Background: an optimization exercise with open tools, aiming at small area and a short achievable clock period. Do not read the settings as production practice.
At most, simulation tests tie the RTL to the original design; equivalence was not proved.
The series may have gaps, and a smaller design here may also do less where the tests do not look.
The RTL of runs 1, 10 and 11 was laid out without a check of its function.
Power figures rest on the tool's default switching activity, not on a simulated workload.

Run 1, metal layers overlaid:
Only two layers are drawn.
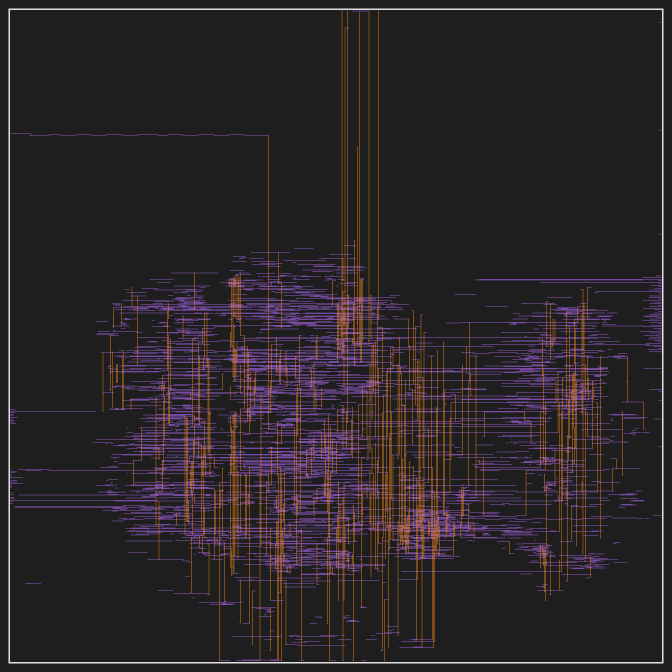
Run 1, clock nets:
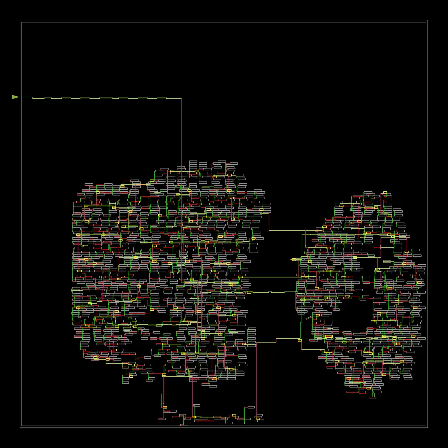
Run 1, where the registers sit:
The bar under the picture is 200 µm long.
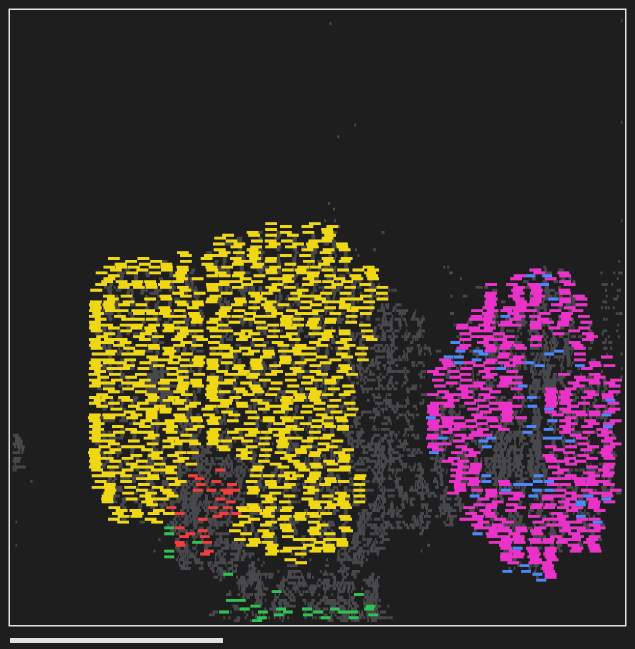
==> flow/design.v <==
`timescale 1ns / 1ps
module g_aoi222(input a1, b1, a2, b2, a3, b3, output y);
    assign y = ~((a1 & b1) | (a2 & b2) | (a3 & b3));
endmodule
module g_nand2(input a, b, output y);
    assign y = ~(a & b);
endmodule
module g_nand3(input a, b, c, output y);
    assign y = ~(a & b & c);
endmodule
module g_nand4(input a, b, c, d, output y);
    assign y = ~(a & b & c & d);
endmodule
module g_or2(input a, b, output y);
    assign y = a | b;
endmodule
module g_or3(input a, b, c, output y);
    assign y = a | b | c;
endmodule
module g_ha(input a, b, output s, co);
    assign s = a ^ b;
    assign co = a & b;
endmodule
module g_mux2(input a0, a1, s, output y);
    assign y = s ? a1 : a0;
endmodule
module g_inv(input a, output y);
    assign y = ~a;
endmodule
module g_xor2(input a, b, output y);
    assign y = a ^ b;
endmodule
module g_and2(input a, b, output y);
    assign y = a & b;
endmodule
module g_xnor2(input a, b, output y);
    assign y = ~(a ^ b);
endmodule
module g_nor2(input a, b, output y);
    assign y = ~(a | b);
endmodule
module g_aoi21(input a1, a2, b, output y);
    assign y = ~((a1 & a2) | b);
endmodule
module g_oai21(input a1, a2, b, output y);
    assign y = ~((a1 | a2) & b);
endmodule
module g_and4(input a, b, c, d, output y);
    assign y = a & b & c & d;
endmodule
module g_mux2i(input a0, a1, s, output y);
    assign y = ~(s ? a1 : a0);
endmodule
`timescale 1ns / 1ps
module aor31(input [30:0] d, input [30:0] s, output q);
    wire [10:0] n;
    genvar i;
    generate
        for (i = 0; i < 10; i = i + 1) begin : a
            g_aoi222 u(d[3*i], s[3*i], d[3*i+1], s[3*i+1], d[3*i+2], s[3*i+2], n[i]);
        end
    endgenerate
    g_nand2 u10(d[30], s[30], n[10]);
    wire x0, x1, x2;
    g_nand4 c0(n[0], n[1], n[2], n[3], x0);
    g_nand4 c1(n[4], n[5], n[6], n[7], x1);
    g_nand3 c2(n[8], n[9], n[10], x2);
    g_or3 o(x0, x1, x2, q);
endmodule
module aor16(input [15:0] d, input [15:0] s, output q);
    wire [5:0] n;
    genvar i;
    generate
        for (i = 0; i < 5; i = i + 1) begin : a
            g_aoi222 u(d[3*i], s[3*i], d[3*i+1], s[3*i+1], d[3*i+2], s[3*i+2], n[i]);
        end
    endgenerate
    g_nand2 u5(d[15], s[15], n[5]);
    wire x0, x1;
    g_nand3 c0(n[0], n[1], n[2], x0);
    g_nand3 c1(n[3], n[4], n[5], x1);
    g_or2 o(x0, x1, q);
endmodule
module aor4(input [3:0] d, input [3:0] s, output q);
    wire n0, n1;
    g_aoi222 u0(d[0], s[0], d[1], s[1], d[2], s[2], n0);
    g_nand2 u1(d[3], s[3], n1);
    g_nand2 o(n0, n1, q);
endmodule
module aor5(input [4:0] d, input [4:0] s, output q);
    wire n0, n1, n2;
    g_aoi222 u0(d[0], s[0], d[1], s[1], d[2], s[2], n0);
    g_nand2 u1(d[3], s[3], n1);
    g_nand2 u2(d[4], s[4], n2);
    g_nand3 o(n0, n1, n2, q);
endmodule
module aor3(input [2:0] d, input [2:0] s, output q);
    wire n0;
    g_aoi222 u0(d[0], s[0], d[1], s[1], d[2], s[2], n0);
    g_inv o(n0, q);
endmodule
module aorn #(parameter N = 8) (input [N-1:0] d, input [N-1:0] s, output q);
    localparam G = N / 3;               
    localparam R = N - 3 * G;           
    localparam L = G + R;               
    wire [L-1:0] n;
    genvar i;
    generate
        for (i = 0; i < G; i = i + 1) begin : a
            g_aoi222 u(d[3*i], s[3*i], d[3*i+1], s[3*i+1], d[3*i+2], s[3*i+2], n[i]);
        end
        for (i = 0; i < R; i = i + 1) begin : b
            g_nand2 u(d[3*G+i], s[3*G+i], n[G+i]);
        end
        if (N == 1) begin : c1
            g_and2 o(d[0], s[0], q);
        end else if (L == 1) begin : c2
            g_inv o(n[0], q);
        end else if (L == 2) begin : c3
            g_nand2 o(n[0], n[1], q);
        end else if (L == 3) begin : c4
            g_nand3 o(n[0], n[1], n[2], q);
        end else begin : c5
            g_nand4 o(n[0], n[1], n[2], n[3], q);
        end
    endgenerate
endmodule
`timescale 1ns / 1ps
module inc_r #(parameter W = 14) (input [W-1:0] a, input ci, output [W-1:0] y, output co);
    wire [W:0] c;
    assign c[0] = ci;
    genvar i;
    generate
        for (i = 0; i < W; i = i + 1) begin : b
            g_ha h(.a(a[i]), .b(c[i]), .s(y[i]), .co(c[i+1]));
        end
    endgenerate
    assign co = c[W];
endmodule
module dec_r #(parameter W = 14) (input [W-1:0] a, output [W-1:0] y);
    wire [W-1:0] an = ~a;
    wire [W-1:0] yn;
    wire co;
    inc_r #(W) u(.a(an), .ci(1'b1), .y(yn), .co(co));    
    assign y = ~yn;
endmodule
module add16c(input [15:0] a, input [15:0] b, output [15:0] s, output co);
    wire [16:0] p, g;
    adder #(17) u(.a({1'b0, a}), .b({1'b0, b}), .cin(1'b1), .s({co, s}), .p(p), .g(g));
endmodule
module takensel(input eq, beq, bne, beq_n, bne_n, output t, tn);
    g_mux2i u0(.a0(bne_n), .a1(beq_n), .s(eq), .y(t));
    g_mux2i u1(.a0(bne), .a1(beq), .s(eq), .y(tn));
endmodule
module PC(
    input [29:0] pc,
    input halt,
    input beq, bne, eq,
    input jump,
    input [15:0] imm,
    input [25:0] j_addr,
    output [29:0] npc
    );
    wire [15:0] p4_lo, bt_lo;
    wire c_lo, c16, c_y;
    inc_r #(16) il(.a(pc[15:0]), .ci(1'b1), .y(p4_lo), .co(c_lo));
    add16c al(.a(pc[15:0]), .b(imm), .s(bt_lo), .co(c16));
    wire [13:0] hi_p, hi_m;
    inc_r #(14) ip(.a(pc[29:16]), .ci(1'b1), .y(hi_p), .co(c_y));
    dec_r #(14) im(.a(pc[29:16]), .y(hi_m));
    wire beq_n = ~beq, bne_n = ~bne;
    wire [4:0] tk, tkn;
    wire seq = ~(halt | jump);            
    wire n_same = halt | ((seq | jump) & ~c_lo);    
    wire n_inc = (seq | jump) & c_lo;               
    wire [29:0] other, bt;
    wire b_same = c16 == imm[15];
    wire b_inc = c16 & ~imm[15];
    wire b_dec = ~c16 & imm[15];
    genvar i;
    generate
        for (i = 0; i < 16; i = i + 1) begin : lo
            aor3 m(.d({j_addr[i], pc[i], p4_lo[i]}), .s({jump, halt, seq}), .q(other[i]));
            assign bt[i] = bt_lo[i];
        end
        for (i = 16; i < 26; i = i + 1) begin : mid
            aor3 m(.d({j_addr[i], hi_p[i-16], pc[i]}), .s({jump, n_inc & ~jump, n_same & ~jump}), .q(other[i]));
        end
        for (i = 26; i < 30; i = i + 1) begin : hi
            aor3 m(.d({1'b0, hi_p[i-16], pc[i]}), .s({1'b0, n_inc, ~n_inc}), .q(other[i]));
        end
        for (i = 16; i < 30; i = i + 1) begin : bh
            aor3 m(.d({hi_m[i-16], hi_p[i-16], pc[i]}), .s({b_dec, b_inc, b_same}), .q(bt[i]));
        end
        for (i = 0; i < 5; i = i + 1) begin : tc
            takensel ts(.eq(eq), .beq(beq), .bne(bne), .beq_n(beq_n), .bne_n(bne_n),
                        .t(tk[i]), .tn(tkn[i]));
        end
        for (i = 0; i < 30; i = i + 1) begin : f
            wire n0, n1;
            wire taken = tk[i / 6], taken_n = tkn[i / 6];
            g_nand2 u0(other[i], taken_n, n0);
            g_nand2 u1(bt[i], taken, n1);
            g_nand2 u2(n0, n1, npc[i]);
        end
    endgenerate
endmodule
`timescale 1ns / 1ps
module CU(
    input [5:0] opCode,
    output op_ori, op_and, op_or, op_sll, op_slti,
    output op_sw, op_lw, op_beq, op_bne, op_j, op_halt,
    output useImm,    
    output subtract,  
    output RegWre,    
    output RegDst     
    );
    wire op_addi = opCode == 6'b000001;
    wire op_sub  = opCode == 6'b000010;
    assign op_ori  = opCode == 6'b010000;
    assign op_and  = opCode == 6'b010001;
    assign op_or   = opCode == 6'b010010;
    assign op_sll  = opCode == 6'b011000;
    assign op_slti = opCode == 6'b011011;
    assign op_sw   = opCode == 6'b100110;
    assign op_lw   = opCode == 6'b100111;
    assign op_beq  = opCode == 6'b110000;
    assign op_bne  = opCode == 6'b110001;
    assign op_j    = opCode == 6'b111000;
    assign op_halt = opCode == 6'b111111;
    assign useImm = op_addi | op_sw | op_lw | op_slti;
    assign subtract = op_sub | op_beq | op_bne | op_slti;
    assign RegWre = ~(op_sw | op_beq | op_bne | op_j | op_halt);
    assign RegDst = ~(op_addi | op_ori | op_lw | op_slti);
endmodule
`timescale 1ns / 1ps
module prefix #(parameter N = 32) (input [N-1:0] g, input [N-1:0] p, input cin, output [N-1:0] c);
    reg [N-1:0] G, P, Gn, Pn;
    integer l, i;
    always @(*) begin
        G = g;
        P = p;
        G[0] = g[0] | (p[0] & cin);
        for (l = 1; l < N; l = l * 2) begin
            Gn = G;
            Pn = P;
            for (i = l; i < N; i = i + 1) begin
                Gn[i] = G[i] | (P[i] & G[i-l]);
                Pn[i] = P[i] & P[i-l];
            end
            G = Gn;
            P = Pn;
        end
    end
    assign c = {G[N-2:0], cin};
endmodule
module adder #(parameter N = 32) (input [N-1:0] a, input [N-1:0] b, input cin,
                                  output [N-1:0] s, output [N-1:0] p, output [N-1:0] g);
    wire [N-1:0] c;
    genvar i;
    generate
        for (i = 0; i < N; i = i + 1) begin : b_
            g_xor2 xp(a[i], b[i], p[i]);
            g_and2 ag(a[i], b[i], g[i]);
            g_xor2 xs(p[i], c[i], s[i]);
        end
    endgenerate
    prefix #(N) pf(.g(g), .p(p), .cin(cin), .c(c));
endmodule
module eq32(input [31:0] a, input [31:0] b, output eq);
    assign eq = a == b;
endmodule
module shl32(input [31:0] a, input [4:0] sh, output [31:0] y);
    wire [3:0] d1 = 4'b1 << sh[1:0];
    wire [7:0] d2 = 8'b1 << sh[4:2];
    wire [31:0] t;
    genvar i, k;
    generate
        for (i = 0; i < 32; i = i + 1) begin : s1
            localparam N1 = (i < 3) ? i + 1 : 4;
            wire [N1-1:0] dd;
            for (k = 0; k < N1; k = k + 1) begin : t_
                assign dd[k] = a[i-k];
            end
            aorn #(N1) m(.d(dd), .s(d1[N1-1:0]), .q(t[i]));
        end
        for (i = 0; i < 32; i = i + 1) begin : s2
            localparam N2 = i / 4 + 1;
            wire [N2-1:0] dd;
            for (k = 0; k < N2; k = k + 1) begin : t_
                assign dd[k] = t[i-4*k];
            end
            aorn #(N2) m(.d(dd), .s(d2[N2-1:0]), .q(y[i]));
        end
    endgenerate
endmodule
module ALU(
    input [31:0] A,         
    input [31:0] R2,
    input [15:0] imm,
    input [4:0] sa,
    input op_ori, op_and, op_or, op_sll, op_slti,
    input useImm, subtract,
    output [31:0] result
    );
    wire useI = useImm | op_ori;
    wire [31:0] ext = {{16{imm[15] & ~op_ori}}, imm};
    wire [31:0] B = (useI ? ext : R2) ^ {32{subtract}};
    wire [31:0] sum, p, g;
    wire c31;
    adder32k add(.a(A), .b(B), .cin(subtract), .s(sum), .p(p), .g(g), .cm(c31));
    wire lt = (A[31] ^ imm[15]) ? A[31] : ~c31;
    wire [31:0] shl;
    shl32 sh(.a(R2), .sh(sa), .y(shl));
    wire is_sum = ~(op_ori | op_and | op_or | op_sll | op_slti);
    wire s_or = op_ori | op_or;           
    wire s_g = s_or | op_and;             
    aor5 r0(.d({sum[0], op_slti & lt, shl[0], g[0], p[0]}),
            .s({is_sum, 1'b1, op_sll, s_g, s_or}), .q(result[0]));
    genvar i;
    generate
        for (i = 1; i < 32; i = i + 1) begin : r
            aor4 m(.d({sum[i], shl[i], g[i], p[i]}), .s({is_sum, op_sll, s_g, s_or}), .q(result[i]));
        end
    endgenerate
endmodule
module adder32k(input [31:0] a, input [31:0] b, input cin,
               output [31:0] s, output [31:0] p, output [31:0] g, output cm);
    wire w0, w1, w2, w3, w4, w5, w6, w7, w8, w9, w10, w11, w12, w13, w14, w15, w16, w17, w18, w19, w20, w21, w22, w23, w24, w25, w26, w27, w28, w29, w30, w31, w32, w33, w34, w35, w36, w37, w38, w39, w40, w41, w42, w43, w44, w45, w46, w47, w48, w49, w50, w51, w52, w53, w54, w55, w56, w57, w58, w59, w60, w61, w62, w63, w64, w65, w66, w67, w68, w69, w70, w71, w72, w73, w74, w75, w76, w77, w78, w79, w80, w81, w82, w83, w84, w85, w86, w87, w88, w89, w90, w91, w92, w93, w94, w95, w96, w97, w98, w99, w100, w101, w102, w103, w104, w105, w106, w107, w108, w109, w110, w111, w112, w113, w114, w115, w116, w117, w118, w119, w120, w121, w122, w123, w124, w125, w126, w127, w128, w129, w130, w131, w132, w133, w134, w135, w136, w137, w138, w139, w140, w141, w142, w143, w144, w145, w146, w147, w148, w149, w150, w151, w152, w153, w154, w155, w156, w157, w158, w159, w160, w161, w162, w163, w164, w165, w166, w167, w168, w169, w170, w171, w172, w173, w174, w175, w176, w177, w178, w179, w180, w181, w182, w183, w184, w185, w186, w187, w188, w189, w190, w191, w192, w193, w194, w195, w196, w197, w198, w199, w200, w201, w202, w203, w204, w205, w206, w207, w208, w209, w210, w211, w212, w213, w214, w215, w216, w217, w218, w219, w220, w221, w222, w223, w224, w225, w226, w227, w228, w229, w230, w231, w232, w233, w234, w235, w236, w237, w238, w239;
    g_xor2 xp0(a[0], b[0], p[0]);
    g_and2 ag0(a[0], b[0], g[0]);
    g_xor2 xp1(a[1], b[1], p[1]);
    g_and2 ag1(a[1], b[1], g[1]);
    g_xor2 xp2(a[2], b[2], p[2]);
    g_and2 ag2(a[2], b[2], g[2]);
    g_xor2 xp3(a[3], b[3], p[3]);
    g_and2 ag3(a[3], b[3], g[3]);
    g_xor2 xp4(a[4], b[4], p[4]);
    g_and2 ag4(a[4], b[4], g[4]);
    g_xor2 xp5(a[5], b[5], p[5]);
    g_and2 ag5(a[5], b[5], g[5]);
    g_xor2 xp6(a[6], b[6], p[6]);
    g_and2 ag6(a[6], b[6], g[6]);
    g_xor2 xp7(a[7], b[7], p[7]);
    g_and2 ag7(a[7], b[7], g[7]);
    g_xor2 xp8(a[8], b[8], p[8]);
    g_and2 ag8(a[8], b[8], g[8]);
    g_xor2 xp9(a[9], b[9], p[9]);
    g_and2 ag9(a[9], b[9], g[9]);
    g_xor2 xp10(a[10], b[10], p[10]);
    g_and2 ag10(a[10], b[10], g[10]);
    g_xor2 xp11(a[11], b[11], p[11]);
    g_and2 ag11(a[11], b[11], g[11]);
    g_xor2 xp12(a[12], b[12], p[12]);
    g_and2 ag12(a[12], b[12], g[12]);
    g_xor2 xp13(a[13], b[13], p[13]);
    g_and2 ag13(a[13], b[13], g[13]);
    g_xor2 xp14(a[14], b[14], p[14]);
    g_and2 ag14(a[14], b[14], g[14]);
    g_xor2 xp15(a[15], b[15], p[15]);
    g_and2 ag15(a[15], b[15], g[15]);
    g_xor2 xp16(a[16], b[16], p[16]);
    g_and2 ag16(a[16], b[16], g[16]);
    g_xor2 xp17(a[17], b[17], p[17]);
    g_and2 ag17(a[17], b[17], g[17]);
    g_xor2 xp18(a[18], b[18], p[18]);
    g_and2 ag18(a[18], b[18], g[18]);
    g_xor2 xp19(a[19], b[19], p[19]);
    g_and2 ag19(a[19], b[19], g[19]);
    g_xor2 xp20(a[20], b[20], p[20]);
    g_and2 ag20(a[20], b[20], g[20]);
    g_xor2 xp21(a[21], b[21], p[21]);
    g_and2 ag21(a[21], b[21], g[21]);
    g_xor2 xp22(a[22], b[22], p[22]);
    g_and2 ag22(a[22], b[22], g[22]);
    g_xor2 xp23(a[23], b[23], p[23]);
    g_and2 ag23(a[23], b[23], g[23]);
    g_xor2 xp24(a[24], b[24], p[24]);
    g_and2 ag24(a[24], b[24], g[24]);
    g_xor2 xp25(a[25], b[25], p[25]);
    g_and2 ag25(a[25], b[25], g[25]);
    g_xor2 xp26(a[26], b[26], p[26]);
    g_and2 ag26(a[26], b[26], g[26]);
    g_xor2 xp27(a[27], b[27], p[27]);
    g_and2 ag27(a[27], b[27], g[27]);
    g_xor2 xp28(a[28], b[28], p[28]);
    g_and2 ag28(a[28], b[28], g[28]);
    g_xor2 xp29(a[29], b[29], p[29]);
    g_and2 ag29(a[29], b[29], g[29]);
    g_xor2 xp30(a[30], b[30], p[30]);
    g_and2 ag30(a[30], b[30], g[30]);
    g_xor2 xp31(a[31], b[31], p[31]);
    g_and2 ag31(a[31], b[31], g[31]);
    g_xor2 xs0(p[0], cin, s[0]);
    g_xnor2 xs1(p[1], w0, s[1]);
    g_xnor2 xs2(p[2], w2, s[2]);
    g_xor2 xs3(p[3], w63, s[3]);
    g_xor2 xs4(p[4], w64, s[4]);
    g_xnor2 xs5(p[5], w122, s[5]);
    g_xnor2 xs6(p[6], w124, s[6]);
    g_xnor2 xs7(p[7], w125, s[7]);
    g_xnor2 xs8(p[8], w126, s[8]);
    g_xor2 xs9(p[9], w175, s[9]);
    g_xor2 xs10(p[10], w176, s[10]);
    g_xor2 xs11(p[11], w178, s[11]);
    g_xor2 xs12(p[12], w180, s[12]);
    g_xor2 xs13(p[13], w181, s[13]);
    g_xor2 xs14(p[14], w182, s[14]);
    g_xor2 xs15(p[15], w183, s[15]);
    g_xor2 xs16(p[16], w184, s[16]);
    g_xnor2 xs17(p[17], w218, s[17]);
    g_xnor2 xs18(p[18], w220, s[18]);
    g_xnor2 xs19(p[19], w221, s[19]);
    g_xnor2 xs20(p[20], w222, s[20]);
    g_xnor2 xs21(p[21], w224, s[21]);
    g_xnor2 xs22(p[22], w226, s[22]);
    g_xnor2 xs23(p[23], w228, s[23]);
    g_xnor2 xs24(p[24], w230, s[24]);
    g_xnor2 xs25(p[25], w231, s[25]);
    g_xnor2 xs26(p[26], w232, s[26]);
    g_xnor2 xs27(p[27], w233, s[27]);
    g_xnor2 xs28(p[28], w234, s[28]);
    g_xnor2 xs29(p[29], w235, s[29]);
    g_xnor2 xs30(p[30], w236, s[30]);
    g_xnor2 xs31(p[31], w237, s[31]);
    assign cm = w239;
    g_aoi21 u0(p[0], cin, g[0], w0);
    g_inv u1(w0, w1);
    g_aoi21 u2(p[1], w1, g[1], w2);
    g_aoi21 u3(p[2], g[1], g[2], w3);
    g_nand2 u4(p[2], p[1], w4);
    g_aoi21 u5(p[3], g[2], g[3], w5);
    g_nand2 u6(p[3], p[2], w6);
    g_aoi21 u7(p[4], g[3], g[4], w7);
    g_nand2 u8(p[4], p[3], w8);
    g_aoi21 u9(p[5], g[4], g[5], w9);
    g_nand2 u10(p[5], p[4], w10);
    g_aoi21 u11(p[6], g[5], g[6], w11);
    g_nand2 u12(p[6], p[5], w12);
    g_aoi21 u13(p[7], g[6], g[7], w13);
    g_nand2 u14(p[7], p[6], w14);
    g_aoi21 u15(p[8], g[7], g[8], w15);
    g_nand2 u16(p[8], p[7], w16);
    g_aoi21 u17(p[9], g[8], g[9], w17);
    g_nand2 u18(p[9], p[8], w18);
    g_aoi21 u19(p[10], g[9], g[10], w19);
    g_nand2 u20(p[10], p[9], w20);
    g_aoi21 u21(p[11], g[10], g[11], w21);
    g_nand2 u22(p[11], p[10], w22);
    g_aoi21 u23(p[12], g[11], g[12], w23);
    g_nand2 u24(p[12], p[11], w24);
    g_aoi21 u25(p[13], g[12], g[13], w25);
    g_nand2 u26(p[13], p[12], w26);
    g_aoi21 u27(p[14], g[13], g[14], w27);
    g_nand2 u28(p[14], p[13], w28);
    g_aoi21 u29(p[15], g[14], g[15], w29);
    g_nand2 u30(p[15], p[14], w30);
    g_aoi21 u31(p[16], g[15], g[16], w31);
    g_nand2 u32(p[16], p[15], w32);
    g_aoi21 u33(p[17], g[16], g[17], w33);
    g_nand2 u34(p[17], p[16], w34);
    g_aoi21 u35(p[18], g[17], g[18], w35);
    g_nand2 u36(p[18], p[17], w36);
    g_aoi21 u37(p[19], g[18], g[19], w37);
    g_nand2 u38(p[19], p[18], w38);
    g_aoi21 u39(p[20], g[19], g[20], w39);
    g_nand2 u40(p[20], p[19], w40);
    g_aoi21 u41(p[21], g[20], g[21], w41);
    g_nand2 u42(p[21], p[20], w42);
    g_aoi21 u43(p[22], g[21], g[22], w43);
    g_nand2 u44(p[22], p[21], w44);
    g_aoi21 u45(p[23], g[22], g[23], w45);
    g_nand2 u46(p[23], p[22], w46);
    g_aoi21 u47(p[24], g[23], g[24], w47);
    g_nand2 u48(p[24], p[23], w48);
    g_aoi21 u49(p[25], g[24], g[25], w49);
    g_nand2 u50(p[25], p[24], w50);
    g_aoi21 u51(p[26], g[25], g[26], w51);
    g_nand2 u52(p[26], p[25], w52);
    g_aoi21 u53(p[27], g[26], g[27], w53);
    g_nand2 u54(p[27], p[26], w54);
    g_aoi21 u55(p[28], g[27], g[28], w55);
    g_nand2 u56(p[28], p[27], w56);
    g_aoi21 u57(p[29], g[28], g[29], w57);
    g_nand2 u58(p[29], p[28], w58);
    g_aoi21 u59(p[30], g[29], g[30], w59);
    g_nand2 u60(p[30], p[29], w60);
    g_aoi21 u61(p[31], g[30], g[31], w61);
    g_nand2 u62(p[31], p[30], w62);
    g_oai21 u63(w4, w0, w3, w63);
    g_oai21 u64(w6, w2, w5, w64);
    g_oai21 u65(w8, w3, w7, w65);
    g_nor2 u66(w8, w4, w66);
    g_oai21 u67(w10, w5, w9, w67);
    g_nor2 u68(w10, w6, w68);
    g_oai21 u69(w12, w7, w11, w69);
    g_nor2 u70(w12, w8, w70);
    g_oai21 u71(w14, w9, w13, w71);
    g_nor2 u72(w14, w10, w72);
    g_oai21 u73(w16, w11, w15, w73);
    g_nor2 u74(w16, w12, w74);
    g_oai21 u75(w18, w13, w17, w75);
    g_nor2 u76(w18, w14, w76);
    g_oai21 u77(w20, w15, w19, w77);
    g_nor2 u78(w20, w16, w78);
    g_oai21 u79(w22, w17, w21, w79);
    g_nor2 u80(w22, w18, w80);
    g_oai21 u81(w24, w19, w23, w81);
    g_nor2 u82(w24, w20, w82);
    g_oai21 u83(w26, w21, w25, w83);
    g_nor2 u84(w26, w22, w84);
    g_oai21 u85(w28, w23, w27, w85);
    g_nor2 u86(w28, w24, w86);
    g_oai21 u87(w30, w25, w29, w87);
    g_nor2 u88(w30, w26, w88);
    g_oai21 u89(w32, w27, w31, w89);
    g_nor2 u90(w32, w28, w90);
    g_oai21 u91(w34, w29, w33, w91);
    g_nor2 u92(w34, w30, w92);
    g_oai21 u93(w36, w31, w35, w93);
    g_nor2 u94(w36, w32, w94);
    g_oai21 u95(w38, w33, w37, w95);
    g_nor2 u96(w38, w34, w96);
    g_oai21 u97(w40, w35, w39, w97);
    g_nor2 u98(w40, w36, w98);
    g_oai21 u99(w42, w37, w41, w99);
    g_nor2 u100(w42, w38, w100);
    g_oai21 u101(w44, w39, w43, w101);
    g_nor2 u102(w44, w40, w102);
    g_oai21 u103(w46, w41, w45, w103);
    g_nor2 u104(w46, w42, w104);
    g_oai21 u105(w48, w43, w47, w105);
    g_nor2 u106(w48, w44, w106);
    g_oai21 u107(w50, w45, w49, w107);
    g_nor2 u108(w50, w46, w108);
    g_oai21 u109(w52, w47, w51, w109);
    g_nor2 u110(w52, w48, w110);
    g_oai21 u111(w54, w49, w53, w111);
    g_nor2 u112(w54, w50, w112);
    g_oai21 u113(w56, w51, w55, w113);
    g_nor2 u114(w56, w52, w114);
    g_oai21 u115(w58, w53, w57, w115);
    g_nor2 u116(w58, w54, w116);
    g_oai21 u117(w60, w55, w59, w117);
    g_nor2 u118(w60, w56, w118);
    g_oai21 u119(w62, w57, w61, w119);
    g_nor2 u120(w62, w58, w120);
    g_inv u121(w0, w121);
    g_aoi21 u122(w66, w121, w65, w122);
    g_inv u123(w2, w123);
    g_aoi21 u124(w68, w123, w67, w124);
    g_aoi21 u125(w70, w63, w69, w125);
    g_aoi21 u126(w72, w64, w71, w126);
    g_aoi21 u127(w74, w65, w73, w127);
    g_nand2 u128(w74, w66, w128);
    g_aoi21 u129(w76, w67, w75, w129);
    g_nand2 u130(w76, w68, w130);
    g_aoi21 u131(w78, w69, w77, w131);
    g_nand2 u132(w78, w70, w132);
    g_aoi21 u133(w80, w71, w79, w133);
    g_nand2 u134(w80, w72, w134);
    g_aoi21 u135(w82, w73, w81, w135);
    g_nand2 u136(w82, w74, w136);
    g_aoi21 u137(w84, w75, w83, w137);
    g_nand2 u138(w84, w76, w138);
    g_aoi21 u139(w86, w77, w85, w139);
    g_nand2 u140(w86, w78, w140);
    g_aoi21 u141(w88, w79, w87, w141);
    g_nand2 u142(w88, w80, w142);
    g_aoi21 u143(w90, w81, w89, w143);
    g_nand2 u144(w90, w82, w144);
    g_aoi21 u145(w92, w83, w91, w145);
    g_nand2 u146(w92, w84, w146);
    g_aoi21 u147(w94, w85, w93, w147);
    g_nand2 u148(w94, w86, w148);
    g_aoi21 u149(w96, w87, w95, w149);
    g_nand2 u150(w96, w88, w150);
    g_aoi21 u151(w98, w89, w97, w151);
    g_nand2 u152(w98, w90, w152);
    g_aoi21 u153(w100, w91, w99, w153);
    g_nand2 u154(w100, w92, w154);
    g_aoi21 u155(w102, w93, w101, w155);
    g_nand2 u156(w102, w94, w156);
    g_aoi21 u157(w104, w95, w103, w157);
    g_nand2 u158(w104, w96, w158);
    g_aoi21 u159(w106, w97, w105, w159);
    g_nand2 u160(w106, w98, w160);
    g_aoi21 u161(w108, w99, w107, w161);
    g_nand2 u162(w108, w100, w162);
    g_aoi21 u163(w110, w101, w109, w163);
    g_nand2 u164(w110, w102, w164);
    g_aoi21 u165(w112, w103, w111, w165);
    g_nand2 u166(w112, w104, w166);
    g_aoi21 u167(w114, w105, w113, w167);
    g_nand2 u168(w114, w106, w168);
    g_aoi21 u169(w116, w107, w115, w169);
    g_nand2 u170(w116, w108, w170);
    g_aoi21 u171(w118, w109, w117, w171);
    g_nand2 u172(w118, w110, w172);
    g_aoi21 u173(w120, w111, w119, w173);
    g_nand2 u174(w120, w112, w174);
    g_oai21 u175(w128, w0, w127, w175);
    g_oai21 u176(w130, w2, w129, w176);
    g_inv u177(w63, w177);
    g_oai21 u178(w132, w177, w131, w178);
    g_inv u179(w64, w179);
    g_oai21 u180(w134, w179, w133, w180);
    g_oai21 u181(w136, w122, w135, w181);
    g_oai21 u182(w138, w124, w137, w182);
    g_oai21 u183(w140, w125, w139, w183);
    g_oai21 u184(w142, w126, w141, w184);
    g_oai21 u185(w144, w127, w143, w185);
    g_nor2 u186(w144, w128, w186);
    g_oai21 u187(w146, w129, w145, w187);
    g_nor2 u188(w146, w130, w188);
    g_oai21 u189(w148, w131, w147, w189);
    g_nor2 u190(w148, w132, w190);
    g_oai21 u191(w150, w133, w149, w191);
    g_nor2 u192(w150, w134, w192);
    g_oai21 u193(w152, w135, w151, w193);
    g_nor2 u194(w152, w136, w194);
    g_oai21 u195(w154, w137, w153, w195);
    g_nor2 u196(w154, w138, w196);
    g_oai21 u197(w156, w139, w155, w197);
    g_nor2 u198(w156, w140, w198);
    g_oai21 u199(w158, w141, w157, w199);
    g_nor2 u200(w158, w142, w200);
    g_oai21 u201(w160, w143, w159, w201);
    g_nor2 u202(w160, w144, w202);
    g_oai21 u203(w162, w145, w161, w203);
    g_nor2 u204(w162, w146, w204);
    g_oai21 u205(w164, w147, w163, w205);
    g_nor2 u206(w164, w148, w206);
    g_oai21 u207(w166, w149, w165, w207);
    g_nor2 u208(w166, w150, w208);
    g_oai21 u209(w168, w151, w167, w209);
    g_nor2 u210(w168, w152, w210);
    g_oai21 u211(w170, w153, w169, w211);
    g_nor2 u212(w170, w154, w212);
    g_oai21 u213(w172, w155, w171, w213);
    g_nor2 u214(w172, w156, w214);
    g_oai21 u215(w174, w157, w173, w215);
    g_nor2 u216(w174, w158, w216);
    g_inv u217(w0, w217);
    g_aoi21 u218(w186, w217, w185, w218);
    g_inv u219(w2, w219);
    g_aoi21 u220(w188, w219, w187, w220);
    g_aoi21 u221(w190, w63, w189, w221);
    g_aoi21 u222(w192, w64, w191, w222);
    g_inv u223(w122, w223);
    g_aoi21 u224(w194, w223, w193, w224);
    g_inv u225(w124, w225);
    g_aoi21 u226(w196, w225, w195, w226);
    g_inv u227(w125, w227);
    g_aoi21 u228(w198, w227, w197, w228);
    g_inv u229(w126, w229);
    g_aoi21 u230(w200, w229, w199, w230);
    g_aoi21 u231(w202, w175, w201, w231);
    g_aoi21 u232(w204, w176, w203, w232);
    g_aoi21 u233(w206, w178, w205, w233);
    g_aoi21 u234(w208, w180, w207, w234);
    g_aoi21 u235(w210, w181, w209, w235);
    g_aoi21 u236(w212, w182, w211, w236);
    g_aoi21 u237(w214, w183, w213, w237);
    g_aoi21 u238(w216, w184, w215, w238);
    g_inv u239(w237, w239);
endmodule
`timescale 1ns / 1ps
module SumDec4(input [3:0] a, input [3:0] b, output [15:0] m);
    wire [3:0] x, xn, o, g;
    genvar i, r;
    generate
        for (i = 0; i < 4; i = i + 1) begin : b_
            g_xor2 ux(a[i], b[i], x[i]);
            g_inv un(x[i], xn[i]);
            g_or2 uo(a[i], b[i], o[i]);
            g_and2 ua(a[i], b[i], g[i]);
        end
        wire [3:0] t1, t2, t3;
        for (i = 1; i < 4; i = i + 1) begin : t_
            wire e00, e01, e10, e11;
            g_xnor2 u00(x[i], o[i-1], e00);    
            g_xor2  u01(x[i], o[i-1], e01);    
            g_xnor2 u10(x[i], g[i-1], e10);    
            g_xor2  u11(x[i], g[i-1], e11);    
            if (i == 1) assign t1 = {e11, e10, e01, e00};
            if (i == 2) assign t2 = {e11, e10, e01, e00};
            if (i == 3) assign t3 = {e11, e10, e01, e00};
        end
        for (r = 0; r < 16; r = r + 1) begin : m_
            g_and4 u(r[0] ? x[0] : xn[0],
                     t1[{r[0], r[1]}], t2[{r[1], r[2]}], t3[{r[2], r[3]}], m[r]);
        end
    endgenerate
endmodule
module MemSel(
    input [5:0] ra,           
    input [5:0] ia,           
    input we,
    input [63:0] mvalid,      
    output [63:0] rsel,       
    output [63:0] wen,
    output [15:0] wsel,       
    output [15:0] osel_n      
    );
    reg [43:0] sel;
    always @(*) begin
        case ({ra[1:0], ia[1:0]})
            4'd0: sel = {16'h8421, 16'h8421, 12'h249};
            4'd1: sel = {16'h1842, 16'h4218, 12'h24a};
            4'd2: sel = {16'h2184, 16'h2184, 12'h252};
            4'd3: sel = {16'h4218, 16'h1842, 12'h292};
            4'd4: sel = {16'h1842, 16'h4218, 12'h24a};
            4'd5: sel = {16'h2184, 16'h2184, 12'h252};
            4'd6: sel = {16'h4218, 16'h1842, 12'h292};
            4'd7: sel = {16'h8421, 16'h8421, 12'h492};
            4'd8: sel = {16'h2184, 16'h2184, 12'h252};
            4'd9: sel = {16'h4218, 16'h1842, 12'h292};
            4'd10: sel = {16'h8421, 16'h8421, 12'h492};
            4'd11: sel = {16'h1842, 16'h4218, 12'h494};
            4'd12: sel = {16'h4218, 16'h1842, 12'h292};
            4'd13: sel = {16'h8421, 16'h8421, 12'h492};
            4'd14: sel = {16'h1842, 16'h4218, 12'h494};
            4'd15: sel = {16'h2184, 16'h2184, 12'h4a4};
            default: sel = 44'b0;
        endcase
    end
    assign osel_n = sel[43:28];
    assign wsel = sel[27:12];
    wire we_n = ~we;
    wire [15:0] m;
    SumDec4 sd(.a(ra[5:2]), .b(ia[5:2]), .m(m));
    genvar k, i, r;
    generate
        for (k = 0; k < 4; k = k + 1) begin : bank
            for (r = 0; r < 16; r = r + 1) begin : row
                wire n;    
                g_aoi222 u(m[r], sel[3*k], m[(r+15)%16], sel[3*k+1], m[(r+14)%16], sel[3*k+2], n);
                wire vn;
                g_inv uv(mvalid[4*r + k], vn);
                g_nor2 ur(n, vn, rsel[16*k + r]);
                g_nor2 uw(n, we_n, wen[16*k + r]);
            end
        end
    endgenerate
endmodule
module MemRead(
    input [511:0] ram,         
    input [63:0] rsel,
    input [15:0] osel,
    output [31:0] word
    );
    wire [7:0] bout [0:3];
    genvar k, b, r, i;
    generate
        for (k = 0; k < 4; k = k + 1) begin : bank
            for (b = 0; b < 8; b = b + 1) begin : bit_
                wire [15:0] col;
                for (r = 0; r < 16; r = r + 1) begin : rr
                    assign col[r] = ram[8*(4*r+k) + b];
                end
                aor16 m(.d(col), .s(rsel[16*k +: 16]), .q(bout[k][b]));
            end
        end
        for (i = 0; i < 4; i = i + 1) begin : ob
            for (b = 0; b < 8; b = b + 1) begin : bit_
                aor4 m(.d({bout[3][b], bout[2][b], bout[1][b], bout[0][b]}),
                       .s(osel[4*i +: 4]), .q(word[31-8*i-7+b]));
            end
        end
    endgenerate
endmodule
module MemWData(
    input [31:0] DataIn,
    input [15:0] wsel,
    output [31:0] wbytes       
    );
    genvar k, b;
    generate
        for (k = 0; k < 4; k = k + 1) begin : bank
            for (b = 0; b < 8; b = b + 1) begin : bit_
                aor4 m(.d({DataIn[b], DataIn[8+b], DataIn[16+b], DataIn[24+b]}),
                       .s({wsel[4*k+3], wsel[4*k+2], wsel[4*k+1], wsel[4*k+0]}),
                       .q(wbytes[8*k+b]));
            end
        end
    endgenerate
endmodule
`timescale 1ns / 1ps
module RegRead(
    input [31*32-1:0] d,      
    input [31:1] valid,
    input [4:0] ra,
    output [31:0] q
    );
    wire [31:0] oh = 32'b1 << ra;
    wire [30:0] s = oh[31:1] & valid;
    genvar b, i;
    generate
        for (b = 0; b < 32; b = b + 1) begin : bit_
            wire [30:0] col;
            for (i = 0; i < 31; i = i + 1) begin : r
                assign col[i] = d[32*i + b];
            end
            aor31 m(.d(col), .s(s), .q(q[b]));
        end
    endgenerate
endmodule
`timescale 1ns / 1ps
module SingleCycleCPU(
    input clk, Reset,
    input [31:0] instr,
    output [5:0] opCode,
    output [31:0] ReadData1, ReadData2, currentPC, nextPC, result, DMOut,
    output [4:0] rs, rt
);
    wire [4:0] rd = instr[15:11];
    wire [4:0] sa = instr[10:6];
    wire [15:0] imm = instr[15:0];
    assign opCode = instr[31:26];
    assign rs = instr[25:21];
    assign rt = instr[20:16];
    wire op_ori, op_and, op_or, op_sll, op_slti, op_sw, op_lw, op_beq, op_bne, op_j, op_halt;
    wire useImm, subtract, RegWre, RegDst;
    CU cu(.opCode(opCode), .op_ori(op_ori), .op_and(op_and), .op_or(op_or), .op_sll(op_sll),
          .op_slti(op_slti), .op_sw(op_sw), .op_lw(op_lw), .op_beq(op_beq), .op_bne(op_bne),
          .op_j(op_j), .op_halt(op_halt), .useImm(useImm), .subtract(subtract),
          .RegWre(RegWre), .RegDst(RegDst));
    reg [31:2] pc;                
    reg [31:0] regFile [1:31];    
    reg [31:1] valid;             
    reg [7:0] ram [0:63];         
    reg [63:0] mvalid;            
    wire [31*32-1:0] rflat;
    genvar g;
    generate
        for (g = 1; g < 32; g = g + 1) begin : rf
            assign rflat[32*(g-1) +: 32] = regFile[g];
        end
    endgenerate
    RegRead rp1(.d(rflat), .valid(valid), .ra(rs), .q(ReadData1));
    RegRead rp2(.d(rflat), .valid(valid), .ra(rt), .q(ReadData2));
    ALU alu(.A(ReadData1), .R2(ReadData2), .imm(imm), .sa(sa),
            .op_ori(op_ori), .op_and(op_and), .op_or(op_or), .op_sll(op_sll),
            .op_slti(op_slti), .useImm(useImm), .subtract(subtract), .result(result));
    wire eq;
    eq32 cmp(.a(ReadData1), .b(ReadData2), .eq(eq));
    wire [29:0] npc;
    PC pcl(.pc(pc), .halt(op_halt), .beq(op_beq), .bne(op_bne), .eq(eq), .jump(op_j),
           .imm(imm), .j_addr(instr[25:0]), .npc(npc));
    assign currentPC = {pc, 2'b00};
    assign nextPC = {npc, 2'b00};
    wire [63:0] rsel, wen;
    wire [15:0] wsel, osel_n;
    MemSel ms(.ra(ReadData1[5:0]), .ia(imm[5:0]), .we(op_sw), .mvalid(mvalid), .rsel(rsel), .wen(wen), .wsel(wsel), .osel_n(osel_n));
    wire [511:0] rambits;
    generate
        for (g = 0; g < 64; g = g + 1) begin : rb
            assign rambits[8*g +: 8] = ram[g];
        end
    endgenerate
    MemRead mr(.ram(rambits), .rsel(rsel), .osel(osel_n), .word(DMOut));
    wire [31:0] wd = op_lw ? DMOut : result;
    wire [31:0] wbytes;
    MemWData mw(.DataIn(ReadData2), .wsel(wsel), .wbytes(wbytes));
    wire [4:0] wa = RegDst ? rd : rt;
    integer j;
    always @(posedge clk or negedge Reset) begin
        if (Reset == 0) pc <= 0;
        else pc <= npc;
    end
    generate
        for (g = 1; g < 32; g = g + 1) begin : w
            wire wen_r = RegWre && wa == g;
            always @(posedge clk) if (wen_r) regFile[g] <= wd;
            always @(posedge clk or negedge Reset) begin
                if (Reset == 0) valid[g] <= 1'b0;
                else if (wen_r) valid[g] <= 1'b1;
            end
        end
        for (g = 0; g < 64; g = g + 1) begin : m
            always @(posedge clk) if (wen[16*(g%4) + g/4]) ram[g] <= wbytes[8*(g%4) +: 8];
            always @(posedge clk or negedge Reset) begin
                if (Reset == 0) mvalid[g] <= 1'b0;
                else if (wen[16*(g%4) + g/4]) mvalid[g] <= 1'b1;
            end
        end
    endgenerate
endmodule
==> flow/flow/run.sh <==
#!/bin/bash
# Layout flow: the standard synthesis unchanged, then the standard ORFS
# steps with our own port buffers, clock tree settings and timing target.
set -euo pipefail
HERE=$(cd "$(dirname "$0")" && pwd)
source "$HERE/settings.sh"

bash standard.sh synth > synth.log 2>&1
bash standard.sh \
  BUFFER_PORTS_ARGS="$PORT_BUF_ARGS" \
  CTS_ARGS="$CTS_ARGS_V" \
  SETUP_SLACK_MARGIN="$SETUP_MARGIN" \
  PRE_RESIZE_TCL="$HERE/pre_resize.tcl" \
  $EXTRA_MAKE_ARGS \
  finish > layout.log 2>&1
==> flow/flow/pre_resize.tcl <==
# Stronger buffers on the input ports (they drive the decoders directly).
foreach inst [get_cells input*] {
  replace_cell $inst sky130_fd_sc_hd__buf_8
}
==> flow/flow/settings.sh <==
# Settings read by run.sh
PORT_BUF_ARGS="-buffer_cell sky130_fd_sc_hd__buf_2"
CTS_ARGS_V="-sink_clustering_enable -repair_clock_nets -buf_list {sky130_fd_sc_hd__clkbuf_8} -sink_clustering_size 16 -sink_clustering_max_diameter 50 -dont_use_dummy_load"
SETUP_MARGIN=7
EXTRA_MAKE_ARGS=""
==> flow/standard.sh <==
#!/bin/bash
# synth_recipe.tcl (not shown) runs the flow's synth.tcl, then flattens the netlist and writes it again
# the make line also repeats each setting of config.mk as NAME=value (left out here)
make -C /OpenROAD-flow-scripts/flow DESIGN_CONFIG=/design/flow/config.mk WORK_HOME=/design/flow/orfs CLKGATE_MAP_FILE= SYNTH_SCRIPT=/design/flow/synth_recipe.tcl "${@:-finish}"
==> flow/config.mk <==
export PLATFORM = sky130hd
export DESIGN_NAME = SingleCycleCPU
export DESIGN_NICKNAME = SingleCycleCPU
export VERILOG_FILES = /design/flow/design.v
export SDC_FILE = /design/flow/constraint.sdc
export NUM_CORES = 8
export LEC_CHECK = 0
export CAP_MARGIN = 30
export CORE_MARGIN = 2
export CORE_UTILIZATION = 22
export SLEW_MARGIN = 30
export SYNTH_HIERARCHICAL = 1
export SYNTH_MINIMUM_KEEP_SIZE = 0
==> flow/constraint.sdc <==
create_clock -name core_clock -period 20.0 [get_ports {clk}]
set_input_delay 4.0000 -clock core_clock [delete_from_list [all_inputs] [get_ports {clk}]]
set_output_delay 4.0000 -clock core_clock [all_outputs]
set_load 0.01 [all_outputs]
==> impl_results.md, run 1 <==
* Core footprint at 327000 µm²
* Filler-free cell count of the finished design at 9966
* GPL Wtd Cong at 0.949
* 1st-iter DRT viols at 13998
* Worst R2R Path Depth at 18
* Util after Layout at 0.260
* Clock slew at reported path FFs at 50 ps
* Die height at 577 µm
* Status: complete, no violations
* Layout Nets at 5691
* Placed Area at 80200 µm²
* Worst setup SP type: input pin
* DRT Pass-1 Iters at 21
* Largest net degree at the start of global routing at 69
* Hold Violations, Final at 0
* Vias in the first global route at 54287
* Drt drc at 0
* CP required at 16000 ps
* Max Buffers Root-to-Sink at 3
* Row count at 210
* Crit Path Max Fanout at 8
* VDD IR max at 0.0812 mV
* FF-to-FF setup slack at 13120 ps
* Reg2Reg Capture Point: regFile[3][21]
* Worst hold path class: reg2reg
* Max H-tree Level at 4
* Post-Syn Instances at 4964
* Crit path DAT at 9750 ps
* Final std cell area, no fill at 85100 µm²
* Placed cell count at 9644
* Worst Skew at 148 ps
* HPWL Detailed at 197 mm
* Die area at 333000 µm²
* Root buf cell: clkbuf_8
* WHS Path Cells at 1
* Final Cycle Share at 0.688
* Endpoint, Worst Hold: mvalid[8]
* Grt total ovfl at 0
* Port-buffer cells at 237
* Cell area power density at 103 nW/µm²
* Setup violators final at 0
* Leak at 29.0 nW
* WL/cell at 30.9 µm
* Hold Path Origin: mvalid[8]
* First-pass GRT wire length at 417 mm
* P&R area growth vs syn at 17.7%
* Drt total wl at 307 mm
* Yosys warns at 12
* Fraction of layout cells with a size suffix above 1 at 0.208
* WS Path Type: in2out
* Mapped Area at 72300 µm²
* Final min period at 13750 ps
* Max Cap Viol at 0
* Via density at 5.73
* Worst Max-Slew Pin Slew at 1020 ps
* Starting density of the core at 0.221
* Clk latency of the worst-skew pair at 970 ps
* CTS tree: yes
* Critical Path Sink Type: primary output
* Ports at 242
* RSZ-0062 raised after global routing: yes
* Slew Viols, Final at 0
* Fmax at 72.7 MHz
* Initial antenna violation count at 30
* Chip width at 577 µm
* Max_slew headroom at 0.317
* Total Neg Setup Slack at 0 ps
* RR Startpoint: valid[4]
* Post-DRT Antenna Nets at 0
* Syn_area_per_cell at 14.6 µm²
* GRT Total Usage at 0.175
* Vias at 57114
* Total CTS buffers at 140
## Picture notes: 'metal layers overlaid'
orange -> metal 4  # wire length 21.9 mm
purple -> metal 3  # wire length 44.3 mm

## Picture notes: 'clock nets'
# clock sinks: 1629
clock network power: 1.70 mW

## Picture notes: 'where the registers sit'
magenta -> ram  # placed flops 512
red -> valid  # placed flops 31
green -> pc  # placed flops 30, where bottom middle
blue -> mvalid  # placed flops 64
yellow -> regFile  # placed flops 992

[run 1: metrics by stage]
step,worst slack [ps],hold WS [ps],power (mW)
global route,6280,480,9.01
global placement,4910,449,6.82
floorplan,7160,440,5.63
detailed placement,5120,452,6.89
CTS,6540,467,8.64
finish,6250,466,8.77
[run 1: layout by cell type, fill, tap and decap left out, types with 20 or more instances in the layout]
cell	instances
a21oi_2	80
a222oi_1	1070
and2_1	58
and3_1	56
buf_12	24
buf_2	185
buf_4	256
buf_6	41
buf_8	29
clkbuf_8	140
conb_1	52
dfrtp_1	125
edfxtp_1	1504
ha_1	46
inv_1	184
mux2_2	30
nand2_1	517
nand2_2	29
nand3_1	142
nand4_1	136
nor2_1	160
nor2_2	27
nor2_4	21
o21ai_1	47
or2_2	66
or2_4	21
or3_1	46
or3_4	20
xnor2_1	35
xor2_1	106
xor2_2	23
[run 1: power by group]
part	switching [mW]	total [mW]	internal, mW
clock network	1.07	1.70	0.624
logic	2.00	2.65	0.650
registers	0.0884	4.42	4.33
total	3.16	8.77	5.61
[run 1: sequential cells by signal, indices dropped and copies added (netlist names)]
signal / flops
mvalid: 64
pc: 30
ram: 512
regFile: 992
valid: 31
[run 1: worst max path at each step]
stage                     slack, ps  startpoint        end  cells past startpoint
after floorplan                7160   instr[24]  DMOut[27]                     15
after global placement         4910   instr[24]  DMOut[23]                     18
after detailed placement       5120   instr[24]  DMOut[23]                     18
after CTS                      6540   instr[21]  DMOut[21]                     18
after global routing           6280   instr[25]  DMOut[21]                     18
final                          6250   instr[24]  DMOut[17]                     20
[run 1: metal layers]
metal	up-vias	routed length, µm	part of all wire	GRT usage
met5	-	56	0.00018	0
li1	22806	-	-	-
met3	941	44300	0.14	0.0586
met1	28480	106000	0.35	0.211
met4	6	21900	0.071	0.111
met2	4881	135000	0.44	0.267
[run 1: final cells by class]
class                   count  area (µm²)
diodes                     11        27.5
clock buffers             140        1930
fillers                 33380      242000
inverters                 186         698
multi-input cells        3106       24100
flip-flops and latches   1629       48300
well taps                4346        5440
repair buffers            548        4610
[run 1: critical path: stages]
cell	delay, ps
clkbuf_16	140
and3b_2	240
and3_4	200
buf_12	140
a222oi_1	350
nand4_1	430
or3_4	620
xor2_4	280
inv_1	170
and4_4	230
a222oi_1	560
nor2_2	150
buf_4	180
buf_4	130
a222oi_1	510
nand3_1	220
or2_4	340
a222oi_1	420
nand2_1	230
buf_6	180
[run 1: repair_timing]
| item | CTS | global route |
|---|---|---|
| buffers inserted | 121 | 39 |
| endpoints found under the setup margin | 88 | 85 |
| gates resized for setup | 276 | 63 |
| endpoints found under the hold margin | 0 | 0 |
| cloned | 10 | 1 |
| pin swaps | 178 | 99 |
| hold buffers | 0 | 0 |
==> run 2: changes to the inputs <==
--- a/flow/design.v
+++ b/flow/design.v
@@ -693,6 +693,35 @@
         end
     endgenerate
 endmodule
+module SumDecC(input [3:0] a, input [3:0] b, input c, output [15:0] mn);
+    wire [3:0] x, o, g;
+    wire x0c, x0cn;
+    genvar i, r;
+    generate
+        for (i = 0; i < 4; i = i + 1) begin : b_
+            g_xor2 ux(a[i], b[i], x[i]);
+            g_or2 uo(a[i], b[i], o[i]);
+            g_and2 ua(a[i], b[i], g[i]);
+        end
+        g_xor2 uc(x[0], c, x0c);           
+        g_inv ucn(x0c, x0cn);
+        wire [3:0] t1, t2, t3;
+        for (i = 1; i < 4; i = i + 1) begin : t_
+            wire e00, e01, e10, e11;
+            g_xnor2 u00(x[i], o[i-1], e00);
+            g_xor2  u01(x[i], o[i-1], e01);
+            g_xnor2 u10(x[i], g[i-1], e10);
+            g_xor2  u11(x[i], g[i-1], e11);
+            if (i == 1) assign t1 = {e11, e10, e01, e00};
+            if (i == 2) assign t2 = {e11, e10, e01, e00};
+            if (i == 3) assign t3 = {e11, e10, e01, e00};
+        end
+        for (r = 0; r < 16; r = r + 1) begin : m_
+            g_nand4 u(r[0] ? x0c : x0cn,
+                      t1[{r[0], r[1]}], t2[{r[1], r[2]}], t3[{r[2], r[3]}], mn[r]);
+        end
+    endgenerate
+endmodule
 module MemSel(
     input [5:0] ra,           
     input [5:0] ia,           
@@ -703,43 +732,43 @@
     output [15:0] wsel,       
     output [15:0] osel_n      
     );
-    reg [43:0] sel;
+    reg [31:0] sel;
     always @(*) begin
         case ({ra[1:0], ia[1:0]})
-            4'd0: sel = {16'h8421, 16'h8421, 12'h249};
-            4'd1: sel = {16'h1842, 16'h4218, 12'h24a};
-            4'd2: sel = {16'h2184, 16'h2184, 12'h252};
-            4'd3: sel = {16'h4218, 16'h1842, 12'h292};
-            4'd4: sel = {16'h1842, 16'h4218, 12'h24a};
-            4'd5: sel = {16'h2184, 16'h2184, 12'h252};
-            4'd6: sel = {16'h4218, 16'h1842, 12'h292};
-            4'd7: sel = {16'h8421, 16'h8421, 12'h492};
-            4'd8: sel = {16'h2184, 16'h2184, 12'h252};
-            4'd9: sel = {16'h4218, 16'h1842, 12'h292};
-            4'd10: sel = {16'h8421, 16'h8421, 12'h492};
-            4'd11: sel = {16'h1842, 16'h4218, 12'h494};
-            4'd12: sel = {16'h4218, 16'h1842, 12'h292};
-            4'd13: sel = {16'h8421, 16'h8421, 12'h492};
-            4'd14: sel = {16'h1842, 16'h4218, 12'h494};
-            4'd15: sel = {16'h2184, 16'h2184, 12'h4a4};
-            default: sel = 44'b0;
+            4'd0: sel = {16'h8421, 16'h8421};
+            4'd1: sel = {16'h1842, 16'h4218};
+            4'd2: sel = {16'h2184, 16'h2184};
+            4'd3: sel = {16'h4218, 16'h1842};
+            4'd4: sel = {16'h1842, 16'h4218};
+            4'd5: sel = {16'h2184, 16'h2184};
+            4'd6: sel = {16'h4218, 16'h1842};
+            4'd7: sel = {16'h8421, 16'h8421};
+            4'd8: sel = {16'h2184, 16'h2184};
+            4'd9: sel = {16'h4218, 16'h1842};
+            4'd10: sel = {16'h8421, 16'h8421};
+            4'd11: sel = {16'h1842, 16'h4218};
+            4'd12: sel = {16'h4218, 16'h1842};
+            4'd13: sel = {16'h8421, 16'h8421};
+            4'd14: sel = {16'h1842, 16'h4218};
+            4'd15: sel = {16'h2184, 16'h2184};
+            default: sel = 32'b0;
         endcase
     end
-    assign osel_n = sel[43:28];
-    assign wsel = sel[27:12];
+    assign osel_n = sel[31:16];
+    assign wsel = sel[15:0];
     wire we_n = ~we;
-    wire [15:0] m;
-    SumDec4 sd(.a(ra[5:2]), .b(ia[5:2]), .m(m));
-    genvar k, i, r;
+    genvar k, r;
     generate
         for (k = 0; k < 4; k = k + 1) begin : bank
+            wire [5:0] bk = ia + 6'd3 - k;
+            wire ck = (ra[1] & bk[1]) | ((ra[1] | bk[1]) & ra[0] & bk[0]);
+            wire [15:0] mn;
+            SumDecC sd(.a(ra[5:2]), .b(bk[5:2]), .c(ck), .mn(mn));
             for (r = 0; r < 16; r = r + 1) begin : row
-                wire n;    
-                g_aoi222 u(m[r], sel[3*k], m[(r+15)%16], sel[3*k+1], m[(r+14)%16], sel[3*k+2], n);
                 wire vn;
                 g_inv uv(mvalid[4*r + k], vn);
-                g_nor2 ur(n, vn, rsel[16*k + r]);
-                g_nor2 uw(n, we_n, wen[16*k + r]);
+                g_nor2 ur(mn[r], vn, rsel[16*k + r]);
+                g_nor2 uw(mn[r], we_n, wen[16*k + r]);
             end
         end
     endgenerate
==> flow/flow/settings.sh (replaced) <==
# Settings read by run.sh
PORT_BUF_ARGS="-buffer_cell sky130_fd_sc_hd__buf_2"
CTS_ARGS_V="-sink_clustering_enable -repair_clock_nets -buf_list {sky130_fd_sc_hd__clkbuf_8} -sink_clustering_size 16 -sink_clustering_max_diameter 50 -dont_use_dummy_load"
SETUP_MARGIN=6
EXTRA_MAKE_ARGS=""
Run 2, clock nets:
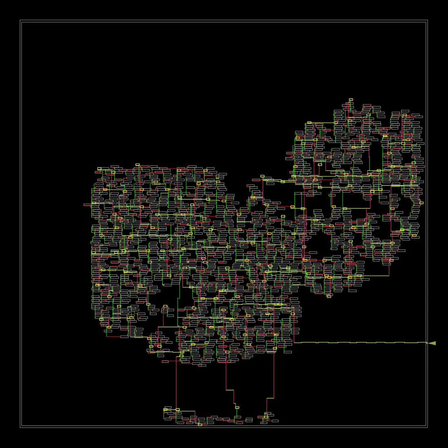
FFs & Latches: 1629
total CTS buffers: 162

Run 2, where the registers sit:
The bar under the picture is 200 µm long.
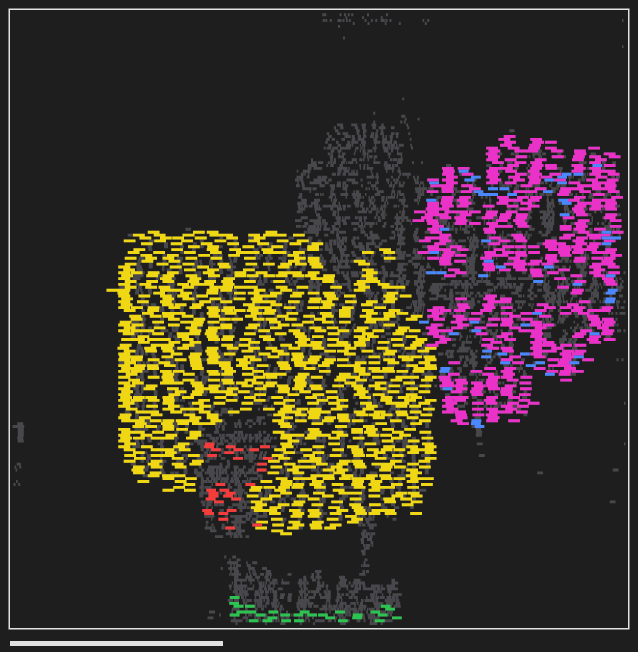
red -> valid  # placed flops 31
green -> pc  # placed flops 30, where bottom middle
yellow -> regFile  # placed flops 992
blue -> mvalid  # placed flops 64, where right middle
magenta -> ram  # placed flops 512

==> run 2 against run 1 <==
Still clean. Sequential share of layout area is 1.3 points higher. Via count decreased by 1.3%. Clock skew increased by 23 ps. Critical path depth fell by 1. Non-clock buffer count shrank 154. Clock power rose by 6%.
==> impl_results.md, run 2 <==
* Worst-path cell chain: buf_8 > and3b_1 > and3_1 > buf_4 > a222oi_1 > nand4_1 > or3_4 > nor2b_1 > maj3_1 > xor2_4 > inv_1 > nand4_1 > nor2_1 > a222oi_1 > nand3_1 > or2_1 > a222oi_1 > nand2_2 > buf_2 (was clkbuf_16 > and3b_2 > and3_4 > buf_12 > a222oi_1 > nand4_1 > or3_4 > xor2_4 > inv_1 > and4_4 > a222oi_1 > nor2_2 > buf_4 > buf_4 > a222oi_1 > nand3_1 > or2_4 > a222oi_1 > nand2_1 > buf_6)
* Vias at 56360 (was 57114)
* First-pass GRT wire length at 413 mm (was 417 mm)
* Vias in the first global route at 53744 (was 54287)
* Slew Viols, Final at 0 (unchanged)
* Worst Max-Slew Pin Slew at 1060 ps (was 1020 ps)
* CP most frequent cell: a222oi_1 (unchanged)
* WHS Path Cells at 1 (unchanged)
* GPL Wtd Cong at 0.971 (was 0.949)
* Row count at 211 (was 210)
* Syn_area_per_cell at 14.4 µm² (was 14.6 µm²)
* Clock slew at reported path FFs at 80 ps (was 50 ps)
* Post-Syn Instances at 5067 (was 4964)
* Via density at 5.67 (was 5.73)
* Yosys warns at 12 (unchanged)
* Max Cap Viol at 0 (unchanged)
* Critical Path Sink Type: primary output (unchanged)
* Crit Path Max Fanout at 32 (was 8)
* DRT Pass-1 Iters at 20 (was 21)
* Fmax at 71.9 MHz (was 72.7 MHz)
* 1st-iter DRT viols at 14177 (was 13998)
* GR Util met2 at 0.270 (was 0.267)
* Mapped Area at 72900 µm² (was 72300 µm²)
* Leak at 28.2 nW (was 29.0 nW)
* WP depth at 19 (was 20)
* Core footprint at 330000 µm² (was 327000 µm²)
* Grt total ovfl at 0 (unchanged)
* Final min period at 13910 ps (was 13750 ps)
* WL/cell at 30.6 µm (was 30.9 µm)
* GRT Total Usage at 0.171 (was 0.175)
* Ports at 242 (unchanged)
* Placed cell count at 9753 (was 9644)
* Layout Nets at 5641 (was 5691)
* Commonest cells after routing, fill and taps aside: edfxtp_1, a222oi_1, nand2_1 (unchanged)
* Worst Skew at 171 ps (was 148 ps)
* Total Neg Setup Slack at 0 ps (unchanged)
* Initial antenna violation count at 46 (was 30)
* Setup violators final at 0 (unchanged)
* Post-DRT Antenna Nets at 0 (unchanged)
* Clk latency of the worst-skew pair at 970 ps (about the same)
* Hold Violations, Final at 0 (unchanged)
* Max_slew headroom at 0.275 (was 0.317)
* Largest net degree at the start of global routing at 65 (was 69)
* Final Cycle Share at 0.696 (was 0.688)
* CP required at 16000 ps (about the same)
* Crit-path slowest cell: or3_4 (unchanged)
* Filler-free cell count of the finished design at 9943 (was 9966)
* Die height at 580 µm (was 577 µm)
* Met3 GRT Util at 0.0544 (was 0.0586)
* Biggest regs: regFile: 992 flops, ram: 512 flops, mvalid: 64 flops (unchanged)
* Status: complete, no violations (unchanged)
* Max Buffers Root-to-Sink at 3 (unchanged)
Run 2, cell density map:
The bar under the picture is 200 µm long. 29 x 29 tiles, from white (low) to dark blue (high), 0 to 100% covered.
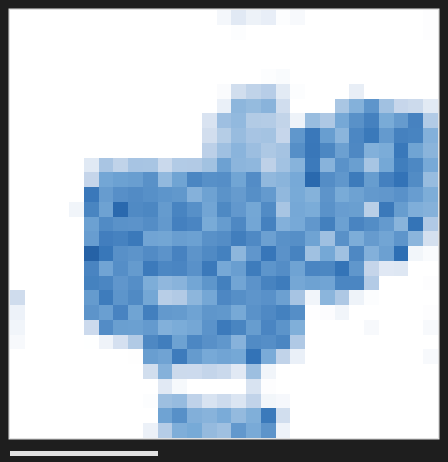
nearly empty tiles = 52%
tiles over 75% full = 0.40%
emptiest ninth of the die = top left
densest ninth of the die = middle
fullest tile = 80%
mean over tiles = 23%

[run 2: cell type report]
cell class | count | area [µm²] | area share
tap | 4366 | 5460 | 0.0657
timing repair buffer | 394 | 2700 | 0.0324
multi-input combinational | 3170 | 23700 | 0.285
sequential | 1629 | 48300 | 0.580
inverter | 196 | 736 | 0.00884
clock buffer | 162 | 2230 | 0.0268
antenna | 26 | 65.1 | 0.000782
[run 2: report_power, final]
| part | switching, mW | total (mW) | internal, mW |
|---|---|---|---|
| Combinational | 2.00 | 2.55 | 0.556 |
| Sequential | 0.0886 | 4.41 | 4.32 |
| Clock | 1.08 | 1.80 | 0.717 |
[run 2: path summary, 6_finish.rpt]
kind | slack (ps) | endpoint | startpoint
max | 6090 | DMOut[21] | instr[24]
min | 470 | mvalid[47] | mvalid[47]
max reg2reg | 12990 | regFile[30][13] | valid[10]
min reg2reg | 470 | mvalid[47] | mvalid[47]
max in group asynchronous | 15820 | valid[15] | Reset
min in group asynchronous | 2960 | mvalid[28] | Reset
[run 2: worst register-to-register path, stage by stage, from the launching register on]
cell,delay [ps]
dfrtp_1,410
and3_1,160
buf_4,280
a222oi_1,520
nand4_1,360
or3_1,520
mux2i_1,730
xnor2_1,250
xor2_1,600
nand2_1,210
nor2_1,300
nand2_1,160
o21ai_1,310
xor2_1,170
nand2_1,70
nand2_1,560
mux2_2,1010
[run 2: layer usage]
metal	routed length, µm	vias up
met1	103000	28088
met5	89	-
li1	-	22727
met2	137000	4656
met3	42800	875
met4	20600	14
[run 2: what timing repair did]
action / 4_1_cts / 5_1_grt
endpoints found under the setup margin: 16 / 28
endpoints found under the hold margin: 0 / 0
hold buffers: 0 / 0
gates resized for setup: 3 / 15
pin swaps: 0 / 1
buffers inserted: 0 / 2
[run 2: metrics by stage]
stage / cell area [µm²] / hold WS, ps / utilization
6_report: 83200 / 470 / 0.252
5_1_grt: 83100 / 486 / 0.252
2_1_floorplan: 73000 / 440 / -
3_3_place_gp: 80400 / 451 / 0.244
3_5_place_dp: 80800 / 453 / 0.245
4_1_cts: 83000 / 469 / 0.252
==> run 3: changes to the inputs <==
==> flow/flow/settings.sh (replaced) <==
# Settings read by run.sh
PORT_BUF_ARGS="-buffer_cell sky130_fd_sc_hd__buf_2"
CTS_ARGS_V="-sink_clustering_enable -repair_clock_nets -buf_list {sky130_fd_sc_hd__clkbuf_8} -sink_clustering_size 16 -sink_clustering_max_diameter 50 -dont_use_dummy_load"
SETUP_MARGIN=7
EXTRA_MAKE_ARGS=""
Run 3, metal layers overlaid:
Only two layers are drawn.
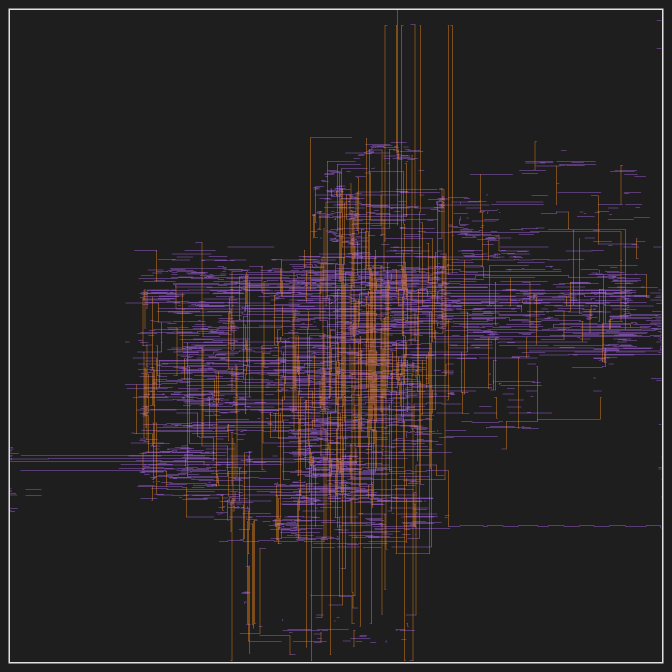
orange -> metal 4  # wire length 22.5 mm
purple -> metal 3  # wire length 44.4 mm

Run 3, placement view:
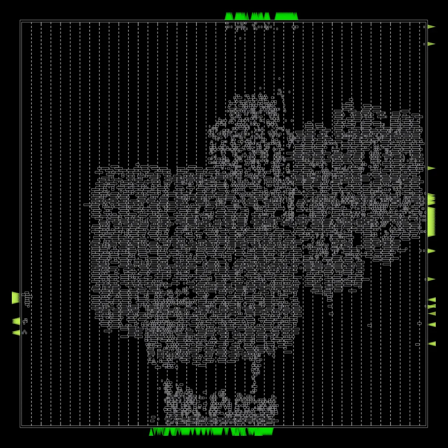
fraction of area in registers: 0.565
core footprint: 330000 µm²
Well Taps: 4366
filler-free cell count of the finished design: 10038
Util after Layout: 0.259

==> run 3 against run 2 <==
Cell area rose by 2.8%. Clock skew is 25 ps lower. Register-to-register slack better by 800 ps. Worst setup slack gained 800 ps. Routed wire length up 2.6%. Highest routed layer unchanged. Critical endpoint is now result[0]. Via count up 1.8%. Clock power about the same. Count of clock-buffer cells in the layout stayed put. Still clean on timing, DRC and antenna. Synthesized cell count is the same. Core utilization is 0.71 points higher. Critical path type unchanged.
==> impl_results.md, run 3 <==
* Reg2Reg Capture Point: regFile[15][10] (was regFile[30][13])
* FF-to-FF setup slack at 13790 ps (was 12990 ps)
* Cell area power density at 104 nW/µm² (was 105 nW/µm²)
* Initial antenna violation count at 42 (was 46)
* Die area at 336000 µm² (unchanged)
* Crit-path slowest cell: or3_4 (unchanged)
* Post-Syn Instances at 5067 (unchanged)
* Via density at 5.72 (was 5.67)
* DRT Pass-1 Iters at 22 (was 20)
* Placed cell count at 9753 (unchanged)
* Design Power at 8.92 mW (was 8.77 mW)
* Gr busiest metal: met2 (unchanged)
* Final min period at 13120 ps (was 13910 ps)
* Leak at 28.9 nW (was 28.2 nW)
* Max_slew headroom at 0.287 (was 0.275)
* Largest delay share family, worst path: simple AND/OR/NAND/NOR gates (unchanged)
* Drt total wl at 312 mm (was 304 mm)
* Met1 usage at 0.203 (was 0.202)
* Largest net degree at the start of global routing at 65 (unchanged)
* 1st-iter DRT viols at 14971 (was 14177)
* Status: complete, no violations (unchanged)
* RR Startpoint: valid[10] (unchanged)
* Syn_area_per_cell at 14.4 µm² (unchanged)
* # clock sinks at 1629 (unchanged)
* Vias at 57391 (was 56360)
* VDD IR max at 0.0760 mV (was 0.0733 mV)
* Yosys warns at 12 (unchanged)
* Chip width at 580 µm (unchanged)
* Worst R2R Path Depth at 19 (was 16)
* Die height at 580 µm (unchanged)
* Max Cap Viol at 0 (unchanged)
* Total CTS buffers at 162 (unchanged)
* Root buf cell: clkbuf_8 (unchanged)
* WHS Path Cells at 1 (unchanged)
* Layout Nets at 5736 (was 5641)
* Worst Skew at 146 ps (was 171 ps)
* Hold Violations, Final at 0 (unchanged)
* Commonest non-fill, non-tap cell in the layout: edfxtp_1 (unchanged)
* Max Buffers Root-to-Sink at 3 (unchanged)
* Hold Path Origin: mvalid[19] (was mvalid[47])
* CTS tree: yes (unchanged)
* Crit path DAT at 9120 ps (was 9910 ps)
* Worst hold path class: reg2reg (unchanged)
* Commonest cells after routing, fill and taps aside: edfxtp_1, a222oi_1, nand2_1 (unchanged)
* Number of flip-flops under the largest register name at 992 (unchanged)
* Setup violators final at 0 (unchanged)
* Top reg by flops: regFile (unchanged)
* Worst Max-Slew Pin Slew at 1070 ps (was 1060 ps)
* Reg area at 48300 µm² (unchanged)
* Final Cycle Share at 0.656 (was 0.696)
* Worst setup SP type: input pin (unchanged)
* Post-DRT Antenna Nets at 0 (unchanged)
* Area occupied by multi-input gates at 24700 µm² (was 23700 µm²)
* Endpoint, Worst Hold: mvalid[19] (was mvalid[47])
* WS Path Type: in2out (unchanged)
* Grt total ovfl at 0 (unchanged)
* Mapped Area at 72900 µm² (unchanged)
* Drt drc at 0 (unchanged)
* Largest stage delay on the critical path at 540 ps (was 610 ps)
* Port-buffer cells at 237 (unchanged)
* First-pass GRT wire length at 414 mm (was 413 mm)
* RSZ-0062 raised after global routing: yes (was no)
* Fraction of layout cells with a size suffix above 1 at 0.203 (was 0.156)
* HPWL Detailed at 200 mm (unchanged)
* Fmax at 76.2 MHz (was 71.9 MHz)
* WL/cell at 31.1 µm (was 30.6 µm)
* Vias in the first global route at 53960 (was 53744)
* Critical Path Sink Type: primary output (unchanged)
* Fillers at 33702 (was 33891)
* GR Util met2 at 0.271 (was 0.270)
* Total Neg Setup Slack at 0 ps (unchanged)
* Max H-tree Level at 4 (unchanged)
* Clk latency of the worst-skew pair at 970 ps (about the same)
* CP required at 16000 ps (about the same)
* Ports at 242 (unchanged)
* Met3 GRT Util at 0.0536 (was 0.0544)
* Worst-path cell chain: buf_8 > nor3b_2 > and3_1 > buf_4 > a222oi_1 > nand4_1 > or3_4 > buf_4 > mux2i_2 > xnor2_1 > xor2_2 > a21oi_2 > o21ai_2 > a21oi_2 > o21ai_1 > a21oi_2 > inv_1 > maj3_1 > nor2b_1 > nand2_1 > nand3_4 > buf_4 (was buf_8 > and3b_1 > and3_1 > buf_4 > a222oi_1 > nand4_1 > or3_4 > nor2b_1 > maj3_1 > xor2_4 > inv_1 > nand4_1 > nor2_1 > a222oi_1 > nand3_1 > or2_1 > a222oi_1 > nand2_2 > buf_2)
* Biggest regs: regFile: 992 flops, ram: 512 flops, mvalid: 64 flops (unchanged)
* Crit Path Max Fanout at 32 (unchanged)
* Row count at 211 (unchanged)
* Slew Viols, Final at 0 (unchanged)
* GPL Wtd Cong at 0.971 (unchanged)
Run 3, cell density map:
The bar under the picture is 200 µm long. 29 x 29 tiles, from white (low) to dark blue (high), 0 to 100% covered.
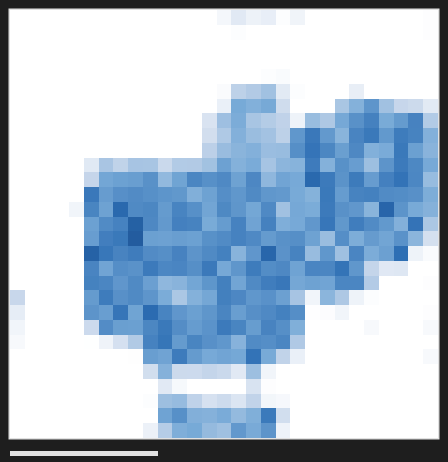
densest ninth of the die = middle
tiles over 75% full = 1.0%
emptiest ninth of the die = top left
nearly empty tiles = 52%
fullest tile = 82%
mean over tiles = 24%

[run 3: power by group]
part	leakage, nW	internal [mW]	switching [mW]
clock network	1.16	0.717	1.09
registers	15.2	4.32	0.0894
logic	12.6	0.638	2.06
[run 3: through the flow]
stage               setup WS, ps  instance area, µm²  hold WS, ps
finish                      6880               85500          470
detailed placement          5730               80800          453
floorplan                   7640               73000          440
global placement            5490               80400          451
CTS                         7000               83800          469
global route                6930               85500          486
[run 3: worst max-delay path by stage]
| stage | endpoint | depth (start not counted) | from | slack [ps] |
|---|---|---|---|---|
| 2_1_floorplan | DMOut[27] | 17 | instr[24] | 7640 |
| 3_3_place_gp | DMOut[22] | 19 | instr[25] | 5490 |
| 3_5_place_dp | DMOut[20] | 19 | instr[25] | 5730 |
| 4_1_cts | DMOut[27] | 19 | instr[24] | 7000 |
| 5_1_grt | result[25] | 21 | instr[17] | 6930 |
| 6_report | result[0] | 22 | instr[17] | 6880 |
[run 3: what timing repair did]
action                     in CTS  in global routing
hold buffers                    0                  0
setup buffers                  25                 59
gates cloned                    0                 13
pin swaps                      64                145
gates resized for setup       128                224
setup endpoints to repair      59                 72
[run 3: final cells by class]
cell class                      count  area share
Antenna cell                       26    0.000761
Clock buffer                      162      0.0261
Inverter                          196     0.00863
Multi-Input combinational cell   3170       0.289
Sequential cell                  1629       0.565
Tap cell                         4366      0.0639
Timing Repair Buffer              489      0.0472
[run 3: layer usage]
layer,share of wire,vias to the layer above
met5,0.00053,-
met1,0.34,28554
met2,0.45,4972
met3,0.14,957
li1,-,22880
met4,0.072,28
==> run 4: changes to the inputs <==
==> flow/flow/pre_resize.tcl (replaced) <==
# Stronger buffers on the input ports (they drive the decoders directly).
foreach inst [get_cells input*] {
  replace_cell $inst sky130_fd_sc_hd__buf_8
}
# The last gate of each register-file read bit drives the ALU, comparator,
# memory and output port: use the strongest or3.
foreach inst [get_cells -filter "ref_name == sky130_fd_sc_hd__or3_1"] {
  set net [get_full_name [get_nets -of_objects [get_pins [get_full_name $inst]/A]]]
  if {[string match "rp*" $net]} {
    replace_cell $inst sky130_fd_sc_hd__or3_4
  }
}
Run 4, clock nets:
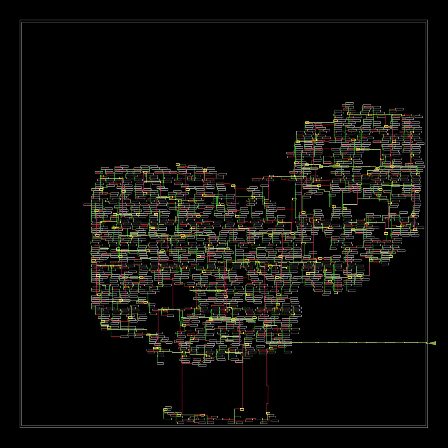
clock network power: 1.81 mW
clk latency of the worst-skew pair: 980 ps
# clk buffers: 162
Worst Skew: 164 ps

Run 4, metal layers overlaid:
Only two layers are drawn.
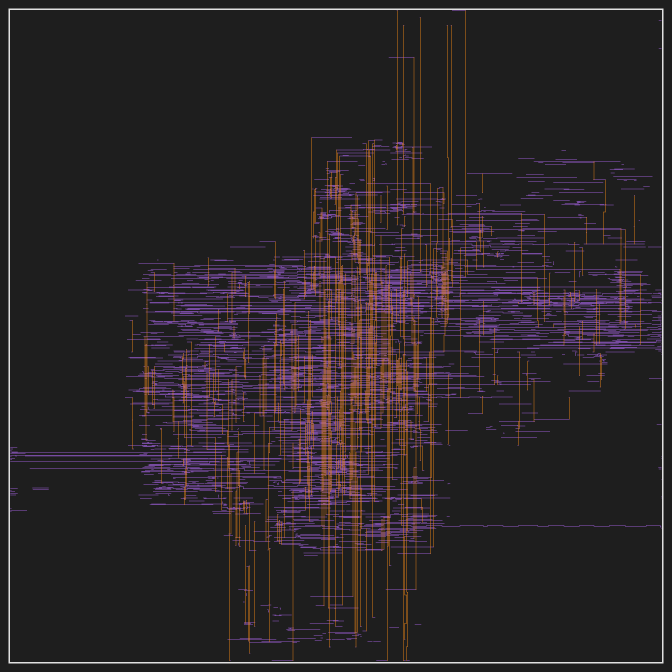
purple -> metal 3  # wire length 43.4 mm
orange -> metal 4  # wire length 22.5 mm

==> run 4 against run 3 <==
Highest routed layer unchanged. Synthesized area is the same. Flip-flop and latch count did not move. Hold slack worse by 5.7 ps. Critical path type unchanged. Critical path depth decreased by 4. Synthesized cell count did not move. Count of clock-buffer cells in the layout unchanged. Cell area up 0.19%. Clock power barely moved. Core utilization is essentially flat. Total power is 0.22% higher. Sequential power is essentially flat.
==> impl_results.md, run 4 <==
* Leak at 28.9 nW (about the same)
* Cell area power density at 104 nW/µm² (about the same)
* Mapped Area at 72900 µm² (unchanged)
* Die area at 336000 µm² (unchanged)
* Final Cycle Share at 0.657 (was 0.656)
* Root buf cell: clkbuf_8 (unchanged)
* Fmax at 76.1 MHz (was 76.2 MHz)
* Post-Syn Instances at 5067 (unchanged)
* HPWL Detailed at 200 mm (about the same)
* Total Neg Setup Slack at 0 ps (unchanged)
* Met1 usage at 0.207 (was 0.203)
* CP required at 16000 ps (about the same)
* Die height at 580 µm (unchanged)
* Port-buffer cells at 237 (unchanged)
* Layout Nets at 5726 (was 5736)
* GR Util met2 at 0.269 (was 0.271)
* Worst-path cell chain: buf_12 > and3b_2 > and3_4 > buf_12 > buf_4 > a222oi_1 > nand4_1 > or3_4 > or2_1 > xnor2_1 > nand4_1 > nor2_4 > a222oi_1 > nand3_1 > or2_4 > a222oi_1 > nand2_1 > buf_2 (was buf_8 > nor3b_2 > and3_1 > buf_4 > a222oi_1 > nand4_1 > or3_4 > buf_4 > mux2i_2 > xnor2_1 > xor2_2 > a21oi_2 > o21ai_2 > a21oi_2 > o21ai_1 > a21oi_2 > inv_1 > maj3_1 > nor2b_1 > nand2_1 > nand3_4 > buf_4)
* 1st-iter DRT viols at 14853 (was 14971)
* Starting density of the core at 0.221 (unchanged)
* Vias in the first global route at 53902 (was 53960)
* Crit-path slowest cell: or3_4 (unchanged)
* Worst hold path class: reg2reg (unchanged)
* Chip width at 580 µm (unchanged)
* Vias at 57228 (was 57391)
* GRT Total Usage at 0.172 (was 0.171)
* Biggest regs: regFile: 992 flops, ram: 512 flops, mvalid: 64 flops (unchanged)
* Yosys warns at 12 (unchanged)
* CTS tree: yes (unchanged)
* WS Path Type: in2out (unchanged)
* Core footprint at 330000 µm² (unchanged)
* Final WS setup at 6860 ps (was 6880 ps)
* Drt drc at 0 (unchanged)
* CP most frequent cell: a222oi_1
* Largest net degree at the start of global routing at 65 (unchanged)
* Syn_area_per_cell at 14.4 µm² (unchanged)
* First-pass GRT wire length at 415 mm (was 414 mm)
* Crit Path Max Fanout at 16 (was 32)
* Placed Area at 81100 µm² (was 80800 µm²)
* Final min period at 13140 ps (was 13120 ps)
* Post-DRT Antenna Nets at 0 (unchanged)
* Row count at 211 (unchanged)
* Place WS at 5970 ps (was 5730 ps)
* Clock slew at reported path FFs at 50 ps (was 80 ps)
* Via density at 5.71 (was 5.72)
* Setup violators final at 0 (unchanged)
* Max Buffers Root-to-Sink at 3 (unchanged)
* Drt total wl at 311 mm (was 312 mm)
* # clock sinks at 1629 (unchanged)
* Grt total ovfl at 0 (unchanged)
* Top reg by flops: regFile (unchanged)
* Met3 GRT Util at 0.0498 (was 0.0536)
* Crit path DAT at 9140 ps (was 9120 ps)
* Number of flip-flops under the largest register name at 992 (unchanged)
* Slew Viols, Final at 0 (unchanged)
* Fraction of layout cells with a size suffix above 1 at 0.209 (was 0.203)
* Worst Max-Slew Pin Slew at 1050 ps (was 1070 ps)
* RSZ-0062 raised after global routing: yes (unchanged)
* Worst setup SP type: input pin (unchanged)
* Fillers at 33740 (was 33702)
* Total CTS buffers at 162 (unchanged)
* DRT Pass-1 Iters at 17 (was 22)
* P&R area growth vs syn at 17.5% (was 17.3%)
* Largest delay share family, worst path: simple AND/OR/NAND/NOR gates (unchanged)
* WP buf/inv at 4 (was 5)
* VDD IR max at 0.0735 mV (was 0.0760 mV)
* WL/cell at 31.1 µm (about the same)
* Design Power at 8.94 mW (was 8.92 mW)
* Commonest non-fill, non-tap cell in the layout: edfxtp_1 (unchanged)
* Ports at 242 (unchanged)
* Largest stage delay on the critical path at 730 ps (was 540 ps)
* Max H-tree Level at 4 (unchanged)
* Gr busiest metal: met2 (unchanged)
* Initial antenna violation count at 30 (was 42)
* Commonest cells after routing, fill and taps aside: edfxtp_1, a222oi_1, nand2_1 (unchanged)
* Final std cell area, no fill at 85700 µm² (was 85500 µm²)
* Hold Violations, Final at 0 (unchanged)
* Critical Path Sink Type: primary output (unchanged)
* Status: complete, no violations (unchanged)
* GPL Wtd Cong at 0.971 (unchanged)
Run 4, where the registers sit:
The bar under the picture is 200 µm long.
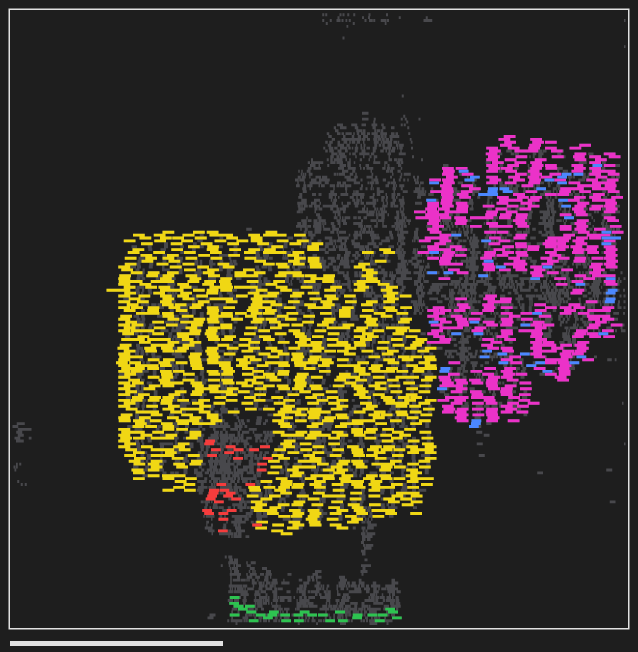
blue -> mvalid  # placed flops 64, where right middle
green -> pc  # placed flops 30, where bottom middle
magenta -> ram  # placed flops 512
red -> valid  # placed flops 31
yellow -> regFile  # placed flops 992

-- run 4: final timing paths --
kind / to / slack (ps) / depth (start not counted) / from
max in group asynchronous: valid[27] / 15840 / 2 / Reset
max: DMOut[17] / 6860 / 18 / instr[24]
min in group asynchronous: mvalid[0] / 2930 / 1 / Reset
min: mvalid[31] / 460 / 1 / mvalid[31]
min reg2reg: mvalid[31] / 460 / 1 / mvalid[31]
max reg2reg: regFile[15][9] / 13680 / 17 / valid[1]
-- run 4: area by class of cell --
cell class                 count  area, µm²  share of cell area
inverter                     196        738             0.00861
timing repair buffer         479       4080              0.0477
sequential                  1629      48300               0.564
antenna                       20       50.0            0.000584
multi-input combinational   3170      24800               0.290
tap                         4366       5460              0.0637
clock buffer                 162       2230              0.0260
-- run 4: routing by layer --
metal | vias to the layer above | routed length, µm
met5 | - | 69
met4 | 10 | 22500
met1 | 28609 | 106000
li1 | 22871 | -
met2 | 4911 | 139000
met3 | 827 | 43400
-- run 4: timing repair --
item	4_1_cts	5_1_grt
endpoints found under the hold margin	0	0
gates cloned	0	15
hold buffers	0	0
setup endpoints to repair	56	68
setup buffers	20	52
resized for setup	112	230
pin swaps	56	159
-- run 4: through the flow --
stage | util | cells | hold slack, ps
6_report | 0.260 | 10022 | 465
3_5_place_dp | 0.246 | 9753 | 453
4_1_cts | 0.255 | 9935 | 469
2_1_floorplan | - | 5080 | 440
5_1_grt | 0.260 | 10005 | 488
3_3_place_gp | 0.244 | 9753 | 451
-- run 4: power by group --
part | switching [mW] | leakage (nW) | internal, mW
Clock | 1.09 | 1.16 | 0.717
Combinational | 2.06 | 12.5 | 0.652
Sequential | 0.0892 | 15.2 | 4.32
Total | 3.24 | 28.9 | 5.69
==> run 5: changes to the inputs <==
--- a/flow/config.mk
+++ b/flow/config.mk
@@ -7,7 +7,8 @@
 export LEC_CHECK = 0
 export CAP_MARGIN = 30
 export CORE_MARGIN = 2
-export CORE_UTILIZATION = 22
+export CORE_UTILIZATION = 35
+export PLACE_DENSITY = 0.65
 export SLEW_MARGIN = 30
 export SYNTH_HIERARCHICAL = 1
 export SYNTH_MINIMUM_KEEP_SIZE = 0
Run 5, cell density map:
The bar under the picture is 100 µm long. 23 x 23 tiles, from white (low) to dark blue (high), 0 to 100% covered.
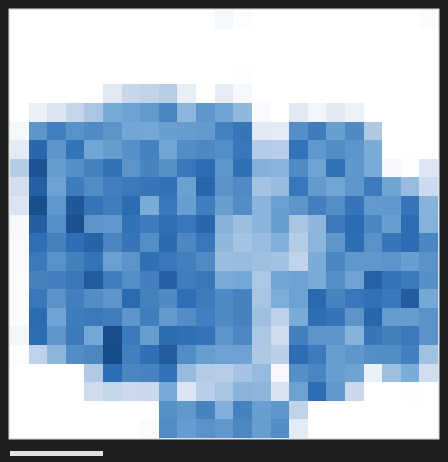
emptiest ninth of the die = top right
mean over tiles = 38%
tiles over 75% full = 6.0%
fullest tile = 90%

Run 5, clock nets:
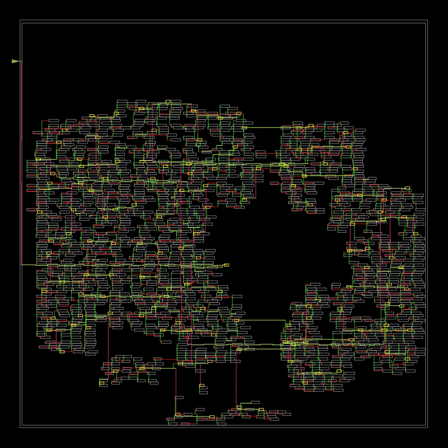
# clk buffers: 139
clk latency of the worst-skew pair: 990 ps
Worst Skew: 161 ps

==> run 5 against run 4 <==
Still clean. Synthesized cell count did not move. First-iteration DRC count fell by 1.6%. Worst setup slack improved by 64 ps. Non-clock buffer count rose by 7. Sequential power barely moved. Routed wire length fell by 8.8%. Cell area fell by 2.6%. Count of clock-buffer cells in the layout fell by 23. Critical path type unchanged. Largest power group unchanged. Highest routed layer unchanged.
==> impl_results.md, run 5 <==
* Area occupied by multi-input gates at 24800 µm² (about the same)
* CTS tree: yes (unchanged)
* Drt drc at 0 (unchanged)
* Final min period at 13070 ps (was 13140 ps)
* Crit path DAT at 9070 ps (was 9140 ps)
* Largest stage delay on the critical path at 550 ps (was 730 ps)
* WS Path Type: in2out (unchanged)
* Total CTS buffers at 139 (was 162)
* Critical Path Sink Type: primary output (unchanged)
* 1st-iter DRT viols at 14614 (was 14853)
* Crit-path slowest cell: a222oi_1 (was or3_4)
* Hold Path Origin: mvalid[61] (was mvalid[31])
* Mapped Area at 72900 µm² (unchanged)
* WL/cell at 33.7 µm (was 31.1 µm)
* Largest net degree at the start of global routing at 66 (was 65)
* Worst Max-Slew Pin Slew at 975 ps (was 1050 ps)
* Fraction of layout cells with a size suffix above 1 at 0.204 (was 0.209)
* Filler-free cell count of the finished design at 8418 (was 10022)
* Status: complete, no violations (unchanged)
* Max Cap Viol at 0 (unchanged)
* Port-buffer cells at 237 (unchanged)
* P_int at 5.58 mW (was 5.69 mW)
* Reg area at 48300 µm² (unchanged)
* Clock Power Share at 0.195 (was 0.203)
* GRT Total Usage at 0.247 (was 0.172)
* Vias at 56757 (was 57228)
* Endpoint, Worst Hold: mvalid[61] (was mvalid[31])
* Die height at 460 µm (was 580 µm)
* Final WS setup at 6930 ps (was 6860 ps)
* Via density at 6.74 (was 5.71)
* Slew Viols, Final at 0 (unchanged)
* Fmax at 76.5 MHz (was 76.1 MHz)
* Ports at 242 (unchanged)
* Post-Syn Instances at 5067 (unchanged)
* Hold Violations, Final at 0 (unchanged)
* Worst-path cell chain: buf_12 > nor3b_2 > and3_4 > buf_12 > a222oi_1 > nand4_1 > or3_4 > buf_12 > xor2_4 > buf_12 > xnor2_2 > nand4_1 > nor2_4 > a222oi_1 > nand3_1 > or2_4 > a222oi_1 > nand2_2 > buf_6 (was buf_12 > and3b_2 > and3_4 > buf_12 > buf_4 > a222oi_1 > nand4_1 > or3_4 > or2_1 > xnor2_1 > nand4_1 > nor2_4 > a222oi_1 > nand3_1 > or2_4 > a222oi_1 > nand2_1 > buf_2)
* Net Sw Frac at 0.350 (was 0.363)
* Chip width at 460 µm (was 580 µm)
* Yosys warns at 12 (unchanged)
* Top reg by flops: regFile (unchanged)
* Reg2Reg Capture Point: regFile[10][14] (was regFile[15][9])
* Vias in the first global route at 52138 (was 53902)
* Leak at 28.8 nW (was 28.9 nW)
* Post-DRT Antenna Nets at 0 (unchanged)
* Placed cell count at 8169 (was 9753)
* Biggest regs: regFile: 992 flops, ram: 512 flops, mvalid: 64 flops (unchanged)
* DRT Pass-1 Iters at 17 (unchanged)
* Initial antenna violation count at 17 (was 30)
* Post-CTS Hold Buffers at 0 (unchanged)
* Worst setup SP type: input pin (unchanged)
* Drt total wl at 284 mm (was 311 mm)
* # clock sinks at 1629 (unchanged)
* Commonest non-fill, non-tap cell in the layout: edfxtp_1 (unchanged)
* Commonest cells after routing, fill and taps aside: edfxtp_1, a222oi_1, nand2_1 (unchanged)
* Logic pwr share at 0.292 (was 0.304)
* Cell area power density at 103 nW/µm² (was 104 nW/µm²)
* Worst R2R Path Depth at 18 (was 17)
* Row count at 167 (was 211)
* CP most frequent cell: buf_12 (was a222oi_1)
* Die area at 212000 µm² (was 336000 µm²)
* Starting density of the core at 0.352 (was 0.221)
* Core footprint at 207000 µm² (was 330000 µm²)
* Worst hold path class: reg2reg (unchanged)
* Max H-tree Level at 4 (unchanged)
* HPWL Detailed at 178 mm (was 200 mm)
* Place WS at 5990 ps (was 5970 ps)
* Total Neg Setup Slack at 0 ps (unchanged)
* Final Cycle Share at 0.654 (was 0.657)
* Crit Path Max Fanout at 32 (was 16)
* First-pass GRT wire length at 380 mm (was 415 mm)
* VDD IR max at 0.0867 mV (was 0.0735 mV)
* CP required at 16000 ps (about the same)
Run 5, where the registers sit:
The bar under the picture is 100 µm long.
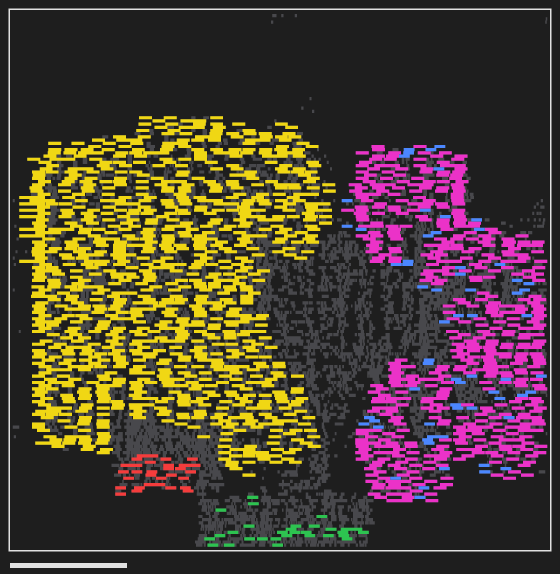
yellow -> regFile  # placed flops 992
green -> pc  # placed flops 30, where bottom middle
magenta -> ram  # placed flops 512
red -> valid  # placed flops 31, where bottom left
blue -> mvalid  # placed flops 64

-- run 5: power groups by stage --
stage	Clock (mW)	Sequential, mW	Combinational (mW)
CTS	1.69	4.40	2.33
floorplan	0	4.45	1.22
global route	1.80	4.42	2.59
detailed placement	0	4.48	2.29
finish	1.67	4.41	2.50
global placement	0	4.47	2.21
-- run 5: critical path, delay by kind of cell --
family / cells / cell delay (ps)
xor+xnor: 2 / 350
compound gates: 3 / 1390
buf+inv: 5 / 800
simple gates: 9 / 2470
-- run 5: worst max-delay path by stage --
stage,startpoint,endpoint,cells past startpoint
2_1_floorplan,instr[24],DMOut[27],17
3_3_place_gp,instr[24],DMOut[21],20
3_5_place_dp,instr[24],DMOut[10],20
4_1_cts,instr[24],DMOut[14],19
5_1_grt,instr[24],DMOut[5],20
6_report,instr[24],DMOut[14],19
-- run 5: cell type report --
type,instances,area share
Clock buffer,139,0.0229
Inverter,196,0.00882
Tap cell,2788,0.0418
Antenna cell,10,0.000300
Sequential cell,1629,0.579
Timing Repair Buffer,486,0.0506
Multi-Input combinational cell,3170,0.297
-- run 5: repair_timing --
item                                    in CTS  in global routing
buffers inserted                            18                 62
endpoints found under the setup margin      38                 53
gates cloned                                 2                 17
resized for setup                          115                196
pin swaps                                   48                103
-- run 5: per-layer routing --
layer,routed length (µm),part of all wire,GRT usage,vias to the layer above
li1,-,-,-,22826
met5,70,0.00025,0,-
met4,17600,0.062,0.118,12
met2,127000,0.45,0.382,4774
met1,98700,0.35,0.323,28373
met3,40900,0.14,0.0647,772
-- run 5: per-stage QoR --
stage               hold slack (ps)  total power, mW   util  instance area [µm²]
floorplan                       440             5.67      -                73000
global placement                451             6.68  0.379                78400
detailed placement              452             6.77  0.382                79100
CTS                             464             8.42  0.395                81700
global route                    466             8.81  0.403                83400
finish                          464             8.58  0.403                83400
==> run 6: changes to the inputs <==
==> flow/flow/settings.sh (replaced) <==
# Settings read by run.sh
PORT_BUF_ARGS="-buffer_cell sky130_fd_sc_hd__buf_2"
CTS_ARGS_V="-sink_clustering_enable -repair_clock_nets -buf_list {sky130_fd_sc_hd__clkbuf_8} -sink_clustering_size 16 -sink_clustering_max_diameter 50 -dont_use_dummy_load"
SETUP_MARGIN=7.5
EXTRA_MAKE_ARGS="TNS_END_PERCENT=20"
Run 6, clock nets:
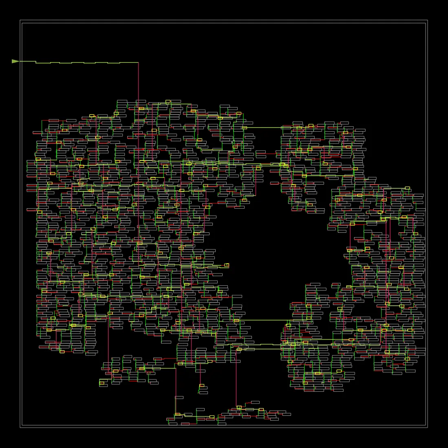
Worst Skew: 159 ps
clock network power: 1.67 mW
total CTS buffers: 139

Run 6, where the registers sit:
The bar under the picture is 100 µm long.
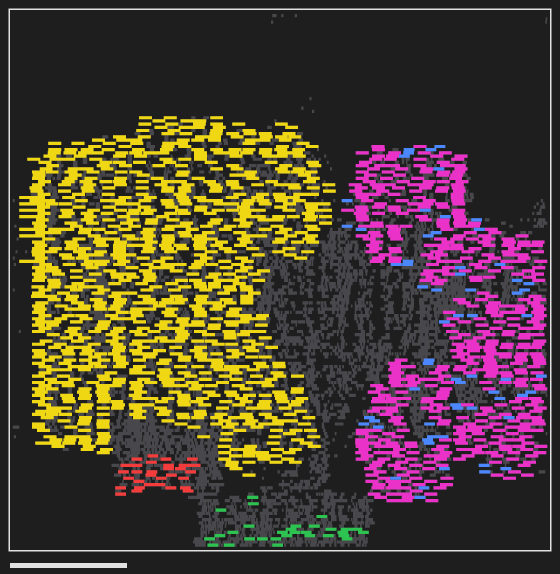
red -> valid  # placed flops 31, where bottom left
yellow -> regFile  # placed flops 992
blue -> mvalid  # placed flops 64
magenta -> ram  # placed flops 512
green -> pc  # placed flops 30, where bottom middle

==> run 6 against run 5 <==
Still clean on timing, DRC and antenna. Critical path depth decreased by 1. Sequential share of layout area decreased by 1.0 points. Core utilization increased by 0.71 points. Synthesized cell count unchanged. Critical path type unchanged. Highest routed layer unchanged.
==> impl_results.md, run 6 <==
* Starting density of the core at 0.352 (unchanged)
* Setup violators final at 0 (unchanged)
* Slew Viols, Final at 0 (unchanged)
* Crit path DAT at 9030 ps (was 9070 ps)
* Worst hold path class: reg2reg (unchanged)
* Syn_area_per_cell at 14.4 µm² (unchanged)
* 1st-iter DRT viols at 14688 (was 14614)
* Commonest cells after routing, fill and taps aside: edfxtp_1, a222oi_1, nand2_1 (unchanged)
* Vias in the first global route at 52893 (was 52138)
* Port-buffer cells at 237 (unchanged)
* Hold Violations, Final at 0 (unchanged)
* Mapped Area at 72900 µm² (unchanged)
* GRT Total Usage at 0.254 (was 0.247)
* HPWL Detailed at 178 mm (unchanged)
* Post-Syn Instances at 5067 (unchanged)
* Max Buffers Root-to-Sink at 3 (unchanged)
* Max Cap Viol at 0 (unchanged)
* Root buf cell: clkbuf_8 (unchanged)
* Die height at 460 µm (unchanged)
* Placed cell count at 8169 (unchanged)
* Critical Path Sink Type: primary output (unchanged)
* Worst setup SP type: input pin (unchanged)
* Via density at 6.76 (was 6.74)
* Max H-tree Level at 4 (unchanged)
* Final Cycle Share at 0.651 (was 0.654)
* Fillers at 18788 (was 18946)
* Clk latency of the worst-skew pair at 990 ps (about the same)
* First-pass GRT wire length at 389 mm (was 380 mm)
* Cell area power density at 102 nW/µm² (was 103 nW/µm²)
* Leak at 29.3 nW (was 28.8 nW)
* Ports at 242 (unchanged)
* Fmax at 76.8 MHz (was 76.5 MHz)
* Layout Nets at 5774 (was 5710)
* Clock slew at reported path FFs at 50 ps (about the same)
* Crit Path Max Fanout at 5 (was 32)
* Die area at 212000 µm² (unchanged)
* WS Path Type: in2out (unchanged)
* Row count at 167 (unchanged)
* Drt drc at 0 (unchanged)
* Largest net degree at the start of global routing at 66 (unchanged)
* CP required at 16000 ps (about the same)
* Drt total wl at 287 mm (was 284 mm)
* GPL Wtd Cong at 0.960 (unchanged)
* # clock sinks at 1629 (unchanged)
* Max_slew headroom at 0.371 (was 0.350)
* Status: complete, no violations (unchanged)
* Total Neg Setup Slack at 0 ps (unchanged)
* Grt total ovfl at 0 (unchanged)
* Worst Max-Slew Pin Slew at 943 ps (was 975 ps)
* Post-DRT Antenna Nets at 0 (unchanged)
* Design Power at 8.70 mW (was 8.58 mW)
* Placed Area at 79100 µm² (unchanged)
* Fin Hold WS at 465 ps (was 464 ps)
* DRT Pass-1 Iters at 17 (unchanged)
* Final std cell area, no fill at 84900 µm² (was 83400 µm²)
* Yosys warns at 12 (unchanged)
* Commonest non-fill, non-tap cell in the layout: edfxtp_1 (unchanged)
* Initial antenna violation count at 19 (was 17)
* Top reg by flops: regFile (unchanged)
* Vias at 57358 (was 56757)
* Biggest regs: regFile: 992 flops, ram: 512 flops, mvalid: 64 flops (unchanged)
* RSZ-0062 raised after global routing: yes (unchanged)
* Chip width at 460 µm (unchanged)
* P&R area growth vs syn at 16.4% (was 14.4%)
* Number of flip-flops under the largest register name at 992 (unchanged)
* Filler-free cell count of the finished design at 8479 (was 8418)
* Final min period at 13030 ps (was 13070 ps)
* Post-CTS Hold Buffers at 0 (unchanged)
* VDD IR max at 0.0873 mV (was 0.0867 mV)
* WL/cell at 33.9 µm (was 33.7 µm)
* CTS tree: yes (unchanged)
* Fraction of layout cells with a size suffix above 1 at 0.229 (was 0.204)
* Core footprint at 207000 µm² (unchanged)
Run 6, cell density map:
The bar under the picture is 100 µm long. 23 x 23 tiles, from white (low) to dark blue (high), 0 to 100% covered.
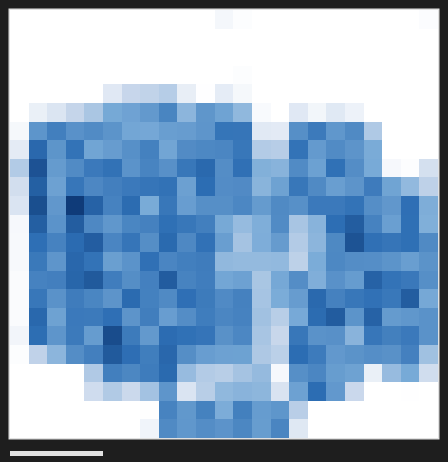
mean over tiles = 38%
fullest tile = 95%
nearly empty tiles = 31%

## run 6: routing by layer
layer  track usage  wire length, µm
met5       0.00115              122
met4         0.135            18800
met3        0.0677            42300
met2         0.392           128000
met1         0.327            98000
## run 6: layout make-up
class / instances / area (µm²) / share of cell area
clock buffer: 139 / 1910 / 0.0225
inverter: 196 / 738 / 0.00870
sequential: 1629 / 48300 / 0.569
antenna: 7 / 17.5 / 0.000206
tap: 2788 / 3490 / 0.0411
multi-input combinational: 3171 / 25300 / 0.298
timing repair buffer: 549 / 5110 / 0.0602
## run 6: report_power, final
part	leakage [nW]	total (mW)	internal (mW)	switching (mW)
Clock	0.999	1.67	0.620	1.05
Sequential	15.2	4.41	4.32	0.0919
Combinational	13.1	2.62	0.712	1.91
## run 6: timing repair
item	in CTS	in global routing
resized for setup	238	241
setup buffers	59	79
endpoints found under the setup margin	58	90
cloned	14	11
pin swaps	101	144
## run 6: final timing paths
path	startpoint	end	slack, ps	cells after the start
max	instr[24]	DMOut[14]	6970	18
min	mvalid[61]	mvalid[61]	460	1
max reg2reg	valid[1]	regFile[6][25]	13860	20
min reg2reg	mvalid[61]	mvalid[61]	460	1
max in group asynchronous	Reset	valid[6]	15560	2
min in group asynchronous	Reset	mvalid[13]	3040	1
## run 6: through the flow
| stage | setup WS, ps | utilization |
|---|---|---|
| floorplan | 7640 | - |
| detailed placement | 5990 | 0.382 |
| CTS | 7150 | 0.400 |
| finish | 6970 | 0.410 |
| global placement | 5940 | 0.379 |
| global route | 7020 | 0.410 |
## run 6: critical path, cell delays in order
cell      delay [ps]
buf_12           100
and3b_2          260
and3_4           240
buf_12           160
a222oi_1         370
nand4_1          420
or3_4            540
buf_12           170
xor2_4           300
xnor2_2          140
nand4_1          260
nor2_4           100
a222oi_1         530
nand3_1          230
or2_4            320
a222oi_1         440
nand2_2          230
buf_6            180
==> run 7: changes to the inputs <==
==> flow/flow/settings.sh (replaced) <==
# Settings read by run.sh
PORT_BUF_ARGS="-buffer_cell sky130_fd_sc_hd__buf_2"
CTS_ARGS_V="-sink_clustering_enable -repair_clock_nets -buf_list {sky130_fd_sc_hd__clkbuf_8} -sink_clustering_size 16 -sink_clustering_max_diameter 50 -dont_use_dummy_load"
SETUP_MARGIN=7
EXTRA_MAKE_ARGS="TNS_END_PERCENT=20"
Run 7, placement view:
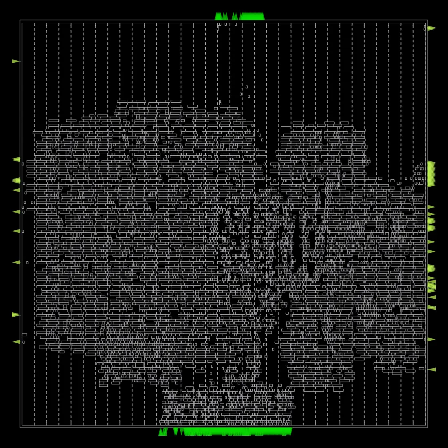
fraction of area in registers: 0.582
Util after Layout: 0.401
Fillers: 18990

Run 7, metal layers overlaid:
Only two layers are drawn.
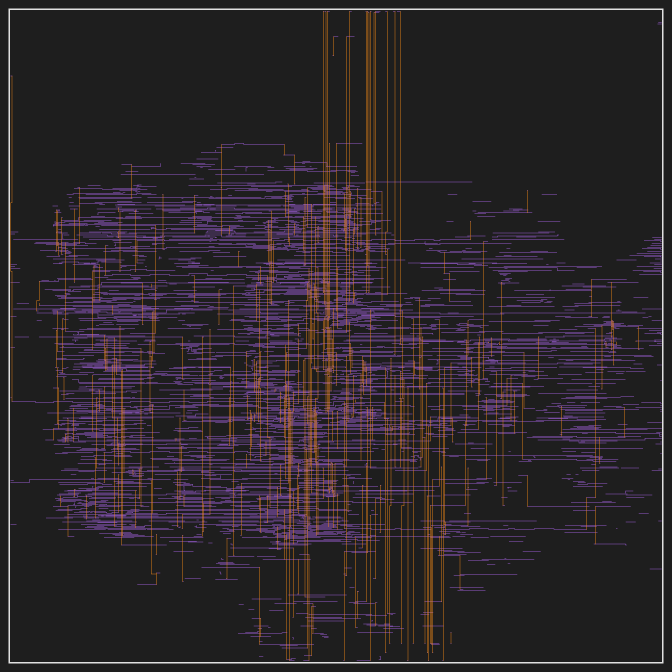
orange -> metal 4  # wire length 17000 µm
purple -> metal 3  # wire length 41.3 mm

==> run 7 against run 6 <==
Flip-flop and latch count unchanged. Highest routed layer unchanged. Synthesized area unchanged. Non-clock buffer count is 86 lower. Total power shrank 1.7%. Count of clock-buffer cells in the layout is the same. Maximum frequency shrank 0.67%. Final cell count down 0.97%. Critical path depth unchanged. Via count is 1.2% lower. Synthesized cell count stayed put. Routed wire length down 1.9%. Cell area fell by 2.2%.
==> impl_results.md, run 7 <==
* Biggest regs: regFile: 992 flops, ram: 512 flops, mvalid: 64 flops (unchanged)
* RSZ-0062 raised after global routing: yes (unchanged)
* Top reg by flops: regFile (unchanged)
* Crit Path Max Fanout at 32 (was 5)
* Leak at 28.6 nW (was 29.3 nW)
* Fmax at 76.3 MHz (was 76.8 MHz)
* Crit path from: instr[24] (unchanged)
* VDD IR max at 0.0898 mV (was 0.0873 mV)
* GR Util met2 at 0.383 (was 0.392)
* Row count at 167 (unchanged)
* Filler-free cell count of the finished design at 8397 (was 8479)
* Ports at 242 (unchanged)
* Starting density of the core at 0.352 (unchanged)
* Mapped Area at 72900 µm² (unchanged)
* Grt total ovfl at 0 (unchanged)
* Drt drc at 0 (unchanged)
* Post-DRT Antenna Nets at 0 (unchanged)
* CTS tree: yes (unchanged)
* Initial antenna violation count at 19 (unchanged)
* Crit path DAT at 9110 ps (was 9030 ps)
* Worst Skew at 152 ps (was 159 ps)
* Largest net degree at the start of global routing at 66 (unchanged)
* WL/cell at 33.6 µm (was 33.9 µm)
* Status: complete, no violations (unchanged)
* Worst setup SP type: input pin (unchanged)
* Final min period at 13110 ps (was 13030 ps)
* Placed Area at 79100 µm² (unchanged)
* Reg2Reg Capture Point: regFile[10][14] (was regFile[6][25])
* Cell area power density at 103 nW/µm² (was 102 nW/µm²)
* Clock slew at reported path FFs at 50 ps (about the same)
* GRT Total Usage at 0.247 (was 0.254)
* Worst R2R Path Depth at 19 (was 20)
* Worst hold path class: reg2reg (unchanged)
* Syn_area_per_cell at 14.4 µm² (unchanged)
* Placed cell count at 8169 (unchanged)
* DRT Pass-1 Iters at 17 (unchanged)
* Critical Path Sink Type: primary output (unchanged)
* Layout Nets at 5688 (was 5774)
* Yosys warns at 12 (unchanged)
* Vias at 56650 (was 57358)
* Die area at 212000 µm² (unchanged)
* Post-Syn Instances at 5067 (unchanged)
* Worst Max-Slew Pin Slew at 959 ps (was 943 ps)
* Number of flip-flops under the largest register name at 992 (unchanged)
* Hold Path Origin: mvalid[33] (was mvalid[61])
* Total Neg Setup Slack at 0 ps (unchanged)
* Design Power at 8.55 mW (was 8.70 mW)
* # clock sinks at 1629 (unchanged)
* Final Cycle Share at 0.656 (was 0.651)
* Core footprint at 207000 µm² (unchanged)
* Max H-tree Level at 4 (unchanged)
* FF-to-FF setup slack at 13890 ps (was 13860 ps)
* First-pass GRT wire length at 380 mm (was 389 mm)
* Root buf cell: clkbuf_8 (unchanged)
* Hold Violations, Final at 0 (unchanged)
* RR Startpoint: valid[22] (was valid[1])
* GPL Wtd Cong at 0.960 (unchanged)
* Clk latency of the worst-skew pair at 990 ps (about the same)
* Worst-path cell chain: buf_12 > nor3b_2 > and3_1 > buf_6 > a222oi_1 > nand4_1 > or3_4 > buf_6 > xor2_4 > xnor2_1 > nand4_1 > nor2_4 > a222oi_1 > nand3_1 > or2_4 > a222oi_1 > nand2_2 > buf_6 (was buf_12 > and3b_2 > and3_4 > buf_12 > a222oi_1 > nand4_1 > or3_4 > buf_12 > xor2_4 > xnor2_2 > nand4_1 > nor2_4 > a222oi_1 > nand3_1 > or2_4 > a222oi_1 > nand2_2 > buf_6)
* Die height at 460 µm (unchanged)
* 1st-iter DRT viols at 14595 (was 14688)
* Max Buffers Root-to-Sink at 3 (unchanged)
* Slew Viols, Final at 0 (unchanged)
* Setup violators final at 0 (unchanged)
* Drt total wl at 282 mm (was 287 mm)
* Met1 usage at 0.322 (was 0.327)
* Crit-path slowest cell: a222oi_1 (was or3_4)
* Max Cap Viol at 0 (unchanged)
* WS Path Type: in2out (unchanged)
* Chip width at 460 µm (unchanged)
* Max_slew headroom at 0.361 (was 0.371)
* HPWL Detailed at 178 mm (unchanged)
* Final std cell area, no fill at 83000 µm² (was 84900 µm²)
* Met3 GRT Util at 0.0636 (was 0.0677)
* Via density at 6.75 (was 6.76)
* Endpoint, Worst Hold: mvalid[33] (was mvalid[61])
* Commonest non-fill, non-tap cell in the layout: edfxtp_1 (unchanged)
* Fraction of layout cells with a size suffix above 1 at 0.197 (was 0.229)
* Largest stage delay on the critical path at 560 ps (was 540 ps)
* Vias in the first global route at 52144 (was 52893)
* Total CTS buffers at 139 (unchanged)
* Gr busiest metal: met2 (unchanged)
* Port-buffer cells at 237 (unchanged)
* WHS Path Cells at 1 (unchanged)
* CP required at 16000 ps (about the same)
* P&R area growth vs syn at 13.8% (was 16.4%)
* Commonest cells after routing, fill and taps aside: edfxtp_1, a222oi_1, nand2_1 (unchanged)
Run 7, cell density map:
The bar under the picture is 100 µm long. 23 x 23 tiles, from white (low) to dark blue (high), 0 to 100% covered.
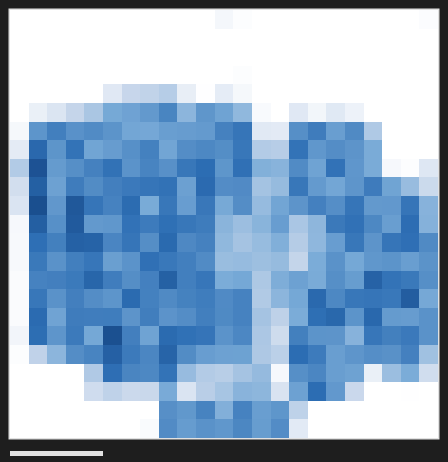
fullest tile = 88%
mean over tiles = 38%
nearly empty tiles = 31%
tiles over 75% full = 5.7%

-- run 7: critical path, delay by kind of cell --
family	cells	cell delay, ps
buffers and inverters	4	730
XOR/XNOR	2	460
AO/OA/AOI/OAI	3	1360
AND/OR/NAND/NOR	9	2470
-- run 7: power breakdown --
group	internal [mW]	leakage, nW	switching (mW)
Clock	0.620	0.999	1.05
Sequential	4.32	15.2	0.0906
Combinational	0.621	12.4	1.85
-- run 7: routing by layer --
| metal | wire (µm) | up-vias |
|---|---|---|
| li1 | - | 22794 |
| met1 | 97200 | 28268 |
| met2 | 126000 | 4825 |
| met3 | 41300 | 749 |
| met4 | 17000 | 14 |
| met5 | 71 | - |
-- run 7: through the flow --
step           hold slack (ps)  setup WS, ps
4_1_cts                    464          6990
6_report                   463          6890
5_1_grt                    466          6920
2_1_floorplan              440          7640
3_3_place_gp               451          5940
3_5_place_dp               452          5990
-- run 7: final cells by class --
cell class	count	area, µm²
Sequential cell	1629	48300
Tap cell	2788	3490
Timing Repair Buffer	463	3910
Multi-Input combinational cell	3171	24600
Antenna cell	11	27.5
Clock buffer	139	1910
Inverter	196	736
Fill cell	18990	124000
-- run 7: timing repair --
action	CTS	global route
setup buffers	18	42
setup endpoints to repair	38	53
hold buffers	0	0
pin swaps	45	86
gates cloned	2	15
resized for setup	110	161
-- run 7: worst max-delay path by stage --
stage | end | cells past startpoint
3_5_place_dp | DMOut[10] | 20
3_3_place_gp | DMOut[21] | 20
6_report | DMOut[14] | 18
2_1_floorplan | DMOut[27] | 17
5_1_grt | result[0] | 23
4_1_cts | DMOut[14] | 19
==> run 8: changes to the inputs <==
--- a/flow/config.mk
+++ b/flow/config.mk
@@ -7,8 +7,7 @@
 export LEC_CHECK = 0
 export CAP_MARGIN = 30
 export CORE_MARGIN = 2
-export CORE_UTILIZATION = 35
-export PLACE_DENSITY = 0.65
+export CORE_UTILIZATION = 22
 export SLEW_MARGIN = 30
 export SYNTH_HIERARCHICAL = 1
 export SYNTH_MINIMUM_KEEP_SIZE = 0
Run 8, clock nets:
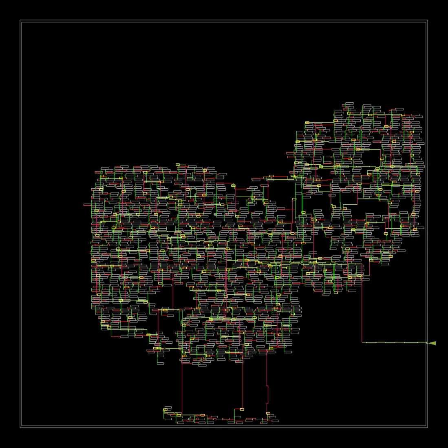
clk latency of the worst-skew pair: 970 ps
Worst Skew: 168 ps
clock network power: 1.81 mW

Run 8, metal layers overlaid:
Only two layers are drawn.
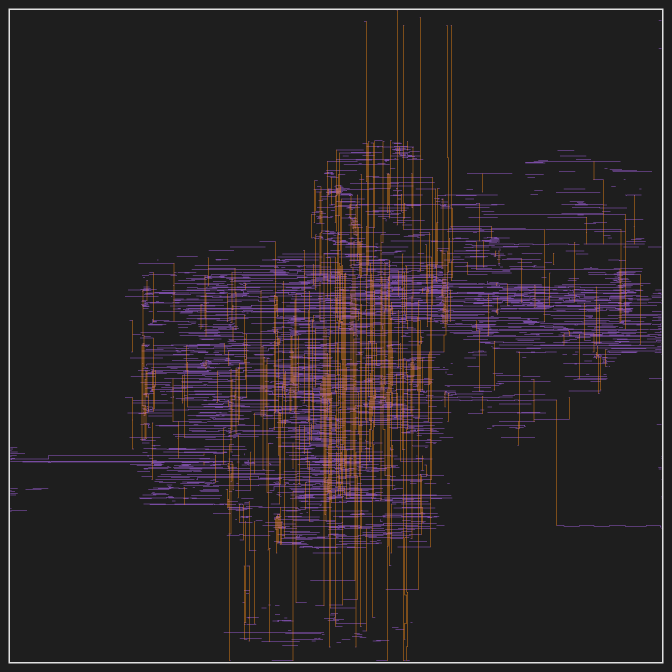
purple -> metal 3  # wire length 42.4 mm
orange -> metal 4  # wire length 21.8 mm

==> run 8 against run 7 <==
Count of clock-buffer cells in the layout up 23. Die area up 59%. First-iteration DRC count down 1.6%. Total power up 4.1%. Routed wire length up 9.5%. Clock skew up 15 ps. Flip-flop and latch count unchanged. Combinational power up 8.5%. Core utilization down 14 points. Largest cell class unchanged.
==> impl_results.md, run 8 <==
* Commonest non-fill, non-tap cell in the layout: edfxtp_1 (unchanged)
* Fillers at 33810 (was 18990)
* Worst hold path class: reg2reg (unchanged)
* Endpoint, Worst Hold: mvalid[31] (was mvalid[33])
* Clock slew at reported path FFs at 50 ps (about the same)
* Placed cell count at 9753 (was 8169)
* Mapped Area at 72900 µm² (unchanged)
* Max Cap Viol at 0 (unchanged)
* Vias at 57276 (was 56650)
* Util after Layout at 0.258 (was 0.401)
* Worst R2R Path Depth at 16 (was 19)
* Largest net degree at the start of global routing at 65 (was 66)
* Crit-path slowest cell: or3_4 (was a222oi_1)
* Syn_area_per_cell at 14.4 µm² (unchanged)
* Crit path DAT at 9220 ps (was 9110 ps)
* Chip width at 580 µm (was 460 µm)
* RR Startpoint: valid[2] (was valid[22])
* Yosys warns at 12 (unchanged)
* VDD IR max at 0.0710 mV (was 0.0898 mV)
* 1st-iter DRT viols at 14362 (was 14595)
* WP buf/inv at 5 (was 4)
* Core footprint at 330000 µm² (was 207000 µm²)
* Critical Path Sink Type: primary output (unchanged)
* Commonest cells after routing, fill and taps aside: edfxtp_1, a222oi_1, nand2_1 (unchanged)
* Worst Max-Slew Pin Slew at 1040 ps (was 959 ps)
* P&R area growth vs syn at 16.7% (was 13.8%)
* RSZ-0062 raised after global routing: yes (unchanged)
* Setup violators final at 0 (unchanged)
* Hold Path Origin: mvalid[31] (was mvalid[33])
* Top reg by flops: regFile (unchanged)
* GPL Wtd Cong at 0.971 (was 0.960)
* Drt total wl at 309 mm (was 282 mm)
* WL/cell at 30.9 µm (was 33.6 µm)
* GRT Total Usage at 0.171 (was 0.247)
* First-pass GRT wire length at 415 mm (was 380 mm)
* Crit Path Max Fanout at 16 (was 32)
* Row count at 211 (was 167)
* Leak at 28.6 nW (about the same)
* Clock Power Share at 0.203 (was 0.195)
* Net Sw Frac at 0.362 (was 0.350)
* Biggest regs: regFile: 992 flops, ram: 512 flops, mvalid: 64 flops (unchanged)
* Status: complete, no violations (unchanged)
* Hold Violations, Final at 0 (unchanged)
* WHS Path Cells at 1 (unchanged)
* # clock sinks at 1629 (unchanged)
* CP required at 16000 ps (about the same)
* Post-Syn Instances at 5067 (unchanged)
* Final min period at 13220 ps (was 13110 ps)
* Max Buffers Root-to-Sink at 3 (unchanged)
* Cell area power density at 105 nW/µm² (was 103 nW/µm²)
* Reg2Reg Capture Point: regFile[23][9] (was regFile[10][14])
* Final Cycle Share at 0.661 (was 0.656)
* Worst setup SP type: input pin (unchanged)
* Number of flip-flops under the largest register name at 992 (unchanged)
* Layout Nets at 5695 (was 5688)
* Die height at 580 µm (was 460 µm)
* CTS tree: yes (unchanged)
* Total CTS buffers at 162 (was 139)
* Fin Hold WS at 464 ps (was 463 ps)
* Root buf cell: clkbuf_8 (unchanged)
* Post-CTS Hold Buffers at 0 (unchanged)
* DRT Pass-1 Iters at 15 (was 17)
* FF-to-FF setup slack at 13720 ps (was 13890 ps)
* WS Path Type: in2out (unchanged)
* Largest stage delay on the critical path at 560 ps (about the same)
* HPWL Detailed at 200 mm (was 178 mm)
* Via density at 5.73 (was 6.75)
* Post-DRT Antenna Nets at 0 (unchanged)
* Port-buffer cells at 237 (unchanged)
* Max_slew headroom at 0.308 (was 0.361)
* Largest delay share family, worst path: simple AND/OR/NAND/NOR gates (unchanged)
* Grt total ovfl at 0 (unchanged)
* Filler-free cell count of the finished design at 10000 (was 8397)
* Area occupied by multi-input gates at 24700 µm² (was 24600 µm²)
* Total Neg Setup Slack at 0 ps (unchanged)
* Ports at 242 (unchanged)
* Fmax at 75.6 MHz (was 76.3 MHz)
* Vias in the first global route at 53890 (was 52144)
* Starting density of the core at 0.221 (was 0.352)
* Fraction of layout cells with a size suffix above 1 at 0.199 (was 0.197)
* Drt drc at 0 (unchanged)
* Psw at 3.23 mW (was 2.99 mW)
* Sequential share of power at 0.496 (was 0.516)
* Design Power at 8.90 mW (was 8.55 mW)
* Slew Viols, Final at 0 (unchanged)
* P_int at 5.68 mW (was 5.56 mW)
* Initial antenna violation count at 33 (was 19)
* CP most frequent cell: a222oi_1
* Logic pwr share at 0.301 (was 0.289)
* Reg area at 48300 µm² (unchanged)
* Max H-tree Level at 4 (unchanged)
* Worst-path cell chain: buf_8 > nor2b_1 > and3_4 > buf_12 > a222oi_1 > nand4_1 > or3_4 > buf_12 > xor2_4 > xor2_4 > buf_4 > nand4_1 > nor2_2 > a222oi_1 > nand3_1 > or2_4 > a222oi_1 > nand2_1 > buf_2 (was buf_12 > nor3b_2 > and3_1 > buf_6 > a222oi_1 > nand4_1 > or3_4 > buf_6 > xor2_4 > xnor2_1 > nand4_1 > nor2_4 > a222oi_1 > nand3_1 > or2_4 > a222oi_1 > nand2_2 > buf_6)
* Die area at 336000 µm² (was 212000 µm²)
Run 8, where the registers sit:
The bar under the picture is 200 µm long.
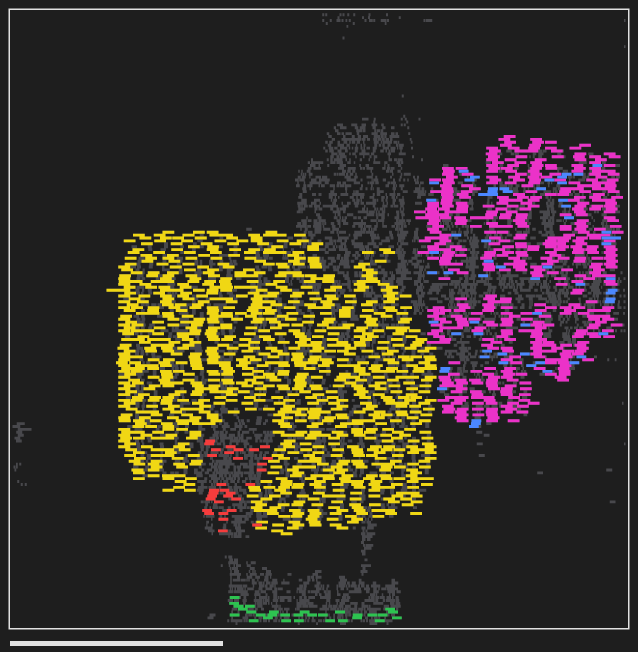
blue -> mvalid  # placed flops 64, where right middle
red -> valid  # placed flops 31
green -> pc  # placed flops 30, where bottom middle
yellow -> regFile  # placed flops 992
magenta -> ram  # placed flops 512

## run 8: stage by stage
step	setup slack (ps)	area (µm²)
floorplan	7640	73000
global placement	5490	80400
detailed placement	5970	81100
CTS	6850	83900
global route	6860	85100
finish	6780	85100
## run 8: worst max-delay path by stage
stage	startpoint	end	slack [ps]	cells after the start
4_1_cts	instr[18]	result[31]	6850	21
5_1_grt	instr[23]	DMOut[20]	6860	20
6_report	instr[23]	DMOut[17]	6780	19
3_3_place_gp	instr[25]	DMOut[22]	5490	19
3_5_place_dp	instr[25]	DMOut[22]	5970	19
2_1_floorplan	instr[24]	DMOut[27]	7640	17
## run 8: layer usage
| metal | share of wire | global-route usage |
|---|---|---|
| met2 | 0.45 | 0.271 |
| met5 | 0.000052 | 0 |
| met4 | 0.071 | 0.102 |
| met3 | 0.14 | 0.0479 |
| met1 | 0.34 | 0.207 |
## run 8: power by group through the flow
stage          registers, mW  logic [mW]  clock network (mW)
2_1_floorplan           4.45        1.22                   0
3_3_place_gp            4.48        2.40                   0
3_5_place_dp            4.48        2.48                   0
4_1_cts                 4.41        2.53                1.83
5_1_grt                 4.43        2.76                1.94
6_report                4.41        2.68                1.81
## run 8: what timing repair did
item                                    4_1_cts  5_1_grt
endpoints found under the setup margin       56       67
setup buffers                                18       31
pin swaps                                    47      103
resized for setup                            88      187
gates cloned                                  0        7
hold endpoints to repair                      0        0
## run 8: final cells by class
| type | count | share of cell area |
|---|---|---|
| clock buffer | 162 | 0.0262 |
| antenna | 29 | 0.000853 |
| sequential | 1629 | 0.567 |
| tap | 4366 | 0.0642 |
| timing repair buffer | 448 | 0.0423 |
| multi-input combinational | 3170 | 0.290 |
| inverter | 196 | 0.00864 |
==> run 9: changes to the inputs <==
--- a/flow/flow/pre_resize.tcl
+++ b/flow/flow/pre_resize.tcl
@@ -10,3 +10,10 @@
     replace_cell $inst sky130_fd_sc_hd__or3_4
   }
 }
+# Outputs with plenty of slack get the smallest buffer.
+foreach inst [get_cells output*] {
+  set net [get_full_name [get_nets -of_objects [get_pins [get_full_name $inst]/X]]]
+  if {[regexp {^(currentPC|opCode|rs|rt|ReadData1|ReadData2)} $net]} {
+    replace_cell $inst sky130_fd_sc_hd__buf_1
+  }
+}
--- a/flow/config.mk
+++ b/flow/config.mk
@@ -7,7 +7,8 @@
 export LEC_CHECK = 0
 export CAP_MARGIN = 30
 export CORE_MARGIN = 2
-export CORE_UTILIZATION = 22
+export CORE_UTILIZATION = 35
+export PLACE_DENSITY = 0.65
 export SLEW_MARGIN = 30
 export SYNTH_HIERARCHICAL = 1
 export SYNTH_MINIMUM_KEEP_SIZE = 0
Run 9, clock nets:
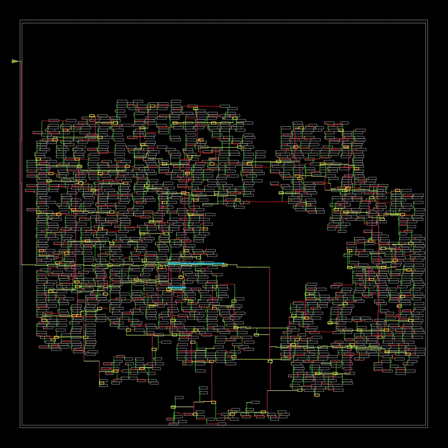
# clk buffers: 143
clk latency of the worst-skew pair: 1030 ps

Run 9, where the registers sit:
The bar under the picture is 100 µm long.
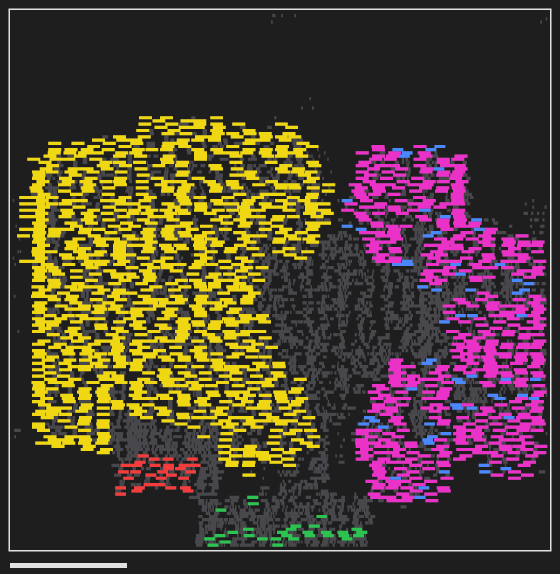
magenta -> ram  # placed flops 512
blue -> mvalid  # placed flops 64
red -> valid  # placed flops 31, where bottom left
green -> pc  # placed flops 30, where bottom middle
yellow -> regFile  # placed flops 992

==> run 9 against run 8 <==
Non-clock buffer count increased by 9. Die area down 37%. Hold slack better by 7.1 ps. Critical path depth grew 1. Clock power shrank 7%. Clock skew rose by 18 ps. Still clean on timing, DRC and antenna. Critical path type unchanged. Flip-flop and latch count stayed put. Via count down 1.8%. Routed wire length fell by 10%. Cell area down 2.9%. Largest cell class unchanged. Maximum frequency grew 0.62%. Combinational power fell by 8.2%.
==> impl_results.md, run 9 <==
* Setup crit end: DMOut[14] (was DMOut[17])
* VDD IR max at 0.0927 mV (was 0.0710 mV)
* Row count at 167 (was 211)
* Initial antenna violation count at 15 (was 33)
* Vias at 56273 (was 57276)
* Ports at 242 (unchanged)
* Total CTS buffers at 143 (was 162)
* Sequential share of power at 0.515 (was 0.496)
* CP required at 16000 ps (about the same)
* First-pass GRT wire length at 381 mm (was 415 mm)
* Max H-tree Level at 4 (unchanged)
* Leak at 28.2 nW (was 28.6 nW)
* Core footprint at 207000 µm² (was 330000 µm²)
* Yosys warns at 12 (unchanged)
* # clock sinks at 1629 (unchanged)
* Fraction of layout cells with a size suffix above 1 at 0.177 (was 0.199)
* Number of flip-flops under the largest register name at 992 (unchanged)
* Die area at 212000 µm² (was 336000 µm²)
* GRT Total Usage at 0.248 (was 0.171)
* Net Sw Frac at 0.349 (was 0.362)
* DRT Pass-1 Iters at 14 (was 15)
* Final Cycle Share at 0.657 (was 0.661)
* Vias in the first global route at 52235 (was 53890)
* Crit path from: instr[23] (unchanged)
* Grt total ovfl at 0 (unchanged)
* WHS Path Cells at 1 (unchanged)
* RSZ-0062 raised after global routing: yes (unchanged)
* Placed cell count at 8169 (was 9753)
* Cell area power density at 104 nW/µm² (was 105 nW/µm²)
* Post-Syn Instances at 5067 (unchanged)
* P_int at 5.57 mW (was 5.68 mW)
* Starting density of the core at 0.352 (was 0.221)
* Design Power at 8.56 mW (was 8.90 mW)
* FF-to-FF setup slack at 13830 ps (was 13720 ps)
* Crit path DAT at 9140 ps (was 9220 ps)
* Post-DRT Antenna Nets at 0 (unchanged)
* Syn_area_per_cell at 14.4 µm² (unchanged)
* Clock Power Share at 0.197 (was 0.203)
* Clock slew at reported path FFs at 40 ps (was 50 ps)
* Commonest non-fill, non-tap cell in the layout: edfxtp_1 (unchanged)
* Final min period at 13140 ps (was 13220 ps)
* Post-CTS Hold Buffers at 0 (unchanged)
* Worst hold path class: reg2reg (unchanged)
* Setup violators final at 0 (unchanged)
* Drt drc at 0 (unchanged)
* Mapped Area at 72900 µm² (unchanged)
* Util after Layout at 0.399 (was 0.258)
* GPL Wtd Cong at 0.960 (was 0.971)
* Worst Skew at 186 ps (was 168 ps)
* Psw at 2.99 mW (was 3.23 mW)
* Layout Nets at 5685 (was 5695)
* Die height at 460 µm (was 580 µm)
* Critical Path Sink Type: primary output (unchanged)
* Chip width at 460 µm (was 580 µm)
* Commonest cells after routing, fill and taps aside: edfxtp_1, a222oi_1, nand2_1 (unchanged)
* Max_slew headroom at 0.332 (was 0.308)
* Top reg by flops: regFile (unchanged)
* Status: complete, no violations (unchanged)
* P&R area growth vs syn at 13.3% (was 16.7%)
* Worst R2R Path Depth at 16 (unchanged)
* Via density at 6.71 (was 5.73)
* Drt total wl at 277 mm (was 309 mm)
* Root buf cell: clkbuf_8 (unchanged)
* Biggest regs: regFile: 992 flops, ram: 512 flops, mvalid: 64 flops (unchanged)
* Filler-free cell count of the finished design at 8390 (was 10000)
Run 9, cell density map:
The bar under the picture is 100 µm long. 23 x 23 tiles, from white (low) to dark blue (high), 0 to 100% covered.
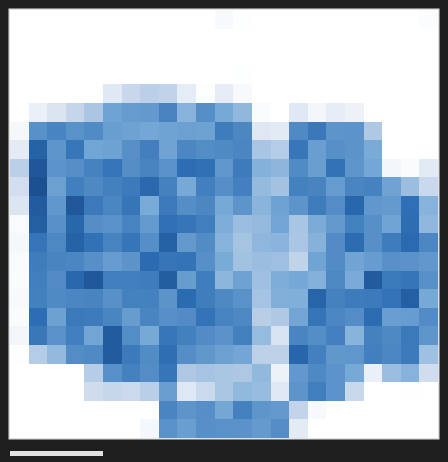
tiles over 75% full = 5.3%
mean over tiles = 37%
emptiest ninth of the die = top right
nearly empty tiles = 30%
fullest tile = 87%

==> run 9: layout make-up <==
type                    count  area, µm²
diodes                      7       17.5
clock buffers             143       1970
fillers                 19051     124000
inverters                 196        738
multi-input cells        3170      24600
flip-flops and latches   1629      48300
well taps                2788       3490
repair buffers            457       3520
==> run 9: what timing repair did <==
| item | in CTS | in global routing |
|---|---|---|
| gates resized for setup | 109 | 129 |
| endpoints found under the setup margin | 37 | 57 |
| gates cloned | 3 | 7 |
| pin swaps | 47 | 96 |
| setup buffers | 24 | 37 |
==> run 9: metal layers <==
metal  vias to the layer above  wire (µm)  track usage
li1                      22756          -            -
met2                      4726     125000        0.385
met1                     27974      97100        0.323
met3                       800      39300       0.0652
met5                         -        191            0
met4                        17      15400        0.116
==> run 9: worst min-delay path by stage <==
stage               start    endpoint
6_report       mvalid[60]  mvalid[60]
5_1_grt        mvalid[60]  mvalid[60]
4_1_cts        mvalid[60]  mvalid[60]
3_5_place_dp   mvalid[41]  mvalid[41]
3_3_place_gp   mvalid[11]  mvalid[11]
2_1_floorplan   mvalid[0]   mvalid[0]
==> run 9: per-stage QoR <==
stage / cell area (µm²) / hold slack, ps
2_1_floorplan: 73000 / 440
3_3_place_gp: 78400 / 451
3_5_place_dp: 79000 / 452
4_1_cts: 81600 / 473
5_1_grt: 82600 / 483
6_report: 82600 / 471
==> run 9: power by group through the flow <==
| stage | registers [mW] | logic (mW) | clock network, mW |
|---|---|---|---|
| 5_1_grt | 4.42 | 2.56 | 1.82 |
| 6_report | 4.41 | 2.46 | 1.69 |
| 2_1_floorplan | 4.45 | 1.22 | 0 |
| 3_3_place_gp | 4.47 | 2.21 | 0 |
| 3_5_place_dp | 4.48 | 2.28 | 0 |
| 4_1_cts | 4.40 | 2.32 | 1.70 |
==> run 9: worst max-delay path, stage by stage <==
cell	delay, ps
buf_8	120
nor2b_2	180
and3_1	230
buf_12	190
a222oi_1	340
nand4_1	270
or3_4	460
buf_12	160
nor2b_4	130
maj3_2	340
xor2_4	190
buf_6	140
nand4_1	240
nor2_4	100
a222oi_1	550
nand3_1	240
or2_4	320
a222oi_1	430
nand2_2	260
buf_6	190
==> run 10: changes to the inputs <==
--- a/flow/design.v
+++ b/flow/design.v
@@ -301,12 +301,14 @@
     input [4:0] sa,
     input op_ori, op_and, op_or, op_sll, op_slti,
     input useImm, subtract,
-    output [31:0] result
+    output [31:0] result,
+    output eq               
     );
     wire useI = useImm | op_ori;
     wire [31:0] ext = {{16{imm[15] & ~op_ori}}, imm};
     wire [31:0] B = (useI ? ext : R2) ^ {32{subtract}};
     wire [31:0] sum, p, g;
+    assign eq = &p;
     wire c31;
     adder32k add(.a(A), .b(B), .cin(subtract), .s(sum), .p(p), .g(g), .cm(c31));
     wire lt = (A[31] ^ imm[15]) ? A[31] : ~c31;
@@ -869,11 +871,10 @@
     endgenerate
     RegRead rp1(.d(rflat), .valid(valid), .ra(rs), .q(ReadData1));
     RegRead rp2(.d(rflat), .valid(valid), .ra(rt), .q(ReadData2));
+    wire eq;
     ALU alu(.A(ReadData1), .R2(ReadData2), .imm(imm), .sa(sa),
             .op_ori(op_ori), .op_and(op_and), .op_or(op_or), .op_sll(op_sll),
-            .op_slti(op_slti), .useImm(useImm), .subtract(subtract), .result(result));
-    wire eq;
-    eq32 cmp(.a(ReadData1), .b(ReadData2), .eq(eq));
+            .op_slti(op_slti), .useImm(useImm), .subtract(subtract), .result(result), .eq(eq));
     wire [29:0] npc;
     PC pcl(.pc(pc), .halt(op_halt), .beq(op_beq), .bne(op_bne), .eq(eq), .jump(op_j),
            .imm(imm), .j_addr(instr[25:0]), .npc(npc));
Run 10, metal layers overlaid:
Only two layers are drawn.
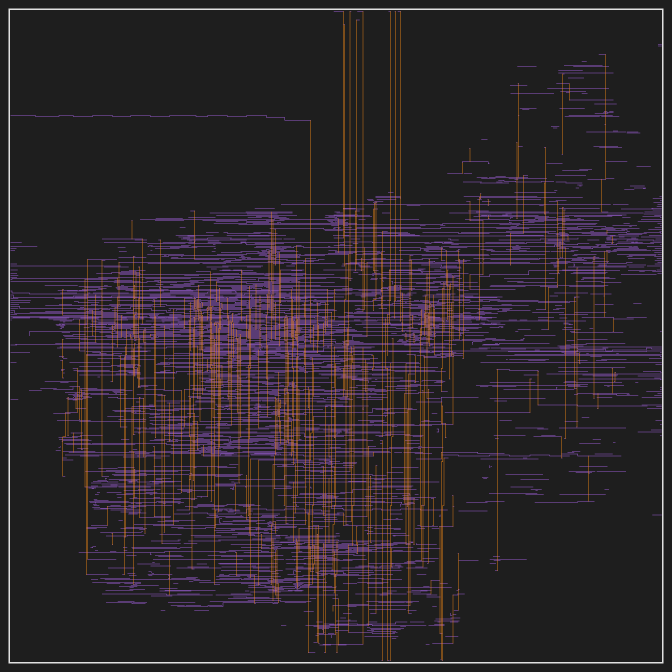
orange -> metal 4  # wire length 18700 µm
purple -> metal 3  # wire length 44.5 mm

Run 10, where the registers sit:
The bar under the picture is 100 µm long.
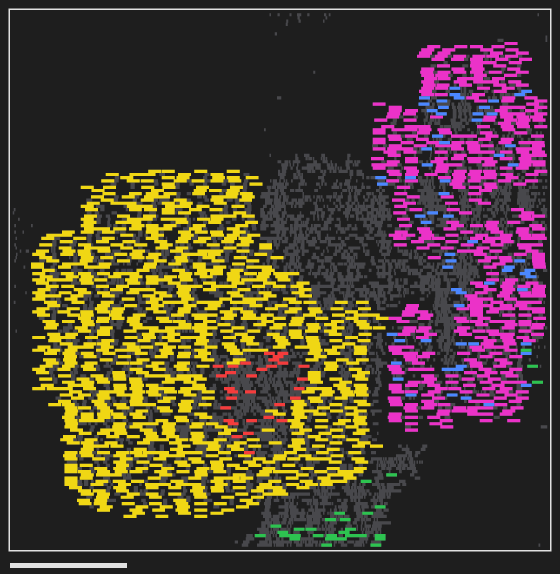
magenta -> ram  # placed flops 512
yellow -> regFile  # placed flops 992
green -> pc  # placed flops 30, where bottom middle
red -> valid  # placed flops 31
blue -> mvalid  # placed flops 64

==> run 10 against run 9 <==
Still clean. Register-to-register slack got worse by 340 ps. Combinational power rose by 7%. Clock skew fell by 13 ps. Die area fell by 0.36%. Final cell count fell by 0.51%. Hold slack got worse by 8.1 ps. Non-clock buffer count rose by 44. Worst setup slack got worse by 17 ps. Global-route usage rose by 0.60 points. Count of clock-buffer cells in the layout rose by 10. Critical endpoint is now DMOut[15]. Largest cell class unchanged. Largest power group unchanged.
==> impl_results.md, run 10 <==
* Die height at 460 µm (about the same)
* Cell area power density at 106 nW/µm² (was 104 nW/µm²)
* Yosys warns at 12 (unchanged)
* Largest stage delay on the critical path at 590 ps (was 550 ps)
* Area occupied by multi-input gates at 24900 µm² (was 24600 µm²)
* Root buf cell: clkbuf_8 (unchanged)
* Starting density of the core at 0.352 (about the same)
* Clock slew at reported path FFs at 40 ps (about the same)
* HPWL Detailed at 184 mm (was 178 mm)
* Fmax at 76.0 MHz (was 76.1 MHz)
* WS Path Type: in2out (unchanged)
* Clock Power Share at 0.199 (was 0.197)
* Layout Nets at 5716 (was 5685)
* Total CTS buffers at 153 (was 143)
* Worst hold path class: reg2reg (unchanged)
* Status: complete, no violations (unchanged)
* Net Sw Frac at 0.357 (was 0.349)
* Worst-path cell chain: buf_12 > and3b_2 > and3_4 > buf_12 > a222oi_1 > nand4_1 > or3_4 > buf_12 > or2_1 > xor2_1 > nand4_1 > nor2_2 > a222oi_1 > nand3_1 > or2_4 > a222oi_1 > nand2_2 > buf_2 (was buf_8 > nor2b_2 > and3_1 > buf_12 > a222oi_1 > nand4_1 > or3_4 > buf_12 > nor2b_4 > maj3_2 > xor2_4 > buf_6 > nand4_1 > nor2_4 > a222oi_1 > nand3_1 > or2_4 > a222oi_1 > nand2_2 > buf_6)
* Largest net degree at the start of global routing at 77 (was 66)
* 1st-iter DRT viols at 15168 (was 14048)
* WP depth at 18 (was 20)
* Max Cap Viol at 0 (unchanged)
* Sequential share of power at 0.503 (was 0.515)
* Total Neg Setup Slack at 0 ps (unchanged)
* Post-CTS Hold Buffers at 0 (unchanged)
* Final Cycle Share at 0.658 (was 0.657)
* Initial antenna violation count at 23 (was 15)
* Core footprint at 207000 µm² (about the same)
* Post-DRT Antenna Nets at 0 (unchanged)
* Ports at 242 (unchanged)
* Grt total ovfl at 0 (unchanged)
* Worst setup SP type: input pin (unchanged)
* Port-buffer cells at 237 (unchanged)
* Biggest regs: regFile: 992 flops, ram: 512 flops, mvalid: 64 flops (unchanged)
* VDD IR max at 0.0701 mV (was 0.0927 mV)
* Max_slew headroom at 0.276 (was 0.332)
* CTS tree: yes (unchanged)
* Util after Layout at 0.403 (was 0.399)
* WP buf/inv at 4 (was 5)
* Fraction of layout cells with a size suffix above 1 at 0.196 (was 0.177)
* P_int at 5.67 mW (was 5.57 mW)
* Top reg by flops: regFile (unchanged)
* Row count at 167 (unchanged)
* Worst R2R Path Depth at 19 (was 16)
* GRT Total Usage at 0.254 (was 0.248)
* WL/cell at 34.4 µm (was 33.0 µm)
* Clk latency of the worst-skew pair at 960 ps (was 1030 ps)
* Reg2Reg Capture Point: regFile[24][29] (was regFile[18][14])
* RR Startpoint: valid[4] (was valid[10])
* DRT Pass-1 Iters at 17 (was 14)
* Crit path from: instr[24] (was instr[23])
* FF-to-FF setup slack at 13490 ps (was 13830 ps)
* Slew Viols, Final at 0 (unchanged)
* Vias at 56892 (was 56273)
* Crit-path slowest cell: or3_4 (was a222oi_1)
* Syn_area_per_cell at 14.4 µm² (about the same)
* RSZ-0062 raised after global routing: yes (unchanged)
* Hold Violations, Final at 0 (unchanged)
* Mapped Area at 72700 µm² (was 72900 µm²)
* Reg area at 48300 µm² (unchanged)
* # clock sinks at 1629 (unchanged)
* First-pass GRT wire length at 387 mm (was 381 mm)
* GPL Wtd Cong at 0.992 (was 0.960)
* Post-Syn Instances at 5041 (was 5067)
* Worst Max-Slew Pin Slew at 1090 ps (was 997 ps)
* Commonest cells after routing, fill and taps aside: edfxtp_1, a222oi_1, nand2_1 (unchanged)
* Commonest non-fill, non-tap cell in the layout: edfxtp_1 (unchanged)
* Psw at 3.14 mW (was 2.99 mW)
* Final min period at 13150 ps (was 13140 ps)
* P&R area growth vs syn at 14.7% (was 13.3%)
* Drt drc at 0 (unchanged)
* Number of flip-flops under the largest register name at 992 (unchanged)
* Critical Path Sink Type: primary output (unchanged)
* Drt total wl at 288 mm (was 277 mm)
* Design Power at 8.81 mW (was 8.56 mW)
* Leak at 28.4 nW (was 28.2 nW)
* Die area at 211000 µm² (was 212000 µm²)
* Max H-tree Level at 4 (unchanged)
* Setup crit end: DMOut[15] (was DMOut[14])
* Setup violators final at 0 (unchanged)
* Vias in the first global route at 52097 (was 52235)
* Via density at 6.82 (was 6.71)
* Chip width at 460 µm (about the same)
* Logic pwr share at 0.298 (was 0.288)
* Crit Path Max Fanout at 10 (was 32)
* Crit path DAT at 9150 ps (was 9140 ps)
Run 10, cell density map:
The bar under the picture is 100 µm long. 23 x 23 tiles, from white (low) to dark blue (high), 0 to 100% covered.
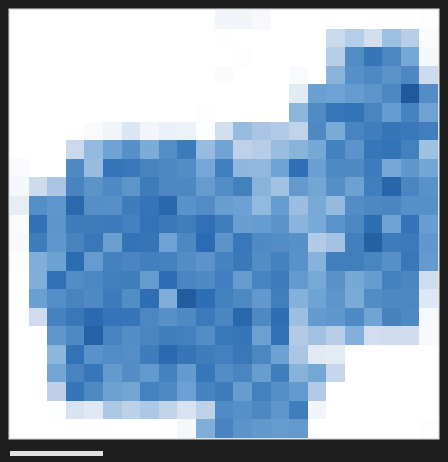
nearly empty tiles = 31%
fullest tile = 83%
mean over tiles = 38%
tiles over 75% full = 2.5%

==> run 10: cell types whose count changed in the layout (fill, tap and decap cells not counted), moves of 14 or more <==
cell      previous run  this run
xor2_1             140        91
nor2_1             152       176
and3_1              52        31
buf_4              177       214
and3_4               9        26
nand2b_1            17         3
==> run 10: worst min path at each step <==
| stage | from | to | slack, ps | cells past startpoint |
|---|---|---|---|---|
| floorplan | mvalid[0] | mvalid[0] | 440 | 1 |
| global placement | mvalid[48] | mvalid[48] | 450 | 1 |
| detailed placement | mvalid[29] | mvalid[29] | 450 | 1 |
| CTS | mvalid[29] | mvalid[29] | 460 | 1 |
| global route | mvalid[24] | mvalid[24] | 480 | 1 |
| finish | mvalid[29] | mvalid[29] | 460 | 1 |
==> run 10: repair_timing <==
item                                    CTS  global route
setup buffers                            71            57
endpoints found under the setup margin   85            76
gates cloned                              2            13
pin swaps                               117           143
gates resized for setup                 158           156
==> run 10: final cells by class <==
type | instances | area share
flip-flops and latches | 1629 | 0.580
inverters | 195 | 0.00881
diodes | 17 | 0.000510
clock buffers | 153 | 0.0253
repair buffers | 501 | 0.0468
multi-input cells | 3148 | 0.299
well taps | 2704 | 0.0406
==> run 10: layer usage <==
layer | vias up | global-route usage | share of wire
li1 | 22829 | - | -
met1 | 28287 | 0.325 | 0.35
met2 | 4973 | 0.377 | 0.43
met3 | 789 | 0.0875 | 0.15
met4 | 14 | 0.139 | 0.065
met5 | - | 0 | 0.00095
==> run 10: metrics by stage <==
stage / std cells / worst slack, ps / instance area (µm²) / hold WS (ps)
4_1_cts: 8260 / 6950 / 81900 / 462
3_5_place_dp: 8034 / 5850 / 78400 / 452
3_3_place_gp: 8034 / 5450 / 77900 / 450
5_1_grt: 8333 / 6880 / 83300 / 479
2_1_floorplan: 5054 / 7610 / 72700 / 440
6_report: 8347 / 6850 / 83300 / 463
==> run 10: worst register-to-register path: cells and delay by family, from the launching register on <==
kind | cells | cell delay [ps]
multiplexers | 1 | 560
AO/OA/AOI/OAI | 3 | 1260
AND/OR/NAND/NOR | 9 | 2460
flip-flops | 1 | 570
buffers and inverters | 4 | 610
XOR/XNOR | 1 | 190
adder cells (fa/ha/maj) | 1 | 370
==> run 10: power by group through the flow <==
stage / logic, mW / clock network [mW] / registers, mW
after floorplan: 1.21 / 0 / 4.46
after global routing: 2.71 / 1.88 / 4.44
after global placement: 2.30 / 0 / 4.49
after detailed placement: 2.35 / 0 / 4.50
final: 2.63 / 1.75 / 4.43
after CTS: 2.46 / 1.76 / 4.42
==> run 11: changes to the inputs <==
--- a/flow/design.v
+++ b/flow/design.v
@@ -125,6 +125,18 @@
         end
     endgenerate
 endmodule
+module aor16h(input [15:0] d, input [15:0] s, output x0, x1);
+    wire [5:0] n;
+    genvar i;
+    generate
+        for (i = 0; i < 5; i = i + 1) begin : a
+            g_aoi222 u(d[3*i], s[3*i], d[3*i+1], s[3*i+1], d[3*i+2], s[3*i+2], n[i]);
+        end
+    endgenerate
+    g_nand2 u5(d[15], s[15], n[5]);
+    g_nand3 c0(n[0], n[1], n[2], x0);
+    g_nand3 c1(n[3], n[4], n[5], x1);
+endmodule
 `timescale 1ns / 1ps
 module inc_r #(parameter W = 14) (input [W-1:0] a, input ci, output [W-1:0] y, output co);
     wire [W:0] c;
@@ -301,14 +313,12 @@
     input [4:0] sa,
     input op_ori, op_and, op_or, op_sll, op_slti,
     input useImm, subtract,
-    output [31:0] result,
-    output eq               
+    output [31:0] result
     );
     wire useI = useImm | op_ori;
     wire [31:0] ext = {{16{imm[15] & ~op_ori}}, imm};
     wire [31:0] B = (useI ? ext : R2) ^ {32{subtract}};
     wire [31:0] sum, p, g;
-    assign eq = &p;
     wire c31;
     adder32k add(.a(A), .b(B), .cin(subtract), .s(sum), .p(p), .g(g), .cm(c31));
     wire lt = (A[31] ^ imm[15]) ? A[31] : ~c31;
@@ -781,7 +791,8 @@
     input [15:0] osel,
     output [31:0] word
     );
-    wire [7:0] bout [0:3];
+    wire [7:0] bx0 [0:3];
+    wire [7:0] bx1 [0:3];
     genvar k, b, r, i;
     generate
         for (k = 0; k < 4; k = k + 1) begin : bank
@@ -790,13 +801,16 @@
                 for (r = 0; r < 16; r = r + 1) begin : rr
                     assign col[r] = ram[8*(4*r+k) + b];
                 end
-                aor16 m(.d(col), .s(rsel[16*k +: 16]), .q(bout[k][b]));
+                aor16h m(.d(col), .s(rsel[16*k +: 16]), .x0(bx0[k][b]), .x1(bx1[k][b]));
             end
         end
         for (i = 0; i < 4; i = i + 1) begin : ob
             for (b = 0; b < 8; b = b + 1) begin : bit_
-                aor4 m(.d({bout[3][b], bout[2][b], bout[1][b], bout[0][b]}),
-                       .s(osel[4*i +: 4]), .q(word[31-8*i-7+b]));
+                aorn #(8) m(.d({bx1[3][b], bx0[3][b], bx1[2][b], bx0[2][b],
+                                bx1[1][b], bx0[1][b], bx1[0][b], bx0[0][b]}),
+                            .s({osel[4*i+3], osel[4*i+3], osel[4*i+2], osel[4*i+2],
+                                osel[4*i+1], osel[4*i+1], osel[4*i], osel[4*i]}),
+                            .q(word[31-8*i-7+b]));
             end
         end
     endgenerate
@@ -871,10 +885,11 @@
     endgenerate
     RegRead rp1(.d(rflat), .valid(valid), .ra(rs), .q(ReadData1));
     RegRead rp2(.d(rflat), .valid(valid), .ra(rt), .q(ReadData2));
-    wire eq;
     ALU alu(.A(ReadData1), .R2(ReadData2), .imm(imm), .sa(sa),
             .op_ori(op_ori), .op_and(op_and), .op_or(op_or), .op_sll(op_sll),
-            .op_slti(op_slti), .useImm(useImm), .subtract(subtract), .result(result), .eq(eq));
+            .op_slti(op_slti), .useImm(useImm), .subtract(subtract), .result(result));
+    wire eq;
+    eq32 cmp(.a(ReadData1), .b(ReadData2), .eq(eq));
     wire [29:0] npc;
     PC pcl(.pc(pc), .halt(op_halt), .beq(op_beq), .bne(op_bne), .eq(eq), .jump(op_j),
            .imm(imm), .j_addr(instr[25:0]), .npc(npc));
--- a/flow/flow/pre_resize.tcl
+++ b/flow/flow/pre_resize.tcl
@@ -10,10 +10,3 @@
     replace_cell $inst sky130_fd_sc_hd__or3_4
   }
 }
-# Outputs with plenty of slack get the smallest buffer.
-foreach inst [get_cells output*] {
-  set net [get_full_name [get_nets -of_objects [get_pins [get_full_name $inst]/X]]]
-  if {[regexp {^(currentPC|opCode|rs|rt|ReadData1|ReadData2)} $net]} {
-    replace_cell $inst sky130_fd_sc_hd__buf_1
-  }
-}
==> flow/flow/settings.sh (replaced) <==
# Settings read by run.sh
PORT_BUF_ARGS="-buffer_cell sky130_fd_sc_hd__buf_2"
CTS_ARGS_V="-sink_clustering_enable -repair_clock_nets -buf_list {sky130_fd_sc_hd__clkbuf_8} -sink_clustering_size 16 -sink_clustering_max_diameter 50 -dont_use_dummy_load"
SETUP_MARGIN=7
EXTRA_MAKE_ARGS=""
Run 11, where the registers sit:
The bar under the picture is 100 µm long.
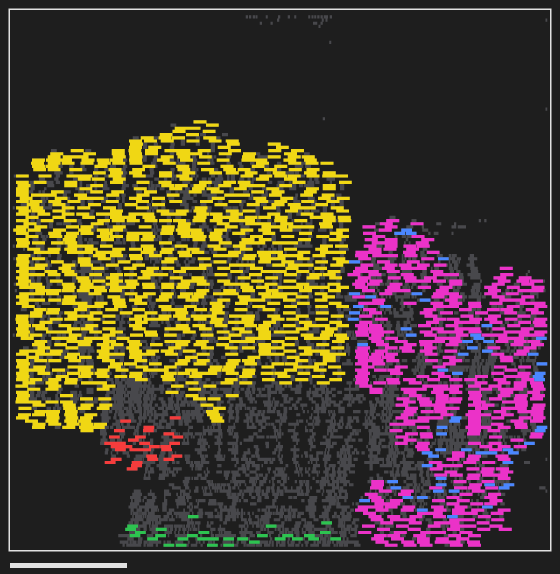
green -> pc  # placed flops 30
blue -> mvalid  # placed flops 64
magenta -> ram  # placed flops 512
red -> valid  # placed flops 31, where bottom left
yellow -> regFile  # placed flops 992

Run 11, placement view:
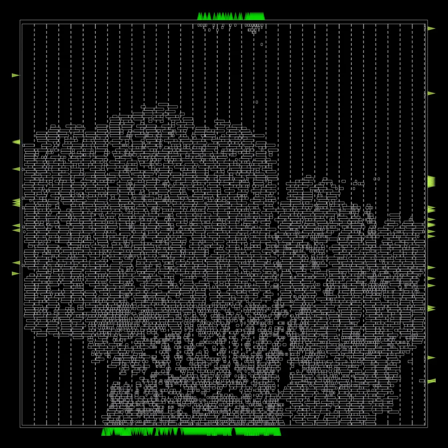
core footprint: 207000 µm²
fraction of area in registers: 0.576

==> run 11 against run 10 <==
Routed wire length down 2.4%. Flip-flop and latch count unchanged. Synthesized area up 0.81%. Cell area up 0.53%.
==> impl_results.md, run 11 <==
* Critical Path Sink Type: primary output (unchanged)
* Total CTS buffers at 143 (was 153)
* Top reg by flops: regFile (unchanged)
* Slew Viols, Final at 0 (unchanged)
* Worst setup SP type: input pin (unchanged)
* Psw at 3.07 mW (was 3.14 mW)
* Setup violators final at 0 (unchanged)
* VDD IR max at 0.0824 mV (was 0.0701 mV)
* Crit Path Max Fanout at 32 (was 10)
* Design Power at 8.67 mW (was 8.81 mW)
* RR Startpoint: valid[10] (was valid[4])
* Worst hold path class: reg2reg (unchanged)
* Die height at 461 µm (was 460 µm)
* Row count at 167 (unchanged)
* 1st-iter DRT viols at 13491 (was 15168)
* Crit path DAT at 9140 ps (was 9150 ps)
* First-pass GRT wire length at 384 mm (was 387 mm)
* Via density at 6.71 (was 6.82)
* Mapped Area at 73200 µm² (was 72700 µm²)
* Fillers at 18991 (was 18783)
* Vias in the first global route at 52995 (was 52097)
* Die area at 213000 µm² (was 211000 µm²)
* Ports at 242 (unchanged)
* Post-CTS Hold Buffers at 0 (unchanged)
* Post-DRT Antenna Nets at 0 (unchanged)
* Worst Max-Slew Pin Slew at 975 ps (was 1090 ps)
* Worst Skew at 205 ps (was 173 ps)
* Layout Nets at 5756 (was 5716)
* Total Neg Setup Slack at 0 ps (unchanged)
* Leak at 28.8 nW (was 28.4 nW)
* P_int at 5.60 mW (was 5.67 mW)
* Commonest cells after routing, fill and taps aside: edfxtp_1, a222oi_1, nand2_1 (unchanged)
* Initial antenna violation count at 25 (was 23)
* Post-Syn Instances at 5104 (was 5041)
* Cell area power density at 104 nW/µm² (was 106 nW/µm²)
* Status: complete, no violations (unchanged)
* Net Sw Frac at 0.354 (was 0.357)
* Root buf cell: clkbuf_8 (unchanged)
* Clock Power Share at 0.195 (was 0.199)
* Grt total ovfl at 0 (unchanged)
* Logic pwr share at 0.297 (was 0.298)
* HPWL Detailed at 180 mm (was 184 mm)
* Syn_area_per_cell at 14.4 µm² (about the same)
* Vias at 56867 (was 56892)
* Final std cell area, no fill at 83800 µm² (was 83300 µm²)
* GPL Wtd Cong at 0.973 (was 0.992)
* Final min period at 13140 ps (was 13150 ps)
Run 11, cell density map:
The bar under the picture is 100 µm long. 23 x 23 tiles, from white (low) to dark blue (high), 0 to 100% covered.
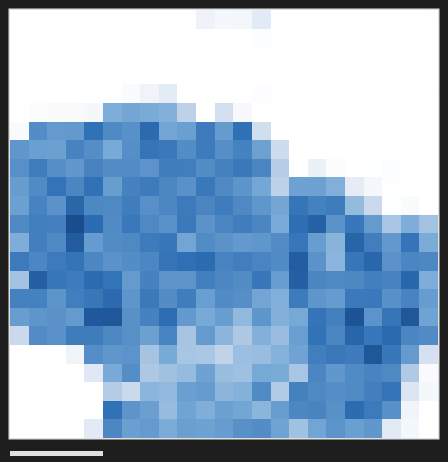
fullest tile = 88%
nearly empty tiles = 32%
tiles over 75% full = 4.5%
emptiest ninth of the die = top right
mean over tiles = 38%

[run 11: per-stage QoR]
stage | hold slack, ps | util | instances | setup slack, ps
2_1_floorplan | 440 | - | 5117 | 7720
3_3_place_gp | 450 | 0.380 | 8217 | 5840
3_5_place_dp | 452 | 0.383 | 8217 | 6000
4_1_cts | 471 | 0.395 | 8390 | 6940
5_1_grt | 485 | 0.404 | 8457 | 6910
6_report | 469 | 0.404 | 8475 | 6860
[run 11: path summary, 6_finish.rpt]
| kind | end | slack [ps] | cells after the start |
|---|---|---|---|
| setup / recovery | result[0] | 6860 | 22 |
| hold / removal | mvalid[28] | 470 | 1 |
| setup reg to reg | regFile[10][0] | 13950 | 21 |
| hold reg to reg | mvalid[28] | 470 | 1 |
| max in group asynchronous | valid[24] | 15600 | 2 |
| min in group asynchronous | mvalid[39] | 3040 | 1 |
[run 11: timing repair]
action                     CTS  global route
resized for setup           55           242
setup endpoints to repair   47            54
pin swaps                   51            92
cloned                       0            11
buffers inserted            30            53
[run 11: power by group through the flow]
stage	Clock, mW	Combinational (mW)	Sequential (mW)
after floorplan	0	1.23	4.45
after global placement	0	2.28	4.47
after detailed placement	0	2.35	4.48
after CTS	1.70	2.39	4.40
after global routing	1.83	2.67	4.42
final	1.69	2.58	4.41
[run 11: final cells by class]
cell class,count,area (µm²),share of cell area
antenna,21,52.6,0.000627
clock buffer,143,1970,0.0235
inverter,195,734,0.00877
multi-input combinational,3206,25200,0.301
sequential,1629,48300,0.576
tap,2788,3490,0.0416
timing repair buffer,493,4020,0.0480
[run 11: metal layers]
| metal | up-vias | part of all wire | track usage |
|---|---|---|---|
| met5 | - | 0.00030 | 0 |
| met4 | 14 | 0.061 | 0.138 |
| met3 | 789 | 0.14 | 0.0686 |
| met2 | 4522 | 0.45 | 0.384 |
| met1 | 28361 | 0.35 | 0.316 |
| li1 | 23181 | - | - |
[run 11: critical path, cell delays in order]
cell and delay [ps]:
buf_8 140, and3b_1 250, and3_1 220, buf_12 190
a222oi_1 410, nand4_1 490, or3_4 540, buf_6 200
mux2i_2 190, xnor2_1 140, xor2_2 240, a21oi_2 230
o21ai_2 120, a21oi_2 180, o21ai_1 150, a21oi_2 250
inv_1 70, maj3_1 440, nor2b_1 200, nand2_1 70
nand3_1 170, buf_2 190

==> notes/layouts.md <==
Pictures saved along the way, in no particular order.

Placement view.
Plate I
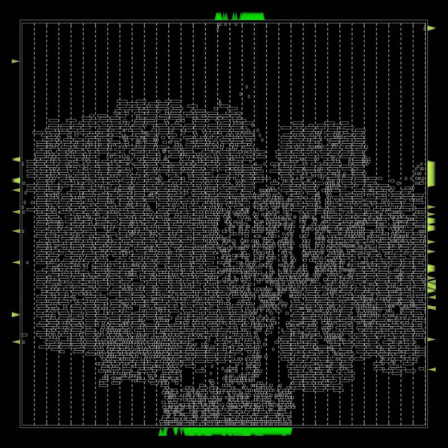
Plate II
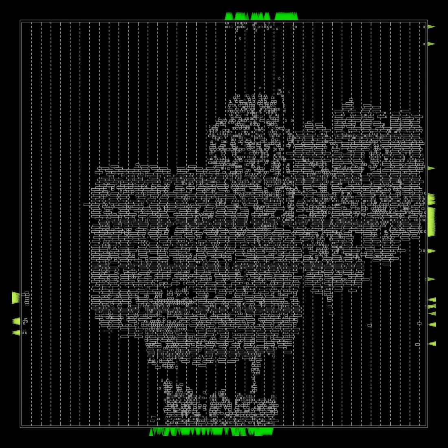
Run 2 is Plate II.
Run 5 is Plate I.
- highest utilization: Plate I
- most cells: Plate II

[re-timing with driven ports]
The flow's constraints put no driver on any port. The routed layouts listed below were extracted and timed again, unchanged, in two steps. Step 1 (the two cells are an assumption about what drives the block):
set clk [get_ports {clk}]
set_driving_cell -lib_cell sky130_fd_sc_hd__clkbuf_16 $clk
set_driving_cell -lib_cell sky130_fd_sc_hd__buf_2 [delete_from_list [all_inputs] $clk]
Step 2, shift: input delay + t, output delay - t, t = (earliest + latest rising clock arrival at the registers) / 2. This alone moves slack from input paths to output paths. Three values: ideal ports, drivers, drivers and shift; two values: the first two.
run	t (ns)	setup WS [ns]	worst setup path at the end	worst slew at a driven data input, ns	cell pins on the clock port's net
run 1	1.003	6.249 / 5.997 / 5.997	input to output	0.24	1
run 2	0.959	6.086 / 5.995 / 5.995	input to output	0.24	1
run 3	0.976	6.882 / 6.823 / 6.823	input to output	0.21	1
run 4	0.984	6.862 / 6.622 / 6.622	input to output	0.25	1
run 5	0.992	6.926 / 6.865 / 6.865	input to output	0.14	1
run 6	1.002	6.974 / 6.768 / 6.768	input to output	0.21	1
run 7	1.006	6.885 / 6.827 / 6.827	input to output	0.14	1
run 8	0.963	6.781 / 6.642 / 6.642	input to output	0.24	1
run 9	1.020	6.862 / 6.733 / 6.733	input to output	0.16	1
run 10	0.957	6.845 / 6.674 / 6.674	input to output	0.18	1
run 11	0.969	6.862 / 6.795 / 6.795	input to output	0.15	1
After both steps setup and hold are still met in every run listed. For run 1, which loses most, drivers alone change the setup slack by -0.252 ns; drivers and shift together by -0.252 ns.
